What follows belongs to an exercise in optimizing a design on an open flow for small area, a short achievable clock period and few clock cycles; a production flow would make more cautious choices.
RTL that was checked went through simulation tests only; none was proved equivalent to the original.
The series may have gaps, and a smaller design here may also do less where the tests do not look.
Function not checked in runs 7, 8 and 11 to 13: the RTL went through the layout flow alone.

--- flow/config.mk ---
export PLATFORM = sky130hd
export DESIGN_NAME = mat_mul
export DESIGN_NICKNAME = mat_mul
export VERILOG_FILES = /design/flow/design.v
export SDC_FILE = /design/flow/constraint.sdc
export NUM_CORES = 4
export LEC_CHECK = 0
export ABC_AREA = 1
export CAP_MARGIN = 20
export CORE_MARGIN = 2
export CORE_UTILIZATION = 45
export CTS_BUF_LIST = sky130_fd_sc_hd__clkbuf_16
export CTS_CLUSTER_DIAMETER = 100
export CTS_CLUSTER_SIZE = 25
export PLACE_DENSITY = 0.6
export SLEW_MARGIN = 20
--- flow/constraint.sdc ---
create_clock -name core_clock -period 15.0 [get_ports {s00_axi_aclk}]
set_input_delay 3.0000 -clock core_clock [delete_from_list [all_inputs] [get_ports {s00_axi_aclk}]]
set_output_delay 3.0000 -clock core_clock [all_outputs]
set_load 0.01 [all_outputs]
--- flow/design.v ---
`timescale 1ns / 1ps
module mat_mul #
    (
        parameter integer INPUT_SIZE = 49,
        parameter integer RESULT_SIZE = 1,
        parameter integer WEIGHT_SIZE = INPUT_SIZE*RESULT_SIZE,
        parameter integer INPUT_ADDR_SIZE = 10,
        parameter integer RESULT_ADDR_SIZE = 2,
        parameter integer WEIGHT_ADDR_SIZE = 6,
        parameter integer FIXED_POINT_AMOUNT = 12,
        parameter integer DATA_WIDTH = 32
    )
    (
        input wire  s00_axi_aclk,
        input wire  s00_axi_aresetn,
        output wire  s00_axis_tready,
        input  wire  [DATA_WIDTH-1 : 0] s00_axis_tdata,
        input  wire  s00_axis_tlast,
        input  wire  s00_axis_tvalid,
        output wire  m00_axis_tvalid,
        output wire  [DATA_WIDTH-1 : 0] m00_axis_tdata,
        output wire  [(DATA_WIDTH/8)-1 : 0] m00_axis_tstrb,
        output wire  m00_axis_tlast,
        input  wire  m00_axis_tready,
        input wire sel,
        input wire start,
        output wire [DATA_WIDTH-1 : 0] MAC_result,
        output wire valid_MAC_result
    );
    localparam integer N = 49;
    localparam integer NT = 6;    
    wire clk = s00_axi_aclk;
    wire rst = !s00_axi_aresetn;
    function automatic in_taps(input [5:0] c);
        in_taps = (c == 6'd1) || (c == 6'd9) || (c == 6'd17) ||
                  (c == 6'd25) || (c == 6'd33) || (c == 6'd41);
    endfunction
    function automatic [NT-1:0] tap_onehot(input [5:0] c);
        tap_onehot = {c == 6'd41, c == 6'd33, c == 6'd25, c == 6'd17, c == 6'd9, c == 6'd1};
    endfunction
    function automatic [5:0] inc49(input [5:0] c);
        inc49 = (c == 6'd48) ? 6'd0 : c + 6'd1;
    endfunction
    reg        rdy;            
    reg        busy;           
    reg        ldx;            
    reg        w_ok, x_ok;     
    reg        dirty;          
    reg  [5:0] cw, cx;         
    reg  [5:0] d;              
    reg  [NT-1:0] tsel;        
    wire xfer  = s00_axis_tvalid & rdy;
    wire first = xfer & ~busy;
    wire ins_w = xfer & ~sel;
    wire ins_x = xfer & sel;
    localparam [2:0] SP_IDLE = 3'd0, SP_ALIGN = 3'd1, SP_SHIFT = 3'd2,
                     SP_WAIT = 3'd3, SP_RUN = 3'd4, SP_D1 = 3'd5, SP_D2 = 3'd6;
    reg  [2:0] sp;
    reg  [5:0] spc;
    wire rl = (sp == SP_SHIFT);
    reg        m1v, m1f;       
    reg        m2v, m2f;       
    reg        vq;             
    reg        vr;             
    reg  [31:0] acc;           
    reg  [31:0] res;           
    reg  [31:0] od;            
    reg        s0, s1, s2, tv;
    reg [31:0] w [0:N-1];
    reg [31:0] x [0:N-1];
    integer k;
    always @(posedge clk) begin
        for (k = 1; k < N; k = k + 1) begin
            w[k] <= w[k-1];
            x[k] <= x[k-1];
        end
        w[0] <= ins_w ? s00_axis_tdata : w[N-1];
        x[0] <= ins_x ? s00_axis_tdata : (rl ? acc : x[N-1]);
    end
    wire        wen = (sp != SP_IDLE) ? x_ok : w_ok;
    wire [31:0] wtap = ({32{tsel[0]}} & w[0])  | ({32{tsel[1]}} & w[8])  |
                       ({32{tsel[2]}} & w[16]) | ({32{tsel[3]}} & w[24]) |
                       ({32{tsel[4]}} & w[32]) | ({32{tsel[5]}} & w[40]);
    wire [47:0] wenc;
    booth_enc benc (.y(wtap), .e(wenc));
    reg  [47:0] wb;
    always @(posedge clk) wb <= wenc & {48{wen}};
    wire [43:0] ms, mc;
    booth_mul44e mul (.e(wb), .m(x[0]), .s(ms), .c(mc));
    wire [12:0] lo = {1'b0, ms[11:0]} + {1'b0, mc[11:0]};
    reg  [31:0] ps, pc;
    reg         pcy;
    always @(posedge clk) begin
        ps  <= ms[43:12];
        pc  <= mc[43:12];
        pcy <= lo[12];
    end
    wire [31:0] acc_in = m2f ? 32'd0 : acc;
    wire [31:0] t3 = acc_in ^ ps ^ pc;
    wire [31:0] u3 = (acc_in & ps) | (acc_in & pc) | (ps & pc);
    wire [31:0] acc_sum = t3 + {u3[30:0], 1'b0} + {31'd0, pcy};
    always @(posedge clk) begin
        if (rst)
            acc <= 32'd0;
        else if (rl)
            acc <= x[N-1];
        else if (m2v)
            acc <= acc_sum;
    end
    wire [5:0] cw_n = (first & ~sel) ? 6'd1 : inc49(cw);
    wire [5:0] dx   = (cw >= cx) ? cw - cx : cw + 6'd49 - cx;
    always @(posedge clk) begin
        if (rst) begin
            rdy <= 1'b0; busy <= 1'b0; ldx <= 1'b0;
            w_ok <= 1'b0; x_ok <= 1'b0; dirty <= 1'b0;
            cw <= 6'd0; cx <= 6'd0; d <= 6'd0; tsel <= {NT{1'b0}};
            sp <= SP_IDLE; spc <= 6'd0;
            m1v <= 1'b0; m1f <= 1'b0; m2v <= 1'b0; m2f <= 1'b0;
            vq <= 1'b0; res <= 32'd0;
            s0 <= 1'b0; s1 <= 1'b0; s2 <= 1'b0; tv <= 1'b0;
        end else begin
            if (xfer & s00_axis_tlast)
                busy <= 1'b0;
            else if (first)
                busy <= 1'b1;
            if (first)
                ldx <= sel;
            if (xfer & s00_axis_tlast)
                rdy <= 1'b0;
            else if (busy | first)
                rdy <= 1'b1;
            else if (s00_axis_tvalid & ~sel)
                rdy <= 1'b1;
            else
                rdy <= in_taps(cw_n);
            cw <= cw_n;
            if (first & sel)
                cx <= 6'd1;
            else if (!(rl && spc == 6'd0))
                cx <= inc49(cx);
            if (first & sel) begin
                x_ok <= 1'b1; dirty <= 1'b0;
            end else if (first & ~sel) begin
                w_ok <= 1'b1; dirty <= 1'b1;
            end
            if (sp != SP_IDLE)
                tsel <= tap_onehot(rl && spc == 6'd0 ? inc49(d) : d);
            else if (!((first & sel) | (busy & ldx)))
                tsel <= tap_onehot(cw_n);
            m1v <= ins_x;
            m1f <= first & sel;
            case (sp)
                SP_IDLE: if (start & dirty) begin sp <= SP_ALIGN; d <= dx; end
                SP_ALIGN: begin
                    if (in_taps(d)) sp <= SP_WAIT;
                    else begin sp <= SP_SHIFT; spc <= 6'd49; end
                end
                SP_SHIFT: begin
                    spc <= spc - 6'd1;
                    if (spc == 6'd0) begin sp <= SP_ALIGN; d <= inc49(d); end
                end
                SP_WAIT: if (cx == 6'd0) begin
                    sp <= SP_RUN;
                    m1v <= 1'b1; m1f <= 1'b1;
                end
                SP_RUN: begin
                    m1v <= 1'b1; m1f <= 1'b0;
                    if (cx == 6'd48) sp <= SP_D1;
                end
                SP_D1: sp <= SP_D2;
                SP_D2: begin sp <= SP_IDLE; dirty <= 1'b0; end
                default: sp <= SP_IDLE;
            endcase
            m2v <= m1v; m2f <= m1f;
            vq <= (start & ~dirty) | (sp == SP_D2);
            if (vr) res <= acc;
            s0 <= m00_axis_tready;
            s1 <= s0;
            s2 <= s1;
            tv <= m00_axis_tready | s0 | s1 | s2;
        end
    end
    always @(posedge clk) begin
        vr <= (start & ~dirty) | (sp == SP_D2);
        od <= m00_axis_tready ? res : 32'd0;
    end
    assign s00_axis_tready  = rdy;
    assign valid_MAC_result = vq;
    assign MAC_result       = acc;
    assign m00_axis_tvalid  = tv;
    assign m00_axis_tlast   = s0;
    assign m00_axis_tdata   = od;
    assign m00_axis_tstrb   = 4'hf;
endmodule
module booth_enc (input wire [31:0] y, output wire [47:0] e);
    genvar i;
    generate for (i = 0; i < 16; i = i + 1) begin : g
        wire b2 = y[2*i+1];
        wire b1 = y[2*i];
        wire b0 = (i == 0) ? 1'b0 : y[2*i-1];
        assign e[3*i]   = b1 ^ b0;
        assign e[3*i+1] = (b2 & ~b1 & ~b0) | (~b2 & b1 & b0);
        assign e[3*i+2] = b2;
    end endgenerate
endmodule
module booth_mul44e (input wire [47:0] e, input wire [31:0] m,
                    output wire [43:0] s, output wire [43:0] c);
    wire one0 = e[0];
    wire two0 = e[1];
    wire neg0 = e[2];
    wire one1 = e[3];
    wire two1 = e[4];
    wire neg1 = e[5];
    wire one2 = e[6];
    wire two2 = e[7];
    wire neg2 = e[8];
    wire one3 = e[9];
    wire two3 = e[10];
    wire neg3 = e[11];
    wire one4 = e[12];
    wire two4 = e[13];
    wire neg4 = e[14];
    wire one5 = e[15];
    wire two5 = e[16];
    wire neg5 = e[17];
    wire one6 = e[18];
    wire two6 = e[19];
    wire neg6 = e[20];
    wire one7 = e[21];
    wire two7 = e[22];
    wire neg7 = e[23];
    wire one8 = e[24];
    wire two8 = e[25];
    wire neg8 = e[26];
    wire one9 = e[27];
    wire two9 = e[28];
    wire neg9 = e[29];
    wire one10 = e[30];
    wire two10 = e[31];
    wire neg10 = e[32];
    wire one11 = e[33];
    wire two11 = e[34];
    wire neg11 = e[35];
    wire one12 = e[36];
    wire two12 = e[37];
    wire neg12 = e[38];
    wire one13 = e[39];
    wire two13 = e[40];
    wire neg13 = e[41];
    wire one14 = e[42];
    wire two14 = e[43];
    wire neg14 = e[44];
    wire one15 = e[45];
    wire two15 = e[46];
    wire neg15 = e[47];
    wire pp0_0 = ((one0 & m[0]) | (two0 & 1'b0)) ^ neg0;
    wire pp0_1 = ((one0 & m[1]) | (two0 & m[0])) ^ neg0;
    wire pp0_2 = ((one0 & m[2]) | (two0 & m[1])) ^ neg0;
    wire pp0_3 = ((one0 & m[3]) | (two0 & m[2])) ^ neg0;
    wire pp0_4 = ((one0 & m[4]) | (two0 & m[3])) ^ neg0;
    wire pp0_5 = ((one0 & m[5]) | (two0 & m[4])) ^ neg0;
    wire pp0_6 = ((one0 & m[6]) | (two0 & m[5])) ^ neg0;
    wire pp0_7 = ((one0 & m[7]) | (two0 & m[6])) ^ neg0;
    wire pp0_8 = ((one0 & m[8]) | (two0 & m[7])) ^ neg0;
    wire pp0_9 = ((one0 & m[9]) | (two0 & m[8])) ^ neg0;
    wire pp0_10 = ((one0 & m[10]) | (two0 & m[9])) ^ neg0;
    wire pp0_11 = ((one0 & m[11]) | (two0 & m[10])) ^ neg0;
    wire pp0_12 = ((one0 & m[12]) | (two0 & m[11])) ^ neg0;
    wire pp0_13 = ((one0 & m[13]) | (two0 & m[12])) ^ neg0;
    wire pp0_14 = ((one0 & m[14]) | (two0 & m[13])) ^ neg0;
    wire pp0_15 = ((one0 & m[15]) | (two0 & m[14])) ^ neg0;
    wire pp0_16 = ((one0 & m[16]) | (two0 & m[15])) ^ neg0;
    wire pp0_17 = ((one0 & m[17]) | (two0 & m[16])) ^ neg0;
    wire pp0_18 = ((one0 & m[18]) | (two0 & m[17])) ^ neg0;
    wire pp0_19 = ((one0 & m[19]) | (two0 & m[18])) ^ neg0;
    wire pp0_20 = ((one0 & m[20]) | (two0 & m[19])) ^ neg0;
    wire pp0_21 = ((one0 & m[21]) | (two0 & m[20])) ^ neg0;
    wire pp0_22 = ((one0 & m[22]) | (two0 & m[21])) ^ neg0;
    wire pp0_23 = ((one0 & m[23]) | (two0 & m[22])) ^ neg0;
    wire pp0_24 = ((one0 & m[24]) | (two0 & m[23])) ^ neg0;
    wire pp0_25 = ((one0 & m[25]) | (two0 & m[24])) ^ neg0;
    wire pp0_26 = ((one0 & m[26]) | (two0 & m[25])) ^ neg0;
    wire pp0_27 = ((one0 & m[27]) | (two0 & m[26])) ^ neg0;
    wire pp0_28 = ((one0 & m[28]) | (two0 & m[27])) ^ neg0;
    wire pp0_29 = ((one0 & m[29]) | (two0 & m[28])) ^ neg0;
    wire pp0_30 = ((one0 & m[30]) | (two0 & m[29])) ^ neg0;
    wire pp0_31 = ((one0 & m[31]) | (two0 & m[30])) ^ neg0;
    wire pp0_32 = ~(((one0 & m[31]) | (two0 & m[31])) ^ neg0);
    wire pp1_0 = ((one1 & m[0]) | (two1 & 1'b0)) ^ neg1;
    wire pp1_1 = ((one1 & m[1]) | (two1 & m[0])) ^ neg1;
    wire pp1_2 = ((one1 & m[2]) | (two1 & m[1])) ^ neg1;
    wire pp1_3 = ((one1 & m[3]) | (two1 & m[2])) ^ neg1;
    wire pp1_4 = ((one1 & m[4]) | (two1 & m[3])) ^ neg1;
    wire pp1_5 = ((one1 & m[5]) | (two1 & m[4])) ^ neg1;
    wire pp1_6 = ((one1 & m[6]) | (two1 & m[5])) ^ neg1;
    wire pp1_7 = ((one1 & m[7]) | (two1 & m[6])) ^ neg1;
    wire pp1_8 = ((one1 & m[8]) | (two1 & m[7])) ^ neg1;
    wire pp1_9 = ((one1 & m[9]) | (two1 & m[8])) ^ neg1;
    wire pp1_10 = ((one1 & m[10]) | (two1 & m[9])) ^ neg1;
    wire pp1_11 = ((one1 & m[11]) | (two1 & m[10])) ^ neg1;
    wire pp1_12 = ((one1 & m[12]) | (two1 & m[11])) ^ neg1;
    wire pp1_13 = ((one1 & m[13]) | (two1 & m[12])) ^ neg1;
    wire pp1_14 = ((one1 & m[14]) | (two1 & m[13])) ^ neg1;
    wire pp1_15 = ((one1 & m[15]) | (two1 & m[14])) ^ neg1;
    wire pp1_16 = ((one1 & m[16]) | (two1 & m[15])) ^ neg1;
    wire pp1_17 = ((one1 & m[17]) | (two1 & m[16])) ^ neg1;
    wire pp1_18 = ((one1 & m[18]) | (two1 & m[17])) ^ neg1;
    wire pp1_19 = ((one1 & m[19]) | (two1 & m[18])) ^ neg1;
    wire pp1_20 = ((one1 & m[20]) | (two1 & m[19])) ^ neg1;
    wire pp1_21 = ((one1 & m[21]) | (two1 & m[20])) ^ neg1;
    wire pp1_22 = ((one1 & m[22]) | (two1 & m[21])) ^ neg1;
    wire pp1_23 = ((one1 & m[23]) | (two1 & m[22])) ^ neg1;
    wire pp1_24 = ((one1 & m[24]) | (two1 & m[23])) ^ neg1;
    wire pp1_25 = ((one1 & m[25]) | (two1 & m[24])) ^ neg1;
    wire pp1_26 = ((one1 & m[26]) | (two1 & m[25])) ^ neg1;
    wire pp1_27 = ((one1 & m[27]) | (two1 & m[26])) ^ neg1;
    wire pp1_28 = ((one1 & m[28]) | (two1 & m[27])) ^ neg1;
    wire pp1_29 = ((one1 & m[29]) | (two1 & m[28])) ^ neg1;
    wire pp1_30 = ((one1 & m[30]) | (two1 & m[29])) ^ neg1;
    wire pp1_31 = ((one1 & m[31]) | (two1 & m[30])) ^ neg1;
    wire pp1_32 = ~(((one1 & m[31]) | (two1 & m[31])) ^ neg1);
    wire pp2_0 = ((one2 & m[0]) | (two2 & 1'b0)) ^ neg2;
    wire pp2_1 = ((one2 & m[1]) | (two2 & m[0])) ^ neg2;
    wire pp2_2 = ((one2 & m[2]) | (two2 & m[1])) ^ neg2;
    wire pp2_3 = ((one2 & m[3]) | (two2 & m[2])) ^ neg2;
    wire pp2_4 = ((one2 & m[4]) | (two2 & m[3])) ^ neg2;
    wire pp2_5 = ((one2 & m[5]) | (two2 & m[4])) ^ neg2;
    wire pp2_6 = ((one2 & m[6]) | (two2 & m[5])) ^ neg2;
    wire pp2_7 = ((one2 & m[7]) | (two2 & m[6])) ^ neg2;
    wire pp2_8 = ((one2 & m[8]) | (two2 & m[7])) ^ neg2;
    wire pp2_9 = ((one2 & m[9]) | (two2 & m[8])) ^ neg2;
    wire pp2_10 = ((one2 & m[10]) | (two2 & m[9])) ^ neg2;
    wire pp2_11 = ((one2 & m[11]) | (two2 & m[10])) ^ neg2;
    wire pp2_12 = ((one2 & m[12]) | (two2 & m[11])) ^ neg2;
    wire pp2_13 = ((one2 & m[13]) | (two2 & m[12])) ^ neg2;
    wire pp2_14 = ((one2 & m[14]) | (two2 & m[13])) ^ neg2;
    wire pp2_15 = ((one2 & m[15]) | (two2 & m[14])) ^ neg2;
    wire pp2_16 = ((one2 & m[16]) | (two2 & m[15])) ^ neg2;
    wire pp2_17 = ((one2 & m[17]) | (two2 & m[16])) ^ neg2;
    wire pp2_18 = ((one2 & m[18]) | (two2 & m[17])) ^ neg2;
    wire pp2_19 = ((one2 & m[19]) | (two2 & m[18])) ^ neg2;
    wire pp2_20 = ((one2 & m[20]) | (two2 & m[19])) ^ neg2;
    wire pp2_21 = ((one2 & m[21]) | (two2 & m[20])) ^ neg2;
    wire pp2_22 = ((one2 & m[22]) | (two2 & m[21])) ^ neg2;
    wire pp2_23 = ((one2 & m[23]) | (two2 & m[22])) ^ neg2;
    wire pp2_24 = ((one2 & m[24]) | (two2 & m[23])) ^ neg2;
    wire pp2_25 = ((one2 & m[25]) | (two2 & m[24])) ^ neg2;
    wire pp2_26 = ((one2 & m[26]) | (two2 & m[25])) ^ neg2;
    wire pp2_27 = ((one2 & m[27]) | (two2 & m[26])) ^ neg2;
    wire pp2_28 = ((one2 & m[28]) | (two2 & m[27])) ^ neg2;
    wire pp2_29 = ((one2 & m[29]) | (two2 & m[28])) ^ neg2;
    wire pp2_30 = ((one2 & m[30]) | (two2 & m[29])) ^ neg2;
    wire pp2_31 = ((one2 & m[31]) | (two2 & m[30])) ^ neg2;
    wire pp2_32 = ~(((one2 & m[31]) | (two2 & m[31])) ^ neg2);
    wire pp3_0 = ((one3 & m[0]) | (two3 & 1'b0)) ^ neg3;
    wire pp3_1 = ((one3 & m[1]) | (two3 & m[0])) ^ neg3;
    wire pp3_2 = ((one3 & m[2]) | (two3 & m[1])) ^ neg3;
    wire pp3_3 = ((one3 & m[3]) | (two3 & m[2])) ^ neg3;
    wire pp3_4 = ((one3 & m[4]) | (two3 & m[3])) ^ neg3;
    wire pp3_5 = ((one3 & m[5]) | (two3 & m[4])) ^ neg3;
    wire pp3_6 = ((one3 & m[6]) | (two3 & m[5])) ^ neg3;
    wire pp3_7 = ((one3 & m[7]) | (two3 & m[6])) ^ neg3;
    wire pp3_8 = ((one3 & m[8]) | (two3 & m[7])) ^ neg3;
    wire pp3_9 = ((one3 & m[9]) | (two3 & m[8])) ^ neg3;
    wire pp3_10 = ((one3 & m[10]) | (two3 & m[9])) ^ neg3;
    wire pp3_11 = ((one3 & m[11]) | (two3 & m[10])) ^ neg3;
    wire pp3_12 = ((one3 & m[12]) | (two3 & m[11])) ^ neg3;
    wire pp3_13 = ((one3 & m[13]) | (two3 & m[12])) ^ neg3;
    wire pp3_14 = ((one3 & m[14]) | (two3 & m[13])) ^ neg3;
    wire pp3_15 = ((one3 & m[15]) | (two3 & m[14])) ^ neg3;
    wire pp3_16 = ((one3 & m[16]) | (two3 & m[15])) ^ neg3;
    wire pp3_17 = ((one3 & m[17]) | (two3 & m[16])) ^ neg3;
    wire pp3_18 = ((one3 & m[18]) | (two3 & m[17])) ^ neg3;
    wire pp3_19 = ((one3 & m[19]) | (two3 & m[18])) ^ neg3;
    wire pp3_20 = ((one3 & m[20]) | (two3 & m[19])) ^ neg3;
    wire pp3_21 = ((one3 & m[21]) | (two3 & m[20])) ^ neg3;
    wire pp3_22 = ((one3 & m[22]) | (two3 & m[21])) ^ neg3;
    wire pp3_23 = ((one3 & m[23]) | (two3 & m[22])) ^ neg3;
    wire pp3_24 = ((one3 & m[24]) | (two3 & m[23])) ^ neg3;
    wire pp3_25 = ((one3 & m[25]) | (two3 & m[24])) ^ neg3;
    wire pp3_26 = ((one3 & m[26]) | (two3 & m[25])) ^ neg3;
    wire pp3_27 = ((one3 & m[27]) | (two3 & m[26])) ^ neg3;
    wire pp3_28 = ((one3 & m[28]) | (two3 & m[27])) ^ neg3;
    wire pp3_29 = ((one3 & m[29]) | (two3 & m[28])) ^ neg3;
    wire pp3_30 = ((one3 & m[30]) | (two3 & m[29])) ^ neg3;
    wire pp3_31 = ((one3 & m[31]) | (two3 & m[30])) ^ neg3;
    wire pp3_32 = ~(((one3 & m[31]) | (two3 & m[31])) ^ neg3);
    wire pp4_0 = ((one4 & m[0]) | (two4 & 1'b0)) ^ neg4;
    wire pp4_1 = ((one4 & m[1]) | (two4 & m[0])) ^ neg4;
    wire pp4_2 = ((one4 & m[2]) | (two4 & m[1])) ^ neg4;
    wire pp4_3 = ((one4 & m[3]) | (two4 & m[2])) ^ neg4;
    wire pp4_4 = ((one4 & m[4]) | (two4 & m[3])) ^ neg4;
    wire pp4_5 = ((one4 & m[5]) | (two4 & m[4])) ^ neg4;
    wire pp4_6 = ((one4 & m[6]) | (two4 & m[5])) ^ neg4;
    wire pp4_7 = ((one4 & m[7]) | (two4 & m[6])) ^ neg4;
    wire pp4_8 = ((one4 & m[8]) | (two4 & m[7])) ^ neg4;
    wire pp4_9 = ((one4 & m[9]) | (two4 & m[8])) ^ neg4;
    wire pp4_10 = ((one4 & m[10]) | (two4 & m[9])) ^ neg4;
    wire pp4_11 = ((one4 & m[11]) | (two4 & m[10])) ^ neg4;
    wire pp4_12 = ((one4 & m[12]) | (two4 & m[11])) ^ neg4;
    wire pp4_13 = ((one4 & m[13]) | (two4 & m[12])) ^ neg4;
    wire pp4_14 = ((one4 & m[14]) | (two4 & m[13])) ^ neg4;
    wire pp4_15 = ((one4 & m[15]) | (two4 & m[14])) ^ neg4;
    wire pp4_16 = ((one4 & m[16]) | (two4 & m[15])) ^ neg4;
    wire pp4_17 = ((one4 & m[17]) | (two4 & m[16])) ^ neg4;
    wire pp4_18 = ((one4 & m[18]) | (two4 & m[17])) ^ neg4;
    wire pp4_19 = ((one4 & m[19]) | (two4 & m[18])) ^ neg4;
    wire pp4_20 = ((one4 & m[20]) | (two4 & m[19])) ^ neg4;
    wire pp4_21 = ((one4 & m[21]) | (two4 & m[20])) ^ neg4;
    wire pp4_22 = ((one4 & m[22]) | (two4 & m[21])) ^ neg4;
    wire pp4_23 = ((one4 & m[23]) | (two4 & m[22])) ^ neg4;
    wire pp4_24 = ((one4 & m[24]) | (two4 & m[23])) ^ neg4;
    wire pp4_25 = ((one4 & m[25]) | (two4 & m[24])) ^ neg4;
    wire pp4_26 = ((one4 & m[26]) | (two4 & m[25])) ^ neg4;
    wire pp4_27 = ((one4 & m[27]) | (two4 & m[26])) ^ neg4;
    wire pp4_28 = ((one4 & m[28]) | (two4 & m[27])) ^ neg4;
    wire pp4_29 = ((one4 & m[29]) | (two4 & m[28])) ^ neg4;
    wire pp4_30 = ((one4 & m[30]) | (two4 & m[29])) ^ neg4;
    wire pp4_31 = ((one4 & m[31]) | (two4 & m[30])) ^ neg4;
    wire pp4_32 = ~(((one4 & m[31]) | (two4 & m[31])) ^ neg4);
    wire pp5_0 = ((one5 & m[0]) | (two5 & 1'b0)) ^ neg5;
    wire pp5_1 = ((one5 & m[1]) | (two5 & m[0])) ^ neg5;
    wire pp5_2 = ((one5 & m[2]) | (two5 & m[1])) ^ neg5;
    wire pp5_3 = ((one5 & m[3]) | (two5 & m[2])) ^ neg5;
    wire pp5_4 = ((one5 & m[4]) | (two5 & m[3])) ^ neg5;
    wire pp5_5 = ((one5 & m[5]) | (two5 & m[4])) ^ neg5;
    wire pp5_6 = ((one5 & m[6]) | (two5 & m[5])) ^ neg5;
    wire pp5_7 = ((one5 & m[7]) | (two5 & m[6])) ^ neg5;
    wire pp5_8 = ((one5 & m[8]) | (two5 & m[7])) ^ neg5;
    wire pp5_9 = ((one5 & m[9]) | (two5 & m[8])) ^ neg5;
    wire pp5_10 = ((one5 & m[10]) | (two5 & m[9])) ^ neg5;
    wire pp5_11 = ((one5 & m[11]) | (two5 & m[10])) ^ neg5;
    wire pp5_12 = ((one5 & m[12]) | (two5 & m[11])) ^ neg5;
    wire pp5_13 = ((one5 & m[13]) | (two5 & m[12])) ^ neg5;
    wire pp5_14 = ((one5 & m[14]) | (two5 & m[13])) ^ neg5;
    wire pp5_15 = ((one5 & m[15]) | (two5 & m[14])) ^ neg5;
    wire pp5_16 = ((one5 & m[16]) | (two5 & m[15])) ^ neg5;
    wire pp5_17 = ((one5 & m[17]) | (two5 & m[16])) ^ neg5;
    wire pp5_18 = ((one5 & m[18]) | (two5 & m[17])) ^ neg5;
    wire pp5_19 = ((one5 & m[19]) | (two5 & m[18])) ^ neg5;
    wire pp5_20 = ((one5 & m[20]) | (two5 & m[19])) ^ neg5;
    wire pp5_21 = ((one5 & m[21]) | (two5 & m[20])) ^ neg5;
    wire pp5_22 = ((one5 & m[22]) | (two5 & m[21])) ^ neg5;
    wire pp5_23 = ((one5 & m[23]) | (two5 & m[22])) ^ neg5;
    wire pp5_24 = ((one5 & m[24]) | (two5 & m[23])) ^ neg5;
    wire pp5_25 = ((one5 & m[25]) | (two5 & m[24])) ^ neg5;
    wire pp5_26 = ((one5 & m[26]) | (two5 & m[25])) ^ neg5;
    wire pp5_27 = ((one5 & m[27]) | (two5 & m[26])) ^ neg5;
    wire pp5_28 = ((one5 & m[28]) | (two5 & m[27])) ^ neg5;
    wire pp5_29 = ((one5 & m[29]) | (two5 & m[28])) ^ neg5;
    wire pp5_30 = ((one5 & m[30]) | (two5 & m[29])) ^ neg5;
    wire pp5_31 = ((one5 & m[31]) | (two5 & m[30])) ^ neg5;
    wire pp5_32 = ~(((one5 & m[31]) | (two5 & m[31])) ^ neg5);
    wire pp6_0 = ((one6 & m[0]) | (two6 & 1'b0)) ^ neg6;
    wire pp6_1 = ((one6 & m[1]) | (two6 & m[0])) ^ neg6;
    wire pp6_2 = ((one6 & m[2]) | (two6 & m[1])) ^ neg6;
    wire pp6_3 = ((one6 & m[3]) | (two6 & m[2])) ^ neg6;
    wire pp6_4 = ((one6 & m[4]) | (two6 & m[3])) ^ neg6;
    wire pp6_5 = ((one6 & m[5]) | (two6 & m[4])) ^ neg6;
    wire pp6_6 = ((one6 & m[6]) | (two6 & m[5])) ^ neg6;
    wire pp6_7 = ((one6 & m[7]) | (two6 & m[6])) ^ neg6;
    wire pp6_8 = ((one6 & m[8]) | (two6 & m[7])) ^ neg6;
    wire pp6_9 = ((one6 & m[9]) | (two6 & m[8])) ^ neg6;
    wire pp6_10 = ((one6 & m[10]) | (two6 & m[9])) ^ neg6;
    wire pp6_11 = ((one6 & m[11]) | (two6 & m[10])) ^ neg6;
    wire pp6_12 = ((one6 & m[12]) | (two6 & m[11])) ^ neg6;
    wire pp6_13 = ((one6 & m[13]) | (two6 & m[12])) ^ neg6;
    wire pp6_14 = ((one6 & m[14]) | (two6 & m[13])) ^ neg6;
    wire pp6_15 = ((one6 & m[15]) | (two6 & m[14])) ^ neg6;
    wire pp6_16 = ((one6 & m[16]) | (two6 & m[15])) ^ neg6;
    wire pp6_17 = ((one6 & m[17]) | (two6 & m[16])) ^ neg6;
    wire pp6_18 = ((one6 & m[18]) | (two6 & m[17])) ^ neg6;
    wire pp6_19 = ((one6 & m[19]) | (two6 & m[18])) ^ neg6;
    wire pp6_20 = ((one6 & m[20]) | (two6 & m[19])) ^ neg6;
    wire pp6_21 = ((one6 & m[21]) | (two6 & m[20])) ^ neg6;
    wire pp6_22 = ((one6 & m[22]) | (two6 & m[21])) ^ neg6;
    wire pp6_23 = ((one6 & m[23]) | (two6 & m[22])) ^ neg6;
    wire pp6_24 = ((one6 & m[24]) | (two6 & m[23])) ^ neg6;
    wire pp6_25 = ((one6 & m[25]) | (two6 & m[24])) ^ neg6;
    wire pp6_26 = ((one6 & m[26]) | (two6 & m[25])) ^ neg6;
    wire pp6_27 = ((one6 & m[27]) | (two6 & m[26])) ^ neg6;
    wire pp6_28 = ((one6 & m[28]) | (two6 & m[27])) ^ neg6;
    wire pp6_29 = ((one6 & m[29]) | (two6 & m[28])) ^ neg6;
    wire pp6_30 = ((one6 & m[30]) | (two6 & m[29])) ^ neg6;
    wire pp6_31 = ((one6 & m[31]) | (two6 & m[30])) ^ neg6;
    wire pp7_0 = ((one7 & m[0]) | (two7 & 1'b0)) ^ neg7;
    wire pp7_1 = ((one7 & m[1]) | (two7 & m[0])) ^ neg7;
    wire pp7_2 = ((one7 & m[2]) | (two7 & m[1])) ^ neg7;
    wire pp7_3 = ((one7 & m[3]) | (two7 & m[2])) ^ neg7;
    wire pp7_4 = ((one7 & m[4]) | (two7 & m[3])) ^ neg7;
    wire pp7_5 = ((one7 & m[5]) | (two7 & m[4])) ^ neg7;
    wire pp7_6 = ((one7 & m[6]) | (two7 & m[5])) ^ neg7;
    wire pp7_7 = ((one7 & m[7]) | (two7 & m[6])) ^ neg7;
    wire pp7_8 = ((one7 & m[8]) | (two7 & m[7])) ^ neg7;
    wire pp7_9 = ((one7 & m[9]) | (two7 & m[8])) ^ neg7;
    wire pp7_10 = ((one7 & m[10]) | (two7 & m[9])) ^ neg7;
    wire pp7_11 = ((one7 & m[11]) | (two7 & m[10])) ^ neg7;
    wire pp7_12 = ((one7 & m[12]) | (two7 & m[11])) ^ neg7;
    wire pp7_13 = ((one7 & m[13]) | (two7 & m[12])) ^ neg7;
    wire pp7_14 = ((one7 & m[14]) | (two7 & m[13])) ^ neg7;
    wire pp7_15 = ((one7 & m[15]) | (two7 & m[14])) ^ neg7;
    wire pp7_16 = ((one7 & m[16]) | (two7 & m[15])) ^ neg7;
    wire pp7_17 = ((one7 & m[17]) | (two7 & m[16])) ^ neg7;
    wire pp7_18 = ((one7 & m[18]) | (two7 & m[17])) ^ neg7;
    wire pp7_19 = ((one7 & m[19]) | (two7 & m[18])) ^ neg7;
    wire pp7_20 = ((one7 & m[20]) | (two7 & m[19])) ^ neg7;
    wire pp7_21 = ((one7 & m[21]) | (two7 & m[20])) ^ neg7;
    wire pp7_22 = ((one7 & m[22]) | (two7 & m[21])) ^ neg7;
    wire pp7_23 = ((one7 & m[23]) | (two7 & m[22])) ^ neg7;
    wire pp7_24 = ((one7 & m[24]) | (two7 & m[23])) ^ neg7;
    wire pp7_25 = ((one7 & m[25]) | (two7 & m[24])) ^ neg7;
    wire pp7_26 = ((one7 & m[26]) | (two7 & m[25])) ^ neg7;
    wire pp7_27 = ((one7 & m[27]) | (two7 & m[26])) ^ neg7;
    wire pp7_28 = ((one7 & m[28]) | (two7 & m[27])) ^ neg7;
    wire pp7_29 = ((one7 & m[29]) | (two7 & m[28])) ^ neg7;
    wire pp8_0 = ((one8 & m[0]) | (two8 & 1'b0)) ^ neg8;
    wire pp8_1 = ((one8 & m[1]) | (two8 & m[0])) ^ neg8;
    wire pp8_2 = ((one8 & m[2]) | (two8 & m[1])) ^ neg8;
    wire pp8_3 = ((one8 & m[3]) | (two8 & m[2])) ^ neg8;
    wire pp8_4 = ((one8 & m[4]) | (two8 & m[3])) ^ neg8;
    wire pp8_5 = ((one8 & m[5]) | (two8 & m[4])) ^ neg8;
    wire pp8_6 = ((one8 & m[6]) | (two8 & m[5])) ^ neg8;
    wire pp8_7 = ((one8 & m[7]) | (two8 & m[6])) ^ neg8;
    wire pp8_8 = ((one8 & m[8]) | (two8 & m[7])) ^ neg8;
    wire pp8_9 = ((one8 & m[9]) | (two8 & m[8])) ^ neg8;
    wire pp8_10 = ((one8 & m[10]) | (two8 & m[9])) ^ neg8;
    wire pp8_11 = ((one8 & m[11]) | (two8 & m[10])) ^ neg8;
    wire pp8_12 = ((one8 & m[12]) | (two8 & m[11])) ^ neg8;
    wire pp8_13 = ((one8 & m[13]) | (two8 & m[12])) ^ neg8;
    wire pp8_14 = ((one8 & m[14]) | (two8 & m[13])) ^ neg8;
    wire pp8_15 = ((one8 & m[15]) | (two8 & m[14])) ^ neg8;
    wire pp8_16 = ((one8 & m[16]) | (two8 & m[15])) ^ neg8;
    wire pp8_17 = ((one8 & m[17]) | (two8 & m[16])) ^ neg8;
    wire pp8_18 = ((one8 & m[18]) | (two8 & m[17])) ^ neg8;
    wire pp8_19 = ((one8 & m[19]) | (two8 & m[18])) ^ neg8;
    wire pp8_20 = ((one8 & m[20]) | (two8 & m[19])) ^ neg8;
    wire pp8_21 = ((one8 & m[21]) | (two8 & m[20])) ^ neg8;
    wire pp8_22 = ((one8 & m[22]) | (two8 & m[21])) ^ neg8;
    wire pp8_23 = ((one8 & m[23]) | (two8 & m[22])) ^ neg8;
    wire pp8_24 = ((one8 & m[24]) | (two8 & m[23])) ^ neg8;
    wire pp8_25 = ((one8 & m[25]) | (two8 & m[24])) ^ neg8;
    wire pp8_26 = ((one8 & m[26]) | (two8 & m[25])) ^ neg8;
    wire pp8_27 = ((one8 & m[27]) | (two8 & m[26])) ^ neg8;
    wire pp9_0 = ((one9 & m[0]) | (two9 & 1'b0)) ^ neg9;
    wire pp9_1 = ((one9 & m[1]) | (two9 & m[0])) ^ neg9;
    wire pp9_2 = ((one9 & m[2]) | (two9 & m[1])) ^ neg9;
    wire pp9_3 = ((one9 & m[3]) | (two9 & m[2])) ^ neg9;
    wire pp9_4 = ((one9 & m[4]) | (two9 & m[3])) ^ neg9;
    wire pp9_5 = ((one9 & m[5]) | (two9 & m[4])) ^ neg9;
    wire pp9_6 = ((one9 & m[6]) | (two9 & m[5])) ^ neg9;
    wire pp9_7 = ((one9 & m[7]) | (two9 & m[6])) ^ neg9;
    wire pp9_8 = ((one9 & m[8]) | (two9 & m[7])) ^ neg9;
    wire pp9_9 = ((one9 & m[9]) | (two9 & m[8])) ^ neg9;
    wire pp9_10 = ((one9 & m[10]) | (two9 & m[9])) ^ neg9;
    wire pp9_11 = ((one9 & m[11]) | (two9 & m[10])) ^ neg9;
    wire pp9_12 = ((one9 & m[12]) | (two9 & m[11])) ^ neg9;
    wire pp9_13 = ((one9 & m[13]) | (two9 & m[12])) ^ neg9;
    wire pp9_14 = ((one9 & m[14]) | (two9 & m[13])) ^ neg9;
    wire pp9_15 = ((one9 & m[15]) | (two9 & m[14])) ^ neg9;
    wire pp9_16 = ((one9 & m[16]) | (two9 & m[15])) ^ neg9;
    wire pp9_17 = ((one9 & m[17]) | (two9 & m[16])) ^ neg9;
    wire pp9_18 = ((one9 & m[18]) | (two9 & m[17])) ^ neg9;
    wire pp9_19 = ((one9 & m[19]) | (two9 & m[18])) ^ neg9;
    wire pp9_20 = ((one9 & m[20]) | (two9 & m[19])) ^ neg9;
    wire pp9_21 = ((one9 & m[21]) | (two9 & m[20])) ^ neg9;
    wire pp9_22 = ((one9 & m[22]) | (two9 & m[21])) ^ neg9;
    wire pp9_23 = ((one9 & m[23]) | (two9 & m[22])) ^ neg9;
    wire pp9_24 = ((one9 & m[24]) | (two9 & m[23])) ^ neg9;
    wire pp9_25 = ((one9 & m[25]) | (two9 & m[24])) ^ neg9;
    wire pp10_0 = ((one10 & m[0]) | (two10 & 1'b0)) ^ neg10;
    wire pp10_1 = ((one10 & m[1]) | (two10 & m[0])) ^ neg10;
    wire pp10_2 = ((one10 & m[2]) | (two10 & m[1])) ^ neg10;
    wire pp10_3 = ((one10 & m[3]) | (two10 & m[2])) ^ neg10;
    wire pp10_4 = ((one10 & m[4]) | (two10 & m[3])) ^ neg10;
    wire pp10_5 = ((one10 & m[5]) | (two10 & m[4])) ^ neg10;
    wire pp10_6 = ((one10 & m[6]) | (two10 & m[5])) ^ neg10;
    wire pp10_7 = ((one10 & m[7]) | (two10 & m[6])) ^ neg10;
    wire pp10_8 = ((one10 & m[8]) | (two10 & m[7])) ^ neg10;
    wire pp10_9 = ((one10 & m[9]) | (two10 & m[8])) ^ neg10;
    wire pp10_10 = ((one10 & m[10]) | (two10 & m[9])) ^ neg10;
    wire pp10_11 = ((one10 & m[11]) | (two10 & m[10])) ^ neg10;
    wire pp10_12 = ((one10 & m[12]) | (two10 & m[11])) ^ neg10;
    wire pp10_13 = ((one10 & m[13]) | (two10 & m[12])) ^ neg10;
    wire pp10_14 = ((one10 & m[14]) | (two10 & m[13])) ^ neg10;
    wire pp10_15 = ((one10 & m[15]) | (two10 & m[14])) ^ neg10;
    wire pp10_16 = ((one10 & m[16]) | (two10 & m[15])) ^ neg10;
    wire pp10_17 = ((one10 & m[17]) | (two10 & m[16])) ^ neg10;
    wire pp10_18 = ((one10 & m[18]) | (two10 & m[17])) ^ neg10;
    wire pp10_19 = ((one10 & m[19]) | (two10 & m[18])) ^ neg10;
    wire pp10_20 = ((one10 & m[20]) | (two10 & m[19])) ^ neg10;
    wire pp10_21 = ((one10 & m[21]) | (two10 & m[20])) ^ neg10;
    wire pp10_22 = ((one10 & m[22]) | (two10 & m[21])) ^ neg10;
    wire pp10_23 = ((one10 & m[23]) | (two10 & m[22])) ^ neg10;
    wire pp11_0 = ((one11 & m[0]) | (two11 & 1'b0)) ^ neg11;
    wire pp11_1 = ((one11 & m[1]) | (two11 & m[0])) ^ neg11;
    wire pp11_2 = ((one11 & m[2]) | (two11 & m[1])) ^ neg11;
    wire pp11_3 = ((one11 & m[3]) | (two11 & m[2])) ^ neg11;
    wire pp11_4 = ((one11 & m[4]) | (two11 & m[3])) ^ neg11;
    wire pp11_5 = ((one11 & m[5]) | (two11 & m[4])) ^ neg11;
    wire pp11_6 = ((one11 & m[6]) | (two11 & m[5])) ^ neg11;
    wire pp11_7 = ((one11 & m[7]) | (two11 & m[6])) ^ neg11;
    wire pp11_8 = ((one11 & m[8]) | (two11 & m[7])) ^ neg11;
    wire pp11_9 = ((one11 & m[9]) | (two11 & m[8])) ^ neg11;
    wire pp11_10 = ((one11 & m[10]) | (two11 & m[9])) ^ neg11;
    wire pp11_11 = ((one11 & m[11]) | (two11 & m[10])) ^ neg11;
    wire pp11_12 = ((one11 & m[12]) | (two11 & m[11])) ^ neg11;
    wire pp11_13 = ((one11 & m[13]) | (two11 & m[12])) ^ neg11;
    wire pp11_14 = ((one11 & m[14]) | (two11 & m[13])) ^ neg11;
    wire pp11_15 = ((one11 & m[15]) | (two11 & m[14])) ^ neg11;
    wire pp11_16 = ((one11 & m[16]) | (two11 & m[15])) ^ neg11;
    wire pp11_17 = ((one11 & m[17]) | (two11 & m[16])) ^ neg11;
    wire pp11_18 = ((one11 & m[18]) | (two11 & m[17])) ^ neg11;
    wire pp11_19 = ((one11 & m[19]) | (two11 & m[18])) ^ neg11;
    wire pp11_20 = ((one11 & m[20]) | (two11 & m[19])) ^ neg11;
    wire pp11_21 = ((one11 & m[21]) | (two11 & m[20])) ^ neg11;
    wire pp12_0 = ((one12 & m[0]) | (two12 & 1'b0)) ^ neg12;
    wire pp12_1 = ((one12 & m[1]) | (two12 & m[0])) ^ neg12;
    wire pp12_2 = ((one12 & m[2]) | (two12 & m[1])) ^ neg12;
    wire pp12_3 = ((one12 & m[3]) | (two12 & m[2])) ^ neg12;
    wire pp12_4 = ((one12 & m[4]) | (two12 & m[3])) ^ neg12;
    wire pp12_5 = ((one12 & m[5]) | (two12 & m[4])) ^ neg12;
    wire pp12_6 = ((one12 & m[6]) | (two12 & m[5])) ^ neg12;
    wire pp12_7 = ((one12 & m[7]) | (two12 & m[6])) ^ neg12;
    wire pp12_8 = ((one12 & m[8]) | (two12 & m[7])) ^ neg12;
    wire pp12_9 = ((one12 & m[9]) | (two12 & m[8])) ^ neg12;
    wire pp12_10 = ((one12 & m[10]) | (two12 & m[9])) ^ neg12;
    wire pp12_11 = ((one12 & m[11]) | (two12 & m[10])) ^ neg12;
    wire pp12_12 = ((one12 & m[12]) | (two12 & m[11])) ^ neg12;
    wire pp12_13 = ((one12 & m[13]) | (two12 & m[12])) ^ neg12;
    wire pp12_14 = ((one12 & m[14]) | (two12 & m[13])) ^ neg12;
    wire pp12_15 = ((one12 & m[15]) | (two12 & m[14])) ^ neg12;
    wire pp12_16 = ((one12 & m[16]) | (two12 & m[15])) ^ neg12;
    wire pp12_17 = ((one12 & m[17]) | (two12 & m[16])) ^ neg12;
    wire pp12_18 = ((one12 & m[18]) | (two12 & m[17])) ^ neg12;
    wire pp12_19 = ((one12 & m[19]) | (two12 & m[18])) ^ neg12;
    wire pp13_0 = ((one13 & m[0]) | (two13 & 1'b0)) ^ neg13;
    wire pp13_1 = ((one13 & m[1]) | (two13 & m[0])) ^ neg13;
    wire pp13_2 = ((one13 & m[2]) | (two13 & m[1])) ^ neg13;
    wire pp13_3 = ((one13 & m[3]) | (two13 & m[2])) ^ neg13;
    wire pp13_4 = ((one13 & m[4]) | (two13 & m[3])) ^ neg13;
    wire pp13_5 = ((one13 & m[5]) | (two13 & m[4])) ^ neg13;
    wire pp13_6 = ((one13 & m[6]) | (two13 & m[5])) ^ neg13;
    wire pp13_7 = ((one13 & m[7]) | (two13 & m[6])) ^ neg13;
    wire pp13_8 = ((one13 & m[8]) | (two13 & m[7])) ^ neg13;
    wire pp13_9 = ((one13 & m[9]) | (two13 & m[8])) ^ neg13;
    wire pp13_10 = ((one13 & m[10]) | (two13 & m[9])) ^ neg13;
    wire pp13_11 = ((one13 & m[11]) | (two13 & m[10])) ^ neg13;
    wire pp13_12 = ((one13 & m[12]) | (two13 & m[11])) ^ neg13;
    wire pp13_13 = ((one13 & m[13]) | (two13 & m[12])) ^ neg13;
    wire pp13_14 = ((one13 & m[14]) | (two13 & m[13])) ^ neg13;
    wire pp13_15 = ((one13 & m[15]) | (two13 & m[14])) ^ neg13;
    wire pp13_16 = ((one13 & m[16]) | (two13 & m[15])) ^ neg13;
    wire pp13_17 = ((one13 & m[17]) | (two13 & m[16])) ^ neg13;
    wire pp14_0 = ((one14 & m[0]) | (two14 & 1'b0)) ^ neg14;
    wire pp14_1 = ((one14 & m[1]) | (two14 & m[0])) ^ neg14;
    wire pp14_2 = ((one14 & m[2]) | (two14 & m[1])) ^ neg14;
    wire pp14_3 = ((one14 & m[3]) | (two14 & m[2])) ^ neg14;
    wire pp14_4 = ((one14 & m[4]) | (two14 & m[3])) ^ neg14;
    wire pp14_5 = ((one14 & m[5]) | (two14 & m[4])) ^ neg14;
    wire pp14_6 = ((one14 & m[6]) | (two14 & m[5])) ^ neg14;
    wire pp14_7 = ((one14 & m[7]) | (two14 & m[6])) ^ neg14;
    wire pp14_8 = ((one14 & m[8]) | (two14 & m[7])) ^ neg14;
    wire pp14_9 = ((one14 & m[9]) | (two14 & m[8])) ^ neg14;
    wire pp14_10 = ((one14 & m[10]) | (two14 & m[9])) ^ neg14;
    wire pp14_11 = ((one14 & m[11]) | (two14 & m[10])) ^ neg14;
    wire pp14_12 = ((one14 & m[12]) | (two14 & m[11])) ^ neg14;
    wire pp14_13 = ((one14 & m[13]) | (two14 & m[12])) ^ neg14;
    wire pp14_14 = ((one14 & m[14]) | (two14 & m[13])) ^ neg14;
    wire pp14_15 = ((one14 & m[15]) | (two14 & m[14])) ^ neg14;
    wire pp15_0 = ((one15 & m[0]) | (two15 & 1'b0)) ^ neg15;
    wire pp15_1 = ((one15 & m[1]) | (two15 & m[0])) ^ neg15;
    wire pp15_2 = ((one15 & m[2]) | (two15 & m[1])) ^ neg15;
    wire pp15_3 = ((one15 & m[3]) | (two15 & m[2])) ^ neg15;
    wire pp15_4 = ((one15 & m[4]) | (two15 & m[3])) ^ neg15;
    wire pp15_5 = ((one15 & m[5]) | (two15 & m[4])) ^ neg15;
    wire pp15_6 = ((one15 & m[6]) | (two15 & m[5])) ^ neg15;
    wire pp15_7 = ((one15 & m[7]) | (two15 & m[6])) ^ neg15;
    wire pp15_8 = ((one15 & m[8]) | (two15 & m[7])) ^ neg15;
    wire pp15_9 = ((one15 & m[9]) | (two15 & m[8])) ^ neg15;
    wire pp15_10 = ((one15 & m[10]) | (two15 & m[9])) ^ neg15;
    wire pp15_11 = ((one15 & m[11]) | (two15 & m[10])) ^ neg15;
    wire pp15_12 = ((one15 & m[12]) | (two15 & m[11])) ^ neg15;
    wire pp15_13 = ((one15 & m[13]) | (two15 & m[12])) ^ neg15;
    wire s1 = pp0_24 ^ pp1_22;
    wire c2 = pp0_24 & pp1_22;
    wire s3 = pp0_25 ^ pp1_23;
    wire c4 = pp0_25 & pp1_23;
    wire s5 = pp0_26 ^ pp1_24 ^ pp2_22;
    wire c6 = (pp0_26 & pp1_24) | (pp0_26 & pp2_22) | (pp1_24 & pp2_22);
    wire s7 = pp3_20 ^ pp4_18;
    wire c8 = pp3_20 & pp4_18;
    wire s9 = pp0_27 ^ pp1_25 ^ pp2_23;
    wire c10 = (pp0_27 & pp1_25) | (pp0_27 & pp2_23) | (pp1_25 & pp2_23);
    wire s11 = pp3_21 ^ pp4_19;
    wire c12 = pp3_21 & pp4_19;
    wire s13 = pp0_28 ^ pp1_26 ^ pp2_24;
    wire c14 = (pp0_28 & pp1_26) | (pp0_28 & pp2_24) | (pp1_26 & pp2_24);
    wire s15 = pp3_22 ^ pp4_20 ^ pp5_18;
    wire c16 = (pp3_22 & pp4_20) | (pp3_22 & pp5_18) | (pp4_20 & pp5_18);
    wire s17 = pp6_16 ^ pp7_14;
    wire c18 = pp6_16 & pp7_14;
    wire s19 = pp0_29 ^ pp1_27 ^ pp2_25;
    wire c20 = (pp0_29 & pp1_27) | (pp0_29 & pp2_25) | (pp1_27 & pp2_25);
    wire s21 = pp3_23 ^ pp4_21 ^ pp5_19;
    wire c22 = (pp3_23 & pp4_21) | (pp3_23 & pp5_19) | (pp4_21 & pp5_19);
    wire s23 = pp6_17 ^ pp7_15;
    wire c24 = pp6_17 & pp7_15;
    wire s25 = pp0_30 ^ pp1_28 ^ pp2_26;
    wire c26 = (pp0_30 & pp1_28) | (pp0_30 & pp2_26) | (pp1_28 & pp2_26);
    wire s27 = pp3_24 ^ pp4_22 ^ pp5_20;
    wire c28 = (pp3_24 & pp4_22) | (pp3_24 & pp5_20) | (pp4_22 & pp5_20);
    wire s29 = pp6_18 ^ pp7_16 ^ pp8_14;
    wire c30 = (pp6_18 & pp7_16) | (pp6_18 & pp8_14) | (pp7_16 & pp8_14);
    wire s31 = pp9_12 ^ pp10_10;
    wire c32 = pp9_12 & pp10_10;
    wire s33 = pp0_31 ^ pp1_29 ^ pp2_27;
    wire c34 = (pp0_31 & pp1_29) | (pp0_31 & pp2_27) | (pp1_29 & pp2_27);
    wire s35 = pp3_25 ^ pp4_23 ^ pp5_21;
    wire c36 = (pp3_25 & pp4_23) | (pp3_25 & pp5_21) | (pp4_23 & pp5_21);
    wire s37 = pp6_19 ^ pp7_17 ^ pp8_15;
    wire c38 = (pp6_19 & pp7_17) | (pp6_19 & pp8_15) | (pp7_17 & pp8_15);
    wire s39 = pp9_13 ^ pp10_11;
    wire c40 = pp9_13 & pp10_11;
    wire s41 = pp0_32 ^ pp1_30 ^ pp2_28;
    wire c42 = (pp0_32 & pp1_30) | (pp0_32 & pp2_28) | (pp1_30 & pp2_28);
    wire s43 = pp3_26 ^ pp4_24 ^ pp5_22;
    wire c44 = (pp3_26 & pp4_24) | (pp3_26 & pp5_22) | (pp4_24 & pp5_22);
    wire s45 = pp6_20 ^ pp7_18 ^ pp8_16;
    wire c46 = (pp6_20 & pp7_18) | (pp6_20 & pp8_16) | (pp7_18 & pp8_16);
    wire s47 = pp9_14 ^ pp10_12 ^ pp11_10;
    wire c48 = (pp9_14 & pp10_12) | (pp9_14 & pp11_10) | (pp10_12 & pp11_10);
    wire s49 = pp1_31 ^ pp2_29 ^ pp3_27;
    wire c50 = (pp1_31 & pp2_29) | (pp1_31 & pp3_27) | (pp2_29 & pp3_27);
    wire s51 = pp4_25 ^ pp5_23 ^ pp6_21;
    wire c52 = (pp4_25 & pp5_23) | (pp4_25 & pp6_21) | (pp5_23 & pp6_21);
    wire s53 = pp7_19 ^ pp8_17 ^ pp9_15;
    wire c54 = (pp7_19 & pp8_17) | (pp7_19 & pp9_15) | (pp8_17 & pp9_15);
    wire s55 = pp10_13 ^ pp11_11;
    wire c56 = pp10_13 & pp11_11;
    wire s57 = pp1_32 ^ pp2_30 ^ pp3_28;
    wire c58 = (pp1_32 & pp2_30) | (pp1_32 & pp3_28) | (pp2_30 & pp3_28);
    wire s59 = pp4_26 ^ pp5_24 ^ pp6_22;
    wire c60 = (pp4_26 & pp5_24) | (pp4_26 & pp6_22) | (pp5_24 & pp6_22);
    wire s61 = pp7_20 ^ pp8_18 ^ pp9_16;
    wire c62 = (pp7_20 & pp8_18) | (pp7_20 & pp9_16) | (pp8_18 & pp9_16);
    wire s63 = pp2_31 ^ pp3_29 ^ pp4_27;
    wire c64 = (pp2_31 & pp3_29) | (pp2_31 & pp4_27) | (pp3_29 & pp4_27);
    wire s65 = pp5_25 ^ pp6_23 ^ pp7_21;
    wire c66 = (pp5_25 & pp6_23) | (pp5_25 & pp7_21) | (pp6_23 & pp7_21);
    wire s67 = pp8_19 ^ pp9_17;
    wire c68 = pp8_19 & pp9_17;
    wire s69 = pp2_32 ^ pp3_30 ^ pp4_28;
    wire c70 = (pp2_32 & pp3_30) | (pp2_32 & pp4_28) | (pp3_30 & pp4_28);
    wire s71 = pp5_26 ^ pp6_24 ^ pp7_22;
    wire c72 = (pp5_26 & pp6_24) | (pp5_26 & pp7_22) | (pp6_24 & pp7_22);
    wire s73 = pp3_31 ^ pp4_29 ^ pp5_27;
    wire c74 = (pp3_31 & pp4_29) | (pp3_31 & pp5_27) | (pp4_29 & pp5_27);
    wire s75 = pp6_25 ^ pp7_23;
    wire c76 = pp6_25 & pp7_23;
    wire s77 = pp3_32 ^ pp4_30 ^ pp5_28;
    wire c78 = (pp3_32 & pp4_30) | (pp3_32 & pp5_28) | (pp4_30 & pp5_28);
    wire s79 = pp4_31 ^ pp5_29;
    wire c80 = pp4_31 & pp5_29;
    wire s81 = pp0_16 ^ pp1_14;
    wire c82 = pp0_16 & pp1_14;
    wire s83 = pp0_17 ^ pp1_15;
    wire c84 = pp0_17 & pp1_15;
    wire s85 = pp0_18 ^ pp1_16 ^ pp2_14;
    wire c86 = (pp0_18 & pp1_16) | (pp0_18 & pp2_14) | (pp1_16 & pp2_14);
    wire s87 = pp3_12 ^ pp4_10;
    wire c88 = pp3_12 & pp4_10;
    wire s89 = pp0_19 ^ pp1_17 ^ pp2_15;
    wire c90 = (pp0_19 & pp1_17) | (pp0_19 & pp2_15) | (pp1_17 & pp2_15);
    wire s91 = pp3_13 ^ pp4_11;
    wire c92 = pp3_13 & pp4_11;
    wire s93 = pp0_20 ^ pp1_18 ^ pp2_16;
    wire c94 = (pp0_20 & pp1_18) | (pp0_20 & pp2_16) | (pp1_18 & pp2_16);
    wire s95 = pp3_14 ^ pp4_12 ^ pp5_10;
    wire c96 = (pp3_14 & pp4_12) | (pp3_14 & pp5_10) | (pp4_12 & pp5_10);
    wire s97 = pp6_8 ^ pp7_6;
    wire c98 = pp6_8 & pp7_6;
    wire s99 = pp0_21 ^ pp1_19 ^ pp2_17;
    wire c100 = (pp0_21 & pp1_19) | (pp0_21 & pp2_17) | (pp1_19 & pp2_17);
    wire s101 = pp3_15 ^ pp4_13 ^ pp5_11;
    wire c102 = (pp3_15 & pp4_13) | (pp3_15 & pp5_11) | (pp4_13 & pp5_11);
    wire s103 = pp6_9 ^ pp7_7;
    wire c104 = pp6_9 & pp7_7;
    wire s105 = pp0_22 ^ pp1_20 ^ pp2_18;
    wire c106 = (pp0_22 & pp1_20) | (pp0_22 & pp2_18) | (pp1_20 & pp2_18);
    wire s107 = pp3_16 ^ pp4_14 ^ pp5_12;
    wire c108 = (pp3_16 & pp4_14) | (pp3_16 & pp5_12) | (pp4_14 & pp5_12);
    wire s109 = pp6_10 ^ pp7_8 ^ pp8_6;
    wire c110 = (pp6_10 & pp7_8) | (pp6_10 & pp8_6) | (pp7_8 & pp8_6);
    wire s111 = pp9_4 ^ pp10_2;
    wire c112 = pp9_4 & pp10_2;
    wire s113 = pp0_23 ^ pp1_21 ^ pp2_19;
    wire c114 = (pp0_23 & pp1_21) | (pp0_23 & pp2_19) | (pp1_21 & pp2_19);
    wire s115 = pp3_17 ^ pp4_15 ^ pp5_13;
    wire c116 = (pp3_17 & pp4_15) | (pp3_17 & pp5_13) | (pp4_15 & pp5_13);
    wire s117 = pp6_11 ^ pp7_9 ^ pp8_7;
    wire c118 = (pp6_11 & pp7_9) | (pp6_11 & pp8_7) | (pp7_9 & pp8_7);
    wire s119 = pp9_5 ^ pp10_3;
    wire c120 = pp9_5 & pp10_3;
    wire s121 = pp2_20 ^ pp3_18 ^ pp4_16;
    wire c122 = (pp2_20 & pp3_18) | (pp2_20 & pp4_16) | (pp3_18 & pp4_16);
    wire s123 = pp5_14 ^ pp6_12 ^ pp7_10;
    wire c124 = (pp5_14 & pp6_12) | (pp5_14 & pp7_10) | (pp6_12 & pp7_10);
    wire s125 = pp8_8 ^ pp9_6 ^ pp10_4;
    wire c126 = (pp8_8 & pp9_6) | (pp8_8 & pp10_4) | (pp9_6 & pp10_4);
    wire s127 = pp11_2 ^ pp12_0 ^ neg12;
    wire c128 = (pp11_2 & pp12_0) | (pp11_2 & neg12) | (pp12_0 & neg12);
    wire s129 = pp2_21 ^ pp3_19 ^ pp4_17;
    wire c130 = (pp2_21 & pp3_19) | (pp2_21 & pp4_17) | (pp3_19 & pp4_17);
    wire s131 = pp5_15 ^ pp6_13 ^ pp7_11;
    wire c132 = (pp5_15 & pp6_13) | (pp5_15 & pp7_11) | (pp6_13 & pp7_11);
    wire s133 = pp8_9 ^ pp9_7 ^ pp10_5;
    wire c134 = (pp8_9 & pp9_7) | (pp8_9 & pp10_5) | (pp9_7 & pp10_5);
    wire s135 = pp11_3 ^ pp12_1 ^ s3;
    wire c136 = (pp11_3 & pp12_1) | (pp11_3 & s3) | (pp12_1 & s3);
    wire s137 = pp5_16 ^ pp6_14 ^ pp7_12;
    wire c138 = (pp5_16 & pp6_14) | (pp5_16 & pp7_12) | (pp6_14 & pp7_12);
    wire s139 = pp8_10 ^ pp9_8 ^ pp10_6;
    wire c140 = (pp8_10 & pp9_8) | (pp8_10 & pp10_6) | (pp9_8 & pp10_6);
    wire s141 = pp11_4 ^ pp12_2 ^ pp13_0;
    wire c142 = (pp11_4 & pp12_2) | (pp11_4 & pp13_0) | (pp12_2 & pp13_0);
    wire s143 = neg13 ^ s5 ^ s7;
    wire c144 = (neg13 & s5) | (neg13 & s7) | (s5 & s7);
    wire s145 = pp5_17 ^ pp6_15 ^ pp7_13;
    wire c146 = (pp5_17 & pp6_15) | (pp5_17 & pp7_13) | (pp6_15 & pp7_13);
    wire s147 = pp8_11 ^ pp9_9 ^ pp10_7;
    wire c148 = (pp8_11 & pp9_9) | (pp8_11 & pp10_7) | (pp9_9 & pp10_7);
    wire s149 = pp11_5 ^ pp12_3 ^ pp13_1;
    wire c150 = (pp11_5 & pp12_3) | (pp11_5 & pp13_1) | (pp12_3 & pp13_1);
    wire s151 = s9 ^ s11 ^ c6;
    wire c152 = (s9 & s11) | (s9 & c6) | (s11 & c6);
    wire s153 = pp8_12 ^ pp9_10 ^ pp10_8;
    wire c154 = (pp8_12 & pp9_10) | (pp8_12 & pp10_8) | (pp9_10 & pp10_8);
    wire s155 = pp11_6 ^ pp12_4 ^ pp13_2;
    wire c156 = (pp11_6 & pp12_4) | (pp11_6 & pp13_2) | (pp12_4 & pp13_2);
    wire s157 = pp14_0 ^ neg14 ^ s13;
    wire c158 = (pp14_0 & neg14) | (pp14_0 & s13) | (neg14 & s13);
    wire s159 = s15 ^ s17 ^ c10;
    wire c160 = (s15 & s17) | (s15 & c10) | (s17 & c10);
    wire s161 = pp8_13 ^ pp9_11 ^ pp10_9;
    wire c162 = (pp8_13 & pp9_11) | (pp8_13 & pp10_9) | (pp9_11 & pp10_9);
    wire s163 = pp11_7 ^ pp12_5 ^ pp13_3;
    wire c164 = (pp11_7 & pp12_5) | (pp11_7 & pp13_3) | (pp12_5 & pp13_3);
    wire s165 = pp14_1 ^ s19 ^ s21;
    wire c166 = (pp14_1 & s19) | (pp14_1 & s21) | (s19 & s21);
    wire s167 = s23 ^ c14 ^ c16;
    wire c168 = (s23 & c14) | (s23 & c16) | (c14 & c16);
    wire s169 = pp11_8 ^ pp12_6 ^ pp13_4;
    wire c170 = (pp11_8 & pp12_6) | (pp11_8 & pp13_4) | (pp12_6 & pp13_4);
    wire s171 = pp14_2 ^ pp15_0 ^ neg15;
    wire c172 = (pp14_2 & pp15_0) | (pp14_2 & neg15) | (pp15_0 & neg15);
    wire s173 = s25 ^ s27 ^ s29;
    wire c174 = (s25 & s27) | (s25 & s29) | (s27 & s29);
    wire s175 = s31 ^ c20 ^ c22;
    wire c176 = (s31 & c20) | (s31 & c22) | (c20 & c22);
    wire s177 = pp11_9 ^ pp12_7 ^ pp13_5;
    wire c178 = (pp11_9 & pp12_7) | (pp11_9 & pp13_5) | (pp12_7 & pp13_5);
    wire s179 = pp14_3 ^ pp15_1 ^ s33;
    wire c180 = (pp14_3 & pp15_1) | (pp14_3 & s33) | (pp15_1 & s33);
    wire s181 = s35 ^ s37 ^ s39;
    wire c182 = (s35 & s37) | (s35 & s39) | (s37 & s39);
    wire s183 = c26 ^ c28 ^ c30;
    wire c184 = (c26 & c28) | (c26 & c30) | (c28 & c30);
    wire s185 = pp12_8 ^ pp13_6 ^ pp14_4;
    wire c186 = (pp12_8 & pp13_6) | (pp12_8 & pp14_4) | (pp13_6 & pp14_4);
    wire s187 = pp15_2 ^ 1'b1 ^ s41;
    wire c188 = (pp15_2 & 1'b1) | (pp15_2 & s41) | (1'b1 & s41);
    wire s189 = s43 ^ s45 ^ s47;
    wire c190 = (s43 & s45) | (s43 & s47) | (s45 & s47);
    wire s191 = c34 ^ c36 ^ c38;
    wire c192 = (c34 & c36) | (c34 & c38) | (c36 & c38);
    wire s193 = pp12_9 ^ pp13_7 ^ pp14_5;
    wire c194 = (pp12_9 & pp13_7) | (pp12_9 & pp14_5) | (pp13_7 & pp14_5);
    wire s195 = pp15_3 ^ 1'b1 ^ s49;
    wire c196 = (pp15_3 & 1'b1) | (pp15_3 & s49) | (1'b1 & s49);
    wire s197 = s51 ^ s53 ^ s55;
    wire c198 = (s51 & s53) | (s51 & s55) | (s53 & s55);
    wire s199 = c42 ^ c44 ^ c46;
    wire c200 = (c42 & c44) | (c42 & c46) | (c44 & c46);
    wire s201 = pp10_14 ^ pp11_12 ^ pp12_10;
    wire c202 = (pp10_14 & pp11_12) | (pp10_14 & pp12_10) | (pp11_12 & pp12_10);
    wire s203 = pp13_8 ^ pp14_6 ^ pp15_4;
    wire c204 = (pp13_8 & pp14_6) | (pp13_8 & pp15_4) | (pp14_6 & pp15_4);
    wire s205 = s57 ^ s59 ^ s61;
    wire c206 = (s57 & s59) | (s57 & s61) | (s59 & s61);
    wire s207 = c50 ^ c52 ^ c54;
    wire c208 = (c50 & c52) | (c50 & c54) | (c52 & c54);
    wire s209 = pp10_15 ^ pp11_13 ^ pp12_11;
    wire c210 = (pp10_15 & pp11_13) | (pp10_15 & pp12_11) | (pp11_13 & pp12_11);
    wire s211 = pp13_9 ^ pp14_7 ^ pp15_5;
    wire c212 = (pp13_9 & pp14_7) | (pp13_9 & pp15_5) | (pp14_7 & pp15_5);
    wire s213 = 1'b1 ^ s63 ^ s65;
    wire c214 = (1'b1 & s63) | (1'b1 & s65) | (s63 & s65);
    wire s215 = s67 ^ c58 ^ c60;
    wire c216 = (s67 & c58) | (s67 & c60) | (c58 & c60);
    wire s217 = pp8_20 ^ pp9_18 ^ pp10_16;
    wire c218 = (pp8_20 & pp9_18) | (pp8_20 & pp10_16) | (pp9_18 & pp10_16);
    wire s219 = pp11_14 ^ pp12_12 ^ pp13_10;
    wire c220 = (pp11_14 & pp12_12) | (pp11_14 & pp13_10) | (pp12_12 & pp13_10);
    wire s221 = pp14_8 ^ pp15_6 ^ s69;
    wire c222 = (pp14_8 & pp15_6) | (pp14_8 & s69) | (pp15_6 & s69);
    wire s223 = s71 ^ c64 ^ c66;
    wire c224 = (s71 & c64) | (s71 & c66) | (c64 & c66);
    wire s225 = pp8_21 ^ pp9_19 ^ pp10_17;
    wire c226 = (pp8_21 & pp9_19) | (pp8_21 & pp10_17) | (pp9_19 & pp10_17);
    wire s227 = pp11_15 ^ pp12_13 ^ pp13_11;
    wire c228 = (pp11_15 & pp12_13) | (pp11_15 & pp13_11) | (pp12_13 & pp13_11);
    wire s229 = pp14_9 ^ pp15_7 ^ 1'b1;
    wire c230 = (pp14_9 & pp15_7) | (pp14_9 & 1'b1) | (pp15_7 & 1'b1);
    wire s231 = s73 ^ s75 ^ c70;
    wire c232 = (s73 & s75) | (s73 & c70) | (s75 & c70);
    wire s233 = pp6_26 ^ pp7_24 ^ pp8_22;
    wire c234 = (pp6_26 & pp7_24) | (pp6_26 & pp8_22) | (pp7_24 & pp8_22);
    wire s235 = pp9_20 ^ pp10_18 ^ pp11_16;
    wire c236 = (pp9_20 & pp10_18) | (pp9_20 & pp11_16) | (pp10_18 & pp11_16);
    wire s237 = pp12_14 ^ pp13_12 ^ pp14_10;
    wire c238 = (pp12_14 & pp13_12) | (pp12_14 & pp14_10) | (pp13_12 & pp14_10);
    wire s239 = pp15_8 ^ s77 ^ c74;
    wire c240 = (pp15_8 & s77) | (pp15_8 & c74) | (s77 & c74);
    wire s241 = pp6_27 ^ pp7_25 ^ pp8_23;
    wire c242 = (pp6_27 & pp7_25) | (pp6_27 & pp8_23) | (pp7_25 & pp8_23);
    wire s243 = pp9_21 ^ pp10_19 ^ pp11_17;
    wire c244 = (pp9_21 & pp10_19) | (pp9_21 & pp11_17) | (pp10_19 & pp11_17);
    wire s245 = pp12_15 ^ pp13_13 ^ pp14_11;
    wire c246 = (pp12_15 & pp13_13) | (pp12_15 & pp14_11) | (pp13_13 & pp14_11);
    wire s247 = pp15_9 ^ 1'b1 ^ s79;
    wire c248 = (pp15_9 & 1'b1) | (pp15_9 & s79) | (1'b1 & s79);
    wire s249 = pp4_32 ^ pp5_30 ^ pp6_28;
    wire c250 = (pp4_32 & pp5_30) | (pp4_32 & pp6_28) | (pp5_30 & pp6_28);
    wire s251 = pp7_26 ^ pp8_24 ^ pp9_22;
    wire c252 = (pp7_26 & pp8_24) | (pp7_26 & pp9_22) | (pp8_24 & pp9_22);
    wire s253 = pp10_20 ^ pp11_18 ^ pp12_16;
    wire c254 = (pp10_20 & pp11_18) | (pp10_20 & pp12_16) | (pp11_18 & pp12_16);
    wire s255 = pp13_14 ^ pp14_12 ^ pp15_10;
    wire c256 = (pp13_14 & pp14_12) | (pp13_14 & pp15_10) | (pp14_12 & pp15_10);
    wire s257 = pp5_31 ^ pp6_29 ^ pp7_27;
    wire c258 = (pp5_31 & pp6_29) | (pp5_31 & pp7_27) | (pp6_29 & pp7_27);
    wire s259 = pp8_25 ^ pp9_23 ^ pp10_21;
    wire c260 = (pp8_25 & pp9_23) | (pp8_25 & pp10_21) | (pp9_23 & pp10_21);
    wire s261 = pp11_19 ^ pp12_17 ^ pp13_15;
    wire c262 = (pp11_19 & pp12_17) | (pp11_19 & pp13_15) | (pp12_17 & pp13_15);
    wire s263 = pp14_13 ^ pp15_11;
    wire c264 = pp14_13 & pp15_11;
    wire s265 = pp5_32 ^ pp6_30 ^ pp7_28;
    wire c266 = (pp5_32 & pp6_30) | (pp5_32 & pp7_28) | (pp6_30 & pp7_28);
    wire s267 = pp8_26 ^ pp9_24 ^ pp10_22;
    wire c268 = (pp8_26 & pp9_24) | (pp8_26 & pp10_22) | (pp9_24 & pp10_22);
    wire s269 = pp11_20 ^ pp12_18 ^ pp13_16;
    wire c270 = (pp11_20 & pp12_18) | (pp11_20 & pp13_16) | (pp12_18 & pp13_16);
    wire s271 = pp6_31 ^ pp7_29 ^ pp8_27;
    wire c272 = (pp6_31 & pp7_29) | (pp6_31 & pp8_27) | (pp7_29 & pp8_27);
    wire s273 = pp9_25 ^ pp10_23 ^ pp11_21;
    wire c274 = (pp9_25 & pp10_23) | (pp9_25 & pp11_21) | (pp10_23 & pp11_21);
    wire s275 = pp12_19 ^ pp13_17;
    wire c276 = pp12_19 & pp13_17;
    wire s277 = pp0_10 ^ pp1_8;
    wire c278 = pp0_10 & pp1_8;
    wire s279 = pp0_11 ^ pp1_9;
    wire c280 = pp0_11 & pp1_9;
    wire s281 = pp0_12 ^ pp1_10 ^ pp2_8;
    wire c282 = (pp0_12 & pp1_10) | (pp0_12 & pp2_8) | (pp1_10 & pp2_8);
    wire s283 = pp3_6 ^ pp4_4;
    wire c284 = pp3_6 & pp4_4;
    wire s285 = pp0_13 ^ pp1_11 ^ pp2_9;
    wire c286 = (pp0_13 & pp1_11) | (pp0_13 & pp2_9) | (pp1_11 & pp2_9);
    wire s287 = pp3_7 ^ pp4_5;
    wire c288 = pp3_7 & pp4_5;
    wire s289 = pp0_14 ^ pp1_12 ^ pp2_10;
    wire c290 = (pp0_14 & pp1_12) | (pp0_14 & pp2_10) | (pp1_12 & pp2_10);
    wire s291 = pp3_8 ^ pp4_6 ^ pp5_4;
    wire c292 = (pp3_8 & pp4_6) | (pp3_8 & pp5_4) | (pp4_6 & pp5_4);
    wire s293 = pp6_2 ^ pp7_0;
    wire c294 = pp6_2 & pp7_0;
    wire s295 = pp0_15 ^ pp1_13 ^ pp2_11;
    wire c296 = (pp0_15 & pp1_13) | (pp0_15 & pp2_11) | (pp1_13 & pp2_11);
    wire s297 = pp3_9 ^ pp4_7 ^ pp5_5;
    wire c298 = (pp3_9 & pp4_7) | (pp3_9 & pp5_5) | (pp4_7 & pp5_5);
    wire s299 = pp6_3 ^ pp7_1;
    wire c300 = pp6_3 & pp7_1;
    wire s301 = pp2_12 ^ pp3_10 ^ pp4_8;
    wire c302 = (pp2_12 & pp3_10) | (pp2_12 & pp4_8) | (pp3_10 & pp4_8);
    wire s303 = pp5_6 ^ pp6_4 ^ pp7_2;
    wire c304 = (pp5_6 & pp6_4) | (pp5_6 & pp7_2) | (pp6_4 & pp7_2);
    wire s305 = pp8_0 ^ neg8 ^ s81;
    wire c306 = (pp8_0 & neg8) | (pp8_0 & s81) | (neg8 & s81);
    wire s307 = pp2_13 ^ pp3_11 ^ pp4_9;
    wire c308 = (pp2_13 & pp3_11) | (pp2_13 & pp4_9) | (pp3_11 & pp4_9);
    wire s309 = pp5_7 ^ pp6_5 ^ pp7_3;
    wire c310 = (pp5_7 & pp6_5) | (pp5_7 & pp7_3) | (pp6_5 & pp7_3);
    wire s311 = pp8_1 ^ s83 ^ c82;
    wire c312 = (pp8_1 & s83) | (pp8_1 & c82) | (s83 & c82);
    wire s313 = pp5_8 ^ pp6_6 ^ pp7_4;
    wire c314 = (pp5_8 & pp6_6) | (pp5_8 & pp7_4) | (pp6_6 & pp7_4);
    wire s315 = pp8_2 ^ pp9_0 ^ neg9;
    wire c316 = (pp8_2 & pp9_0) | (pp8_2 & neg9) | (pp9_0 & neg9);
    wire s317 = s85 ^ s87 ^ c84;
    wire c318 = (s85 & s87) | (s85 & c84) | (s87 & c84);
    wire s319 = pp5_9 ^ pp6_7 ^ pp7_5;
    wire c320 = (pp5_9 & pp6_7) | (pp5_9 & pp7_5) | (pp6_7 & pp7_5);
    wire s321 = pp8_3 ^ pp9_1 ^ s89;
    wire c322 = (pp8_3 & pp9_1) | (pp8_3 & s89) | (pp9_1 & s89);
    wire s323 = s91 ^ c86 ^ c88;
    wire c324 = (s91 & c86) | (s91 & c88) | (c86 & c88);
    wire s325 = pp8_4 ^ pp9_2 ^ pp10_0;
    wire c326 = (pp8_4 & pp9_2) | (pp8_4 & pp10_0) | (pp9_2 & pp10_0);
    wire s327 = neg10 ^ s93 ^ s95;
    wire c328 = (neg10 & s93) | (neg10 & s95) | (s93 & s95);
    wire s329 = s97 ^ c90 ^ c92;
    wire c330 = (s97 & c90) | (s97 & c92) | (c90 & c92);
    wire s331 = pp8_5 ^ pp9_3 ^ pp10_1;
    wire c332 = (pp8_5 & pp9_3) | (pp8_5 & pp10_1) | (pp9_3 & pp10_1);
    wire s333 = s99 ^ s101 ^ s103;
    wire c334 = (s99 & s101) | (s99 & s103) | (s101 & s103);
    wire s335 = c94 ^ c96 ^ c98;
    wire c336 = (c94 & c96) | (c94 & c98) | (c96 & c98);
    wire s337 = pp11_0 ^ neg11 ^ s105;
    wire c338 = (pp11_0 & neg11) | (pp11_0 & s105) | (neg11 & s105);
    wire s339 = s107 ^ s109 ^ s111;
    wire c340 = (s107 & s109) | (s107 & s111) | (s109 & s111);
    wire s341 = c100 ^ c102 ^ c104;
    wire c342 = (c100 & c102) | (c100 & c104) | (c102 & c104);
    wire s343 = pp11_1 ^ s113 ^ s115;
    wire c344 = (pp11_1 & s113) | (pp11_1 & s115) | (s113 & s115);
    wire s345 = s117 ^ s119 ^ c106;
    wire c346 = (s117 & s119) | (s117 & c106) | (s119 & c106);
    wire s347 = c108 ^ c110 ^ c112;
    wire c348 = (c108 & c110) | (c108 & c112) | (c110 & c112);
    wire s349 = s1 ^ s121 ^ s123;
    wire c350 = (s1 & s121) | (s1 & s123) | (s121 & s123);
    wire s351 = s125 ^ s127 ^ c114;
    wire c352 = (s125 & s127) | (s125 & c114) | (s127 & c114);
    wire s353 = c116 ^ c118 ^ c120;
    wire c354 = (c116 & c118) | (c116 & c120) | (c118 & c120);
    wire s355 = c2 ^ s129 ^ s131;
    wire c356 = (c2 & s129) | (c2 & s131) | (s129 & s131);
    wire s357 = s133 ^ s135 ^ c122;
    wire c358 = (s133 & s135) | (s133 & c122) | (s135 & c122);
    wire s359 = c124 ^ c126 ^ c128;
    wire c360 = (c124 & c126) | (c124 & c128) | (c126 & c128);
    wire s361 = c4 ^ s137 ^ s139;
    wire c362 = (c4 & s137) | (c4 & s139) | (s137 & s139);
    wire s363 = s141 ^ s143 ^ c130;
    wire c364 = (s141 & s143) | (s141 & c130) | (s143 & c130);
    wire s365 = c132 ^ c134 ^ c136;
    wire c366 = (c132 & c134) | (c132 & c136) | (c134 & c136);
    wire s367 = c8 ^ s145 ^ s147;
    wire c368 = (c8 & s145) | (c8 & s147) | (s145 & s147);
    wire s369 = s149 ^ s151 ^ c138;
    wire c370 = (s149 & s151) | (s149 & c138) | (s151 & c138);
    wire s371 = c140 ^ c142 ^ c144;
    wire c372 = (c140 & c142) | (c140 & c144) | (c142 & c144);
    wire s373 = c12 ^ s153 ^ s155;
    wire c374 = (c12 & s153) | (c12 & s155) | (s153 & s155);
    wire s375 = s157 ^ s159 ^ c146;
    wire c376 = (s157 & s159) | (s157 & c146) | (s159 & c146);
    wire s377 = c148 ^ c150 ^ c152;
    wire c378 = (c148 & c150) | (c148 & c152) | (c150 & c152);
    wire s379 = c18 ^ s161 ^ s163;
    wire c380 = (c18 & s161) | (c18 & s163) | (s161 & s163);
    wire s381 = s165 ^ s167 ^ c154;
    wire c382 = (s165 & s167) | (s165 & c154) | (s167 & c154);
    wire s383 = c156 ^ c158 ^ c160;
    wire c384 = (c156 & c158) | (c156 & c160) | (c158 & c160);
    wire s385 = c24 ^ s169 ^ s171;
    wire c386 = (c24 & s169) | (c24 & s171) | (s169 & s171);
    wire s387 = s173 ^ s175 ^ c162;
    wire c388 = (s173 & s175) | (s173 & c162) | (s175 & c162);
    wire s389 = c164 ^ c166 ^ c168;
    wire c390 = (c164 & c166) | (c164 & c168) | (c166 & c168);
    wire s391 = c32 ^ s177 ^ s179;
    wire c392 = (c32 & s177) | (c32 & s179) | (s177 & s179);
    wire s393 = s181 ^ s183 ^ c170;
    wire c394 = (s181 & s183) | (s181 & c170) | (s183 & c170);
    wire s395 = c172 ^ c174 ^ c176;
    wire c396 = (c172 & c174) | (c172 & c176) | (c174 & c176);
    wire s397 = c40 ^ s185 ^ s187;
    wire c398 = (c40 & s185) | (c40 & s187) | (s185 & s187);
    wire s399 = s189 ^ s191 ^ c178;
    wire c400 = (s189 & s191) | (s189 & c178) | (s191 & c178);
    wire s401 = c180 ^ c182 ^ c184;
    wire c402 = (c180 & c182) | (c180 & c184) | (c182 & c184);
    wire s403 = c48 ^ s193 ^ s195;
    wire c404 = (c48 & s193) | (c48 & s195) | (s193 & s195);
    wire s405 = s197 ^ s199 ^ c186;
    wire c406 = (s197 & s199) | (s197 & c186) | (s199 & c186);
    wire s407 = c188 ^ c190 ^ c192;
    wire c408 = (c188 & c190) | (c188 & c192) | (c190 & c192);
    wire s409 = c56 ^ s201 ^ s203;
    wire c410 = (c56 & s201) | (c56 & s203) | (s201 & s203);
    wire s411 = s205 ^ s207 ^ c194;
    wire c412 = (s205 & s207) | (s205 & c194) | (s207 & c194);
    wire s413 = c196 ^ c198 ^ c200;
    wire c414 = (c196 & c198) | (c196 & c200) | (c198 & c200);
    wire s415 = c62 ^ s209 ^ s211;
    wire c416 = (c62 & s209) | (c62 & s211) | (s209 & s211);
    wire s417 = s213 ^ s215 ^ c202;
    wire c418 = (s213 & s215) | (s213 & c202) | (s215 & c202);
    wire s419 = c204 ^ c206 ^ c208;
    wire c420 = (c204 & c206) | (c204 & c208) | (c206 & c208);
    wire s421 = c68 ^ s217 ^ s219;
    wire c422 = (c68 & s217) | (c68 & s219) | (s217 & s219);
    wire s423 = s221 ^ s223 ^ c210;
    wire c424 = (s221 & s223) | (s221 & c210) | (s223 & c210);
    wire s425 = c212 ^ c214 ^ c216;
    wire c426 = (c212 & c214) | (c212 & c216) | (c214 & c216);
    wire s427 = c72 ^ s225 ^ s227;
    wire c428 = (c72 & s225) | (c72 & s227) | (s225 & s227);
    wire s429 = s229 ^ s231 ^ c218;
    wire c430 = (s229 & s231) | (s229 & c218) | (s231 & c218);
    wire s431 = c220 ^ c222 ^ c224;
    wire c432 = (c220 & c222) | (c220 & c224) | (c222 & c224);
    wire s433 = c76 ^ s233 ^ s235;
    wire c434 = (c76 & s233) | (c76 & s235) | (s233 & s235);
    wire s435 = s237 ^ s239 ^ c226;
    wire c436 = (s237 & s239) | (s237 & c226) | (s239 & c226);
    wire s437 = c228 ^ c230 ^ c232;
    wire c438 = (c228 & c230) | (c228 & c232) | (c230 & c232);
    wire s439 = c78 ^ s241 ^ s243;
    wire c440 = (c78 & s241) | (c78 & s243) | (s241 & s243);
    wire s441 = s245 ^ s247 ^ c234;
    wire c442 = (s245 & s247) | (s245 & c234) | (s247 & c234);
    wire s443 = c236 ^ c238 ^ c240;
    wire c444 = (c236 & c238) | (c236 & c240) | (c238 & c240);
    wire s445 = c80 ^ s249 ^ s251;
    wire c446 = (c80 & s249) | (c80 & s251) | (s249 & s251);
    wire s447 = s253 ^ s255 ^ c242;
    wire c448 = (s253 & s255) | (s253 & c242) | (s255 & c242);
    wire s449 = c244 ^ c246 ^ c248;
    wire c450 = (c244 & c246) | (c244 & c248) | (c246 & c248);
    wire s451 = 1'b1 ^ s257 ^ s259;
    wire c452 = (1'b1 & s257) | (1'b1 & s259) | (s257 & s259);
    wire s453 = s261 ^ s263 ^ c250;
    wire c454 = (s261 & s263) | (s261 & c250) | (s263 & c250);
    wire s455 = c252 ^ c254 ^ c256;
    wire c456 = (c252 & c254) | (c252 & c256) | (c254 & c256);
    wire s457 = pp14_14 ^ pp15_12 ^ s265;
    wire c458 = (pp14_14 & pp15_12) | (pp14_14 & s265) | (pp15_12 & s265);
    wire s459 = s267 ^ s269 ^ c258;
    wire c460 = (s267 & s269) | (s267 & c258) | (s269 & c258);
    wire s461 = c260 ^ c262 ^ c264;
    wire c462 = (c260 & c262) | (c260 & c264) | (c262 & c264);
    wire s463 = pp14_15 ^ pp15_13 ^ 1'b1;
    wire c464 = (pp14_15 & pp15_13) | (pp14_15 & 1'b1) | (pp15_13 & 1'b1);
    wire s465 = s271 ^ s273 ^ s275;
    wire c466 = (s271 & s273) | (s271 & s275) | (s273 & s275);
    wire s467 = c266 ^ c268 ^ c270;
    wire c468 = (c266 & c268) | (c266 & c270) | (c268 & c270);
    wire s469 = pp0_6 ^ pp1_4;
    wire c470 = pp0_6 & pp1_4;
    wire s471 = pp0_7 ^ pp1_5;
    wire c472 = pp0_7 & pp1_5;
    wire s473 = pp0_8 ^ pp1_6 ^ pp2_4;
    wire c474 = (pp0_8 & pp1_6) | (pp0_8 & pp2_4) | (pp1_6 & pp2_4);
    wire s475 = pp3_2 ^ pp4_0;
    wire c476 = pp3_2 & pp4_0;
    wire s477 = pp0_9 ^ pp1_7 ^ pp2_5;
    wire c478 = (pp0_9 & pp1_7) | (pp0_9 & pp2_5) | (pp1_7 & pp2_5);
    wire s479 = pp3_3 ^ pp4_1;
    wire c480 = pp3_3 & pp4_1;
    wire s481 = pp2_6 ^ pp3_4 ^ pp4_2;
    wire c482 = (pp2_6 & pp3_4) | (pp2_6 & pp4_2) | (pp3_4 & pp4_2);
    wire s483 = pp5_0 ^ neg5 ^ s277;
    wire c484 = (pp5_0 & neg5) | (pp5_0 & s277) | (neg5 & s277);
    wire s485 = pp2_7 ^ pp3_5 ^ pp4_3;
    wire c486 = (pp2_7 & pp3_5) | (pp2_7 & pp4_3) | (pp3_5 & pp4_3);
    wire s487 = pp5_1 ^ s279 ^ c278;
    wire c488 = (pp5_1 & s279) | (pp5_1 & c278) | (s279 & c278);
    wire s489 = pp5_2 ^ pp6_0 ^ neg6;
    wire c490 = (pp5_2 & pp6_0) | (pp5_2 & neg6) | (pp6_0 & neg6);
    wire s491 = s281 ^ s283 ^ c280;
    wire c492 = (s281 & s283) | (s281 & c280) | (s283 & c280);
    wire s493 = pp5_3 ^ pp6_1 ^ s285;
    wire c494 = (pp5_3 & pp6_1) | (pp5_3 & s285) | (pp6_1 & s285);
    wire s495 = s287 ^ c282 ^ c284;
    wire c496 = (s287 & c282) | (s287 & c284) | (c282 & c284);
    wire s497 = neg7 ^ s289 ^ s291;
    wire c498 = (neg7 & s289) | (neg7 & s291) | (s289 & s291);
    wire s499 = s293 ^ c286 ^ c288;
    wire c500 = (s293 & c286) | (s293 & c288) | (c286 & c288);
    wire s501 = s295 ^ s297 ^ s299;
    wire c502 = (s295 & s297) | (s295 & s299) | (s297 & s299);
    wire s503 = c290 ^ c292 ^ c294;
    wire c504 = (c290 & c292) | (c290 & c294) | (c292 & c294);
    wire s505 = s301 ^ s303 ^ s305;
    wire c506 = (s301 & s303) | (s301 & s305) | (s303 & s305);
    wire s507 = c296 ^ c298 ^ c300;
    wire c508 = (c296 & c298) | (c296 & c300) | (c298 & c300);
    wire s509 = s307 ^ s309 ^ s311;
    wire c510 = (s307 & s309) | (s307 & s311) | (s309 & s311);
    wire s511 = c302 ^ c304 ^ c306;
    wire c512 = (c302 & c304) | (c302 & c306) | (c304 & c306);
    wire s513 = s313 ^ s315 ^ s317;
    wire c514 = (s313 & s315) | (s313 & s317) | (s315 & s317);
    wire s515 = c308 ^ c310 ^ c312;
    wire c516 = (c308 & c310) | (c308 & c312) | (c310 & c312);
    wire s517 = s319 ^ s321 ^ s323;
    wire c518 = (s319 & s321) | (s319 & s323) | (s321 & s323);
    wire s519 = c314 ^ c316 ^ c318;
    wire c520 = (c314 & c316) | (c314 & c318) | (c316 & c318);
    wire s521 = s325 ^ s327 ^ s329;
    wire c522 = (s325 & s327) | (s325 & s329) | (s327 & s329);
    wire s523 = c320 ^ c322 ^ c324;
    wire c524 = (c320 & c322) | (c320 & c324) | (c322 & c324);
    wire s525 = s331 ^ s333 ^ s335;
    wire c526 = (s331 & s333) | (s331 & s335) | (s333 & s335);
    wire s527 = c326 ^ c328 ^ c330;
    wire c528 = (c326 & c328) | (c326 & c330) | (c328 & c330);
    wire s529 = s337 ^ s339 ^ s341;
    wire c530 = (s337 & s339) | (s337 & s341) | (s339 & s341);
    wire s531 = c332 ^ c334 ^ c336;
    wire c532 = (c332 & c334) | (c332 & c336) | (c334 & c336);
    wire s533 = s343 ^ s345 ^ s347;
    wire c534 = (s343 & s345) | (s343 & s347) | (s345 & s347);
    wire s535 = c338 ^ c340 ^ c342;
    wire c536 = (c338 & c340) | (c338 & c342) | (c340 & c342);
    wire s537 = s349 ^ s351 ^ s353;
    wire c538 = (s349 & s351) | (s349 & s353) | (s351 & s353);
    wire s539 = c344 ^ c346 ^ c348;
    wire c540 = (c344 & c346) | (c344 & c348) | (c346 & c348);
    wire s541 = s355 ^ s357 ^ s359;
    wire c542 = (s355 & s357) | (s355 & s359) | (s357 & s359);
    wire s543 = c350 ^ c352 ^ c354;
    wire c544 = (c350 & c352) | (c350 & c354) | (c352 & c354);
    wire s545 = s361 ^ s363 ^ s365;
    wire c546 = (s361 & s363) | (s361 & s365) | (s363 & s365);
    wire s547 = c356 ^ c358 ^ c360;
    wire c548 = (c356 & c358) | (c356 & c360) | (c358 & c360);
    wire s549 = s367 ^ s369 ^ s371;
    wire c550 = (s367 & s369) | (s367 & s371) | (s369 & s371);
    wire s551 = c362 ^ c364 ^ c366;
    wire c552 = (c362 & c364) | (c362 & c366) | (c364 & c366);
    wire s553 = s373 ^ s375 ^ s377;
    wire c554 = (s373 & s375) | (s373 & s377) | (s375 & s377);
    wire s555 = c368 ^ c370 ^ c372;
    wire c556 = (c368 & c370) | (c368 & c372) | (c370 & c372);
    wire s557 = s379 ^ s381 ^ s383;
    wire c558 = (s379 & s381) | (s379 & s383) | (s381 & s383);
    wire s559 = c374 ^ c376 ^ c378;
    wire c560 = (c374 & c376) | (c374 & c378) | (c376 & c378);
    wire s561 = s385 ^ s387 ^ s389;
    wire c562 = (s385 & s387) | (s385 & s389) | (s387 & s389);
    wire s563 = c380 ^ c382 ^ c384;
    wire c564 = (c380 & c382) | (c380 & c384) | (c382 & c384);
    wire s565 = s391 ^ s393 ^ s395;
    wire c566 = (s391 & s393) | (s391 & s395) | (s393 & s395);
    wire s567 = c386 ^ c388 ^ c390;
    wire c568 = (c386 & c388) | (c386 & c390) | (c388 & c390);
    wire s569 = s397 ^ s399 ^ s401;
    wire c570 = (s397 & s399) | (s397 & s401) | (s399 & s401);
    wire s571 = c392 ^ c394 ^ c396;
    wire c572 = (c392 & c394) | (c392 & c396) | (c394 & c396);
    wire s573 = s403 ^ s405 ^ s407;
    wire c574 = (s403 & s405) | (s403 & s407) | (s405 & s407);
    wire s575 = c398 ^ c400 ^ c402;
    wire c576 = (c398 & c400) | (c398 & c402) | (c400 & c402);
    wire s577 = s409 ^ s411 ^ s413;
    wire c578 = (s409 & s411) | (s409 & s413) | (s411 & s413);
    wire s579 = c404 ^ c406 ^ c408;
    wire c580 = (c404 & c406) | (c404 & c408) | (c406 & c408);
    wire s581 = s415 ^ s417 ^ s419;
    wire c582 = (s415 & s417) | (s415 & s419) | (s417 & s419);
    wire s583 = c410 ^ c412 ^ c414;
    wire c584 = (c410 & c412) | (c410 & c414) | (c412 & c414);
    wire s585 = s421 ^ s423 ^ s425;
    wire c586 = (s421 & s423) | (s421 & s425) | (s423 & s425);
    wire s587 = c416 ^ c418 ^ c420;
    wire c588 = (c416 & c418) | (c416 & c420) | (c418 & c420);
    wire s589 = s427 ^ s429 ^ s431;
    wire c590 = (s427 & s429) | (s427 & s431) | (s429 & s431);
    wire s591 = c422 ^ c424 ^ c426;
    wire c592 = (c422 & c424) | (c422 & c426) | (c424 & c426);
    wire s593 = s433 ^ s435 ^ s437;
    wire c594 = (s433 & s435) | (s433 & s437) | (s435 & s437);
    wire s595 = c428 ^ c430 ^ c432;
    wire c596 = (c428 & c430) | (c428 & c432) | (c430 & c432);
    wire s597 = s439 ^ s441 ^ s443;
    wire c598 = (s439 & s441) | (s439 & s443) | (s441 & s443);
    wire s599 = c434 ^ c436 ^ c438;
    wire c600 = (c434 & c436) | (c434 & c438) | (c436 & c438);
    wire s601 = s445 ^ s447 ^ s449;
    wire c602 = (s445 & s447) | (s445 & s449) | (s447 & s449);
    wire s603 = c440 ^ c442 ^ c444;
    wire c604 = (c440 & c442) | (c440 & c444) | (c442 & c444);
    wire s605 = s451 ^ s453 ^ s455;
    wire c606 = (s451 & s453) | (s451 & s455) | (s453 & s455);
    wire s607 = c446 ^ c448 ^ c450;
    wire c608 = (c446 & c448) | (c446 & c450) | (c448 & c450);
    wire s609 = s457 ^ s459 ^ s461;
    wire c610 = (s457 & s459) | (s457 & s461) | (s459 & s461);
    wire s611 = c452 ^ c454 ^ c456;
    wire c612 = (c452 & c454) | (c452 & c456) | (c454 & c456);
    wire s613 = s463 ^ s465 ^ s467;
    wire c614 = (s463 & s465) | (s463 & s467) | (s465 & s467);
    wire s615 = c458 ^ c460 ^ c462;
    wire c616 = (c458 & c460) | (c458 & c462) | (c460 & c462);
    wire s617 = pp0_4 ^ pp1_2;
    wire c618 = pp0_4 & pp1_2;
    wire s619 = pp0_5 ^ pp1_3;
    wire c620 = pp0_5 & pp1_3;
    wire s621 = pp2_2 ^ pp3_0 ^ neg3;
    wire c622 = (pp2_2 & pp3_0) | (pp2_2 & neg3) | (pp3_0 & neg3);
    wire s623 = pp2_3 ^ pp3_1 ^ s471;
    wire c624 = (pp2_3 & pp3_1) | (pp2_3 & s471) | (pp3_1 & s471);
    wire s625 = neg4 ^ s473 ^ s475;
    wire c626 = (neg4 & s473) | (neg4 & s475) | (s473 & s475);
    wire s627 = s477 ^ s479 ^ c474;
    wire c628 = (s477 & s479) | (s477 & c474) | (s479 & c474);
    wire s629 = s481 ^ s483 ^ c478;
    wire c630 = (s481 & s483) | (s481 & c478) | (s483 & c478);
    wire s631 = s485 ^ s487 ^ c482;
    wire c632 = (s485 & s487) | (s485 & c482) | (s487 & c482);
    wire s633 = s489 ^ s491 ^ c486;
    wire c634 = (s489 & s491) | (s489 & c486) | (s491 & c486);
    wire s635 = s493 ^ s495 ^ c490;
    wire c636 = (s493 & s495) | (s493 & c490) | (s495 & c490);
    wire s637 = s497 ^ s499 ^ c494;
    wire c638 = (s497 & s499) | (s497 & c494) | (s499 & c494);
    wire s639 = s501 ^ s503 ^ c498;
    wire c640 = (s501 & s503) | (s501 & c498) | (s503 & c498);
    wire s641 = s505 ^ s507 ^ c502;
    wire c642 = (s505 & s507) | (s505 & c502) | (s507 & c502);
    wire s643 = s509 ^ s511 ^ c506;
    wire c644 = (s509 & s511) | (s509 & c506) | (s511 & c506);
    wire s645 = s513 ^ s515 ^ c510;
    wire c646 = (s513 & s515) | (s513 & c510) | (s515 & c510);
    wire s647 = s517 ^ s519 ^ c514;
    wire c648 = (s517 & s519) | (s517 & c514) | (s519 & c514);
    wire s649 = s521 ^ s523 ^ c518;
    wire c650 = (s521 & s523) | (s521 & c518) | (s523 & c518);
    wire s651 = s525 ^ s527 ^ c522;
    wire c652 = (s525 & s527) | (s525 & c522) | (s527 & c522);
    wire s653 = s529 ^ s531 ^ c526;
    wire c654 = (s529 & s531) | (s529 & c526) | (s531 & c526);
    wire s655 = s533 ^ s535 ^ c530;
    wire c656 = (s533 & s535) | (s533 & c530) | (s535 & c530);
    wire s657 = s537 ^ s539 ^ c534;
    wire c658 = (s537 & s539) | (s537 & c534) | (s539 & c534);
    wire s659 = s541 ^ s543 ^ c538;
    wire c660 = (s541 & s543) | (s541 & c538) | (s543 & c538);
    wire s661 = s545 ^ s547 ^ c542;
    wire c662 = (s545 & s547) | (s545 & c542) | (s547 & c542);
    wire s663 = s549 ^ s551 ^ c546;
    wire c664 = (s549 & s551) | (s549 & c546) | (s551 & c546);
    wire s665 = s553 ^ s555 ^ c550;
    wire c666 = (s553 & s555) | (s553 & c550) | (s555 & c550);
    wire s667 = s557 ^ s559 ^ c554;
    wire c668 = (s557 & s559) | (s557 & c554) | (s559 & c554);
    wire s669 = s561 ^ s563 ^ c558;
    wire c670 = (s561 & s563) | (s561 & c558) | (s563 & c558);
    wire s671 = s565 ^ s567 ^ c562;
    wire c672 = (s565 & s567) | (s565 & c562) | (s567 & c562);
    wire s673 = s569 ^ s571 ^ c566;
    wire c674 = (s569 & s571) | (s569 & c566) | (s571 & c566);
    wire s675 = s573 ^ s575 ^ c570;
    wire c676 = (s573 & s575) | (s573 & c570) | (s575 & c570);
    wire s677 = s577 ^ s579 ^ c574;
    wire c678 = (s577 & s579) | (s577 & c574) | (s579 & c574);
    wire s679 = s581 ^ s583 ^ c578;
    wire c680 = (s581 & s583) | (s581 & c578) | (s583 & c578);
    wire s681 = s585 ^ s587 ^ c582;
    wire c682 = (s585 & s587) | (s585 & c582) | (s587 & c582);
    wire s683 = s589 ^ s591 ^ c586;
    wire c684 = (s589 & s591) | (s589 & c586) | (s591 & c586);
    wire s685 = s593 ^ s595 ^ c590;
    wire c686 = (s593 & s595) | (s593 & c590) | (s595 & c590);
    wire s687 = s597 ^ s599 ^ c594;
    wire c688 = (s597 & s599) | (s597 & c594) | (s599 & c594);
    wire s689 = s601 ^ s603 ^ c598;
    wire c690 = (s601 & s603) | (s601 & c598) | (s603 & c598);
    wire s691 = s605 ^ s607 ^ c602;
    wire c692 = (s605 & s607) | (s605 & c602) | (s607 & c602);
    wire s693 = s609 ^ s611 ^ c606;
    wire c694 = (s609 & s611) | (s609 & c606) | (s611 & c606);
    wire s695 = s613 ^ s615 ^ c610;
    wire c696 = (s613 & s615) | (s613 & c610) | (s615 & c610);
    wire s697 = pp0_2 ^ pp1_0;
    wire c698 = pp0_2 & pp1_0;
    wire s699 = pp0_3 ^ pp1_1;
    wire c700 = pp0_3 & pp1_1;
    wire s701 = pp2_0 ^ neg2 ^ s617;
    wire c702 = (pp2_0 & neg2) | (pp2_0 & s617) | (neg2 & s617);
    wire s703 = pp2_1 ^ s619 ^ c618;
    wire c704 = (pp2_1 & s619) | (pp2_1 & c618) | (s619 & c618);
    wire s705 = s469 ^ s621 ^ c620;
    wire c706 = (s469 & s621) | (s469 & c620) | (s621 & c620);
    wire s707 = c470 ^ s623 ^ c622;
    wire c708 = (c470 & s623) | (c470 & c622) | (s623 & c622);
    wire s709 = c472 ^ s625 ^ c624;
    wire c710 = (c472 & s625) | (c472 & c624) | (s625 & c624);
    wire s711 = c476 ^ s627 ^ c626;
    wire c712 = (c476 & s627) | (c476 & c626) | (s627 & c626);
    wire s713 = c480 ^ s629 ^ c628;
    wire c714 = (c480 & s629) | (c480 & c628) | (s629 & c628);
    wire s715 = c484 ^ s631 ^ c630;
    wire c716 = (c484 & s631) | (c484 & c630) | (s631 & c630);
    wire s717 = c488 ^ s633 ^ c632;
    wire c718 = (c488 & s633) | (c488 & c632) | (s633 & c632);
    wire s719 = c492 ^ s635 ^ c634;
    wire c720 = (c492 & s635) | (c492 & c634) | (s635 & c634);
    wire s721 = c496 ^ s637 ^ c636;
    wire c722 = (c496 & s637) | (c496 & c636) | (s637 & c636);
    wire s723 = c500 ^ s639 ^ c638;
    wire c724 = (c500 & s639) | (c500 & c638) | (s639 & c638);
    wire s725 = c504 ^ s641 ^ c640;
    wire c726 = (c504 & s641) | (c504 & c640) | (s641 & c640);
    wire s727 = c508 ^ s643 ^ c642;
    wire c728 = (c508 & s643) | (c508 & c642) | (s643 & c642);
    wire s729 = c512 ^ s645 ^ c644;
    wire c730 = (c512 & s645) | (c512 & c644) | (s645 & c644);
    wire s731 = c516 ^ s647 ^ c646;
    wire c732 = (c516 & s647) | (c516 & c646) | (s647 & c646);
    wire s733 = c520 ^ s649 ^ c648;
    wire c734 = (c520 & s649) | (c520 & c648) | (s649 & c648);
    wire s735 = c524 ^ s651 ^ c650;
    wire c736 = (c524 & s651) | (c524 & c650) | (s651 & c650);
    wire s737 = c528 ^ s653 ^ c652;
    wire c738 = (c528 & s653) | (c528 & c652) | (s653 & c652);
    wire s739 = c532 ^ s655 ^ c654;
    wire c740 = (c532 & s655) | (c532 & c654) | (s655 & c654);
    wire s741 = c536 ^ s657 ^ c656;
    wire c742 = (c536 & s657) | (c536 & c656) | (s657 & c656);
    wire s743 = c540 ^ s659 ^ c658;
    wire c744 = (c540 & s659) | (c540 & c658) | (s659 & c658);
    wire s745 = c544 ^ s661 ^ c660;
    wire c746 = (c544 & s661) | (c544 & c660) | (s661 & c660);
    wire s747 = c548 ^ s663 ^ c662;
    wire c748 = (c548 & s663) | (c548 & c662) | (s663 & c662);
    wire s749 = c552 ^ s665 ^ c664;
    wire c750 = (c552 & s665) | (c552 & c664) | (s665 & c664);
    wire s751 = c556 ^ s667 ^ c666;
    wire c752 = (c556 & s667) | (c556 & c666) | (s667 & c666);
    wire s753 = c560 ^ s669 ^ c668;
    wire c754 = (c560 & s669) | (c560 & c668) | (s669 & c668);
    wire s755 = c564 ^ s671 ^ c670;
    wire c756 = (c564 & s671) | (c564 & c670) | (s671 & c670);
    wire s757 = c568 ^ s673 ^ c672;
    wire c758 = (c568 & s673) | (c568 & c672) | (s673 & c672);
    wire s759 = c572 ^ s675 ^ c674;
    wire c760 = (c572 & s675) | (c572 & c674) | (s675 & c674);
    wire s761 = c576 ^ s677 ^ c676;
    wire c762 = (c576 & s677) | (c576 & c676) | (s677 & c676);
    wire s763 = c580 ^ s679 ^ c678;
    wire c764 = (c580 & s679) | (c580 & c678) | (s679 & c678);
    wire s765 = c584 ^ s681 ^ c680;
    wire c766 = (c584 & s681) | (c584 & c680) | (s681 & c680);
    wire s767 = c588 ^ s683 ^ c682;
    wire c768 = (c588 & s683) | (c588 & c682) | (s683 & c682);
    wire s769 = c592 ^ s685 ^ c684;
    wire c770 = (c592 & s685) | (c592 & c684) | (s685 & c684);
    wire s771 = c596 ^ s687 ^ c686;
    wire c772 = (c596 & s687) | (c596 & c686) | (s687 & c686);
    wire s773 = c600 ^ s689 ^ c688;
    wire c774 = (c600 & s689) | (c600 & c688) | (s689 & c688);
    wire s775 = c604 ^ s691 ^ c690;
    wire c776 = (c604 & s691) | (c604 & c690) | (s691 & c690);
    wire s777 = c608 ^ s693 ^ c692;
    wire c778 = (c608 & s693) | (c608 & c692) | (s693 & c692);
    wire s779 = c612 ^ s695 ^ c694;
    wire c780 = (c612 & s695) | (c612 & c694) | (s695 & c694);
    assign s[0] = pp0_0;
    assign c[0] = neg0;
    assign s[1] = pp0_1;
    assign c[1] = 1'b0;
    assign s[2] = neg1;
    assign c[2] = s697;
    assign s[3] = s699;
    assign c[3] = c698;
    assign s[4] = s701;
    assign c[4] = c700;
    assign s[5] = s703;
    assign c[5] = c702;
    assign s[6] = s705;
    assign c[6] = c704;
    assign s[7] = s707;
    assign c[7] = c706;
    assign s[8] = s709;
    assign c[8] = c708;
    assign s[9] = s711;
    assign c[9] = c710;
    assign s[10] = s713;
    assign c[10] = c712;
    assign s[11] = s715;
    assign c[11] = c714;
    assign s[12] = s717;
    assign c[12] = c716;
    assign s[13] = s719;
    assign c[13] = c718;
    assign s[14] = s721;
    assign c[14] = c720;
    assign s[15] = s723;
    assign c[15] = c722;
    assign s[16] = s725;
    assign c[16] = c724;
    assign s[17] = s727;
    assign c[17] = c726;
    assign s[18] = s729;
    assign c[18] = c728;
    assign s[19] = s731;
    assign c[19] = c730;
    assign s[20] = s733;
    assign c[20] = c732;
    assign s[21] = s735;
    assign c[21] = c734;
    assign s[22] = s737;
    assign c[22] = c736;
    assign s[23] = s739;
    assign c[23] = c738;
    assign s[24] = s741;
    assign c[24] = c740;
    assign s[25] = s743;
    assign c[25] = c742;
    assign s[26] = s745;
    assign c[26] = c744;
    assign s[27] = s747;
    assign c[27] = c746;
    assign s[28] = s749;
    assign c[28] = c748;
    assign s[29] = s751;
    assign c[29] = c750;
    assign s[30] = s753;
    assign c[30] = c752;
    assign s[31] = s755;
    assign c[31] = c754;
    assign s[32] = s757;
    assign c[32] = c756;
    assign s[33] = s759;
    assign c[33] = c758;
    assign s[34] = s761;
    assign c[34] = c760;
    assign s[35] = s763;
    assign c[35] = c762;
    assign s[36] = s765;
    assign c[36] = c764;
    assign s[37] = s767;
    assign c[37] = c766;
    assign s[38] = s769;
    assign c[38] = c768;
    assign s[39] = s771;
    assign c[39] = c770;
    assign s[40] = s773;
    assign c[40] = c772;
    assign s[41] = s775;
    assign c[41] = c774;
    assign s[42] = s777;
    assign c[42] = c776;
    assign s[43] = s779;
    assign c[43] = c778;
endmodule
--- flow/run.sh ---
#!/bin/bash
# synth_recipe.tcl (not shown) runs the flow's synth.tcl, then flattens the netlist and writes it again
# the make line also repeats each setting of config.mk as NAME=value (left out here)
make -C /OpenROAD-flow-scripts/flow DESIGN_CONFIG=/design/flow/config.mk WORK_HOME=/design/flow/orfs CLKGATE_MAP_FILE= SYNTH_SCRIPT=/design/flow/synth_recipe.tcl finish
==> run_1/m4.png <==
Supply wires on this layer in grey.
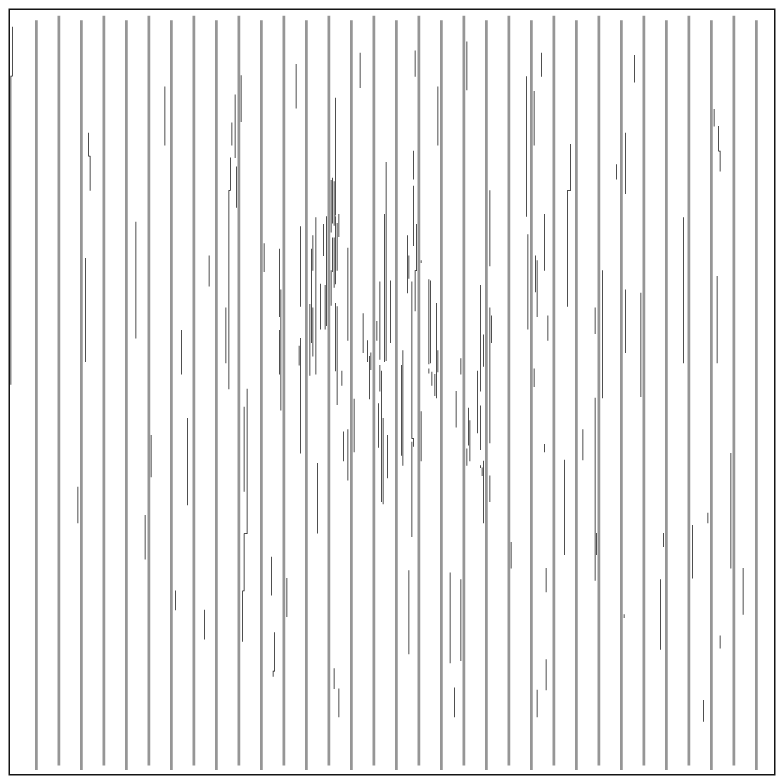
main direction: vertical
wire length on this layer: 5760 um
longest straight run: 186 um
via count: 47952
final wirelength: 199000 um

==> run_1/class_map.png <==
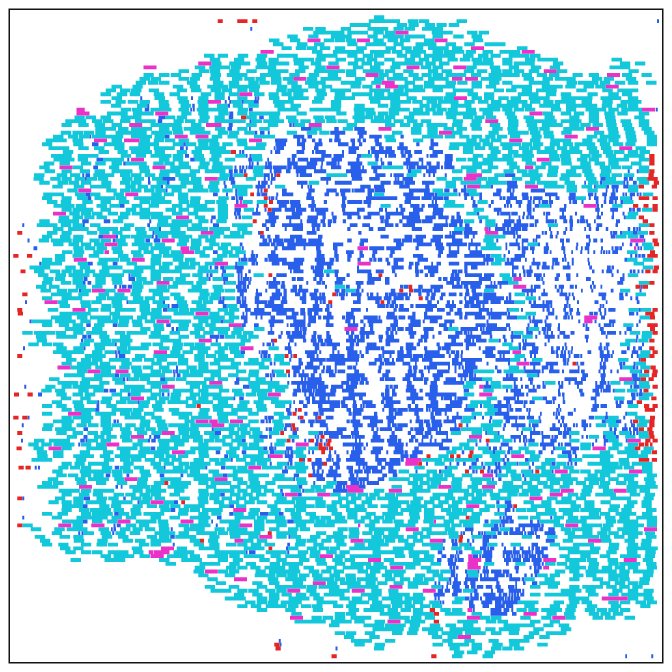
legend:
  clock drivers and dummy loads:
    colour: magenta
    cells: 190
  remaining buffers and delay cells:
    colour: red
    cells: 174
  sequential cells:
    colour: cyan
    cells: 3394
  remaining logic cells:
    colour: blue
    cells: 3601
CORE AREA: 0.207 mm^2
final instance area: 0.102 mm^2

==> run_results.csv, run 1 <==
group,metric,value,unit
worst_setup_path,cp-startpoint,"wb[5]$_DFF_P_",
worst_setup_path,cp_common_cell,"fa_1",
worst_setup_path,cp-end-kind,"register",
timing,rsz0062_at_grt,"false",
timing,hold_viol,0,
timing,relSlewSlack,17.3,%
run,cap_violations,0,
placed_design,place.gp.congestion,0.937,
clocking,cts-root-buf,"clkbuf_16",
worst_setup_path,rr_worst_depth,10,
worst_setup_path,endpoint,"ps[22]$_DFF_P_",
synthesis,synth_flop_cell,"dfxtp_1",
finish,finish.utilization,49.4,%
finish,mostFrequentLayoutCell,"dfxtp_1",
timing,maxSlewViolCount,0,
floorplan,dieArea,0.212,mm^2
routing,via_per_inst,4.72,
timing,finalSetupViolations,0,
clocking,clock_path_buffers,3,
global_routing,grt_use_total,18.8,%
synthesis,ys_seq_area_share,72.4,%
clocking,cts_hold_buf,0,
global_routing,antenna_found_initial,14,
synthesis,synthCells,7262,
worst_setup_path,critPathLaunchType,"register",
worst_setup_path,worstPathMaxFanout,22,
clocking,cts_made_buffers,159,
worst_hold_path,min_path_type,"register to register",
global_routing,grt-ovfl-total,0,
worst_setup_path,path_buf_inv,3,
routing,drc,0,
finish,area_growth,9.00,%
timing,fin_crit,5220,ps
synthesis,yosys_warnings,5,
worst_setup_path,slowest_stage,"clkinv_1",
clocking,clk_pin_slew,90,ps
worst_setup_path,cp_top_family,"adder cells",
timing,worst_pin_slew,1240,ps
floorplan,rows,167,
worst_setup_path,critPathArrivalTime,5950,ps
floorplan,boundaryPins,111,
floorplan,die_x,461,um
placed_design,place_area,0.0978,mm^2
global_routing,first_global_vias,48199,
clocking,cts_resized,0,
worst_hold_path,hp-start,"w[36][2]$_DFF_P_",
clocking,cts.sinks,3394,
placed_design,portBuffers,106,
timing,layout_setup_ws,9780,ps
worst_setup_path,required,15740,ps
routing,routedWlPerCell,19.6,um
global_routing,grt_pass1_wl,299000,um
synthesis,syn-cell-area,0.0939,mm^2
global_routing,grt_max_degree,76,
finish,fin_nets,7837,
clocking,cts_max_level,4,
synthesis,synth_edf_count,0,
worst_setup_path,crit_type,"register to register",
timing,fin_tns_setup,0,ps
timing,fmax,192,MHz
placed_design,place_ws,9190,ps
synthesis,synth_cell_types,50,
placed_design,dp_hpwl,133000,um
synthesis,syn_area_per_cell,12.9,um^2
floorplan,die_y,461,um
synthesis,ys_seq_elements,3394,
worst_hold_path,hold_path_depth,0,
worst_setup_path,crit_chain,"buf_4 > clkinv_1 > xor2_1 > fa_1 > fa_1 > fa_1 > fa_1 > fa_1 > inv_1 > fa_1",
finish,drive_gt1_share,4.38,%
worst_setup_path,critPathMaxStageDelay,740,ps
run_status,status,"timing/DRC/antenna clean",
synthesis,async_reset_ff_share,0,%
routing,first_pass_iters,6,
clocking,cts_tree,"built",
worst_setup_path,rr_startpoint,"wb[5]$_DFF_P_",
worst_setup_path,reg2reg_to,"ps[22]$_DFF_P_",
clocking,cts_setup_buffers,0,
worst_setup_path,rrSetupSlack,9780,ps
timing,min_period_over_period,34.8,%
finish,final_cell_mix,"dfxtp_1, inv_1, nand2_1, xor2_1, o22ai_1",
routing,antenna_left,0,
worst_setup_path,cp.depth,10,
Testbench counts for the RTL of run 1, summed over its fixed seeds: cycles 27,609.
==> run_1/clock_wires.png <==
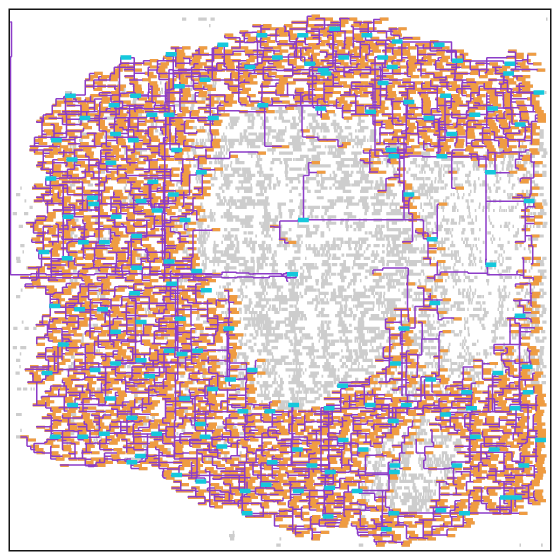
legend:
  clock-net drivers:
    colour: cyan
    count: 159
  flip-flops:
    colour: orange
    count: 3394
  clock wires:
    colour: purple
    length: 29.4 mm
flops lie: spread over the die
routed clock nets: 160
clk_skew: 36.4 ps
worst-skew pair later-pin latency: 840 ps

## run 1: synthesized netlist by cell type, types with 6 or more instances
library cell / n / area share, %
a211oi_1: 20 / 0.16
a31oi_1: 15 / 0.10
clkinv_1: 12 / 0.048
nand3_1: 140 / 0.75
o21ai_0: 146 / 0.78
buf_2: 41 / 0.22
clkbuf_1: 190 / 0.76
nor3_1: 30 / 0.16
buf_1: 25 / 0.10
and2_1: 6 / 0.040
nand2_2: 6 / 0.040
nor2_1: 159 / 0.64
xor2_1: 430 / 4.0
fa_1: 365 / 7.8
o21bai_1: 7 / 0.056
a21oi_1: 176 / 0.94
xnor2_1: 10 / 0.093
a211oi_2: 13 / 0.17
inv_1: 728 / 2.9
inv_2: 25 / 0.10
buf_4: 9 / 0.072
a22o_1: 31 / 0.29
ha_1: 103 / 1.4
o22ai_1: 395 / 2.6
nand4_1: 16 / 0.11
dfxtp_1: 3394 / 72
nand3b_1: 7 / 0.056
nand2_1: 723 / 2.9
## run 1: routing by layer
| layer | routed length [um] | up-vias | GRT usage [%] |
|---|---|---|---|
| met2 | 81700 | 1574 | 27.3 |
| met3 | 18100 | 379 | 5.74 |
| li1 | - | 22690 | - |
| met5 | 9 | - | 0 |
| met1 | 93000 | 23307 | 26.7 |
| met4 | 5760 | 2 | 5.89 |
## run 1: kinds of logic (layout without fill, tap and decap cells)
kind of cell	Yosys count	count (layout)	share of synthesized area, %
buffers and inverters	1035	1129	4.26
XOR/XNOR	440	440	4.11
AO/OA/AOI/OAI	819	819	5.28
multiplexers	2	2	0.0240
adder cells (fa/ha/maj)	468	468	9.16
AND/OR/NAND/NOR	1103	1103	4.79
flip-flops	3394	3394	72.4
other	1	11	0.00399
## run 1: layout make-up
class,count,area [um^2]
Sequential cell,3394,68000
Tap cell,2788,3490
Antenna cell,7,17.5
Multi-Input combinational cell,2836,21900
Timing Repair Buffer,174,1570
Clock buffer,160,4000
Fill cell,18150,105000
Inverter,765,2870
Clock inverter,30,475
## run 1: worst min-delay path by stage
stage	endpoint	slack, ps
final	w[37][2]$_DFF_P_	300
after global routing	w[37][2]$_DFF_P_	310
after CTS	w[48][7]$_DFF_P_	290
after detailed placement	w[10][6]$_DFF_P_	310
after global placement	w[48][1]$_DFF_P_	310
after floorplan	w[10][0]$_DFF_P_	310
## run 1: state kept, by name (all words and copies together), names as in the netlist, 3 cells and up
name and flops:
x 1568, res 32, cx 6, d 6
wb 48, tsel 6, sp 3, ps 32
pc 32, od 32, w 1568, spc 6
cw 6, acc 32
## run 1: worst reg2reg max path: cells and delay by family (launching register included)
family     cells  cell delay (ps)
xor+xnor       1              580
fa+ha+maj      6             3050
buf+inv        3             1180
flops          1              320
## run 1: stage by stage
step                      std cells  hold WS (ps)
after floorplan                7265           310
after global placement         9957           310
after detailed placement       9957           312
after CTS                     10147           289
after global routing          10150           308
final                         10154           300
==> run_1/port_trees.png <==
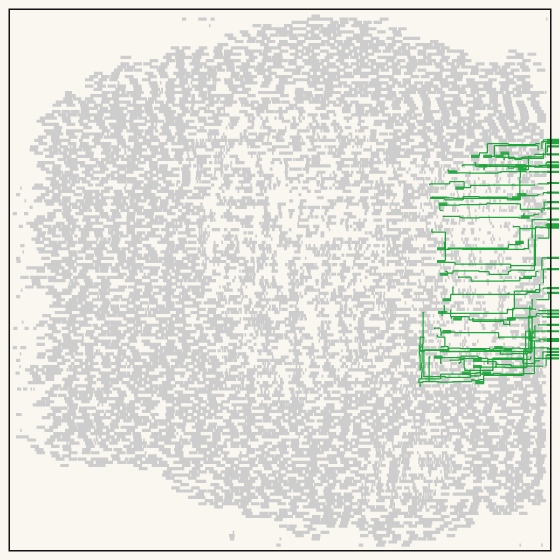

--- run 2 (diff from run 1) ---
==> flow/flow/run.sh (new file) <==
#!/bin/bash
set -euo pipefail
bash standard.sh SETUP_SLACK_MARGIN=10.8 \
    "BUFFER_PORTS_ARGS=-buffer_cell sky130_fd_sc_hd__buf_4" \
    finish > flow_make.log 2>&1
==> flow/standard.sh (new file) <==
#!/bin/bash
# synth_recipe.tcl (not shown) runs the flow's synth.tcl, then flattens the netlist and writes it again
# the make line also repeats each setting of config.mk as NAME=value (left out here)
make -C /OpenROAD-flow-scripts/flow DESIGN_CONFIG=/design/flow/config.mk WORK_HOME=/design/flow/orfs CLKGATE_MAP_FILE= SYNTH_SCRIPT=/design/flow/synth_recipe.tcl "${@:-finish}"
removed: flow/run.sh
==> run_2/port_trees.png <==
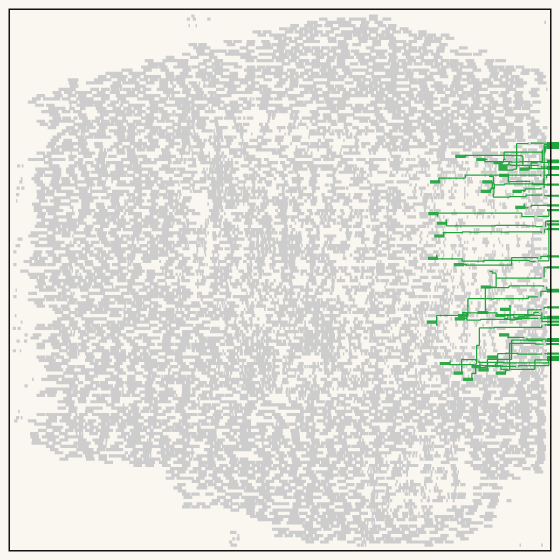
legend:
  MAC_result:
    colour: green
    direction: output
    end_cells: 32
    buffers: 32
    wire: 2350 um
Top Ports: 111
IO Port Bufs: 106

==> run_2/clock_wires.png <==
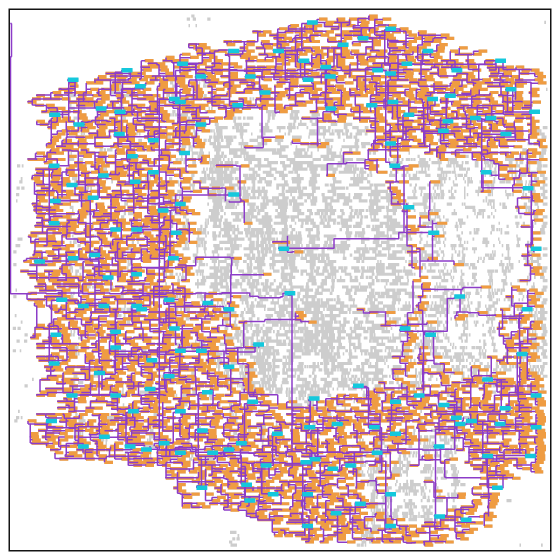
legend:
  clock-net drivers:
    colour: cyan
    count: 160
  clock wires:
    colour: purple
    length: 29.6 mm
  flip-flops:
    colour: orange
    count: 3394
flops lie: spread over the die
routed clock nets: 161
clk_skew: 40.5 ps
worst-skew pair later-pin latency: 860 ps

==> run_results.csv, run 2 <==
group,metric,value,unit
run,cap_violations,0,
finish,finish.utilization,51.4,%
finish,multi_input_area,0.0228,mm^2
synthesis,synth_common_cells,"dfxtp_1, inv_1, nand2_1",
routing,antenna_left,0,
timing,finalSetupViolations,0,
worst_setup_path,worstPathMaxFanout,2,
floorplan,die_x,461,um
synthesis,yosys.area.top_type_share,72.4,%
floorplan,rows,167,
worst_hold_path,min_path_type,"register to register",
worst_setup_path,critPathLaunchType,"register",
synthesis,synthMostInstantiatedCell,"dfxtp_1",
finish,area_growth,13.5,%
synthesis,async_reset_ff_share,0,%
worst_setup_path,required,12000,ps
finish,mostFrequentLayoutCell,"dfxtp_1",
global_routing,grt_pass1_wl,317000,um
global_routing,first_global_vias,49343,
timing,worst_pin_slew,1110,ps
global_routing,grt_max_degree,76,
placed_design,place_inst,9958,
finish,fin_nets,8033,
clocking,clk_pin_slew,100,ps
timing,fmax,229,MHz
synthesis,yosys-top-cells-area,"dfxtp_1, fa_1, xor2_1",
placed_design,place.gp.congestion,0.952,
floorplan,die_y,461,um
worst_setup_path,crit_type,"register to output port",
synthesis,synth_cell_types,50,
finish,final_cell_mix,"dfxtp_1, nand2_1, inv_1, xor2_1, o22ai_1",
floorplan,dieArea,0.212,mm^2
routing,first_pass_iters,7,
placed_design,place_area,0.0976,mm^2
timing,fin_crit,4360,ps
finish,reg.largest.list,"w (1568), x (1568), wb (48)",
worst_setup_path,critPathMaxStageDelay,400,ps
run_status,status,"timing/DRC/antenna clean",
## run 2: cell counts after synthesis
No cell type changed its count.
## run 2: path summary, 6_finish.rpt
| kind | from | end | cells past startpoint | slack [ps] |
|---|---|---|---|---|
| worst max-delay path | acc[31]$_SDFFE_PN0P_ | MAC_result[31] | 1 | 10640 |
| worst min-delay path | x[40][19]$_DFF_P_ | x[41][19]$_DFF_P_ | 0 | 300 |
| worst max register to register | x[0][19]$_DFF_P_ | ps[21]$_DFF_P_ | 12 | 10650 |
| worst min register to register | x[40][19]$_DFF_P_ | x[41][19]$_DFF_P_ | 0 | 300 |
## run 2: cell type report
cell class	count	area share [%]
clock inverters	30	0.459
repair buffers	361	4.04
flip-flops and latches	3394	64.0
well taps	2788	3.28
repair inverters	7	0.0446
inverters	765	2.93
multi-input cells	2837	21.4
diodes	5	0.0117
clock buffers	161	3.78
## run 2: cells by family (layout without fill, tap and decap cells)
family                     after synthesis  count (layout)  synth area share, %
xor gates and xnor gates               440             440                 4.11
buffers and inverters                 1035            1324                 4.26
DFF                                   3394            3394                 72.4
muxes                                    2               2               0.0240
and+or+nand+nor                       1103            1104                 4.79
adders and majority gates              468             468                 9.16
AOI/OAI and AO/OA                      819             819                 5.28
other                                    1               9              0.00399
## run 2: what timing repair did
| item | CTS | global route |
|---|---|---|
| hold endpoints to repair | 0 | 0 |
| endpoints found under the setup margin | 155 | 138 |
| pin swaps | 88 | 109 |
| setup buffers | 139 | 21 |
| gates cloned | 30 | 4 |
| gates resized for setup | 510 | 134 |
## run 2: layer usage
metal	share of wire, %	up-vias	track usage [%]
li1	-	23109	-
met4	4.6	4	8.16
met3	10	600	6.19
met2	40	2127	28.7
met1	45	24043	28.7
met5	0.011	-	0
==> run_2/class_map.png <==
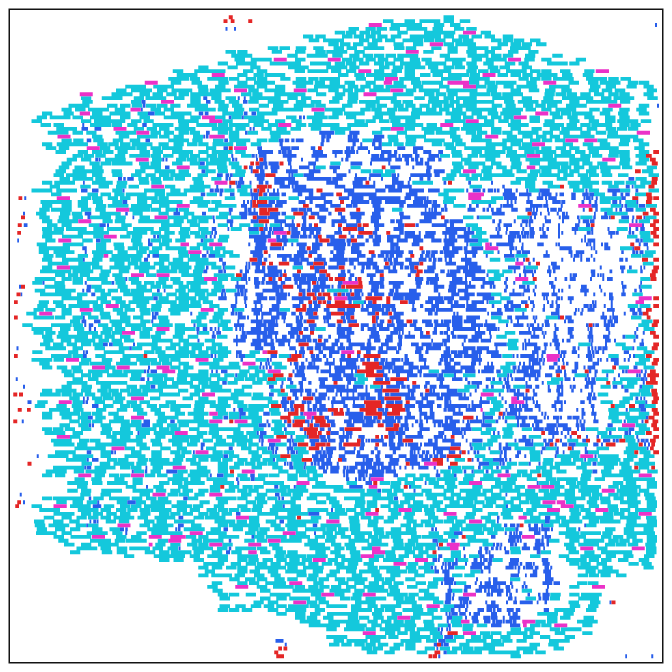

--- run 3 (diff from run 2) ---
--- a/flow/config.mk
+++ b/flow/config.mk
@@ -8,9 +8,9 @@
 export ABC_AREA = 1
 export CAP_MARGIN = 20
 export CORE_MARGIN = 2
-export CORE_UTILIZATION = 45
+export CORE_UTILIZATION = 55
 export CTS_BUF_LIST = sky130_fd_sc_hd__clkbuf_16
 export CTS_CLUSTER_DIAMETER = 100
 export CTS_CLUSTER_SIZE = 25
-export PLACE_DENSITY = 0.6
+export PLACE_DENSITY = 0.65
 export SLEW_MARGIN = 20
==> run_3/class_map.png <==
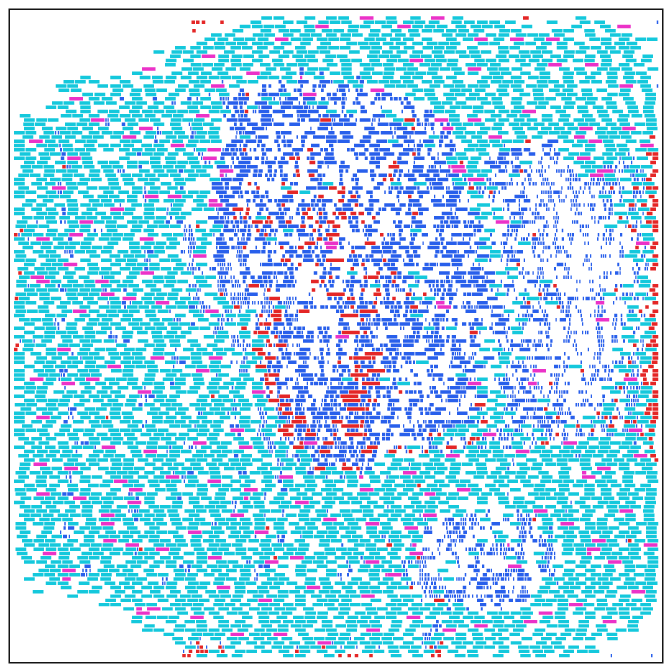
legend:
  clock drivers and dummy loads:
    colour: magenta
    cells: 181
  sequential cells:
    colour: cyan
    cells: 3394
  remaining buffers and delay cells:
    colour: red
    cells: 349
  remaining logic cells:
    colour: blue
    cells: 3607
FP Rows: 151
Seq/total area: 64.9%
final instance area: 0.105 mm^2

==> run_results.csv, run 3 <==
group,metric,value,unit
run_status,status,"timing/DRC/antenna clean",
clocking,cts-root-buf,"clkbuf_16",
finish,finish.utilization,62.1,%
floorplan,die_x,417,um
timing,maxSlewViolCount,0,
floorplan,boundaryPins,111,
worst_setup_path,rrSetupSlack,10690,ps
clocking,cts_hold_buf,0,
routing,first_pass_iters,6,
floorplan,design.core.area,0.169,mm^2
synthesis,synth_adder_area_share,9.16,%
floorplan,die_y,417,um
global_routing,gr-usage-met3,7.82,%
routing,routedWlPerCell,22.0,um
synthesis,syn_area_per_cell,12.9,um^2
synthesis,synthMostInstantiatedCell,"dfxtp_1",
timing,fin_tns_setup,0,ps
synthesis,yosys-top-cells-area,"dfxtp_1, fa_1, xor2_1",
placed_design,dp_hpwl,137000,um
worst_setup_path,critPathLaunchType,"register",
worst_setup_path,crit_type,"register to output port",
finish,area_growth,12.0,%
worst_setup_path,cp-end-kind,"output port",
clocking,cts_tree,"built",
synthesis,async_reset_ff_share,0,%
synthesis,synth_flop_cell,"dfxtp_1",
timing,worst_pin_slew,975,ps
timing,rsz0062_at_grt,"true",
clocking,clk_pin_slew,100,ps
worst_setup_path,reg2reg_to,"ps[22]$_DFF_P_",
placed_design,place.gp.congestion,0.963,
synthesis,synth_common_cells,"dfxtp_1, inv_1, nand2_1",
synthesis,yosys.area_share.simple,4.79,%
synthesis,ys_seq_area_share,72.4,%
worst_setup_path,path_buf_inv,1,
synthesis,yosys.area.top_type_share,72.4,%
synthesis,yosys_warnings,5,
routing,via_per_inst,5.09,
placed_design,portBuffers,106,
synthesis,synthCells,7262,
routing,vias,49604,
global_routing,grt_util_met1,33.6,%
global_routing,met2_usage,36.6,%
timing,fmax,230,MHz
worst_setup_path,endpoint,"MAC_result[17]",
finish,drive_gt1_share,11.8,%
run,cap_violations,0,
worst_setup_path,rr_worst_depth,13,
global_routing,grt_pass1_wl,315000,um
routing,antenna_left,0,
worst_setup_path,cp.depth,1,
timing,min_period_over_period,29.0,%
timing,fin_crit,4340,ps
timing,finalSetupViolations,0,
finish,fin_nets,8016,
global_routing,grt_use_total,24.7,%
global_routing,antenna_found_initial,20,
routing,drc,0,
worst_setup_path,cp-startpoint,"acc[17]$_SDFFE_PN0P_",
worst_setup_path,critPathArrivalTime,1340,ps
worst_setup_path,rr_startpoint,"x[0][19]$_DFF_P_",
synthesis,yosysTopAreaCell,"dfxtp_1",
synthesis,synth_top_family_by_area,"adder cells",
synthesis,ys_seq_elements,3394,
worst_setup_path,slowest_stage,"dfxtp_4",
synthesis,synth_compound_area_share,5.28,%
floorplan,dieArea,0.174,mm^2
global_routing,first_global_vias,49286,
timing,hold_viol,0,
clocking,clk_latency,840,ps
global_routing,grt_max_degree,76,
clocking,clock_path_buffers,3,
==> run_3/cts.png <==
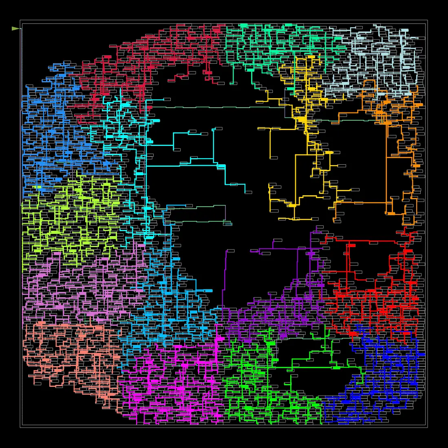
CTS Buf Count: 157
H-tree levels: 4
num sequential: 3394

## run 3: cell count changes in the layout (fill, tap and decap cells not counted), sizes merged
cell	before	now
clkinvlp	29	25
inv	736	742
buf	337	331
bufbuf	20	16
clkbuf	165	161
clkinv	37	25
## run 3: metal layers
metal  share of wire, %  wire length (um)
met5               0.14               307
met4                4.3              9130
met3                9.8             21100
met2                 42             90400
met1                 44             93700
## run 3: cells by family (layout without fill, tap and decap cells)
| kind of cell | Yosys count | count (layout) |
|---|---|---|
| AOI/OAI and AO/OA | 819 | 819 |
| xor gates and xnor gates | 440 | 440 |
| adders and majority gates | 468 | 468 |
| buffers and inverters | 1035 | 1300 |
| DFF | 3394 | 3394 |
| muxes | 2 | 2 |
| other | 1 | 9 |
| and+or+nand+nor | 1103 | 1104 |
## run 3: timing repair
item                                    CTS  global route
gates resized for setup                 464           161
cloned                                   22             1
buffers inserted                        132            23
endpoints found under the setup margin  155           149
pin swaps                                72           104
## run 3: layout make-up
cell class / instances / area, um^2
multi-input combinational: 2837 / 22800
tap: 2218 / 2780
clock buffer: 159 / 3980
timing repair buffer: 349 / 4010
sequential: 3394 / 68200
clock inverter: 22 / 304
timing repair inverter: 5 / 38.8
inverter: 765 / 3090
antenna: 5 / 12.5
fill: 13125 / 64300
## run 3: worst min path at each step
stage	startpoint	endpoint	cells after the start
5_1_grt	x[12][3]$_DFF_P_	x[13][3]$_DFF_P_	0
4_1_cts	x[15][15]$_DFF_P_	x[16][15]$_DFF_P_	0
3_3_place_gp	x[21][14]$_DFF_P_	x[22][14]$_DFF_P_	0
6_report	w[7][17]$_DFF_P_	w[8][17]$_DFF_P_	0
2_1_floorplan	w[9][0]$_DFF_P_	w[10][0]$_DFF_P_	0
3_5_place_dp	w[10][18]$_DFF_P_	w[11][18]$_DFF_P_	0
## run 3: through the flow
| stage | cells | cell area, um^2 | setup WS (ps) | hold WS (ps) |
|---|---|---|---|---|
| 3_5_place_dp | 9390 | 96900 | 9410 | 312 |
| 4_1_cts | 9725 | 104000 | 10590 | 317 |
| 2_1_floorplan | 7265 | 93900 | 10800 | 310 |
| 6_report | 9754 | 105000 | 10660 | 314 |
| 3_3_place_gp | 9389 | 96900 | 9510 | 309 |
| 5_1_grt | 9750 | 105000 | 10590 | 315 |
==> run_3/port_trees.png <==
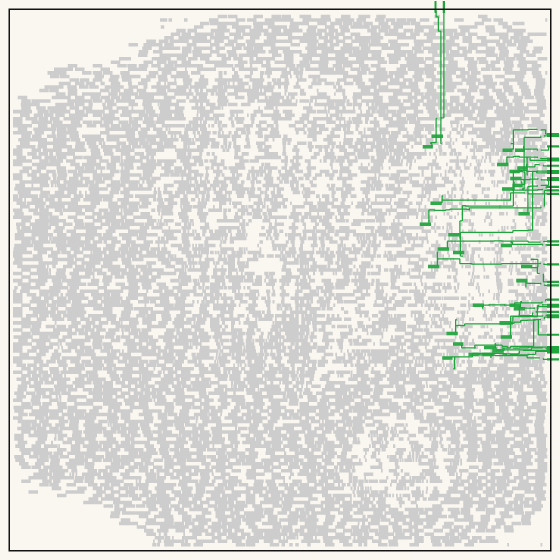

--- run 4 (diff from run 3) ---
==> flow/flow/run.sh (replaced) <==
#!/bin/bash
set -euo pipefail
bash standard.sh SETUP_SLACK_MARGIN=11 \
    "BUFFER_PORTS_ARGS=-buffer_cell sky130_fd_sc_hd__buf_4" \
    "CTS_ARGS=-sink_clustering_enable -repair_clock_nets -sink_clustering_size 25 -sink_clustering_max_diameter 100 -buf_list sky130_fd_sc_hd__clkbuf_16 -dont_use_dummy_load" \
    finish > flow_make.log 2>&1
--- a/flow/config.mk
+++ b/flow/config.mk
@@ -8,9 +8,9 @@
 export ABC_AREA = 1
 export CAP_MARGIN = 20
 export CORE_MARGIN = 2
-export CORE_UTILIZATION = 55
+export CORE_UTILIZATION = 45
 export CTS_BUF_LIST = sky130_fd_sc_hd__clkbuf_16
 export CTS_CLUSTER_DIAMETER = 100
 export CTS_CLUSTER_SIZE = 25
-export PLACE_DENSITY = 0.65
+export PLACE_DENSITY = 0.6
 export SLEW_MARGIN = 20
==> run_4/port_trees.png <==
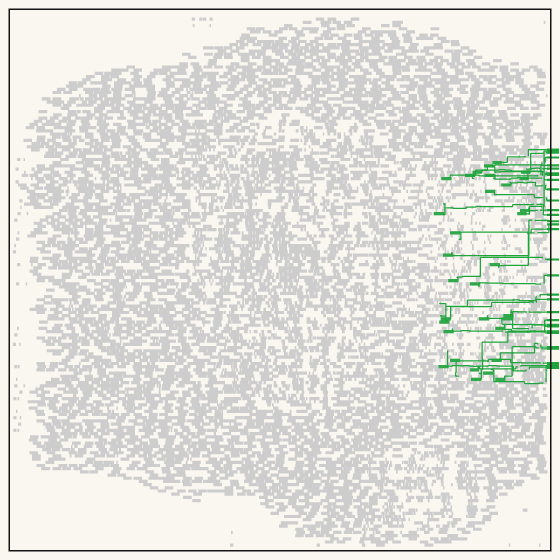
legend:
  MAC_result:
    colour: green
    direction: output
    end_cells: 32
    buffers: 32
    wire: 2270 um

==> run_4/clock_wires.png <==
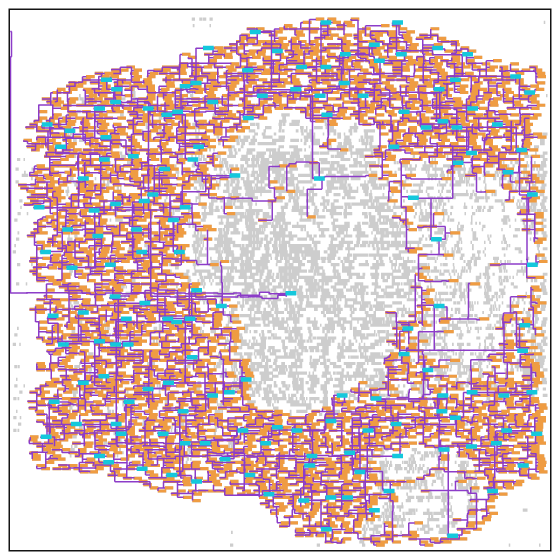
legend:
  clock wires:
    colour: purple
    length: 29.5 mm
  clock-net drivers:
    colour: cyan
    count: 158
  flip-flops:
    colour: orange
    count: 3394
routed clock nets: 159

==> run_results.csv, run 4 <==
group,metric,value,unit
clocking,cts_max_level,4,
synthesis,syn_area_per_cell,12.9,um^2
worst_setup_path,cp-startpoint,"x[0][22]$_DFF_P_",
floorplan,design.core.area,0.207,mm^2
placed_design,portBuffers,106,
run_status,status,"timing/DRC/antenna clean",
clocking,clock_path_buffers,3,
worst_setup_path,worstPathMaxFanout,3,
finish,mostFrequentLayoutCell,"dfxtp_1",
worst_hold_path,hp-start,"x[43][0]$_DFF_P_",
worst_setup_path,critPathLaunchType,"register",
synthesis,yosys.area.top_type_share,72.4,%
routing,met2WireLength,84300,um
synthesis,yosys-top-cells-area,"dfxtp_1, fa_1, xor2_1",
worst_setup_path,rr_startpoint,"x[0][22]$_DFF_P_",
routing,vias,49395,
global_routing,grt-ovfl-total,0,
synthesis,synth_cell_types,50,
synthesis,ys_seq_area_share,72.4,%
synthesis,async_reset_ff_share,0,%
clocking,clk_pin_slew,90,ps
timing,worst_pin_slew,1080,ps
clocking,cts_tree,"built",
placed_design,dp_hpwl,133000,um
worst_setup_path,critPathArrivalTime,5130,ps
worst_setup_path,critPathMaxStageDelay,570,ps
worst_setup_path,cp-end-kind,"register",
floorplan,die_y,461,um
finish,reg.largest.list,"w (1568), x (1568), wb (48)",
placed_design,place.gp.congestion,0.937,
timing,min_period_over_period,29.2,%
placed_design,place_ws,9600,ps
finish,finish.utilization,51.1,%
timing,fin_tns_setup,0,ps
routing,wl_met3,20800,um
run,cap_violations,0,
floorplan,dieArea,0.212,mm^2
timing,layout_setup_ws,10620,ps
timing,fin_hold_ws,258,ps
global_routing,antenna_found_initial,11,
worst_setup_path,required,15750,ps
finish,fin_nets,8011,
worst_setup_path,crit_type,"register to register",
worst_setup_path,crit_chain,"clkinvlp_4 > buf_8 > buf_12 > o22ai_4 > xor2_1 > fa_1 > inv_2 > fa_1 > inv_2 > fa_1 > fa_1 > fa_1 > inv_2 > fa_2",
synthesis,synth_flop_cell,"dfxtp_1",
synthesis,yosys_warnings,5,
timing,maxSlewViolCount,0,
timing,fin_skew,80.9,ps
worst_setup_path,rrSetupSlack,10620,ps
global_routing,grt_pass1_wl,312000,um
global_routing,grt_use_total,19.8,%
worst_hold_path,hold_path_depth,0,
clocking,cts-root-buf,"clkbuf_16",
worst_setup_path,reg2reg_to,"ps[14]$_DFF_P_",
worst_hold_path,min_path_type,"register to register",
timing,finalSetupViolations,0,
global_routing,first_global_vias,49013,
synthesis,synthCells,7262,
routing,first_pass_iters,6,
worst_hold_path,hold_end,"x[44][0]$_DFF_P_",
finish,final_cell_mix,"dfxtp_1, nand2_1, inv_1, xor2_1, o22ai_1",
timing,fmax,228,MHz
clocking,cts.sinks,3394,
synthesis,synth_common_cells,"dfxtp_1, inv_1, nand2_1",
worst_setup_path,rr_worst_depth,14,
floorplan,boundaryPins,111,
routing,antenna_left,0,
timing,rsz0062_at_grt,"true",
routing,drt-met1-wl,96400,um
synthesis,synthMostInstantiatedCell,"dfxtp_1",
clocking,clk_latency,850,ps
worst_setup_path,cp_common_cell,"fa_1",
timing,hold_viol,0,
finish,area_growth,12.8,%
finish,drive_gt1_share,12.8,%
routing,routedWlPerCell,20.5,um
routing,highest_layer,"met5",
timing,relSlewSlack,27.6,%
timing,fin_crit,4380,ps
clocking,cts_made_buffers,158,
worst_setup_path,slowest_stage,"fa_1",
routing,detail_route.wirelength,211000,um
synthesis,yosysTopAreaCell,"dfxtp_1",
synthesis,syn-cell-area,0.0939,mm^2
[run 4: metrics by stage]
step	cell area, um^2	cells
2_1_floorplan	94300	7265
3_3_place_gp	97700	9951
3_5_place_dp	97700	9951
4_1_cts	105000	10268
5_1_grt	106000	10291
6_report	106000	10297
[run 4: cell type report]
class | count | area (um^2) | share of cell area [%]
Clock buffer | 158 | 3950 | 3.73
Sequential cell | 3394 | 68200 | 64.4
Tap cell | 2788 | 3490 | 3.29
Timing Repair inverter | 9 | 68.8 | 0.0650
Multi-Input combinational cell | 2837 | 23200 | 21.9
Antenna cell | 7 | 17.5 | 0.0165
Timing Repair Buffer | 339 | 3790 | 3.58
Inverter | 765 | 3150 | 2.97
[run 4: worst max path at each step]
stage                                  end  slack (ps)  depth (start not counted)
after global routing        ps[20]$_DFF_P_       10550                         13
after detailed placement  x[0][14]$_DFF_P_        9600                          7
after CTS                    MAC_result[6]       10550                          1
final                       ps[14]$_DFF_P_       10620                         14
after floorplan             ps[19]$_DFF_P_       10950                         13
after global placement    x[0][25]$_DFF_P_        9630                          7
[run 4: repair_timing]
action	in CTS	in global routing
hold buffers	0	0
setup buffers	140	21
pin swaps	149	104
gates cloned	19	1
setup endpoints to repair	157	121
resized for setup	525	177
[run 4: cells by family after synthesis]
| logic type | after synthesis | synth area share (%) |
|---|---|---|
| flip-flops | 3394 | 72.4 |
| other | 1 | 0.00399 |
| XOR/XNOR | 440 | 4.11 |
| AND/OR/NAND/NOR | 1103 | 4.79 |
| adder cells (fa/ha/maj) | 468 | 9.16 |
| multiplexers | 2 | 0.0240 |
| buffers and inverters | 1035 | 4.26 |
| AO/OA/AOI/OAI | 819 | 5.28 |
[run 4: worst max-delay path, delay by kind of cell, from the launching register on]
family                   cells  cell delay (ps)
adder cells (fa/ha/maj)      6             3060
buffers and inverters        6              580
flip-flops                   1              420
AO/OA/AOI/OAI                1              140
XOR/XNOR                     1              100
[run 4: metal layers]
metal | track usage, % | up-vias
li1 | - | 23021
met3 | 6.23 | 555
met1 | 28.1 | 23877
met2 | 27.9 | 1940
met4 | 7.86 | 2
met5 | 0 | -
==> run_4/class_map.png <==
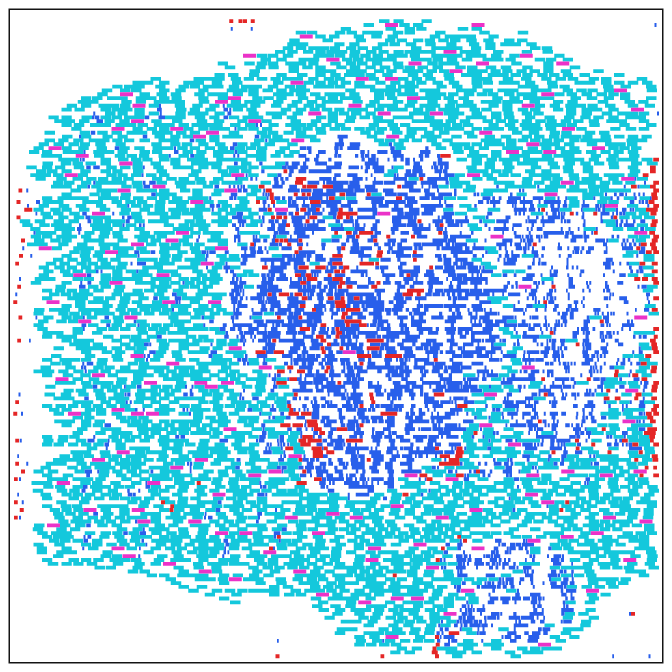

--- run 5 (diff from run 4) ---
--- a/flow/design.v
+++ b/flow/design.v
@@ -32,11 +32,10 @@
     wire clk = s00_axi_aclk;
     wire rst = !s00_axi_aresetn;
     function automatic in_taps(input [5:0] c);
-        in_taps = (c == 6'd1) || (c == 6'd9) || (c == 6'd17) ||
-                  (c == 6'd25) || (c == 6'd33) || (c == 6'd41);
+        in_taps = (c[2:0] == 3'd1);
     endfunction
     function automatic [NT-1:0] tap_onehot(input [5:0] c);
-        tap_onehot = {c == 6'd41, c == 6'd33, c == 6'd25, c == 6'd17, c == 6'd9, c == 6'd1};
+        tap_onehot = (c[2:0] == 3'd1) ? (6'd1 << c[5:3]) : 6'd0;
     endfunction
     function automatic [5:0] inc49(input [5:0] c);
         inc49 = (c == 6'd48) ? 6'd0 : c + 6'd1;
@@ -47,16 +46,15 @@
     reg        w_ok, x_ok;     
     reg        dirty;          
     reg  [5:0] cw, cx;         
-    reg  [5:0] d;              
     reg  [NT-1:0] tsel;        
     wire xfer  = s00_axis_tvalid & rdy;
     wire first = xfer & ~busy;
     wire ins_w = xfer & ~sel;
     wire ins_x = xfer & sel;
-    localparam [2:0] SP_IDLE = 3'd0, SP_ALIGN = 3'd1, SP_SHIFT = 3'd2,
-                     SP_WAIT = 3'd3, SP_RUN = 3'd4, SP_D1 = 3'd5, SP_D2 = 3'd6;
+    localparam [2:0] SP_IDLE = 3'd0, SP_SYNC = 3'd1, SP_SHIFT = 3'd2,
+                     SP_RUN = 3'd3, SP_D1 = 3'd4, SP_D2 = 3'd5;
     reg  [2:0] sp;
-    reg  [5:0] spc;
+    reg        sh1;            
     wire rl = (sp == SP_SHIFT);
     reg        m1v, m1f;       
     reg        m2v, m2f;       
@@ -98,7 +96,7 @@
     wire [31:0] acc_in = m2f ? 32'd0 : acc;
     wire [31:0] t3 = acc_in ^ ps ^ pc;
     wire [31:0] u3 = (acc_in & ps) | (acc_in & pc) | (ps & pc);
-    wire [31:0] acc_sum = t3 + {u3[30:0], 1'b0} + {31'd0, pcy};
+    wire [31:0] acc_sum = t3 + {u3[30:0], pcy};
     always @(posedge clk) begin
         if (rst)
             acc <= 32'd0;
@@ -108,13 +106,12 @@
             acc <= acc_sum;
     end
     wire [5:0] cw_n = (first & ~sel) ? 6'd1 : inc49(cw);
-    wire [5:0] dx   = (cw >= cx) ? cw - cx : cw + 6'd49 - cx;
     always @(posedge clk) begin
         if (rst) begin
             rdy <= 1'b0; busy <= 1'b0; ldx <= 1'b0;
             w_ok <= 1'b0; x_ok <= 1'b0; dirty <= 1'b0;
-            cw <= 6'd0; cx <= 6'd0; d <= 6'd0; tsel <= {NT{1'b0}};
-            sp <= SP_IDLE; spc <= 6'd0;
+            cw <= 6'd0; cx <= 6'd0; tsel <= {NT{1'b0}};
+            sp <= SP_IDLE; sh1 <= 1'b0;
             m1v <= 1'b0; m1f <= 1'b0; m2v <= 1'b0; m2f <= 1'b0;
             vq <= 1'b0; res <= 32'd0;
             s0 <= 1'b0; s1 <= 1'b0; s2 <= 1'b0; tv <= 1'b0;
@@ -136,32 +133,28 @@
             cw <= cw_n;
             if (first & sel)
                 cx <= 6'd1;
-            else if (!(rl && spc == 6'd0))
+            else if (!(rl && sh1))
                 cx <= inc49(cx);
             if (first & sel) begin
                 x_ok <= 1'b1; dirty <= 1'b0;
             end else if (first & ~sel) begin
                 w_ok <= 1'b1; dirty <= 1'b1;
             end
-            if (sp != SP_IDLE)
-                tsel <= tap_onehot(rl && spc == 6'd0 ? inc49(d) : d);
-            else if (!((first & sel) | (busy & ldx)))
+            if (!((first & sel) | (busy & ldx) | (sp == SP_RUN) | (sp == SP_D1) | (sp == SP_D2) |
+                  (((sp == SP_SYNC) | (rl & ~sh1)) & (cx == 6'd0) & in_taps(cw))))
                 tsel <= tap_onehot(cw_n);
             m1v <= ins_x;
             m1f <= first & sel;
+            sh1 <= 1'b0;
             case (sp)
-                SP_IDLE: if (start & dirty) begin sp <= SP_ALIGN; d <= dx; end
-                SP_ALIGN: begin
-                    if (in_taps(d)) sp <= SP_WAIT;
-                    else begin sp <= SP_SHIFT; spc <= 6'd49; end
-                end
-                SP_SHIFT: begin
-                    spc <= spc - 6'd1;
-                    if (spc == 6'd0) begin sp <= SP_ALIGN; d <= inc49(d); end
-                end
-                SP_WAIT: if (cx == 6'd0) begin
-                    sp <= SP_RUN;
-                    m1v <= 1'b1; m1f <= 1'b1;
+                SP_IDLE: if (start & dirty) sp <= SP_SYNC;
+                SP_SYNC, SP_SHIFT: if (cx == 6'd0 && !(rl && sh1)) begin
+                    if (in_taps(cw)) begin
+                        sp <= SP_RUN;
+                        m1v <= 1'b1; m1f <= 1'b1;
+                    end else begin
+                        sp <= SP_SHIFT; sh1 <= 1'b1;
+                    end
                 end
                 SP_RUN: begin
                     m1v <= 1'b1; m1f <= 1'b0;
==> flow/flow/run.sh (replaced) <==
#!/bin/bash
set -euo pipefail
bash standard.sh SETUP_SLACK_MARGIN=11.2 \
    "BUFFER_PORTS_ARGS=-buffer_cell sky130_fd_sc_hd__buf_4" \
    "CTS_ARGS=-sink_clustering_enable -repair_clock_nets -sink_clustering_size 25 -sink_clustering_max_diameter 100 -buf_list sky130_fd_sc_hd__clkbuf_16 -dont_use_dummy_load" \
    finish > flow_make.log 2>&1
--- a/flow/config.mk
+++ b/flow/config.mk
@@ -8,9 +8,9 @@
 export ABC_AREA = 1
 export CAP_MARGIN = 20
 export CORE_MARGIN = 2
-export CORE_UTILIZATION = 45
+export CORE_UTILIZATION = 55
 export CTS_BUF_LIST = sky130_fd_sc_hd__clkbuf_16
 export CTS_CLUSTER_DIAMETER = 100
 export CTS_CLUSTER_SIZE = 25
-export PLACE_DENSITY = 0.6
+export PLACE_DENSITY = 0.65
 export SLEW_MARGIN = 20
==> run_5/class_map.png <==
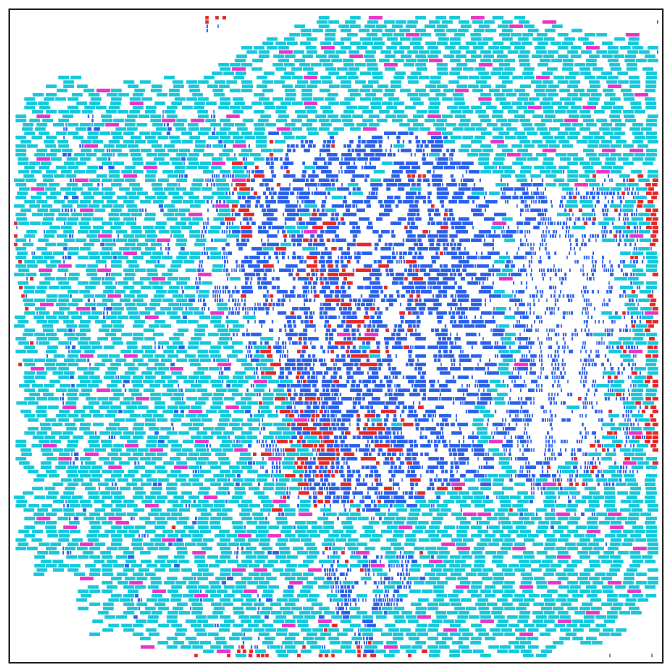
legend:
  clock-net drivers:
    colour: magenta
    cells: 156
  remaining buffers and delay cells:
    colour: red
    cells: 347
  remaining logic cells:
    colour: blue
    cells: 3389
  sequential cells:
    colour: cyan
    cells: 3383

==> run_5/cts.png <==
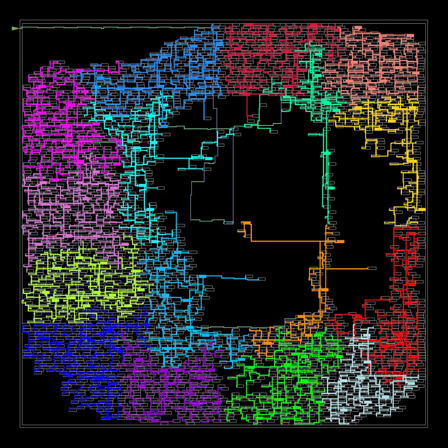
CTS Buf Count: 156
num sequential: 3383

==> run_results.csv, run 5 <==
group,metric,value,unit
timing,maxSlewViolCount,0,
clocking,clock_path_buffers,3,
worst_setup_path,critPathMaxStageDelay,380,ps
timing,rsz0062_at_grt,"true",
routing,vias,48502,
routing,antenna_left,0,
worst_setup_path,critPathArrivalTime,1310,ps
global_routing,antenna_found_initial,12,
global_routing,first_global_vias,47933,
global_routing,grt_pass1_wl,302000,um
routing,drc,0,
synthesis,synth_cell_types,51,
timing,hold_viol,0,
synthesis,synth_common_cells,"dfxtp_1, inv_1, nand2_1",
synthesis,ys_seq_area_share,73.2,%
clocking,clk_pin_slew,100,ps
timing,fin_skew,110,ps
worst_setup_path,cp-end-kind,"output port",
clocking,cts_max_level,4,
global_routing,top_usage_layer,"met2",
floorplan,dieArea,0.172,mm^2
clocking,cts_hold_buf,0,
synthesis,synthCells,7017,
floorplan,die_x,414,um
run_status,status,"timing/DRC/antenna clean",
synthesis,synthMuxAreaShare,0.0852,%
timing,finalSetupViolations,0,
synthesis,synth_compound_area_share,5.01,%
finish,postLayoutCellArea,0.105,mm^2
synthesis,synth_adder_area_share,8.98,%
worst_setup_path,cp_top_family,"flip-flops",
timing,fmax,232,MHz
synthesis,yosys.area_share.simple,4.48,%
synthesis,yosys.area.top_type_share,73.2,%
finish,final_cell_mix,"dfxtp_1, nand2_1, inv_1, xor2_1, o22ai_1",
synthesis,synth_flop_cell,"dfxtp_1",
synthesis,yosys_warnings,5,
timing,fin_crit,4310,ps
global_routing,grt_max_degree,65,
global_routing,met2_usage,34.6,%
timing,min_period_over_period,28.8,%
synthesis,synthMostInstantiatedCell,"dfxtp_1",
synthesis,synth_xor_area_share,4.10,%
synthesis,ys_seq_elements,3383,
timing,layout_setup_ws,10690,ps
timing,worst_pin_slew,1170,ps
synthesis,syn-cell-area,0.0926,mm^2
placed_design,portBuffers,106,
routing,detail_route.wirelength,206000,um
worst_setup_path,critPathLaunchType,"register",
Testbench counts for the RTL of run 5, summed over its fixed seeds: cycles 27,609.
[run 5: cell count changes after synthesis, sizes merged, moves of 11 or more]
cell | before | now
dfxtp | 3394 | 3383
nand3 | 142 | 128
nand2 | 729 | 673
o22ai | 395 | 415
ha | 103 | 87
inv | 753 | 723
o21ai | 150 | 110
a21oi | 178 | 95
o211ai | 4 | 28
clkbuf | 191 | 164
buf | 79 | 100
nor2 | 162 | 133
[run 5: path summary, 6_finish.rpt]
check | startpoint | slack (ps) | to
worst min-delay path | x[4][15]$_DFF_P_ | 290 | x[5][15]$_DFF_P_
worst min register to register | x[4][15]$_DFF_P_ | 290 | x[5][15]$_DFF_P_
worst max register to register | x[0][23]$_DFF_P_ | 10710 | ps[14]$_DFF_P_
worst max-delay path | acc[5]$_SDFFE_PN0P_ | 10690 | MAC_result[5]
[run 5: final cells by class]
cell class	instances	area, um^2
Antenna cell	12	30.0
Clock buffer	156	3900
Fill cell	12707	62500
Inverter	736	3300
Multi-Input combinational cell	2638	22600
Sequential cell	3383	68000
Tap cell	2204	2760
Timing Repair Buffer	347	3980
Timing Repair inverter	15	138
[run 5: metal layers]
layer	part of all wire (%)	wire length [um]	up-vias
li1	-	-	22309
met1	43	88800	23362
met2	41	84900	2129
met3	11	21800	696
met4	5.1	10500	6
met5	0.042	86	-
[run 5: repair_timing]
action,CTS,global route
gates resized for setup,617,144
endpoints found under the setup margin,166,138
buffers inserted,155,24
pin swaps,130,88
cloned,26,7
[run 5: cells by family after synthesis]
group           Yosys count
xor+xnor                433
flops                  3383
compound gates          743
other cells               1
buf+inv                1000
simple gates           1002
mux                       7
fa+ha+maj               448
[run 5: metrics by stage]
step	instances	hold slack (ps)	util, %
after floorplan	7020	310	-
after global placement	9111	309	57.3
after detailed placement	9111	312	57.3
after CTS	9448	289	62.0
after global routing	9479	292	62.6
final	9491	288	62.6
==> run_5/clock_wires.png <==
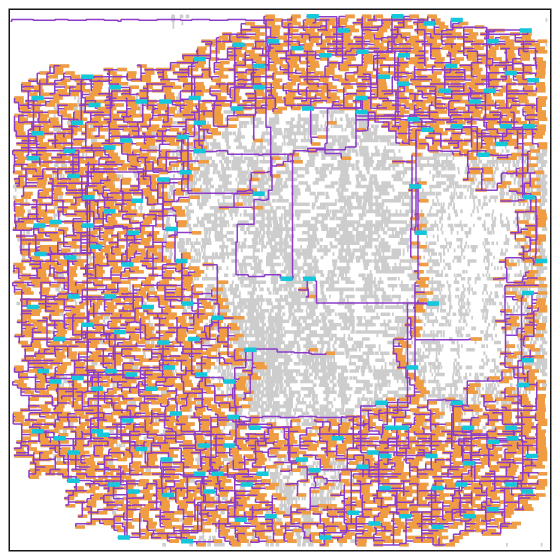

--- run 6 (diff from run 5) ---
==> flow/flow/run.sh (replaced) <==
#!/bin/bash
set -euo pipefail
bash standard.sh SETUP_SLACK_MARGIN=10.8 \
    "BUFFER_PORTS_ARGS=-buffer_cell sky130_fd_sc_hd__buf_4" \
    "CTS_ARGS=-sink_clustering_enable -repair_clock_nets -sink_clustering_size 25 -sink_clustering_max_diameter 100 -buf_list sky130_fd_sc_hd__clkbuf_16 -dont_use_dummy_load" \
    finish > flow_make.log 2>&1
==> run_6/clock_wires.png <==
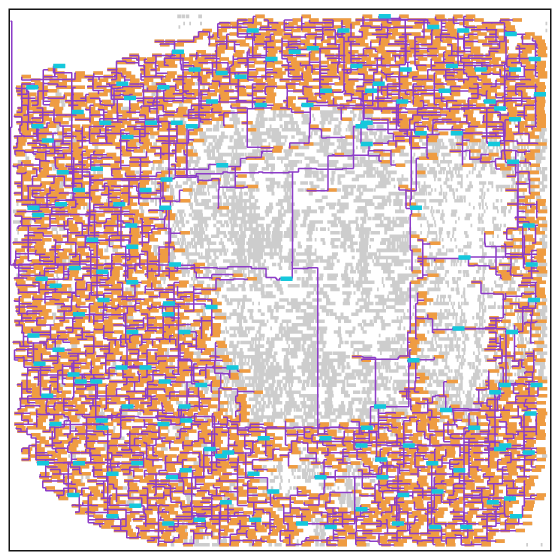
legend:
  clock wires:
    colour: purple
    length: 28.3 mm
  clock-net drivers:
    colour: cyan
    count: 155
  flip-flops:
    colour: orange
    count: 3383
flops lie: spread over the die
routed clock nets: 156

==> run_results.csv, run 6 <==
group,metric,value,unit
synthesis,ys_seq_area_share,73.2,%
worst_setup_path,cp_common_cell,"fa_1",
routing,antenna_left,0,
timing,rsz0062_at_grt,"true",
finish,final_cell_mix,"dfxtp_1, nand2_1, inv_1, xor2_1, o22ai_1",
clocking,cts_tree,"built",
global_routing,grt_pass1_wl,298000,um
clocking,clock_path_buffers,3,
timing,fin_crit,4360,ps
global_routing,antenna_found_initial,13,
synthesis,async_reset_ff_share,0,%
synthesis,synth_xor_area_share,4.10,%
finish,fill_cells,12776,
placed_design,place_ws,9510,ps
floorplan,rows,150,
worst_setup_path,crit_chain,"clkinvlp_4 > o22ai_2 > xor2_2 > fa_1 > fa_1 > fa_1 > fa_1 > fa_1 > inv_1 > fa_2",
timing,layout_setup_ws,10640,ps
worst_setup_path,cp-end-kind,"register",
timing,fin_skew,86.7,ps
run,cap_violations,0,
synthesis,synth_adder_area_share,8.98,%
clocking,cts_made_buffers,155,
clocking,clk_pin_slew,90,ps
synthesis,yosys-top-cells-area,"dfxtp_1, fa_1, xor2_1",
worst_setup_path,slowest_stage,"fa_1",
placed_design,portBuffers,106,
finish,drive_gt1_share,12.2,%
worst_setup_path,crit_type,"register to register",
global_routing,first_global_vias,47172,
synthesis,synth_cell_types,51,
worst_setup_path,critPathLaunchType,"register",
clocking,clk_latency,830,ps
floorplan,die_y,414,um
worst_setup_path,critPathMaxStageDelay,590,ps
floorplan,design.core.area,0.167,mm^2
timing,min_period_over_period,29.1,%
synthesis,synth_compound_area_share,5.01,%
synthesis,yosys_warnings,5,
worst_setup_path,worstPathMaxFanout,5,
routing,via_per_inst,5.03,
synthesis,syn_area_per_cell,13.2,um^2
synthesis,synth_common_cells,"dfxtp_1, inv_1, nand2_1",
timing,fin_tns_setup,0,ps
timing,finalSetupViolations,0,
worst_setup_path,critPathArrivalTime,5080,ps
floorplan,dieArea,0.172,mm^2
finish,finish.utilization,62.0,%
worst_hold_path,min_path_type,"register to register",
finish,area_growth,12.0,%
clocking,cts_hold_buf,0,
routing,drc,0,
synthesis,synthMostInstantiatedCell,"dfxtp_1",
run_status,status,"timing/DRC/antenna clean",
==> run_6/m4.png <==
Supply wires on this layer in grey.
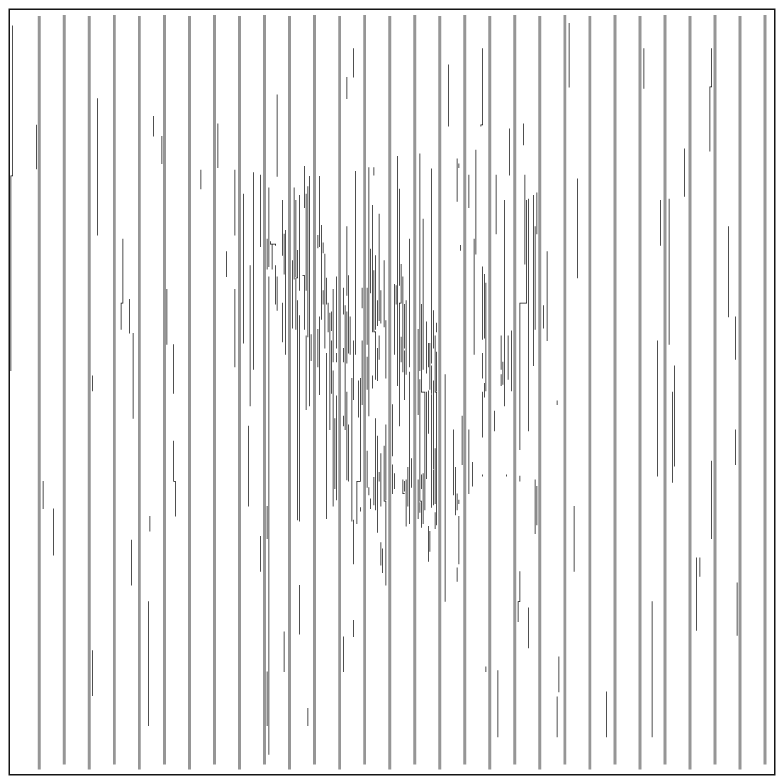
nets with wire on the layer: 157
main direction: vertical
wire length on this layer: 9400 um

[run 6: cell type report]
class | count | area [um^2] | share of cell area, %
Timing Repair inverter | 5 | 35.0 | 0.0338
Antenna cell | 2 | 5.00 | 0.00483
Inverter | 736 | 3000 | 2.89
Timing Repair Buffer | 358 | 4170 | 4.02
Clock buffer | 155 | 3880 | 3.74
Tap cell | 2204 | 2760 | 2.66
Multi-Input combinational cell | 2637 | 21900 | 21.1
Sequential cell | 3383 | 68000 | 65.6
[run 6: timing repair]
action / CTS / global route
gates resized for setup: 483 / 142
setup endpoints to repair: 127 / 120
pin swaps: 60 / 95
cloned: 21 / 8
setup buffers: 136 / 31
[run 6: worst paths after layout]
| check | start | to | slack, ps | cells after the start |
|---|---|---|---|---|
| worst max-delay path | x[0][29]$_DFF_P_ | ps[18]$_DFF_P_ | 10640 | 10 |
| worst min-delay path | x[9][13]$_DFF_P_ | x[10][13]$_DFF_P_ | 270 | 0 |
| worst max register to register | x[0][29]$_DFF_P_ | ps[18]$_DFF_P_ | 10640 | 10 |
| worst min register to register | x[9][13]$_DFF_P_ | x[10][13]$_DFF_P_ | 270 | 0 |
[run 6: through the flow]
stage / instance area [um^2] / instances
after floorplan: 92600 / 7020
final: 104000 / 9480
after global placement: 95500 / 9127
after global routing: 104000 / 9479
after detailed placement: 95500 / 9127
after CTS: 103000 / 9439
[run 6: metal layers]
layer	GRT usage (%)	wire length (um)
met5	0	92
met4	9.40	9400
met3	7.05	18600
met2	34.2	84300
met1	32.4	90500
[run 6: cells by family (layout without fill, tap and decap cells)]
group,after synthesis,after routing
fa+ha+maj,448,448
flops,3383,3383
buf+inv,1000,1254
simple gates,1002,1002
xor+xnor,433,433
mux,7,7
other cells,1,6
compound gates,743,743
[run 6: worst max-delay path: cells and delay by family (launching register included)]
family	cells	cell delay (ps)
xor gates and xnor gates	1	270
AOI/OAI and AO/OA	1	200
adders and majority gates	6	3070
buffers and inverters	2	310
DFF	1	440
==> run_6/port_trees.png <==
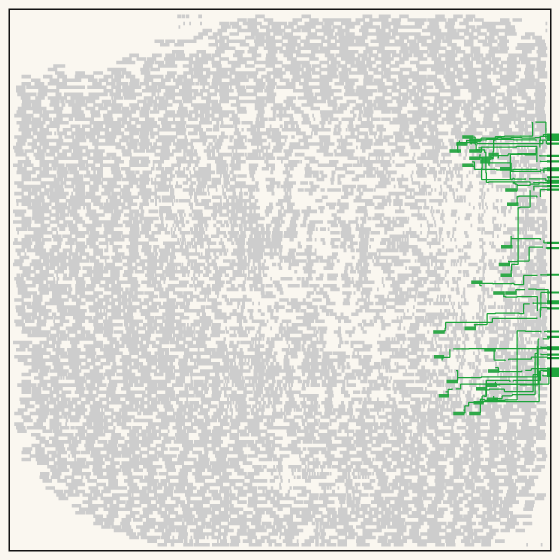

--- run 7 (diff from run 6) ---
--- a/flow/design.v
+++ b/flow/design.v
@@ -75,28 +75,29 @@
         w[0] <= ins_w ? s00_axis_tdata : w[N-1];
         x[0] <= ins_x ? s00_axis_tdata : (rl ? acc : x[N-1]);
     end
-    wire        wen = (sp != SP_IDLE) ? x_ok : w_ok;
     wire [31:0] wtap = ({32{tsel[0]}} & w[0])  | ({32{tsel[1]}} & w[8])  |
                        ({32{tsel[2]}} & w[16]) | ({32{tsel[3]}} & w[24]) |
                        ({32{tsel[4]}} & w[32]) | ({32{tsel[5]}} & w[40]);
     wire [47:0] wenc;
     booth_enc benc (.y(wtap), .e(wenc));
     reg  [47:0] wb;
-    always @(posedge clk) wb <= wenc & {48{wen}};
+    always @(posedge clk) wb <= wenc;
     wire [43:0] ms, mc;
     booth_mul44e mul (.e(wb), .m(x[0]), .s(ms), .c(mc));
-    wire [12:0] lo = {1'b0, ms[11:0]} + {1'b0, mc[11:0]};
+    wire        lo_cy;
+    cy12 lcy (.a(ms[11:0]), .b(mc[11:0]), .co(lo_cy));
     reg  [31:0] ps, pc;
     reg         pcy;
     always @(posedge clk) begin
         ps  <= ms[43:12];
         pc  <= mc[43:12];
-        pcy <= lo[12];
+        pcy <= lo_cy;
     end
     wire [31:0] acc_in = m2f ? 32'd0 : acc;
     wire [31:0] t3 = acc_in ^ ps ^ pc;
     wire [31:0] u3 = (acc_in & ps) | (acc_in & pc) | (ps & pc);
-    wire [31:0] acc_sum = t3 + {u3[30:0], pcy};
+    wire [31:0] acc_sum;
+    bk_add32 aadd (.a(t3), .b({u3[30:0], pcy}), .s(acc_sum));
     always @(posedge clk) begin
         if (rst)
             acc <= 32'd0;
@@ -142,7 +143,8 @@
             end
             if (!((first & sel) | (busy & ldx) | (sp == SP_RUN) | (sp == SP_D1) | (sp == SP_D2) |
                   (((sp == SP_SYNC) | (rl & ~sh1)) & (cx == 6'd0) & in_taps(cw))))
-                tsel <= tap_onehot(cw_n);
+                tsel <= tap_onehot(cw_n) &
+                        {NT{((sp != SP_IDLE) | (start & dirty)) ? x_ok : w_ok}};
             m1v <= ins_x;
             m1f <= first & sel;
             sh1 <= 1'b0;
@@ -1543,3 +1545,149 @@
     assign s[43] = s779;
     assign c[43] = c778;
 endmodule
+module bk_add32 (input wire [31:0] a, input wire [31:0] b, output wire [31:0] s);
+    wire [31:0] p = a ^ b;
+    wire [31:0] g = a & b;
+    wire G1 = g[1] | (p[1] & g[0]);
+    wire G2 = g[3] | (p[3] & g[2]);
+    wire P2 = p[3] & p[2];
+    wire G3 = g[5] | (p[5] & g[4]);
+    wire P3 = p[5] & p[4];
+    wire G4 = g[7] | (p[7] & g[6]);
+    wire P4 = p[7] & p[6];
+    wire G5 = g[9] | (p[9] & g[8]);
+    wire P5 = p[9] & p[8];
+    wire G6 = g[11] | (p[11] & g[10]);
+    wire P6 = p[11] & p[10];
+    wire G7 = g[13] | (p[13] & g[12]);
+    wire P7 = p[13] & p[12];
+    wire G8 = g[15] | (p[15] & g[14]);
+    wire P8 = p[15] & p[14];
+    wire G9 = g[17] | (p[17] & g[16]);
+    wire P9 = p[17] & p[16];
+    wire G10 = g[19] | (p[19] & g[18]);
+    wire P10 = p[19] & p[18];
+    wire G11 = g[21] | (p[21] & g[20]);
+    wire P11 = p[21] & p[20];
+    wire G12 = g[23] | (p[23] & g[22]);
+    wire P12 = p[23] & p[22];
+    wire G13 = g[25] | (p[25] & g[24]);
+    wire P13 = p[25] & p[24];
+    wire G14 = g[27] | (p[27] & g[26]);
+    wire P14 = p[27] & p[26];
+    wire G15 = g[29] | (p[29] & g[28]);
+    wire P15 = p[29] & p[28];
+    wire G16 = g[31] | (p[31] & g[30]);
+    wire P16 = p[31] & p[30];
+    wire G17 = G2 | (P2 & G1);
+    wire G18 = G4 | (P4 & G3);
+    wire P18 = P4 & P3;
+    wire G19 = G6 | (P6 & G5);
+    wire P19 = P6 & P5;
+    wire G20 = G8 | (P8 & G7);
+    wire P20 = P8 & P7;
+    wire G21 = G10 | (P10 & G9);
+    wire P21 = P10 & P9;
+    wire G22 = G12 | (P12 & G11);
+    wire P22 = P12 & P11;
+    wire G23 = G14 | (P14 & G13);
+    wire P23 = P14 & P13;
+    wire G24 = G16 | (P16 & G15);
+    wire P24 = P16 & P15;
+    wire G25 = G18 | (P18 & G17);
+    wire G26 = G20 | (P20 & G19);
+    wire P26 = P20 & P19;
+    wire G27 = G22 | (P22 & G21);
+    wire P27 = P22 & P21;
+    wire G28 = G24 | (P24 & G23);
+    wire P28 = P24 & P23;
+    wire G29 = G26 | (P26 & G25);
+    wire G30 = G28 | (P28 & G27);
+    wire P30 = P28 & P27;
+    wire G31 = G30 | (P30 & G29);
+    wire G32 = G27 | (P27 & G29);
+    wire G33 = G19 | (P19 & G25);
+    wire G34 = G21 | (P21 & G29);
+    wire G35 = G23 | (P23 & G32);
+    wire G36 = G3 | (P3 & G17);
+    wire G37 = G5 | (P5 & G25);
+    wire G38 = G7 | (P7 & G33);
+    wire G39 = G9 | (P9 & G29);
+    wire G40 = G11 | (P11 & G34);
+    wire G41 = G13 | (P13 & G32);
+    wire G42 = G15 | (P15 & G35);
+    wire G43 = g[2] | (p[2] & G1);
+    wire G44 = g[4] | (p[4] & G17);
+    wire G45 = g[6] | (p[6] & G36);
+    wire G46 = g[8] | (p[8] & G25);
+    wire G47 = g[10] | (p[10] & G37);
+    wire G48 = g[12] | (p[12] & G33);
+    wire G49 = g[14] | (p[14] & G38);
+    wire G50 = g[16] | (p[16] & G29);
+    wire G51 = g[18] | (p[18] & G39);
+    wire G52 = g[20] | (p[20] & G34);
+    wire G53 = g[22] | (p[22] & G40);
+    wire G54 = g[24] | (p[24] & G32);
+    wire G55 = g[26] | (p[26] & G41);
+    wire G56 = g[28] | (p[28] & G35);
+    wire G57 = g[30] | (p[30] & G42);
+    assign s[0] = p[0];
+    assign s[1] = p[1] ^ g[0];
+    assign s[2] = p[2] ^ G1;
+    assign s[3] = p[3] ^ G43;
+    assign s[4] = p[4] ^ G17;
+    assign s[5] = p[5] ^ G44;
+    assign s[6] = p[6] ^ G36;
+    assign s[7] = p[7] ^ G45;
+    assign s[8] = p[8] ^ G25;
+    assign s[9] = p[9] ^ G46;
+    assign s[10] = p[10] ^ G37;
+    assign s[11] = p[11] ^ G47;
+    assign s[12] = p[12] ^ G33;
+    assign s[13] = p[13] ^ G48;
+    assign s[14] = p[14] ^ G38;
+    assign s[15] = p[15] ^ G49;
+    assign s[16] = p[16] ^ G29;
+    assign s[17] = p[17] ^ G50;
+    assign s[18] = p[18] ^ G39;
+    assign s[19] = p[19] ^ G51;
+    assign s[20] = p[20] ^ G34;
+    assign s[21] = p[21] ^ G52;
+    assign s[22] = p[22] ^ G40;
+    assign s[23] = p[23] ^ G53;
+    assign s[24] = p[24] ^ G32;
+    assign s[25] = p[25] ^ G54;
+    assign s[26] = p[26] ^ G41;
+    assign s[27] = p[27] ^ G55;
+    assign s[28] = p[28] ^ G35;
+    assign s[29] = p[29] ^ G56;
+    assign s[30] = p[30] ^ G42;
+    assign s[31] = p[31] ^ G57;
+endmodule
+module cy12 (input wire [11:0] a, input wire [11:0] b, output wire co);
+    wire [11:0] p = a ^ b;
+    wire [11:0] g = a & b;
+    wire G1 = g[11] | (p[11] & g[10]);
+    wire P1 = p[11] & p[10];
+    wire G2 = G1 | (P1 & g[9]);
+    wire P2 = P1 & p[9];
+    wire G3 = g[8] | (p[8] & g[7]);
+    wire P3 = p[8] & p[7];
+    wire G4 = G3 | (P3 & g[6]);
+    wire P4 = P3 & p[6];
+    wire G5 = G2 | (P2 & G4);
+    wire P5 = P2 & P4;
+    wire G6 = g[5] | (p[5] & g[4]);
+    wire P6 = p[5] & p[4];
+    wire G7 = G6 | (P6 & g[3]);
+    wire P7 = P6 & p[3];
+    wire G8 = g[2] | (p[2] & g[1]);
+    wire P8 = p[2] & p[1];
+    wire G9 = G8 | (P8 & g[0]);
+    wire P9 = P8 & p[0];
+    wire G10 = G7 | (P7 & G9);
+    wire P10 = P7 & P9;
+    wire G11 = G5 | (P5 & G10);
+    wire P11 = P5 & P10;
+    assign co = G11;
+endmodule
==> run_7/port_trees.png <==
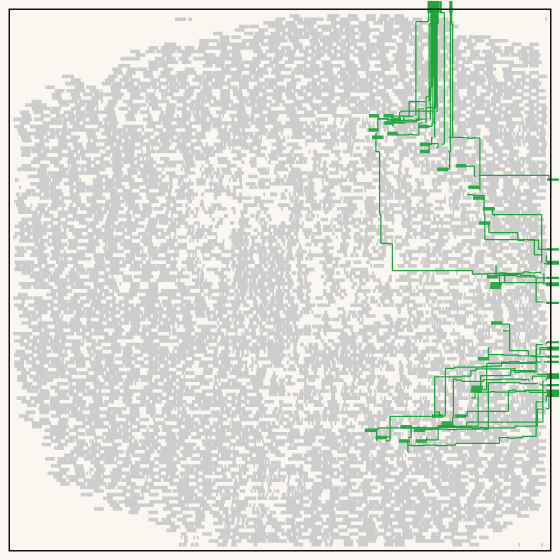
legend:
  MAC_result:
    colour: green
    direction: output
    end_cells: 32
    buffers: 32
    wire: 3620 um

==> run_7/class_map.png <==
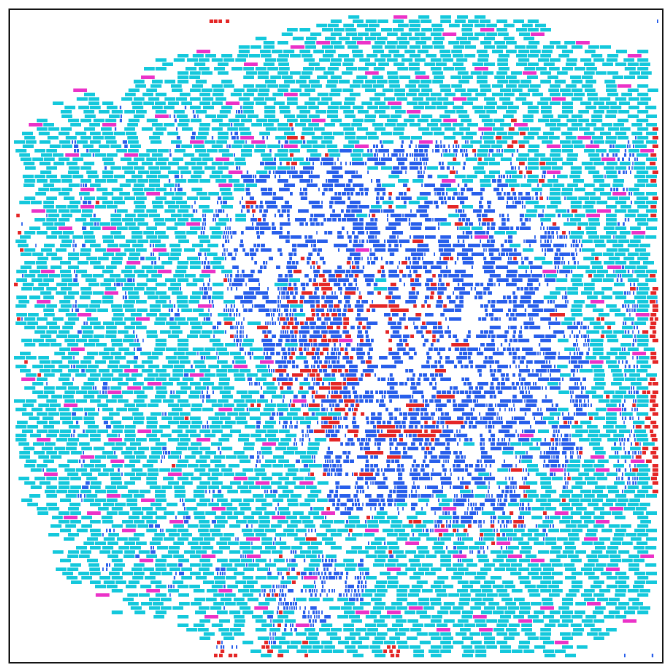
legend:
  sequential cells:
    colour: cyan
    cells: 3383
  remaining logic cells:
    colour: blue
    cells: 2985
  remaining buffers and delay cells:
    colour: red
    cells: 364
  clock-net drivers:
    colour: magenta
    cells: 156
final core utilization: 62.1%
final instance area: 0.102 mm^2
CORE AREA: 0.165 mm^2
FP Rows: 149
Seq/total area: 66.4%

==> run_results.csv, run 7 <==
group,metric,value,unit
clocking,clock_path_buffers,3,
clocking,cts-root-buf,"clkbuf_16",
routing,detail_route.wirelength,187000,um
routing,first_pass_iters,5,
placed_design,place_area,0.0941,mm^2
timing,relSlewSlack,26.9,%
worst_setup_path,crit_type,"register to register",
timing,worst_pin_slew,1090,ps
finish,drive_gt1_share,13.5,%
synthesis,yosys_warnings,5,
worst_setup_path,cp.depth,13,
synthesis,synth_adder_area_share,9.43,%
synthesis,synthCells,6612,
floorplan,die_x,411,um
synthesis,synth_flop_cell,"dfxtp_1",
timing,fin_tns_setup,0,ps
synthesis,yosysTopAreaCell,"dfxtp_1",
synthesis,synth_compound_area_share,4.72,%
routing,drc,0,
timing,fin_skew,80.9,ps
timing,min_period_over_period,29.6,%
floorplan,die_y,411,um
placed_design,dp_hpwl,116000,um
clocking,cts_made_buffers,156,
worst_setup_path,critPathMaxStageDelay,550,ps
global_routing,antenna_found_initial,8,
run,cap_violations,0,
routing,vias,45367,
synthesis,syn-cell-area,0.0911,mm^2
timing,finalSetupViolations,0,
worst_setup_path,required,15670,ps
synthesis,synthMostInstantiatedCell,"dfxtp_1",
global_routing,first_global_vias,45534,
clocking,cts_max_level,4,
worst_hold_path,hold_path_depth,0,
timing,fin_crit,4430,ps
routing,antenna_left,0,
worst_setup_path,critPathLaunchType,"register",
global_routing,grt_max_degree,57,
worst_setup_path,rr_worst_depth,13,
synthesis,synth_edf_count,0,
synthesis,synth_cell_types,50,
global_routing,grt-ovfl-total,0,
worst_setup_path,path_buf_inv,5,
global_routing,grt_use_total,22.2,%
run_status,status,"timing/DRC/antenna clean",
floorplan,dieArea,0.169,mm^2
synthesis,ys_seq_area_share,74.3,%
synthesis,syn_area_per_cell,13.8,um^2
floorplan,boundaryPins,111,
worst_hold_path,min_path_type,"register to register",
synthesis,async_reset_ff_share,0,%
global_routing,grt_pass1_wl,280000,um
finish,area_growth,12.3,%
worst_setup_path,slowest_stage,"fa_2",
routing,routedWlPerCell,20.6,um
timing,fmax,226,MHz
finish,reg.largest.list,"w (1568), x (1568), wb (48)",
clocking,clk_pin_slew,90,ps
worst_setup_path,worstPathMaxFanout,4,
synthesis,ys_seq_elements,3383,
clocking,cts_hold_buf,0,
worst_setup_path,crit_chain,"clkinvlp_4 > buf_6 > buf_6 > buf_6 > o22ai_4 > xor2_2 > fa_1 > fa_2 > fa_1 > fa_2 > fa_1 > inv_2 > fa_2",
placed_design,portBuffers,106,
worst_setup_path,critPathArrivalTime,5110,ps
finish,fill_cells,12528,
timing,rsz0062_at_grt,"true",
synthesis,yosys.area_share.simple,3.41,%
timing,layout_setup_ws,10570,ps
synthesis,synth_common_cells,"dfxtp_1, inv_1, nand2_1",
timing,maxSlewViolCount,0,
worst_setup_path,cp-end-kind,"register",
routing,via_per_inst,5.00,
clocking,cts_tree,"built",
finish,mostFrequentLayoutCell,"dfxtp_1",
clocking,clk_latency,840,ps
placed_design,place_ws,9600,ps
worst_setup_path,rrSetupSlack,10570,ps
clocking,cts.sinks,3383,
synthesis,synth_top_family_by_area,"adder cells",
timing,hold_viol,0,
==> run 7: through the flow <==
stage          hold WS, ps  utilization (%)  instances
6_report               278             62.1       9079
5_1_grt                268             62.1       9077
4_1_cts                274             61.3       9030
3_5_place_dp           312             57.1       8718
3_3_place_gp           310             57.1       8718
2_1_floorplan          310                -       6615
==> run 7: layer usage <==
metal,GRT usage [%],up-vias,part of all wire [%],wire length (um)
li1,-,21107,-,-
met1,31.8,22106,46,86400
met2,32.1,1688,41,77100
met3,5.65,464,8.2,15400
met4,9.42,2,4.6,8600
met5,0,-,0.0059,11
==> run 7: cell type report <==
class	count	area [um^2]	share of cell area (%)
diodes	2	5.00	0.00489
clock buffers	156	3900	3.81
inverters	603	2450	2.39
multi-input cells	2373	21200	20.7
flip-flops and latches	3383	68000	66.4
well taps	2189	2740	2.68
repair buffers	364	3980	3.89
repair inverters	9	67.6	0.0660
==> run 7: kinds of logic (layout without fill, tap and decap cells) <==
| logic type | after synthesis | after routing |
|---|---|---|
| DFF | 3383 | 3383 |
| buffers and inverters | 859 | 1132 |
| and+or+nand+nor | 751 | 751 |
| AOI/OAI and AO/OA | 693 | 693 |
| adders and majority gates | 461 | 461 |
| xor gates and xnor gates | 459 | 459 |
| muxes | 5 | 5 |
| other | 1 | 6 |
==> run 7: what timing repair did <==
item | 4_1_cts | 5_1_grt
gates cloned | 21 | 3
endpoints found under the setup margin | 139 | 127
pin swaps | 86 | 141
resized for setup | 470 | 198
buffers inserted | 135 | 44
==> run 7: final timing paths <==
kind,startpoint,to
worst min register to register,w[19][22]$_DFF_P_,w[20][22]$_DFF_P_
worst min-delay path,w[19][22]$_DFF_P_,w[20][22]$_DFF_P_
worst max register to register,x[0][29]$_DFF_P_,ps[17]$_DFF_P_
worst max-delay path,x[0][29]$_DFF_P_,ps[17]$_DFF_P_
==> run_7/clock_wires.png <==
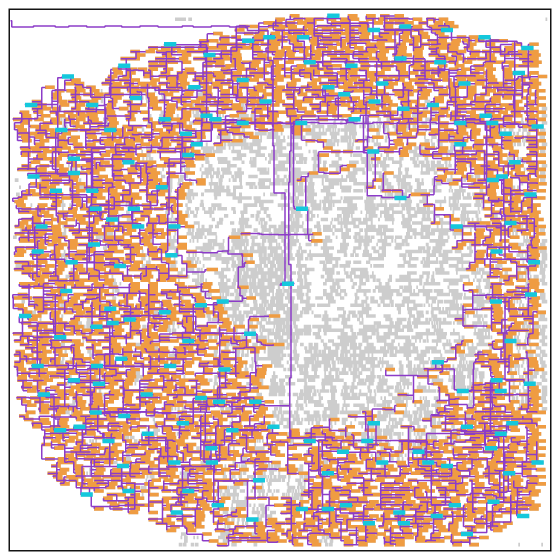

--- run 8 (diff from run 7) ---
==> flow/flow/run.sh (replaced) <==
#!/bin/bash
set -euo pipefail
bash standard.sh SETUP_SLACK_MARGIN=11.0 \
    "BUFFER_PORTS_ARGS=-buffer_cell sky130_fd_sc_hd__buf_4" \
    "CTS_ARGS=-sink_clustering_enable -repair_clock_nets -sink_clustering_size 28 -sink_clustering_max_diameter 100 -buf_list sky130_fd_sc_hd__clkbuf_16 -dont_use_dummy_load" \
    finish > flow_make.log 2>&1
--- a/flow/config.mk
+++ b/flow/config.mk
@@ -8,9 +8,9 @@
 export ABC_AREA = 1
 export CAP_MARGIN = 20
 export CORE_MARGIN = 2
-export CORE_UTILIZATION = 55
+export CORE_UTILIZATION = 65
 export CTS_BUF_LIST = sky130_fd_sc_hd__clkbuf_16
 export CTS_CLUSTER_DIAMETER = 100
-export CTS_CLUSTER_SIZE = 25
-export PLACE_DENSITY = 0.65
+export CTS_CLUSTER_SIZE = 28
+export PLACE_DENSITY = 0.72
 export SLEW_MARGIN = 20
==> run_8/clock_wires.png <==
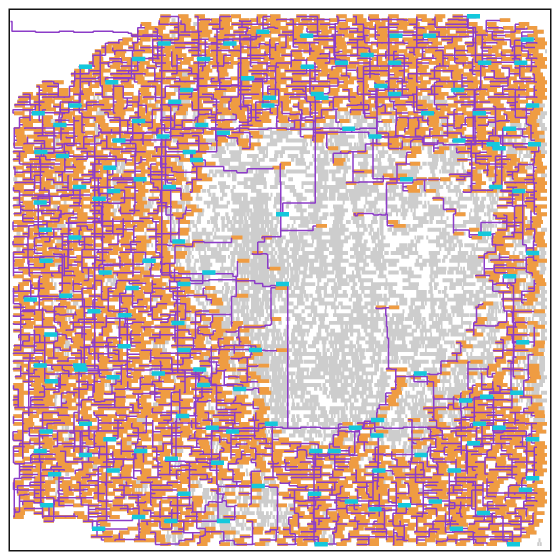
legend:
  clock wires:
    colour: purple
    length: 27.2 mm
  flip-flops:
    colour: orange
    count: 3383
  clock-net drivers:
    colour: cyan
    count: 141
routed clock nets: 142

==> run_8/class_map.png <==
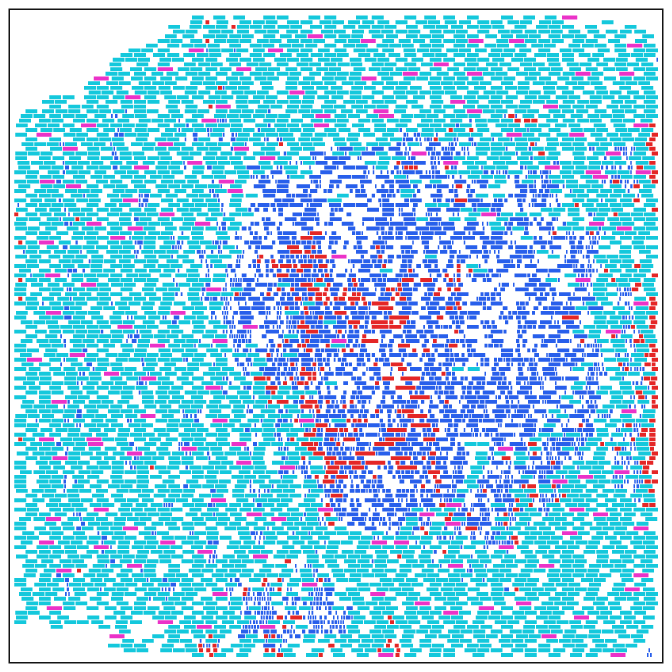
legend:
  remaining buffers and delay cells:
    colour: red
    cells: 380
  clock-net drivers:
    colour: magenta
    cells: 141
  sequential cells:
    colour: cyan
    cells: 3383
  remaining logic cells:
    colour: blue
    cells: 2987
final instance area: 0.102 mm^2
Seq/total area: 66.4%
CORE AREA: 0.139 mm^2

==> run_results.csv, run 8 <==
group,metric,value,unit
run_status,status,"timing/DRC/antenna clean",
clocking,cts_made_buffers,141,
timing,hold_viol,0,
worst_setup_path,crit_chain,"clkinvlp_4 > buf_4 > o22ai_2 > xor2_2 > fa_1 > fa_1 > fa_1 > fa_1 > fa_1 > inv_2 > fa_2",
worst_hold_path,min_path_type,"register to register",
routing,detail_route.wirelength,192000,um
timing,finalSetupViolations,0,
worst_setup_path,cp_common_cell,"fa_1",
worst_setup_path,cp-end-kind,"register",
synthesis,synthCells,6612,
timing,layout_setup_ws,10630,ps
synthesis,synth_flop_cell,"dfxtp_1",
global_routing,antenna_found_initial,8,
worst_setup_path,critPathMaxStageDelay,630,ps
global_routing,grt_max_degree,58,
synthesis,synth_common_cells,"dfxtp_1, inv_1, nand2_1",
synthesis,yosys-top-cells-area,"dfxtp_1, fa_1, xor2_1",
global_routing,grt-ovfl-total,0,
clocking,cts_tree,"built",
clocking,cts-root-buf,"clkbuf_16",
timing,min_period_over_period,29.2,%
finish,fin_nets,7393,
clocking,clk_pin_slew,100,ps
global_routing,grt_use_total,26.9,%
worst_hold_path,hp-start,"x[11][30]$_DFF_P_",
synthesis,synth_edf_count,0,
synthesis,synthMostInstantiatedCell,"dfxtp_1",
clocking,clk_latency,800,ps
synthesis,ys_seq_area_share,74.3,%
timing,worst_pin_slew,1140,ps
routing,drc,0,
worst_setup_path,crit_type,"register to register",
finish,mostFrequentLayoutCell,"dfxtp_1",
routing,first_pass_iters,7,
timing,maxSlewViolCount,0,
routing,antenna_left,0,
finish,reg.largest.list,"w (1568), x (1568), wb (48)",
routing,routedWlPerCell,21.9,um
worst_setup_path,slowest_stage,"fa_1",
timing,fin_tns_setup,0,ps
finish,drive_gt1_share,14.9,%
timing,fin_skew,110,ps
synthesis,yosysTopAreaCell,"dfxtp_1",
floorplan,die_y,378,um
placed_design,portBuffers,106,
clocking,cts.sinks,3383,
timing,relSlewSlack,23.7,%
clocking,clock_path_buffers,3,
global_routing,first_global_vias,46003,
timing,rsz0062_at_grt,"true",
floorplan,die_x,378,um
finish,final_cell_mix,"dfxtp_1, inv_1, nand2_1, xor2_1, o22ai_1",
run,cap_violations,0,
synthesis,async_reset_ff_share,0,%
clocking,cts_hold_buf,0,
synthesis,syn-cell-area,0.0911,mm^2
floorplan,boundaryPins,111,
clocking,cts_max_level,4,
finish,area_growth,12.5,%
-- run 8: changes by cell type in the layout (fill, tap and decap cells not counted), moves of 11 or more --
cell	delta
buf_12	+11
inv_1	-11
dfxtp_1	-12
clkbuf_16	-17
fa_1	-18
o22ai_1	-15
nand2_1	-12
fa_2	+18
-- run 8: path summary, 6_finish.rpt --
| kind | depth (start not counted) | endpoint | slack (ps) |
|---|---|---|---|
| setup / recovery | 11 | ps[19]$_DFF_P_ | 10630 |
| hold / removal | 0 | x[12][30]$_DFF_P_ | 240 |
| setup reg to reg | 11 | ps[19]$_DFF_P_ | 10630 |
| hold reg to reg | 0 | x[12][30]$_DFF_P_ | 240 |
-- run 8: repair_timing --
item	4_1_cts	5_1_grt
buffers inserted	153	43
gates cloned	29	1
gates resized for setup	553	210
pin swaps	124	118
setup endpoints to repair	150	134
endpoints found under the hold margin	0	0
-- run 8: logic make-up after synthesis --
| logic type | after synthesis | synth area share [%] |
|---|---|---|
| compound gates | 693 | 4.72 |
| xor+xnor | 459 | 4.41 |
| fa+ha+maj | 461 | 9.43 |
| buf+inv | 859 | 3.62 |
| flops | 3383 | 74.3 |
| mux | 5 | 0.0618 |
| other cells | 1 | 0.00412 |
| simple gates | 751 | 3.41 |
-- run 8: area by class of cell --
class                           count  area, um^2
Multi-Input combinational cell   2373       21600
Tap cell                         1876        2350
Fill cell                        8817       36900
Timing Repair Buffer              380        4320
Inverter                          603        2540
Timing Repair inverter             11        82.6
Antenna cell                        3        7.51
Clock buffer                      141        3530
Sequential cell                  3383       68000
-- run 8: per-stage QoR --
step                      utilization (%)  instance area, um^2  hold slack (ps)  std cells
after floorplan                         -                91700              310       6615
after global placement               67.4                93900              310       8400
after detailed placement             67.4                93900              312       8400
after CTS                            72.7               101000              239       8723
after global routing                 73.5               102000              250       8767
final                                73.5               102000              245       8770
-- run 8: layer usage --
metal / up-vias / GRT usage (%) / share of wire (%)
li1: 21080 / - / -
met1: 22446 / 37.6 / 44
met2: 2013 / 39.5 / 42
met3: 566 / 7.69 / 9.5
met4: 8 / 11.3 / 4.6
met5: - / 0 / 0.049
-- run 8: critical path, delay by kind of cell, from the launching register on --
kind	cells	cell delay (ps)
compound gates	1	240
xor+xnor	1	130
flops	1	460
fa+ha+maj	6	3090
buf+inv	3	360
==> run_8/port_trees.png <==
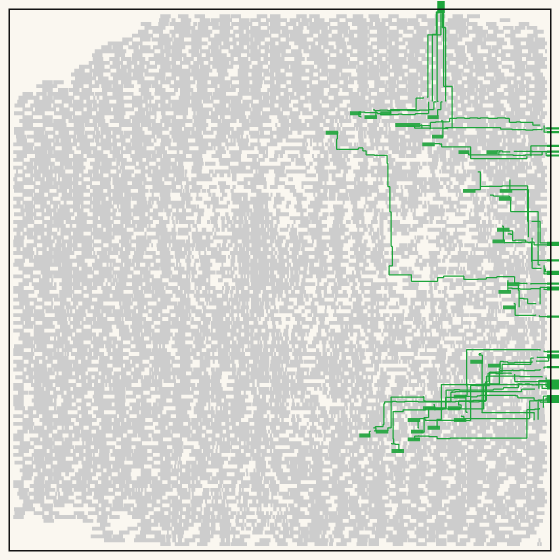

--- run 9: outline of the changes from run 8 ---
flow/design.v: 1693 -> 1821 lines; modules unchanged: 2
  mat_mul: edited, 188 -> 179 lines
  booth_mul44h: new, 1314 lines
  acc_add: new, 197 lines
  removed: booth_mul44e, cy12
==> module acc_add as of run 9 <==
module acc_add (input wire [31:0] a, input wire [97:0] hb, output wire [31:0] s);
    wire s1 = a[0] ^ hb[0] ^ hb[1];
    wire c2 = (a[0] & hb[0]) | (a[0] & hb[1]) | (hb[0] & hb[1]);
    wire s3 = a[1] ^ hb[5];
    wire c4 = a[1] & hb[5];
    wire s5 = a[2] ^ hb[8];
    wire c6 = a[2] & hb[8];
    wire s7 = a[3] ^ hb[11];
    wire c8 = a[3] & hb[11];
    wire s9 = a[4] ^ hb[14];
    wire c10 = a[4] & hb[14];
    wire s11 = a[5] ^ hb[17];
    wire c12 = a[5] & hb[17];
    wire s13 = a[6] ^ hb[20];
    wire c14 = a[6] & hb[20];
    wire s15 = a[7] ^ hb[23];
    wire c16 = a[7] & hb[23];
    wire s17 = a[8] ^ hb[26];
    wire c18 = a[8] & hb[26];
    wire s19 = a[9] ^ hb[29];
    wire c20 = a[9] & hb[29];
    wire s21 = a[10] ^ hb[32];
    wire c22 = a[10] & hb[32];
    wire s23 = a[11] ^ hb[35];
    wire c24 = a[11] & hb[35];
    wire s25 = a[12] ^ hb[38];
    wire c26 = a[12] & hb[38];
    wire s27 = a[13] ^ hb[41];
    wire c28 = a[13] & hb[41];
    wire s29 = a[14] ^ hb[44];
    wire c30 = a[14] & hb[44];
    wire s31 = a[15] ^ hb[47];
    wire c32 = a[15] & hb[47];
    wire s33 = a[16] ^ hb[50];
    wire c34 = a[16] & hb[50];
    wire s35 = a[17] ^ hb[53];
    wire c36 = a[17] & hb[53];
    wire s37 = a[18] ^ hb[56];
    wire c38 = a[18] & hb[56];
    wire s39 = a[19] ^ hb[59];
    wire c40 = a[19] & hb[59];
    wire s41 = a[20] ^ hb[62];
    wire c42 = a[20] & hb[62];
    wire s43 = a[21] ^ hb[65];
    wire c44 = a[21] & hb[65];
    wire s45 = a[22] ^ hb[68];
    wire c46 = a[22] & hb[68];
    wire s47 = a[23] ^ hb[71];
    wire c48 = a[23] & hb[71];
    wire s49 = a[24] ^ hb[74];
    wire c50 = a[24] & hb[74];
    wire s51 = a[25] ^ hb[77];
    wire c52 = a[25] & hb[77];
    wire s53 = a[26] ^ hb[80];
    wire c54 = a[26] & hb[80];
    wire s55 = a[27] ^ hb[83];
    wire c56 = a[27] & hb[83];
    wire s57 = a[28] ^ hb[86];
    wire c58 = a[28] & hb[86];
    wire s59 = a[29] ^ hb[89];
    wire c60 = a[29] & hb[89];
    wire s61 = a[30] ^ hb[92];
    wire c62 = a[30] & hb[92];
    wire s63 = a[31] ^ hb[95];
    wire c64 = a[31] & hb[95];
    wire s65 = hb[2] ^ hb[3];
    wire c66 = hb[2] & hb[3];
    wire s67 = hb[6] ^ hb[7] ^ s3;
    wire c68 = (hb[6] & hb[7]) | (hb[6] & s3) | (hb[7] & s3);
    wire s69 = hb[9] ^ hb[10] ^ s5;
    wire c70 = (hb[9] & hb[10]) | (hb[9] & s5) | (hb[10] & s5);
    wire s71 = hb[12] ^ hb[13] ^ s7;
    wire c72 = (hb[12] & hb[13]) | (hb[12] & s7) | (hb[13] & s7);
    wire s73 = hb[15] ^ hb[16] ^ s9;
    wire c74 = (hb[15] & hb[16]) | (hb[15] & s9) | (hb[16] & s9);
    wire s75 = hb[18] ^ hb[19] ^ s11;
    wire c76 = (hb[18] & hb[19]) | (hb[18] & s11) | (hb[19] & s11);
    wire s77 = hb[21] ^ hb[22] ^ s13;
    wire c78 = (hb[21] & hb[22]) | (hb[21] & s13) | (hb[22] & s13);
    wire s79 = hb[24] ^ hb[25] ^ s15;
    wire c80 = (hb[24] & hb[25]) | (hb[24] & s15) | (hb[25] & s15);
    wire s81 = hb[27] ^ hb[28] ^ s17;
    wire c82 = (hb[27] & hb[28]) | (hb[27] & s17) | (hb[28] & s17);
    wire s83 = hb[30] ^ hb[31] ^ s19;
    wire c84 = (hb[30] & hb[31]) | (hb[30] & s19) | (hb[31] & s19);
    wire s85 = hb[33] ^ hb[34] ^ s21;
    wire c86 = (hb[33] & hb[34]) | (hb[33] & s21) | (hb[34] & s21);
    wire s87 = hb[36] ^ hb[37] ^ s23;
    wire c88 = (hb[36] & hb[37]) | (hb[36] & s23) | (hb[37] & s23);
    wire s89 = hb[39] ^ hb[40] ^ s25;
    wire c90 = (hb[39] & hb[40]) | (hb[39] & s25) | (hb[40] & s25);
    wire s91 = hb[42] ^ hb[43] ^ s27;
    wire c92 = (hb[42] & hb[43]) | (hb[42] & s27) | (hb[43] & s27);
    wire s93 = hb[45] ^ hb[46] ^ s29;
    wire c94 = (hb[45] & hb[46]) | (hb[45] & s29) | (hb[46] & s29);
    wire s95 = hb[48] ^ hb[49] ^ s31;
    wire c96 = (hb[48] & hb[49]) | (hb[48] & s31) | (hb[49] & s31);
    wire s97 = hb[51] ^ hb[52] ^ s33;
    wire c98 = (hb[51] & hb[52]) | (hb[51] & s33) | (hb[52] & s33);
    wire s99 = hb[54] ^ hb[55] ^ s35;
    wire c100 = (hb[54] & hb[55]) | (hb[54] & s35) | (hb[55] & s35);
    wire s101 = hb[57] ^ hb[58] ^ s37;
    wire c102 = (hb[57] & hb[58]) | (hb[57] & s37) | (hb[58] & s37);
    wire s103 = hb[60] ^ hb[61] ^ s39;
    wire c104 = (hb[60] & hb[61]) | (hb[60] & s39) | (hb[61] & s39);
    wire s105 = hb[63] ^ hb[64] ^ s41;
    wire c106 = (hb[63] & hb[64]) | (hb[63] & s41) | (hb[64] & s41);
    wire s107 = hb[66] ^ hb[67] ^ s43;
    wire c108 = (hb[66] & hb[67]) | (hb[66] & s43) | (hb[67] & s43);
    wire s109 = hb[69] ^ hb[70] ^ s45;
    wire c110 = (hb[69] & hb[70]) | (hb[69] & s45) | (hb[70] & s45);
    wire s111 = hb[72] ^ hb[73] ^ s47;
    wire c112 = (hb[72] & hb[73]) | (hb[72] & s47) | (hb[73] & s47);
    wire s113 = hb[75] ^ hb[76] ^ s49;
    wire c114 = (hb[75] & hb[76]) | (hb[75] & s49) | (hb[76] & s49);
    wire s115 = hb[78] ^ hb[79] ^ s51;
    wire c116 = (hb[78] & hb[79]) | (hb[78] & s51) | (hb[79] & s51);
    wire s117 = hb[81] ^ hb[82] ^ s53;
    wire c118 = (hb[81] & hb[82]) | (hb[81] & s53) | (hb[82] & s53);
    wire s119 = hb[84] ^ hb[85] ^ s55;
    wire c120 = (hb[84] & hb[85]) | (hb[84] & s55) | (hb[85] & s55);
    wire s121 = hb[87] ^ hb[88] ^ s57;
    wire c122 = (hb[87] & hb[88]) | (hb[87] & s57) | (hb[88] & s57);
    wire s123 = hb[90] ^ hb[91] ^ s59;
    wire c124 = (hb[90] & hb[91]) | (hb[90] & s59) | (hb[91] & s59);
    wire s125 = hb[93] ^ hb[94] ^ s61;
    wire c126 = (hb[93] & hb[94]) | (hb[93] & s61) | (hb[94] & s61);
    wire s127 = hb[96] ^ hb[97] ^ s63;
    wire c128 = (hb[96] & hb[97]) | (hb[96] & s63) | (hb[97] & s63);
    wire s129 = hb[4] ^ s1;
    wire c130 = hb[4] & s1;
    wire s131 = c2 ^ s67 ^ c66;
    wire c132 = (c2 & s67) | (c2 & c66) | (s67 & c66);
    wire s133 = c4 ^ s69 ^ c68;
    wire c134 = (c4 & s69) | (c4 & c68) | (s69 & c68);
    wire s135 = c6 ^ s71 ^ c70;
    wire c136 = (c6 & s71) | (c6 & c70) | (s71 & c70);
    wire s137 = c8 ^ s73 ^ c72;
    wire c138 = (c8 & s73) | (c8 & c72) | (s73 & c72);
    wire s139 = c10 ^ s75 ^ c74;
    wire c140 = (c10 & s75) | (c10 & c74) | (s75 & c74);
    wire s141 = c12 ^ s77 ^ c76;
    wire c142 = (c12 & s77) | (c12 & c76) | (s77 & c76);
    wire s143 = c14 ^ s79 ^ c78;
    wire c144 = (c14 & s79) | (c14 & c78) | (s79 & c78);
    wire s145 = c16 ^ s81 ^ c80;
    wire c146 = (c16 & s81) | (c16 & c80) | (s81 & c80);
    wire s147 = c18 ^ s83 ^ c82;
    wire c148 = (c18 & s83) | (c18 & c82) | (s83 & c82);
    wire s149 = c20 ^ s85 ^ c84;
    wire c150 = (c20 & s85) | (c20 & c84) | (s85 & c84);
    wire s151 = c22 ^ s87 ^ c86;
    wire c152 = (c22 & s87) | (c22 & c86) | (s87 & c86);
    wire s153 = c24 ^ s89 ^ c88;
    wire c154 = (c24 & s89) | (c24 & c88) | (s89 & c88);
    wire s155 = c26 ^ s91 ^ c90;
    wire c156 = (c26 & s91) | (c26 & c90) | (s91 & c90);
    wire s157 = c28 ^ s93 ^ c92;
    wire c158 = (c28 & s93) | (c28 & c92) | (s93 & c92);
    wire s159 = c30 ^ s95 ^ c94;
    wire c160 = (c30 & s95) | (c30 & c94) | (s95 & c94);
    wire s161 = c32 ^ s97 ^ c96;
    wire c162 = (c32 & s97) | (c32 & c96) | (s97 & c96);
    wire s163 = c34 ^ s99 ^ c98;
    wire c164 = (c34 & s99) | (c34 & c98) | (s99 & c98);
    wire s165 = c36 ^ s101 ^ c100;
    wire c166 = (c36 & s101) | (c36 & c100) | (s101 & c100);
    wire s167 = c38 ^ s103 ^ c102;
    wire c168 = (c38 & s103) | (c38 & c102) | (s103 & c102);
    wire s169 = c40 ^ s105 ^ c104;
    wire c170 = (c40 & s105) | (c40 & c104) | (s105 & c104);
    wire s171 = c42 ^ s107 ^ c106;
    wire c172 = (c42 & s107) | (c42 & c106) | (s107 & c106);
    wire s173 = c44 ^ s109 ^ c108;
    wire c174 = (c44 & s109) | (c44 & c108) | (s109 & c108);
    wire s175 = c46 ^ s111 ^ c110;
    wire c176 = (c46 & s111) | (c46 & c110) | (s111 & c110);
    wire s177 = c48 ^ s113 ^ c112;
    wire c178 = (c48 & s113) | (c48 & c112) | (s113 & c112);
    wire s179 = c50 ^ s115 ^ c114;
    wire c180 = (c50 & s115) | (c50 & c114) | (s115 & c114);
    wire s181 = c52 ^ s117 ^ c116;
    wire c182 = (c52 & s117) | (c52 & c116) | (s117 & c116);
    wire s183 = c54 ^ s119 ^ c118;
    wire c184 = (c54 & s119) | (c54 & c118) | (s119 & c118);
    wire s185 = c56 ^ s121 ^ c120;
    wire c186 = (c56 & s121) | (c56 & c120) | (s121 & c120);
    wire s187 = c58 ^ s123 ^ c122;
    wire c188 = (c58 & s123) | (c58 & c122) | (s123 & c122);
    wire s189 = c60 ^ s125 ^ c124;
    wire c190 = (c60 & s125) | (c60 & c124) | (s125 & c124);
    wire s191 = c62 ^ s127 ^ c126;
    wire c192 = (c62 & s127) | (c62 & c126) | (s127 & c126);
    wire [31:0] ra = {s191, s189, s187, s185, s183, s181, s179, s177, s175, s173, s171, s169, s167, s165, s163, s161, s159, s157, s155, s153, s151, s149, s147, s145, s143, s141, s139, s137, s135, s133, s131, s65};
    wire [31:0] rb = {c190, c188, c186, c184, c182, c180, c178, c176, c174, c172, c170, c168, c166, c164, c162, c160, c158, c156, c154, c152, c150, c148, c146, c144, c142, c140, c138, c136, c134, c132, c130, s129};
    bk_add32 add (.a(ra), .b(rb), .s(s));
endmodule
==> flow/flow/run.sh (replaced) <==
#!/bin/bash
set -euo pipefail
bash standard.sh SETUP_SLACK_MARGIN=10.8 \
    "BUFFER_PORTS_ARGS=-buffer_cell sky130_fd_sc_hd__buf_4" \
    "CTS_ARGS=-sink_clustering_enable -repair_clock_nets -sink_clustering_size 25 -sink_clustering_max_diameter 100 -buf_list sky130_fd_sc_hd__clkbuf_16 -dont_use_dummy_load" \
    finish > flow_make.log 2>&1
--- a/flow/config.mk
+++ b/flow/config.mk
@@ -12,5 +12,5 @@
 export CTS_BUF_LIST = sky130_fd_sc_hd__clkbuf_16
 export CTS_CLUSTER_DIAMETER = 100
-export CTS_CLUSTER_SIZE = 28
+export CTS_CLUSTER_SIZE = 25
 export PLACE_DENSITY = 0.72
 export SLEW_MARGIN = 20
==> run_9/port_trees.png <==
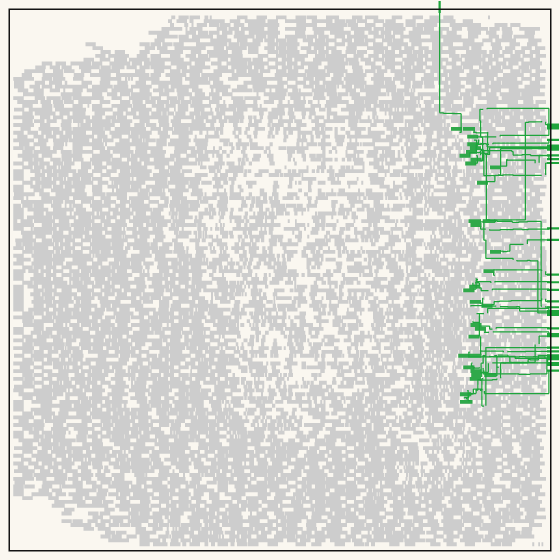
legend:
  MAC_result:
    colour: green
    direction: output
    end_cells: 32
    buffers: 32
    wire: 2310 um

==> run_results.csv, run 9 <==
group,metric,value,unit
run_status,status,"timing/DRC/antenna clean",
timing,hold_viol,0,
floorplan,boundaryPins,111,
worst_setup_path,reg2reg_to,"acc[31]$_SDFFE_PN0P_",
timing,worst_pin_slew,1110,ps
worst_setup_path,critPathLaunchType,"register",
timing,rsz0062_at_grt,"true",
global_routing,grt_use_total,26.6,%
synthesis,yosys-top-cells-area,"dfxtp_1, fa_1, xor2_1",
timing,fin_tns_setup,0,ps
run,cap_violations,0,
worst_setup_path,rrSetupSlack,10520,ps
timing,fin_skew,109,ps
routing,drc,0,
finish,finish.utilization,71.6,%
worst_setup_path,rr_worst_depth,25,
global_routing,first_global_vias,47018,
synthesis,yosys_warnings,5,
timing,relSlewSlack,26.0,%
floorplan,design.core.area,0.142,mm^2
finish,mostFrequentLayoutCell,"dfxtp_1",
timing,fin_crit,4480,ps
global_routing,antenna_found_initial,15,
worst_setup_path,endpoint,"acc[31]$_SDFFE_PN0P_",
synthesis,yosysTopAreaCell,"dfxtp_1",
floorplan,dieArea,0.146,mm^2
finish,final_cell_mix,"dfxtp_1, inv_1, xor2_1, nand2_1, o22ai_1",
global_routing,gr-usage-met3,8.04,%
global_routing,grt-ovfl-total,0,
finish,fill_cells,9249,
global_routing,top_usage_layer,"met2",
timing,min_period_over_period,29.8,%
synthesis,yosys.area.top_type_share,73.7,%
worst_setup_path,critPathArrivalTime,5180,ps
worst_setup_path,cp-end-kind,"register",
synthesis,synth_cell_types,51,
placed_design,dp_hpwl,123000,um
routing,detail_route.wirelength,193000,um
routing,via_per_inst,5.21,
worst_hold_path,hold_path_depth,0,
timing,maxSlewViolCount,0,
clocking,cts-root-buf,"clkbuf_16",
worst_setup_path,crit_type,"register to register",
routing,first_pass_iters,6,
worst_setup_path,cp_top_family,"adder cells",
worst_setup_path,critPathMaxStageDelay,600,ps
synthesis,ys_seq_elements,3416,
finish,area_growth,9.18,%
clocking,cts_made_buffers,157,
global_routing,grt_util_met1,36.6,%
worst_setup_path,slowest_stage,"fa_2",
worst_setup_path,cp.depth,25,
synthesis,synth_flop_cell,"dfxtp_1",
worst_setup_path,required,15700,ps
placed_design,portBuffers,106,
routing,vias,46202,
synthesis,synthCells,6795,
routing,routedWlPerCell,21.8,um
clocking,cts_hold_buf,0,
worst_setup_path,cp_common_cell,"nand2_4",
worst_setup_path,path_buf_inv,4,
finish,fin_nets,7507,
clocking,cts.sinks,3416,
finish,reg.largest.list,"w (1568), x (1568), ph (98)",
global_routing,grt_max_degree,69,
timing,fmax,223,MHz
synthesis,syn_area_per_cell,13.7,um^2
synthesis,syn-cell-area,0.0928,mm^2
Testbench counts for the RTL of run 9, summed over its fixed seeds: cycles 27,609.
==> run_9/clock_wires.png <==
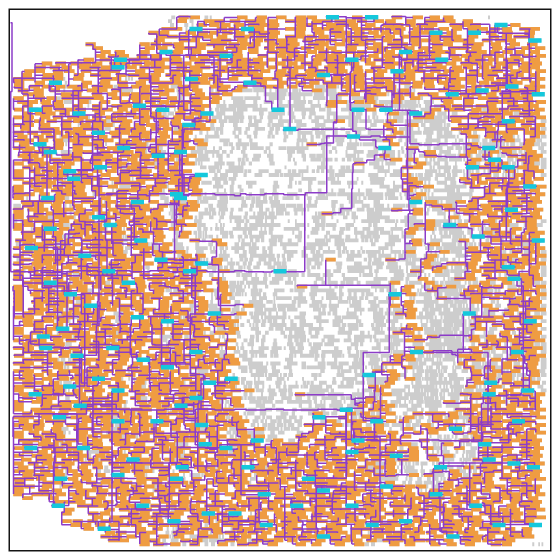
legend:
  clock wires:
    colour: purple
    length: 27.7 mm
  clock-net drivers:
    colour: cyan
    count: 157
  flip-flops:
    colour: orange
    count: 3416
flops lie: spread over the die
worst-skew pair later-pin latency: 840 ps

run 9: cell types whose count changed after synthesis, sizes merged, moves of 14 or more:
| cell | delta |
|---|---|
| a21oi | +59 |
| o21ai | +34 |
| a31oi | -16 |
| nand3 | +14 |
| nand2 | -48 |
| buf | +26 |
| dfxtp | +33 |
| nor2 | -43 |
| o211ai | -17 |
| ha | +32 |
| inv | +124 |
| clkbuf | -21 |
run 9: how the worst min path moves through the flow:
stage                           start                end  slack, ps
floorplan             w[9][0]$_DFF_P_   w[10][0]$_DFF_P_        310
global placement    x[31][30]$_DFF_P_  x[32][30]$_DFF_P_        310
detailed placement   w[15][7]$_DFF_P_   w[16][7]$_DFF_P_        310
CTS                  w[46][0]$_DFF_P_   w[47][0]$_DFF_P_        260
global route          x[2][1]$_DFF_P_    x[3][1]$_DFF_P_        270
finish               w[46][0]$_DFF_P_   w[47][0]$_DFF_P_        270
run 9: final cells by class:
type / count / area [um^2] / share of cell area, %
Antenna cell: 3 / 7.51 / 0.00741
Clock buffer: 157 / 3930 / 3.88
Tap cell: 1890 / 2360 / 2.33
Multi-Input combinational cell: 2393 / 21200 / 20.9
Sequential cell: 3416 / 68500 / 67.6
Timing Repair Buffer: 273 / 2430 / 2.39
Timing Repair inverter: 6 / 42.5 / 0.0420
Inverter: 729 / 2880 / 2.84
run 9: cell families after synthesis:
| group | after synthesis | synth area share, % |
|---|---|---|
| xor gates and xnor gates | 459 | 4.33 |
| DFF | 3416 | 73.7 |
| muxes | 5 | 0.0606 |
| AOI/OAI and AO/OA | 751 | 4.94 |
| and+or+nand+nor | 681 | 3.16 |
| other | 1 | 0.00404 |
| buffers and inverters | 990 | 4.17 |
| adders and majority gates | 492 | 9.66 |
run 9: metal layers:
layer | vias to the layer above | wire (um) | share of wire [%]
li1 | 21400 | - | -
met1 | 22288 | 83700 | 43
met2 | 1926 | 82100 | 42
met3 | 574 | 18700 | 9.7
met4 | 14 | 8810 | 4.6
met5 | - | 76 | 0.039
run 9: per-stage QoR:
| stage | instance area, um^2 | setup slack [ps] | std cells | hold WS (ps) |
|---|---|---|---|---|
| after floorplan | 92900 | 10810 | 6798 | 310 |
| after global placement | 95400 | 9730 | 8596 | 310 |
| after detailed placement | 95400 | 9660 | 8597 | 312 |
| after CTS | 101000 | 10640 | 8837 | 262 |
| after global routing | 101000 | 10350 | 8864 | 274 |
| final | 101000 | 10520 | 8867 | 274 |
run 9: repair_timing:
action,in CTS,in global routing
resized for setup,265,109
endpoints found under the hold margin,0,0
cloned,7,0
setup endpoints to repair,159,114
pin swaps,105,32
buffers inserted,76,27
run 9: worst reg2reg max path, delay by kind of cell (launching register included):
kind                       cells  cell delay [ps]
and+or+nand+nor               11              770
AOI/OAI and AO/OA              2              310
adders and majority gates      5             1990
buffers and inverters          4              350
DFF                            1              410
xor gates and xnor gates       3              550
==> run_9/m4.png <==
Supply wires on this layer in grey.
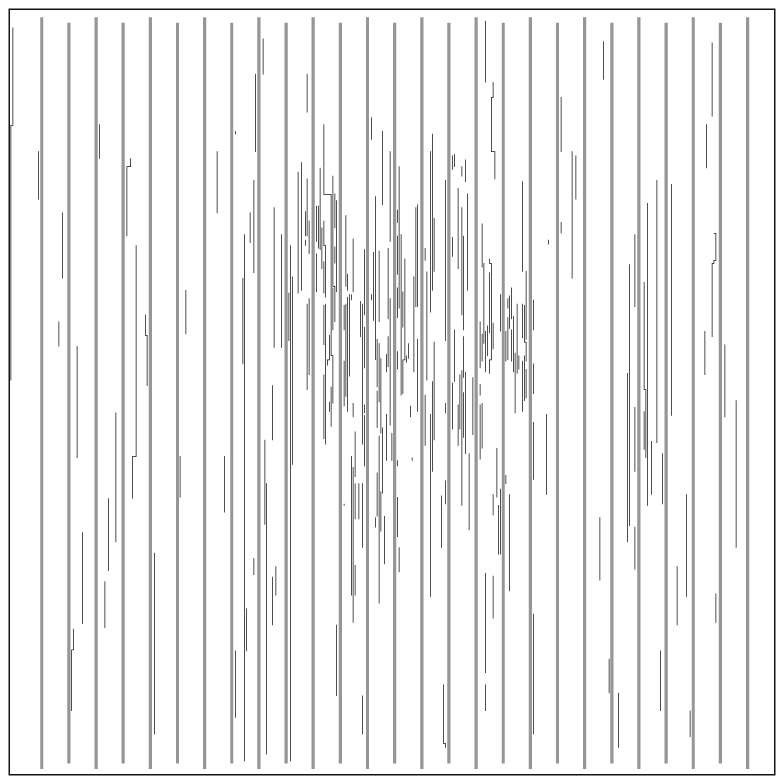

--- run 10 (diff from run 9) ---
--- a/flow/config.mk
+++ b/flow/config.mk
@@ -8,9 +8,9 @@
 export ABC_AREA = 1
 export CAP_MARGIN = 20
 export CORE_MARGIN = 2
-export CORE_UTILIZATION = 65
+export CORE_UTILIZATION = 55
 export CTS_BUF_LIST = sky130_fd_sc_hd__clkbuf_16
 export CTS_CLUSTER_DIAMETER = 100
 export CTS_CLUSTER_SIZE = 25
-export PLACE_DENSITY = 0.72
+export PLACE_DENSITY = 0.65
 export SLEW_MARGIN = 20
==> run_10/m4.png <==
Supply wires on this layer in grey.
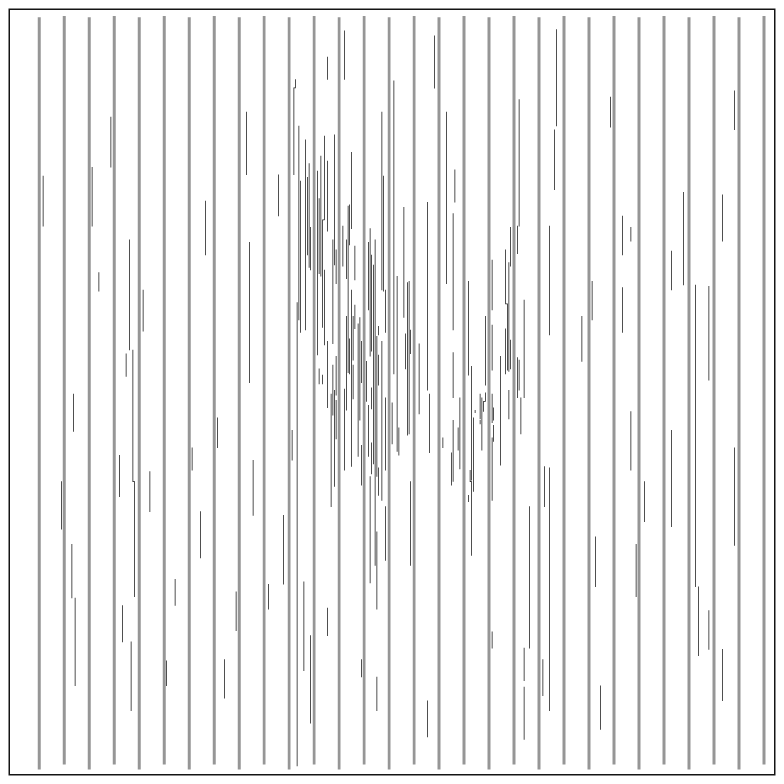
main direction: vertical
nets with wire on the layer: 106
wire length on this layer: 7530 um
share of all routed wire: 3.9%
longest straight run: 252 um
via count: 45536
final wirelength: 193000 um

==> run_10/class_map.png <==
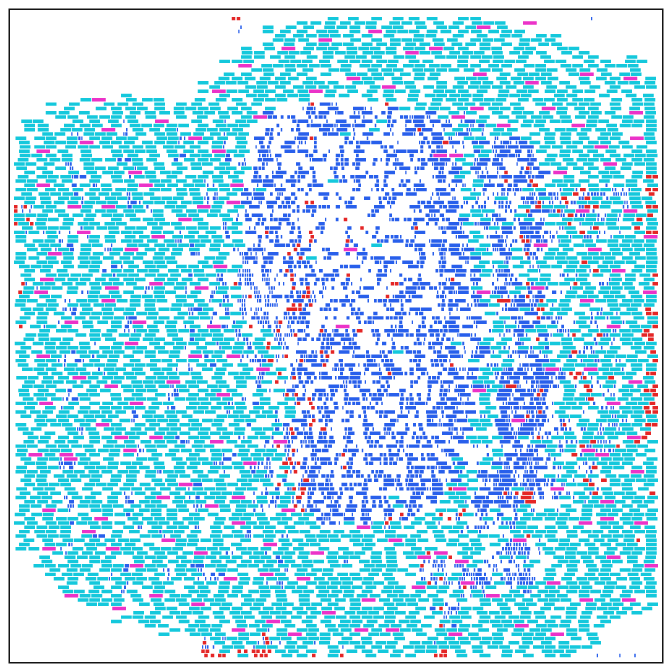
legend:
  sequential cells:
    colour: cyan
    cells: 3416
  remaining buffers and delay cells:
    colour: red
    cells: 250
  remaining logic cells:
    colour: blue
    cells: 3128
  clock-net drivers:
    colour: magenta
    cells: 156

==> run_results.csv, run 10 <==
group,metric,value,unit
finish,area_growth,9.49,%
floorplan,die_y,415,um
clocking,clk_latency,810,ps
synthesis,syn-cell-area,0.0928,mm^2
synthesis,yosys-top-cells-area,"dfxtp_1, fa_1, xor2_1",
worst_setup_path,required,12000,ps
finish,drive_gt1_share,10.5,%
routing,routedWlPerCell,21.1,um
run,cap_violations,0,
clocking,clk_pin_slew,90,ps
timing,relSlewSlack,27.4,%
synthesis,yosysTopAreaCell,"dfxtp_1",
global_routing,grt_use_total,22.4,%
global_routing,grt_max_degree,66,
clocking,cts.sinks,3416,
finish,mostFrequentLayoutCell,"dfxtp_1",
synthesis,synth_edf_count,0,
finish,final_cell_mix,"dfxtp_1, inv_1, xor2_1, nand2_1, o22ai_1",
worst_setup_path,crit_type,"register to output port",
synthesis,synth_flop_cell,"dfxtp_1",
floorplan,boundaryPins,111,
worst_setup_path,critPathMaxStageDelay,410,ps
routing,via_per_inst,4.97,
routing,first_pass_iters,6,
finish,multi_input_area,0.0213,mm^2
worst_setup_path,rr_worst_depth,26,
timing,layout_setup_ws,10660,ps
finish,fin_nets,7483,
timing,hold_viol,0,
placed_design,place_ws,9700,ps
synthesis,synthMostInstantiatedCell,"dfxtp_1",
routing,antenna_left,0,
global_routing,antenna_found_initial,14,
worst_hold_path,min_path_type,"register to register",
worst_setup_path,rrSetupSlack,10680,ps
synthesis,ys_seq_area_share,73.7,%
timing,fin_skew,59.3,ps
finish,fill_cells,12925,
finish,stdcell_count,9156,
timing,worst_pin_slew,1090,ps
worst_setup_path,reg2reg_to,"acc[31]$_SDFFE_PN0P_",
synthesis,syn_area_per_cell,13.7,um^2
synthesis,yosys.area.top_type_share,73.7,%
finish,seq_area,0.0685,mm^2
finish,reg.largest.list,"w (1568), x (1568), ph (98)",
routing,drc,0,
clocking,cts_hold_buf,0,
timing,finalSetupViolations,0,
worst_setup_path,critPathLaunchType,"register",
timing,rsz0062_at_grt,"true",
worst_setup_path,slowest_stage,"dfxtp_4",
synthesis,ys_seq_elements,3416,
worst_setup_path,rr_startpoint,"m2f$_SDFF_PN0_",
global_routing,grt_pass1_wl,287000,um
timing,min_period_over_period,28.9,%
synthesis,synth_cell_types,51,
worst_setup_path,path_buf_inv,1,
clocking,cts_made_buffers,156,
global_routing,grt-ovfl-total,0,
worst_setup_path,cp_top_family,"flip-flops",
clocking,cts_max_level,4,
placed_design,place_inst,8911,
placed_design,place.gp.congestion,0.971,
run_status,status,"timing/DRC/antenna clean",
timing,maxSlewViolCount,0,
synthesis,synthCells,6795,
timing,fin_tns_setup,0,ps
placed_design,portBuffers,106,
[run 10: layer usage]
| layer | vias up | wire (um) | track usage [%] |
|---|---|---|---|
| li1 | 21369 | - | - |
| met1 | 22117 | 87900 | 31.3 |
| met2 | 1595 | 80600 | 32.8 |
| met3 | 451 | 17300 | 6.93 |
| met4 | 4 | 7530 | 8.50 |
| met5 | - | 35 | 0 |
[run 10: area by class of cell]
| cell class | count | area share (%) |
|---|---|---|
| sequential | 3416 | 67.4 |
| multi-input combinational | 2393 | 20.9 |
| clock buffer | 156 | 3.84 |
| inverter | 729 | 2.82 |
| tap | 2204 | 2.71 |
| timing repair buffer | 250 | 2.21 |
| timing repair inverter | 6 | 0.0443 |
| antenna | 2 | 0.00492 |
[run 10: cell families (layout without fill, tap and decap cells)]
family / Yosys count / count (layout) / synth area share (%)
AOI/OAI and AO/OA: 751 / 751 / 4.94
xor gates and xnor gates: 459 / 459 / 4.33
adders and majority gates: 492 / 492 / 9.66
buffers and inverters: 990 / 1141 / 4.17
DFF: 3416 / 3416 / 73.7
muxes: 5 / 5 / 0.0606
other: 1 / 6 / 0.00404
and+or+nand+nor: 681 / 682 / 3.16
[run 10: how the worst max path moves through the flow]
stage                              start                    to  slack (ps)  cells after the start
detailed placement       s00_axis_tvalid      x[0][26]$_DFF_P_        9700                      7
global placement         s00_axis_tvalid      x[0][29]$_DFF_P_        9660                      7
CTS                 acc[31]$_SDFFE_PN0P_        MAC_result[31]       10590                      1
global route              m2f$_SDFF_PN0_  acc[31]$_SDFFE_PN0P_       10450                     21
finish              acc[31]$_SDFFE_PN0P_        MAC_result[31]       10660                      1
floorplan                 m2f$_SDFF_PN0_  acc[31]$_SDFFE_PN0P_       10810                     25
[run 10: per-stage QoR]
stage | hold slack (ps) | instance area [um^2]
2_1_floorplan | 310 | 92900
3_5_place_dp | 312 | 95800
4_1_cts | 278 | 101000
6_report | 290 | 102000
3_3_place_gp | 309 | 95800
5_1_grt | 284 | 102000
[run 10: repair_timing]
item / 4_1_cts / 5_1_grt
buffers inserted: 36 / 43
gates resized for setup: 208 / 170
endpoints found under the setup margin: 157 / 121
pin swaps: 13 / 89
cloned: 6 / 2
==> run_10/cts.png <==
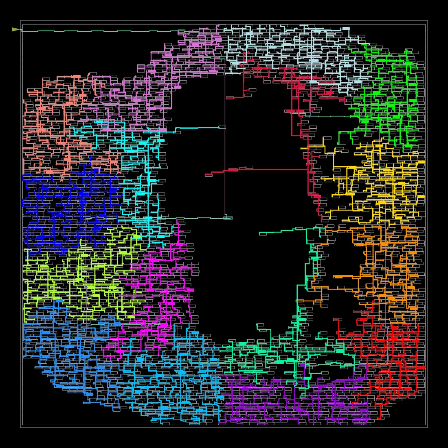

--- run 11 (diff from run 10) ---
--- a/flow/design.v
+++ b/flow/design.v
@@ -57,7 +57,7 @@
     reg        sh1;            
     wire rl = (sp == SP_SHIFT);
     reg        m1v, m1f;       
-    reg        m2v, m2f;       
+    reg        m2v;            
     reg        vq;             
     reg        vr;             
     reg  [31:0] acc;           
@@ -86,14 +86,15 @@
     booth_mul44h mul (.e(wb), .m(x[0]), .hb(hb));
     reg  [97:0] ph;
     always @(posedge clk) ph <= hb;
-    wire [31:0] acc_in = m2f ? 32'd0 : acc;
     wire [31:0] acc_sum;
-    acc_add aadd (.a(acc_in), .hb(ph), .s(acc_sum));
+    acc_add aadd (.a(acc), .hb(ph), .s(acc_sum));
     always @(posedge clk) begin
         if (rst)
             acc <= 32'd0;
         else if (rl)
             acc <= x[N-1];
+        else if (m1f)
+            acc <= 32'd0;
         else if (m2v)
             acc <= acc_sum;
     end
@@ -104,7 +105,7 @@
             w_ok <= 1'b0; x_ok <= 1'b0; dirty <= 1'b0;
             cw <= 6'd0; cx <= 6'd0; tsel <= {NT{1'b0}};
             sp <= SP_IDLE; sh1 <= 1'b0;
-            m1v <= 1'b0; m1f <= 1'b0; m2v <= 1'b0; m2f <= 1'b0;
+            m1v <= 1'b0; m1f <= 1'b0; m2v <= 1'b0;
             vq <= 1'b0; res <= 32'd0;
             s0 <= 1'b0; s1 <= 1'b0; s2 <= 1'b0; tv <= 1'b0;
         end else begin
@@ -157,7 +158,7 @@
                 SP_D2: begin sp <= SP_IDLE; dirty <= 1'b0; end
                 default: sp <= SP_IDLE;
             endcase
-            m2v <= m1v; m2f <= m1f;
+            m2v <= m1v;
             vq <= (start & ~dirty) | (sp == SP_D2);
             if (vr) res <= acc;
             s0 <= m00_axis_tready;
==> flow/flow/run.sh (replaced) <==
#!/bin/bash
set -euo pipefail
bash standard.sh SETUP_SLACK_MARGIN=10.7 \
    "BUFFER_PORTS_ARGS=-buffer_cell sky130_fd_sc_hd__buf_4" \
    "CTS_ARGS=-sink_clustering_enable -repair_clock_nets -sink_clustering_size 25 -sink_clustering_max_diameter 100 -buf_list sky130_fd_sc_hd__clkbuf_16 -dont_use_dummy_load" \
    finish > flow_make.log 2>&1
==> run_11/cts.png <==
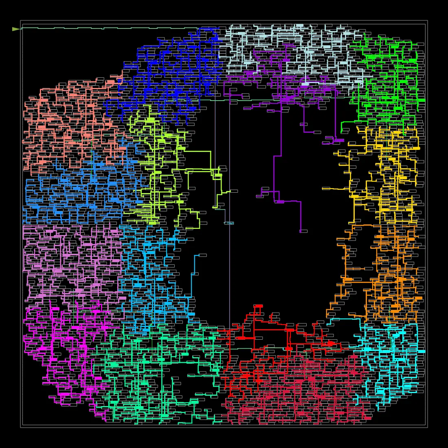
# clock sinks: 3415
CTS Buf Count: 158
Root Buffer: clkbuf_16
num sequential: 3415

==> run_11/class_map.png <==
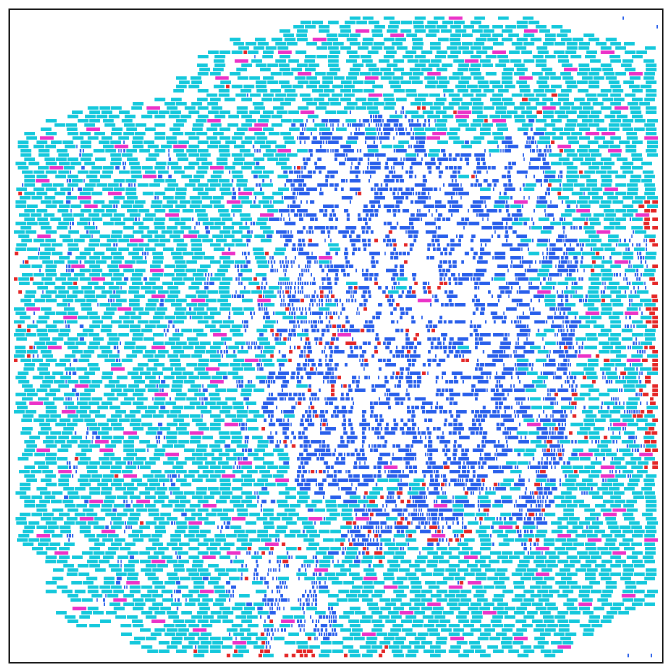
legend:
  sequential cells:
    colour: cyan
    cells: 3415
  remaining logic cells:
    colour: blue
    cells: 3130
  remaining buffers and delay cells:
    colour: red
    cells: 257
  clock-net drivers:
    colour: magenta
    cells: 158
final core utilization: 60.5%
FP Rows: 150
Seq/total area: 67.7%
final instance area: 0.101 mm^2
CORE AREA: 0.167 mm^2

==> run_results.csv, run 11 <==
group,metric,value,unit
run_status,status,"timing/DRC/antenna clean",
routing,routedWlPerCell,21.5,um
global_routing,grt_use_total,22.9,%
synthesis,yosys_warnings,5,
timing,maxSlewViolCount,0,
finish,stdcell_count,9171,
placed_design,place.gp.congestion,0.959,
finish,seq_area,0.0685,mm^2
clocking,cts_hold_buf,0,
synthesis,synth_cell_types,42,
routing,drt-met1-wl,89700,um
synthesis,yosys-top-cells-area,"dfxtp_1, fa_1, xor2_1",
clocking,clk_latency,840,ps
finish,mostFrequentLayoutCell,"dfxtp_1",
synthesis,ys_seq_area_share,73.8,%
routing,wl_met3,16800,um
synthesis,synth_xor_area_share,4.30,%
synthesis,synthCells,6796,
worst_setup_path,critPathArrivalTime,1390,ps
placed_design,portBuffers,106,
global_routing,first_global_vias,45863,
synthesis,syn-cell-area,0.0927,mm^2
synthesis,synth_common_cells,"dfxtp_1, inv_1, nand2_1",
global_routing,grt-ovfl-total,0,
finish,drive_gt1_share,8.94,%
timing,finalSetupViolations,0,
timing,relSlewSlack,24.9,%
worst_setup_path,critPathLaunchType,"register",
synthesis,synth_top_family_by_area,"adder cells",
global_routing,antenna_found_initial,19,
timing,hold_viol,0,
synthesis,yosys.area_share.simple,3.15,%
global_routing,grt_pass1_wl,292000,um
routing,detail_route.wirelength,197000,um
synthesis,ys_seq_elements,3415,
synthesis,synth_edf_count,0,
global_routing,grt_max_degree,65,
floorplan,boundaryPins,111,
finish,fin_nets,7493,
timing,fmax,228,MHz
clocking,cts_max_level,4,
synthesis,async_reset_ff_share,0,%
finish,fill_cells,12944,
clocking,clock_path_buffers,3,
worst_setup_path,worstPathMaxFanout,2,
floorplan,die_x,415,um
worst_hold_path,min_path_type,"register to register",
timing,fin_crit,4390,ps
floorplan,die_y,415,um
run,cap_violations,0,
timing,min_period_over_period,29.3,%
synthesis,synthMostInstantiatedCell,"dfxtp_1",
routing,drc,0,
synthesis,yosysTopAreaCell,"dfxtp_1",
clocking,clk_pin_slew,100,ps
synthesis,synthMuxAreaShare,0.194,%
worst_setup_path,required,12000,ps
timing,fin_tns_setup,0,ps
finish,area_growth,9.13,%
synthesis,syn_area_per_cell,13.6,um^2
finish,multi_input_area,0.0208,mm^2
synthesis,synth_adder_area_share,9.68,%
worst_setup_path,crit_type,"register to output port",
placed_design,place_inst,8929,
routing,first_pass_iters,6,
floorplan,dieArea,0.172,mm^2
routing,vias,46059,
timing,fin_skew,118,ps
clocking,cts_tree,"built",
finish,reg.largest.list,"w (1568), x (1568), ph (98)",
routing,antenna_left,0,
routing,met2WireLength,82100,um
-- run 11: changes by cell type after synthesis, sizes merged, moves of 9 or more --
| cell | before | now |
|---|---|---|
| a21oi | 136 | 70 |
| nor2 | 98 | 127 |
| buf | 99 | 79 |
| clkbuf | 162 | 179 |
| o211ai | 0 | 16 |
| o22ai | 395 | 410 |
| xor2 | 448 | 436 |
| a22oi | 3 | 14 |
| mux2 | 5 | 16 |
| o221ai | 11 | 0 |
| o21ai | 125 | 135 |
| a31oi | 16 | 25 |
-- run 11: layer usage --
layer	vias up	track usage, %
met3	444	5.88
met2	1763	33.2
met5	-	0
li1	21376	-
met1	22470	32.7
met4	6	9.26
-- run 11: area by class of cell --
cell class                 count  share of cell area [%]
multi-input combinational   2391                    20.5
timing repair buffer         257                    2.21
clock buffer                 158                    3.91
antenna                        7                  0.0173
timing repair inverter         4                  0.0247
inverter                     735                    2.82
sequential                  3415                    67.7
tap                         2204                    2.73
-- run 11: critical path, cell delays in order (launching register included) --
cell and delay (ps):
dfxtp_2 350, buf_6 150, buf_6 110
-- run 11: final timing paths --
kind,depth (start not counted),slack [ps],startpoint,endpoint
max,2,10610,acc[2]$_SDFFE_PN0P_,MAC_result[2]
max reg2reg,23,10700,acc[3]$_SDFFE_PN0P_,acc[30]$_SDFFE_PN0P_
min reg2reg,0,270,x[7][3]$_DFF_P_,x[8][3]$_DFF_P_
min,0,270,x[7][3]$_DFF_P_,x[8][3]$_DFF_P_
-- run 11: cells by family (layout without fill, tap and decap cells) --
group,count (synthesis),count (layout)
multiplexers,16,16
buffers and inverters,993,1154
AO/OA/AOI/OAI,725,725
adder cells (fa/ha/maj),492,492
XOR/XNOR,455,455
other,1,11
AND/OR/NAND/NOR,699,699
flip-flops,3415,3415
-- run 11: metrics by stage --
step | hold WS (ps) | utilization [%] | setup slack [ps] | cell area [um^2]
floorplan | 310 | - | 10960 | 92700
global placement | 310 | 57.3 | 9590 | 95800
detailed placement | 312 | 57.3 | 9600 | 95800
CTS | 270 | 60.2 | 10530 | 101000
global route | 272 | 60.5 | 10540 | 101000
finish | 275 | 60.5 | 10610 | 101000
-- run 11: what timing repair did --
| action | in CTS | in global routing |
|---|---|---|
| setup endpoints to repair | 134 | 110 |
| resized for setup | 182 | 86 |
| cloned | 2 | 2 |
| buffers inserted | 48 | 25 |
| pin swaps | 3 | 24 |
==> run_11/m4.png <==
Supply wires on this layer in grey.
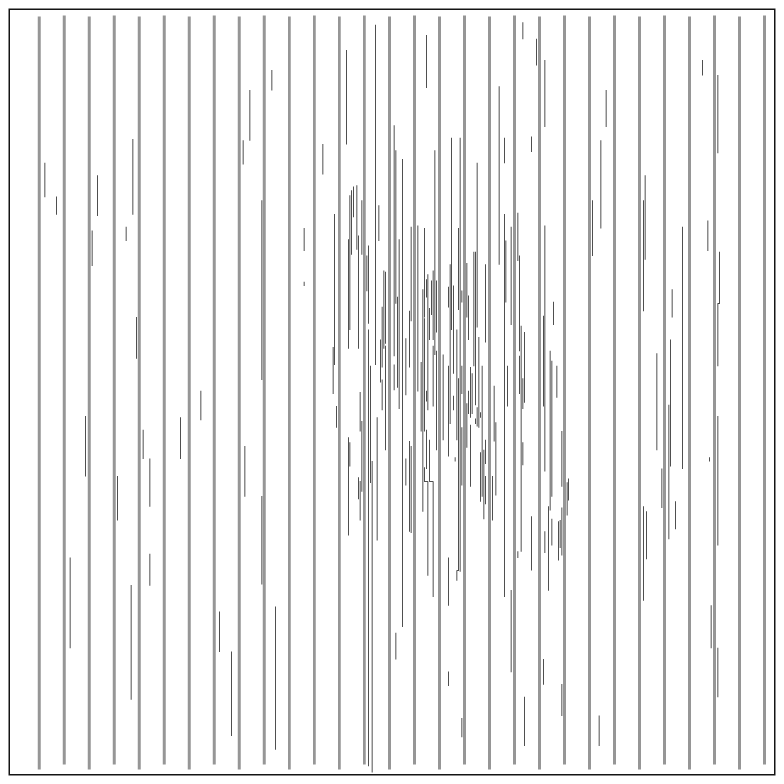

--- run 12 (diff from run 11) ---
==> flow/flow/run.sh (replaced) <==
#!/bin/bash
set -euo pipefail
bash standard.sh SETUP_SLACK_MARGIN=10.55 \
    "BUFFER_PORTS_ARGS=-buffer_cell sky130_fd_sc_hd__buf_4" \
    "CTS_ARGS=-sink_clustering_enable -repair_clock_nets -sink_clustering_size 25 -sink_clustering_max_diameter 100 -buf_list sky130_fd_sc_hd__clkbuf_16 -dont_use_dummy_load" \
    finish > flow_make.log 2>&1
==> run_12/m4.png <==
Supply wires on this layer in grey.
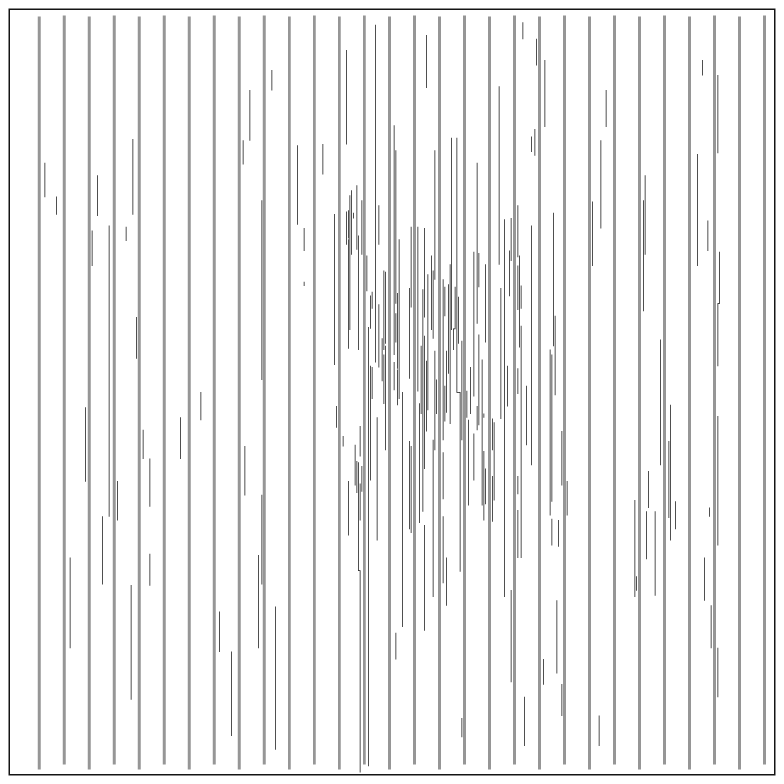
main direction: vertical
nets with wire on the layer: 112
longest straight run: 238 um
wire length on this layer: 8210 um
via count: 45575
final wirelength: 195000 um

==> run_results.csv, run 12 <==
group,metric,value,unit
run_status,status,"timing/DRC/antenna clean",
routing,antenna_left,0,
worst_hold_path,hp-start,"x[7][3]$_DFF_P_",
clocking,clk_pin_slew,100,ps
floorplan,rows,150,
floorplan,dieArea,0.172,mm^2
timing,min_period_over_period,29.6,%
worst_hold_path,min_path_type,"register to register",
synthesis,synthCells,6796,
clocking,cts_max_level,4,
synthesis,yosys-top-cells-area,"dfxtp_1, fa_1, xor2_1",
timing,maxSlewViolCount,0,
floorplan,die_x,415,um
finish,postLayoutCellArea,0.100,mm^2
finish,reg.largest.list,"w (1568), x (1568), ph (98)",
routing,routedWlPerCell,21.4,um
placed_design,portBuffers,106,
synthesis,synthMuxAreaShare,0.194,%
synthesis,synth_top_family_by_area,"adder cells",
timing,fin_skew,123,ps
worst_setup_path,reg2reg_to,"ph[66]$_DFF_P_",
worst_setup_path,critPathLaunchType,"register",
timing,fin_crit,4430,ps
worst_hold_path,hold_end,"x[8][3]$_DFF_P_",
synthesis,synth_flop_cell,"dfxtp_1",
finish,fin_nets,7447,
clocking,clock_path_buffers,3,
clocking,cts.sinks,3415,
routing,drc,0,
global_routing,grt_pass1_wl,290000,um
timing,rsz0062_at_grt,"true",
synthesis,synth_common_cells,"dfxtp_1, inv_1, nand2_1",
worst_setup_path,cp-end-kind,"register",
clocking,cts-root-buf,"clkbuf_16",
timing,finalSetupViolations,0,
synthesis,synth_edf_count,0,
global_routing,first_global_vias,45554,
synthesis,synth_compound_area_share,4.78,%
worst_setup_path,worstPathMaxFanout,12,
floorplan,die_y,415,um
run,cap_violations,0,
clocking,cts_made_buffers,158,
floorplan,design.core.area,0.167,mm^2
placed_design,place.gp.congestion,0.959,
worst_hold_path,hold_path_depth,0,
worst_setup_path,required,15680,ps
clocking,cts_tree,"built",
global_routing,antenna_found_initial,16,
timing,fin_hold_ws,274,ps
synthesis,syn_area_per_cell,13.6,um^2
routing,first_pass_iters,5,
clocking,clk_latency,850,ps
synthesis,yosysTopAreaCell,"dfxtp_1",
timing,hold_viol,0,
synthesis,synth_cell_types,42,
clocking,cts_hold_buf,0,
timing,fmax,226,MHz
finish,finish.utilization,59.9,%
placed_design,place_inst,8929,
placed_design,place_area,0.0958,mm^2
synthesis,yosys.area.top_type_share,73.8,%
timing,worst_pin_slew,1150,ps
global_routing,grt_max_degree,65,
routing,via_per_inst,5.00,
synthesis,yosys_warnings,5,
synthesis,ys_seq_area_share,73.8,%
synthesis,synthMostInstantiatedCell,"dfxtp_1",
finish,final_cell_mix,"dfxtp_1, inv_1, nand2_1, xor2_1, o22ai_1",
worst_setup_path,crit_type,"register to register",
synthesis,synth_xor_area_share,4.30,%
worst_setup_path,rr_worst_depth,10,
timing,fin_tns_setup,0,ps
placed_design,dp_hpwl,125000,um
global_routing,grt_use_total,22.7,%
floorplan,boundaryPins,111,
finish,area_growth,8.14,%
synthesis,ys_seq_elements,3415,
synthesis,async_reset_ff_share,0,%
finish,drive_gt1_share,7.22,%
global_routing,grt-ovfl-total,0,
worst_setup_path,critPathArrivalTime,5110,ps
==> run_12/class_map.png <==
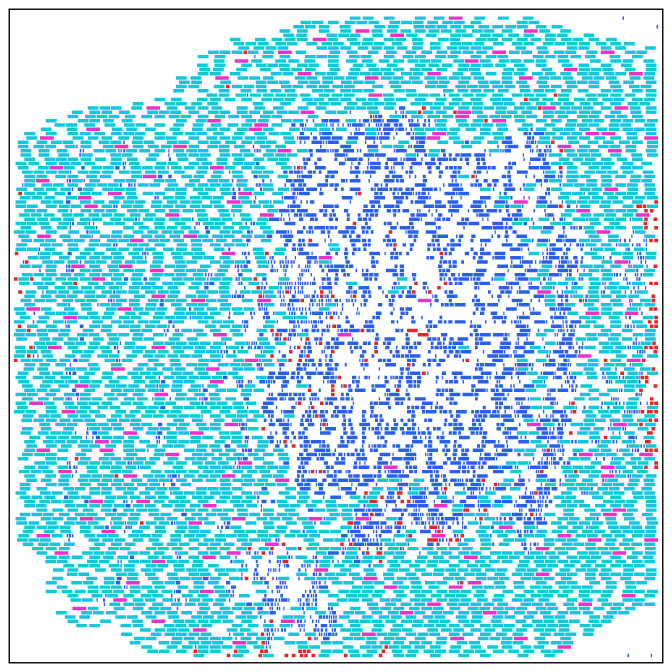
legend:
  remaining logic cells:
    colour: blue
    cells: 3128
  clock-net drivers:
    colour: magenta
    cells: 158
  sequential cells:
    colour: cyan
    cells: 3415
  remaining buffers and delay cells:
    colour: red
    cells: 213

-- run 12: cell count changes in the layout (fill, tap and decap cells not counted), moves of 4 or more --
cell        previous run  this run
ha_4                   9         0
ha_1                 108       117
dfxtp_4               25        11
inv_1                683       689
dfxtp_1             3336      3376
inv_2                 18        22
diode_2                7         2
buf_6                 70        10
dfxtp_2               54        28
inv_4                  8         2
clkinvlp_4            20        11
nand2_4                6         2
buf_4                182       198
-- run 12: worst max-delay path by stage --
stage                            to           startpoint  cells past startpoint  slack [ps]
5_1_grt               MAC_result[2]  acc[2]$_SDFFE_PN0P_                      2       10530
3_5_place_dp       x[0][12]$_DFF_P_                  sel                      7        9600
3_3_place_gp       x[0][17]$_DFF_P_                  sel                      7        9590
6_report             ph[66]$_DFF_P_     x[0][20]$_DFF_P_                     10       10570
4_1_cts               MAC_result[2]  acc[2]$_SDFFE_PN0P_                      2       10530
2_1_floorplan  tsel[4]$_SDFFE_PN0N_                  sel                      9       10960
-- run 12: logic make-up after synthesis --
kind of cell / after synthesis
AOI/OAI and AO/OA: 725
buffers and inverters: 993
and+or+nand+nor: 699
xor gates and xnor gates: 455
muxes: 16
adders and majority gates: 492
DFF: 3415
other: 1
-- run 12: metrics by stage --
step / setup slack, ps
2_1_floorplan: 10960
3_3_place_gp: 9590
3_5_place_dp: 9600
4_1_cts: 10530
5_1_grt: 10530
6_report: 10570
-- run 12: repair_timing --
item                       in CTS  in global routing
pin swaps                       0                  5
gates cloned                    0                  2
setup buffers                   9                 20
hold endpoints to repair        0                  0
gates resized for setup        70                 30
setup endpoints to repair      80                 33
-- run 12: layer usage --
metal | track usage [%] | share of wire, % | routed length, um | vias to the layer above
li1 | - | - | - | 21300
met1 | 32.3 | 46 | 89100 | 22189
met2 | 33.0 | 42 | 81100 | 1646
met3 | 5.98 | 8.6 | 16800 | 436
met4 | 9.16 | 4.2 | 8210 | 4
met5 | 0 | 0.014 | 28 | -
-- run 12: worst max-delay path: stages, from the launching register on --
cell     delay (ps)
dfxtp_1         620
inv_1           370
buf_4           320
o22ai_1         180
xor2_1          240
fa_1            480
fa_1            530
fa_1            550
inv_1            50
fa_1            480
fa_1            480
-- run 12: cell type report --
cell class | count | area [um^2]
Fill cell | 13052 | 67000
Timing Repair Buffer | 213 | 1690
Multi-Input combinational cell | 2391 | 20600
Tap cell | 2204 | 2760
Antenna cell | 2 | 5.00
Sequential cell | 3415 | 68400
Inverter | 735 | 2810
Clock buffer | 158 | 3950
Timing Repair inverter | 2 | 10.0
==> run_12/clock_wires.png <==
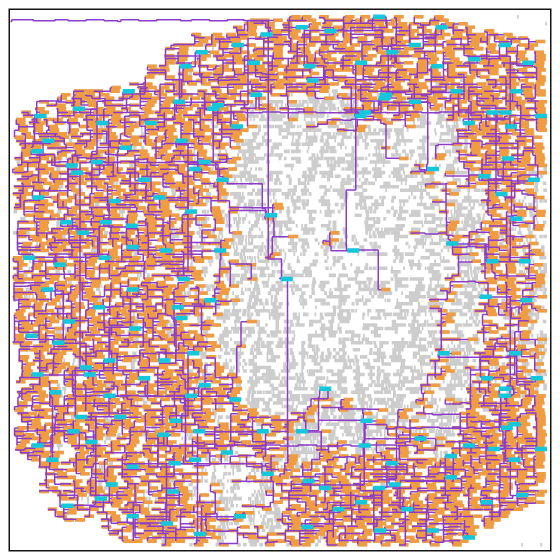

## Run 13: large edit since run 12, in outline
flow/design.v: 1822 -> 173 lines; modules unchanged: 0
  mat_mul: edited, 180 -> 172 lines
  removed: booth_enc, booth_mul44h, acc_add, bk_add32
==> flow/run.sh (new file) <==
#!/bin/bash
# synth_recipe.tcl (not shown) runs the flow's synth.tcl, then flattens the netlist and writes it again
# the make line also repeats each setting of config.mk as NAME=value (left out here)
make -C /OpenROAD-flow-scripts/flow DESIGN_CONFIG=/design/flow/config.mk WORK_HOME=/design/flow/orfs CLKGATE_MAP_FILE= SYNTH_SCRIPT=/design/flow/synth_recipe.tcl finish
==> flow/config.mk (replaced) <==
export PLATFORM = sky130hd
export DESIGN_NAME = mat_mul
export DESIGN_NICKNAME = mat_mul
export VERILOG_FILES = /design/flow/design.v
export SDC_FILE = /design/flow/constraint.sdc
export NUM_CORES = 4
export LEC_CHECK = 0
export CAP_MARGIN = 20
export CORE_MARGIN = 2
export CORE_UTILIZATION = 45
export PLACE_DENSITY = 0.6
export SLEW_MARGIN = 20
removed: flow/flow/run.sh
removed: flow/standard.sh
==> run_13/clock_wires.png <==
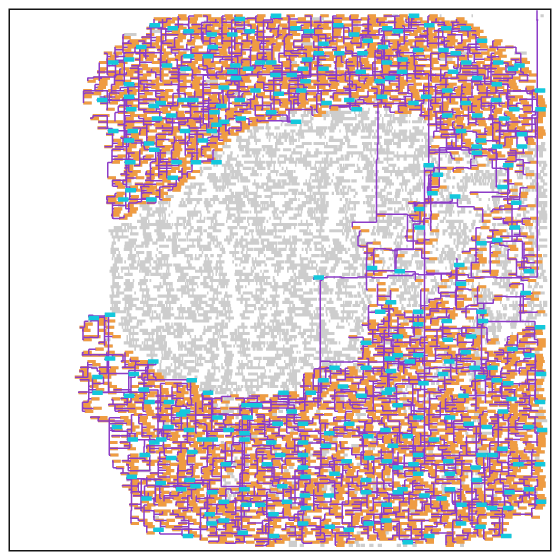
legend:
  clock-net drivers:
    colour: cyan
    count: 307
  flip-flops:
    colour: orange
    count: 3281
  clock wires:
    colour: purple
    length: 30.8 mm
routed clock nets: 308
worst-skew pair later-pin latency: 930 ps
clk_skew: 72.0 ps

==> run_13/class_map.png <==
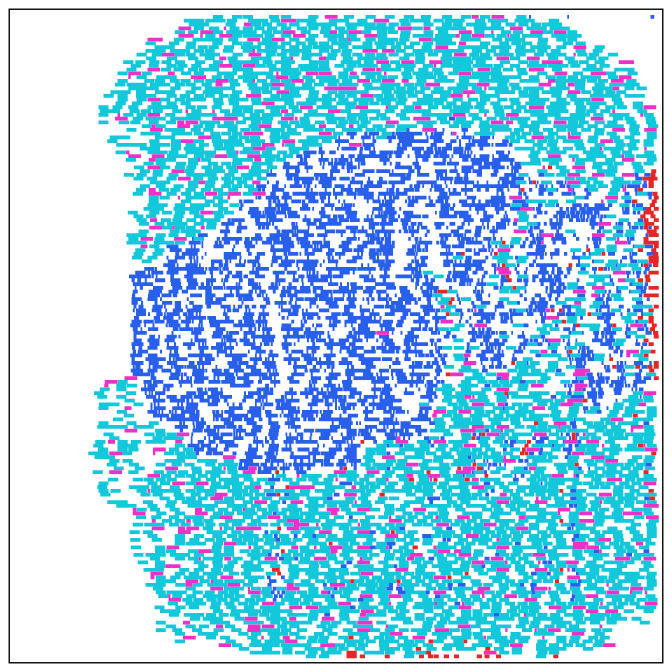
legend:
  clock drivers and dummy loads:
    colour: magenta
    cells: 528
  remaining buffers and delay cells:
    colour: red
    cells: 171
  sequential cells:
    colour: cyan
    cells: 3281
  remaining logic cells:
    colour: blue
    cells: 3674
Seq/total area: 58.4%
FP Rows: 171

==> run_results.csv, run 13 <==
group,metric,value,unit
run_status,status,"timing/DRC/antenna clean",
finish,finish.utilization,51.8,%
global_routing,grt_max_degree,84,
worst_hold_path,min_path_type,"register to register",
global_routing,antenna_found_initial,13,
floorplan,die_x,472,um
worst_setup_path,required,15800,ps
clocking,cts_resized,0,
finish,final_cell_mix,"dfxtp_1, inv_1, fa_1, and2_1, nand2_1",
synthesis,synth_common_cells,"dfxtp_1, inv_1, fa_1",
synthesis,yosys_warnings,3,
synthesis,synthMostInstantiatedCell,"dfxtp_1",
routing,routedWlPerCell,18.8,um
clocking,clock_path_buffers,4,
timing,fmax,112,MHz
run,cap_violations,0,
timing,fin_crit,8950,ps
routing,first_pass_iters,5,
synthesis,yosysTopAreaCell,"dfxtp_1",
finish,fin_nets,8419,
finish,reg.largest.list,"w (1568), x (1568)",
timing,worst_pin_slew,1180,ps
timing,rsz0062_at_grt,"false",
placed_design,portBuffers,106,
synthesis,async_reset_ff_share,0,%
worst_setup_path,crit_type,"register to register",
synthesis,synth_edf_count,0,
clocking,cts_max_level,5,
routing,detail_route.wirelength,197000,um
timing,finalSetupViolations,0,
routing,vias,48492,
global_routing,grt_use_total,18.1,%
floorplan,dieArea,0.222,mm^2
synthesis,synthCells,7194,
synthesis,syn-cell-area,0.0984,mm^2
global_routing,first_global_vias,51144,
worst_setup_path,critPathArrivalTime,9750,ps
global_routing,grt_pass1_wl,305000,um
timing,relSlewSlack,21.2,%
finish,mostFrequentLayoutCell,"dfxtp_1",
placed_design,place_inst,9980,
timing,fin_hold_ws,279,ps
clocking,cts_made_buffers,307,
synthesis,synth_cell_types,72,
finish,area_growth,14.5,%
synthesis,yosys-top-cells-area,"dfxtp_1, fa_1, and2_1",
worst_setup_path,critPathLaunchType,"register",
worst_setup_path,cp-end-kind,"register",
## run 13: changes by cell type after synthesis, moves of 50 or more
cell and delta:
a22oi_1 +88, and2_1 +513, dfxtp_1 -134, fa_1 +371, ha_1 +82, inv_1 +50, mux2i_1 +58, nand2_1 +54
nor2_1 +63, o21ai_0 -61, o22ai_1 -409, xnor2_1 +65, xor2_1 -405
## run 13: path summary, 6_finish.rpt
kind	start	endpoint	slack, ps	depth (start not counted)
worst max register to register	tsel[3]$_SDFFE_PN0P_	p2[42]$_DFF_P_	6050	25
worst min register to register	x[41][15]$_DFF_P_	x[42][15]$_DFF_P_	280	0
worst min-delay path	x[41][15]$_DFF_P_	x[42][15]$_DFF_P_	280	0
worst max-delay path	tsel[3]$_SDFFE_PN0P_	p2[42]$_DFF_P_	6050	25
## run 13: per-layer routing
| layer | up-vias | share of wire (%) | track usage [%] |
|---|---|---|---|
| met5 | - | 0 | 0 |
| met4 | 0 | 2.7 | 6.20 |
| met3 | 364 | 6.5 | 4.06 |
| met2 | 1455 | 44 | 27.8 |
| met1 | 24192 | 47 | 25.2 |
| li1 | 22481 | - | - |
## run 13: critical path, cell delays in order (launching register included)
cell and delay [ps]:
dfxtp_2 430, buf_4 320, a22oi_1 300, nand3_2 850, and2_1 530, fa_1 490, inv_1 60, fa_1 470
fa_1 520, fa_1 510, inv_1 50, fa_1 550, fa_1 440, fa_1 510, fa_1 410, ha_1 380
a21oi_1 180, o21ai_0 130, a21oi_1 190, o21ai_0 130, and3_1 220, o31a_1 310, o41ai_4 330, nand2_2 150
a21oi_2 170, xnor2_1 110
## run 13: stage by stage
| step | instance area, um^2 |
|---|---|
| finish | 113000 |
| floorplan | 98400 |
| global placement | 103000 |
| CTS | 113000 |
| detailed placement | 103000 |
| global route | 113000 |
## run 13: cells by family (layout without fill, tap and decap cells)
logic type	count (synthesis)	after routing	share of synthesized area, %
AO/OA/AOI/OAI	394	394	2.76
multiplexers	90	90	0.957
buffers and inverters	999	1456	3.84
XOR/XNOR	115	115	1.02
adder cells (fa/ha/maj)	945	945	17.7
AND/OR/NAND/NOR	1369	1369	6.92
flip-flops	3281	3281	66.8
other	1	11	0.00381
## run 13: area by class of cell
| class | count | area, um^2 |
|---|---|---|
| inverter | 757 | 2840 |
| fill | 18026 | 105000 |
| multi-input combinational | 2917 | 29000 |
| antenna | 7 | 17.5 |
| tap | 2854 | 3570 |
| clock inverter | 97 | 978 |
| timing repair buffer | 171 | 1560 |
| clock buffer | 431 | 8900 |
| sequential | 3281 | 65700 |

## Gallery

Routed clock nets over the placement.
picture 1
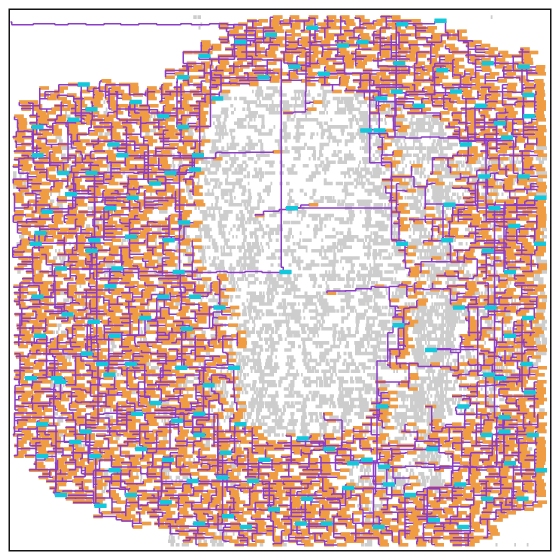
picture 2
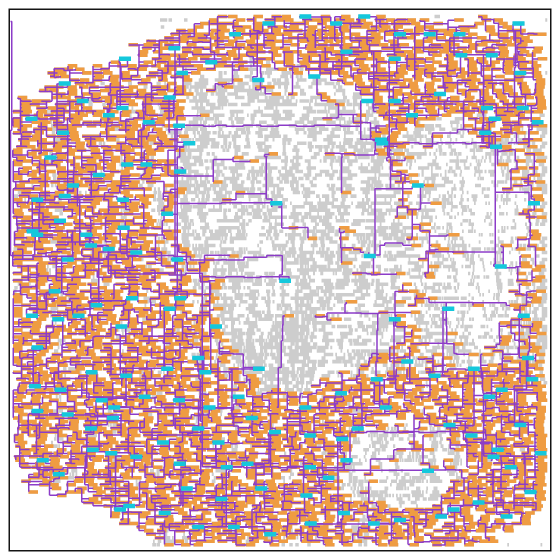
- picture 1 = run 10
- picture 2 = run 3

Key to picture 2:
legend:
  clock-net drivers:
    colour: cyan
    count: 157
  flip-flops:
    colour: orange
    count: 3394
  clock wires:
    colour: purple
    length: 28.9 mm
flops lie: spread over the die

==> what the ideal ports hide <==
Ports are ideal in the flow. The routed layouts listed here were re-timed in OpenROAD.
Step 1 (the two cells are an assumption about what drives the block):
set clk [get_ports {s00_axi_aclk}]
set_driving_cell -lib_cell sky130_fd_sc_hd__clkbuf_16 $clk
set_driving_cell -lib_cell sky130_fd_sc_hd__buf_2 [delete_from_list [all_inputs] $clk]
Step 2 moves the port delays by t, midway between the first and last clock arrival at a register: inputs arrive t later, outputs are due t later. That takes back most of the time a late clock gives input paths.
Slacks: no drivers / after step 1 / after step 2; pairs: no drivers / after step 1.
| run | shift t [ns] | slack for setup (ns) | hold slack, ns | worst data-port slew with drivers (ns) |
|---|---|---|---|---|
| run 1 | 0.918 | 9.781 / 9.781 / 9.258 | 0.300 / 0.300 / 0.300 | 0.08 |
| run 2 | 0.917 | 10.640 / 10.553 / 10.077 | 0.295 / 0.295 / 0.295 | 0.08 |
| run 3 | 0.909 | 10.656 / 10.573 / 10.203 | 0.314 / 0.314 / 0.314 | 0.04 |
| run 4 | 0.881 | 10.623 / 10.573 / 10.263 | 0.258 / 0.258 / 0.258 | 0.06 |
| run 5 | 0.875 | 10.686 / 10.591 / 10.355 | 0.288 / 0.288 / 0.288 | 0.06 |
| run 6 | 0.870 | 10.638 / 10.626 / 10.203 | 0.266 / 0.266 / 0.266 | 0.04 |
| run 7 | 0.885 | 10.567 / 10.532 / 10.073 | 0.278 / 0.278 / 0.278 | 0.06 |
| run 8 | 0.830 | 10.625 / 10.569 / 10.156 | 0.245 / 0.245 / 0.245 | 0.10 |
| run 9 | 0.861 | 10.523 / 10.523 / 10.210 | 0.274 / 0.274 / 0.274 | 0.05 |
| run 10 | 0.873 | 10.664 / 10.582 / 10.184 | 0.290 / 0.290 / 0.290 | 0.06 |
| run 11 | 0.869 | 10.608 / 10.523 / 9.860 | 0.275 / 0.275 / 0.275 | 0.16 |
| run 12 | 0.872 | 10.567 / 10.523 / 9.882 | 0.274 / 0.274 / 0.274 | 0.16 |
| run 13 | 0.988 | 6.047 / 6.047 / 6.047 | 0.279 / 0.279 / 0.279 | 0.07 |
After both steps every run listed still meets setup and hold. The setup slack of run 11, which loses most, moves by -0.085 ns with the drivers and by -0.748 ns with both steps.
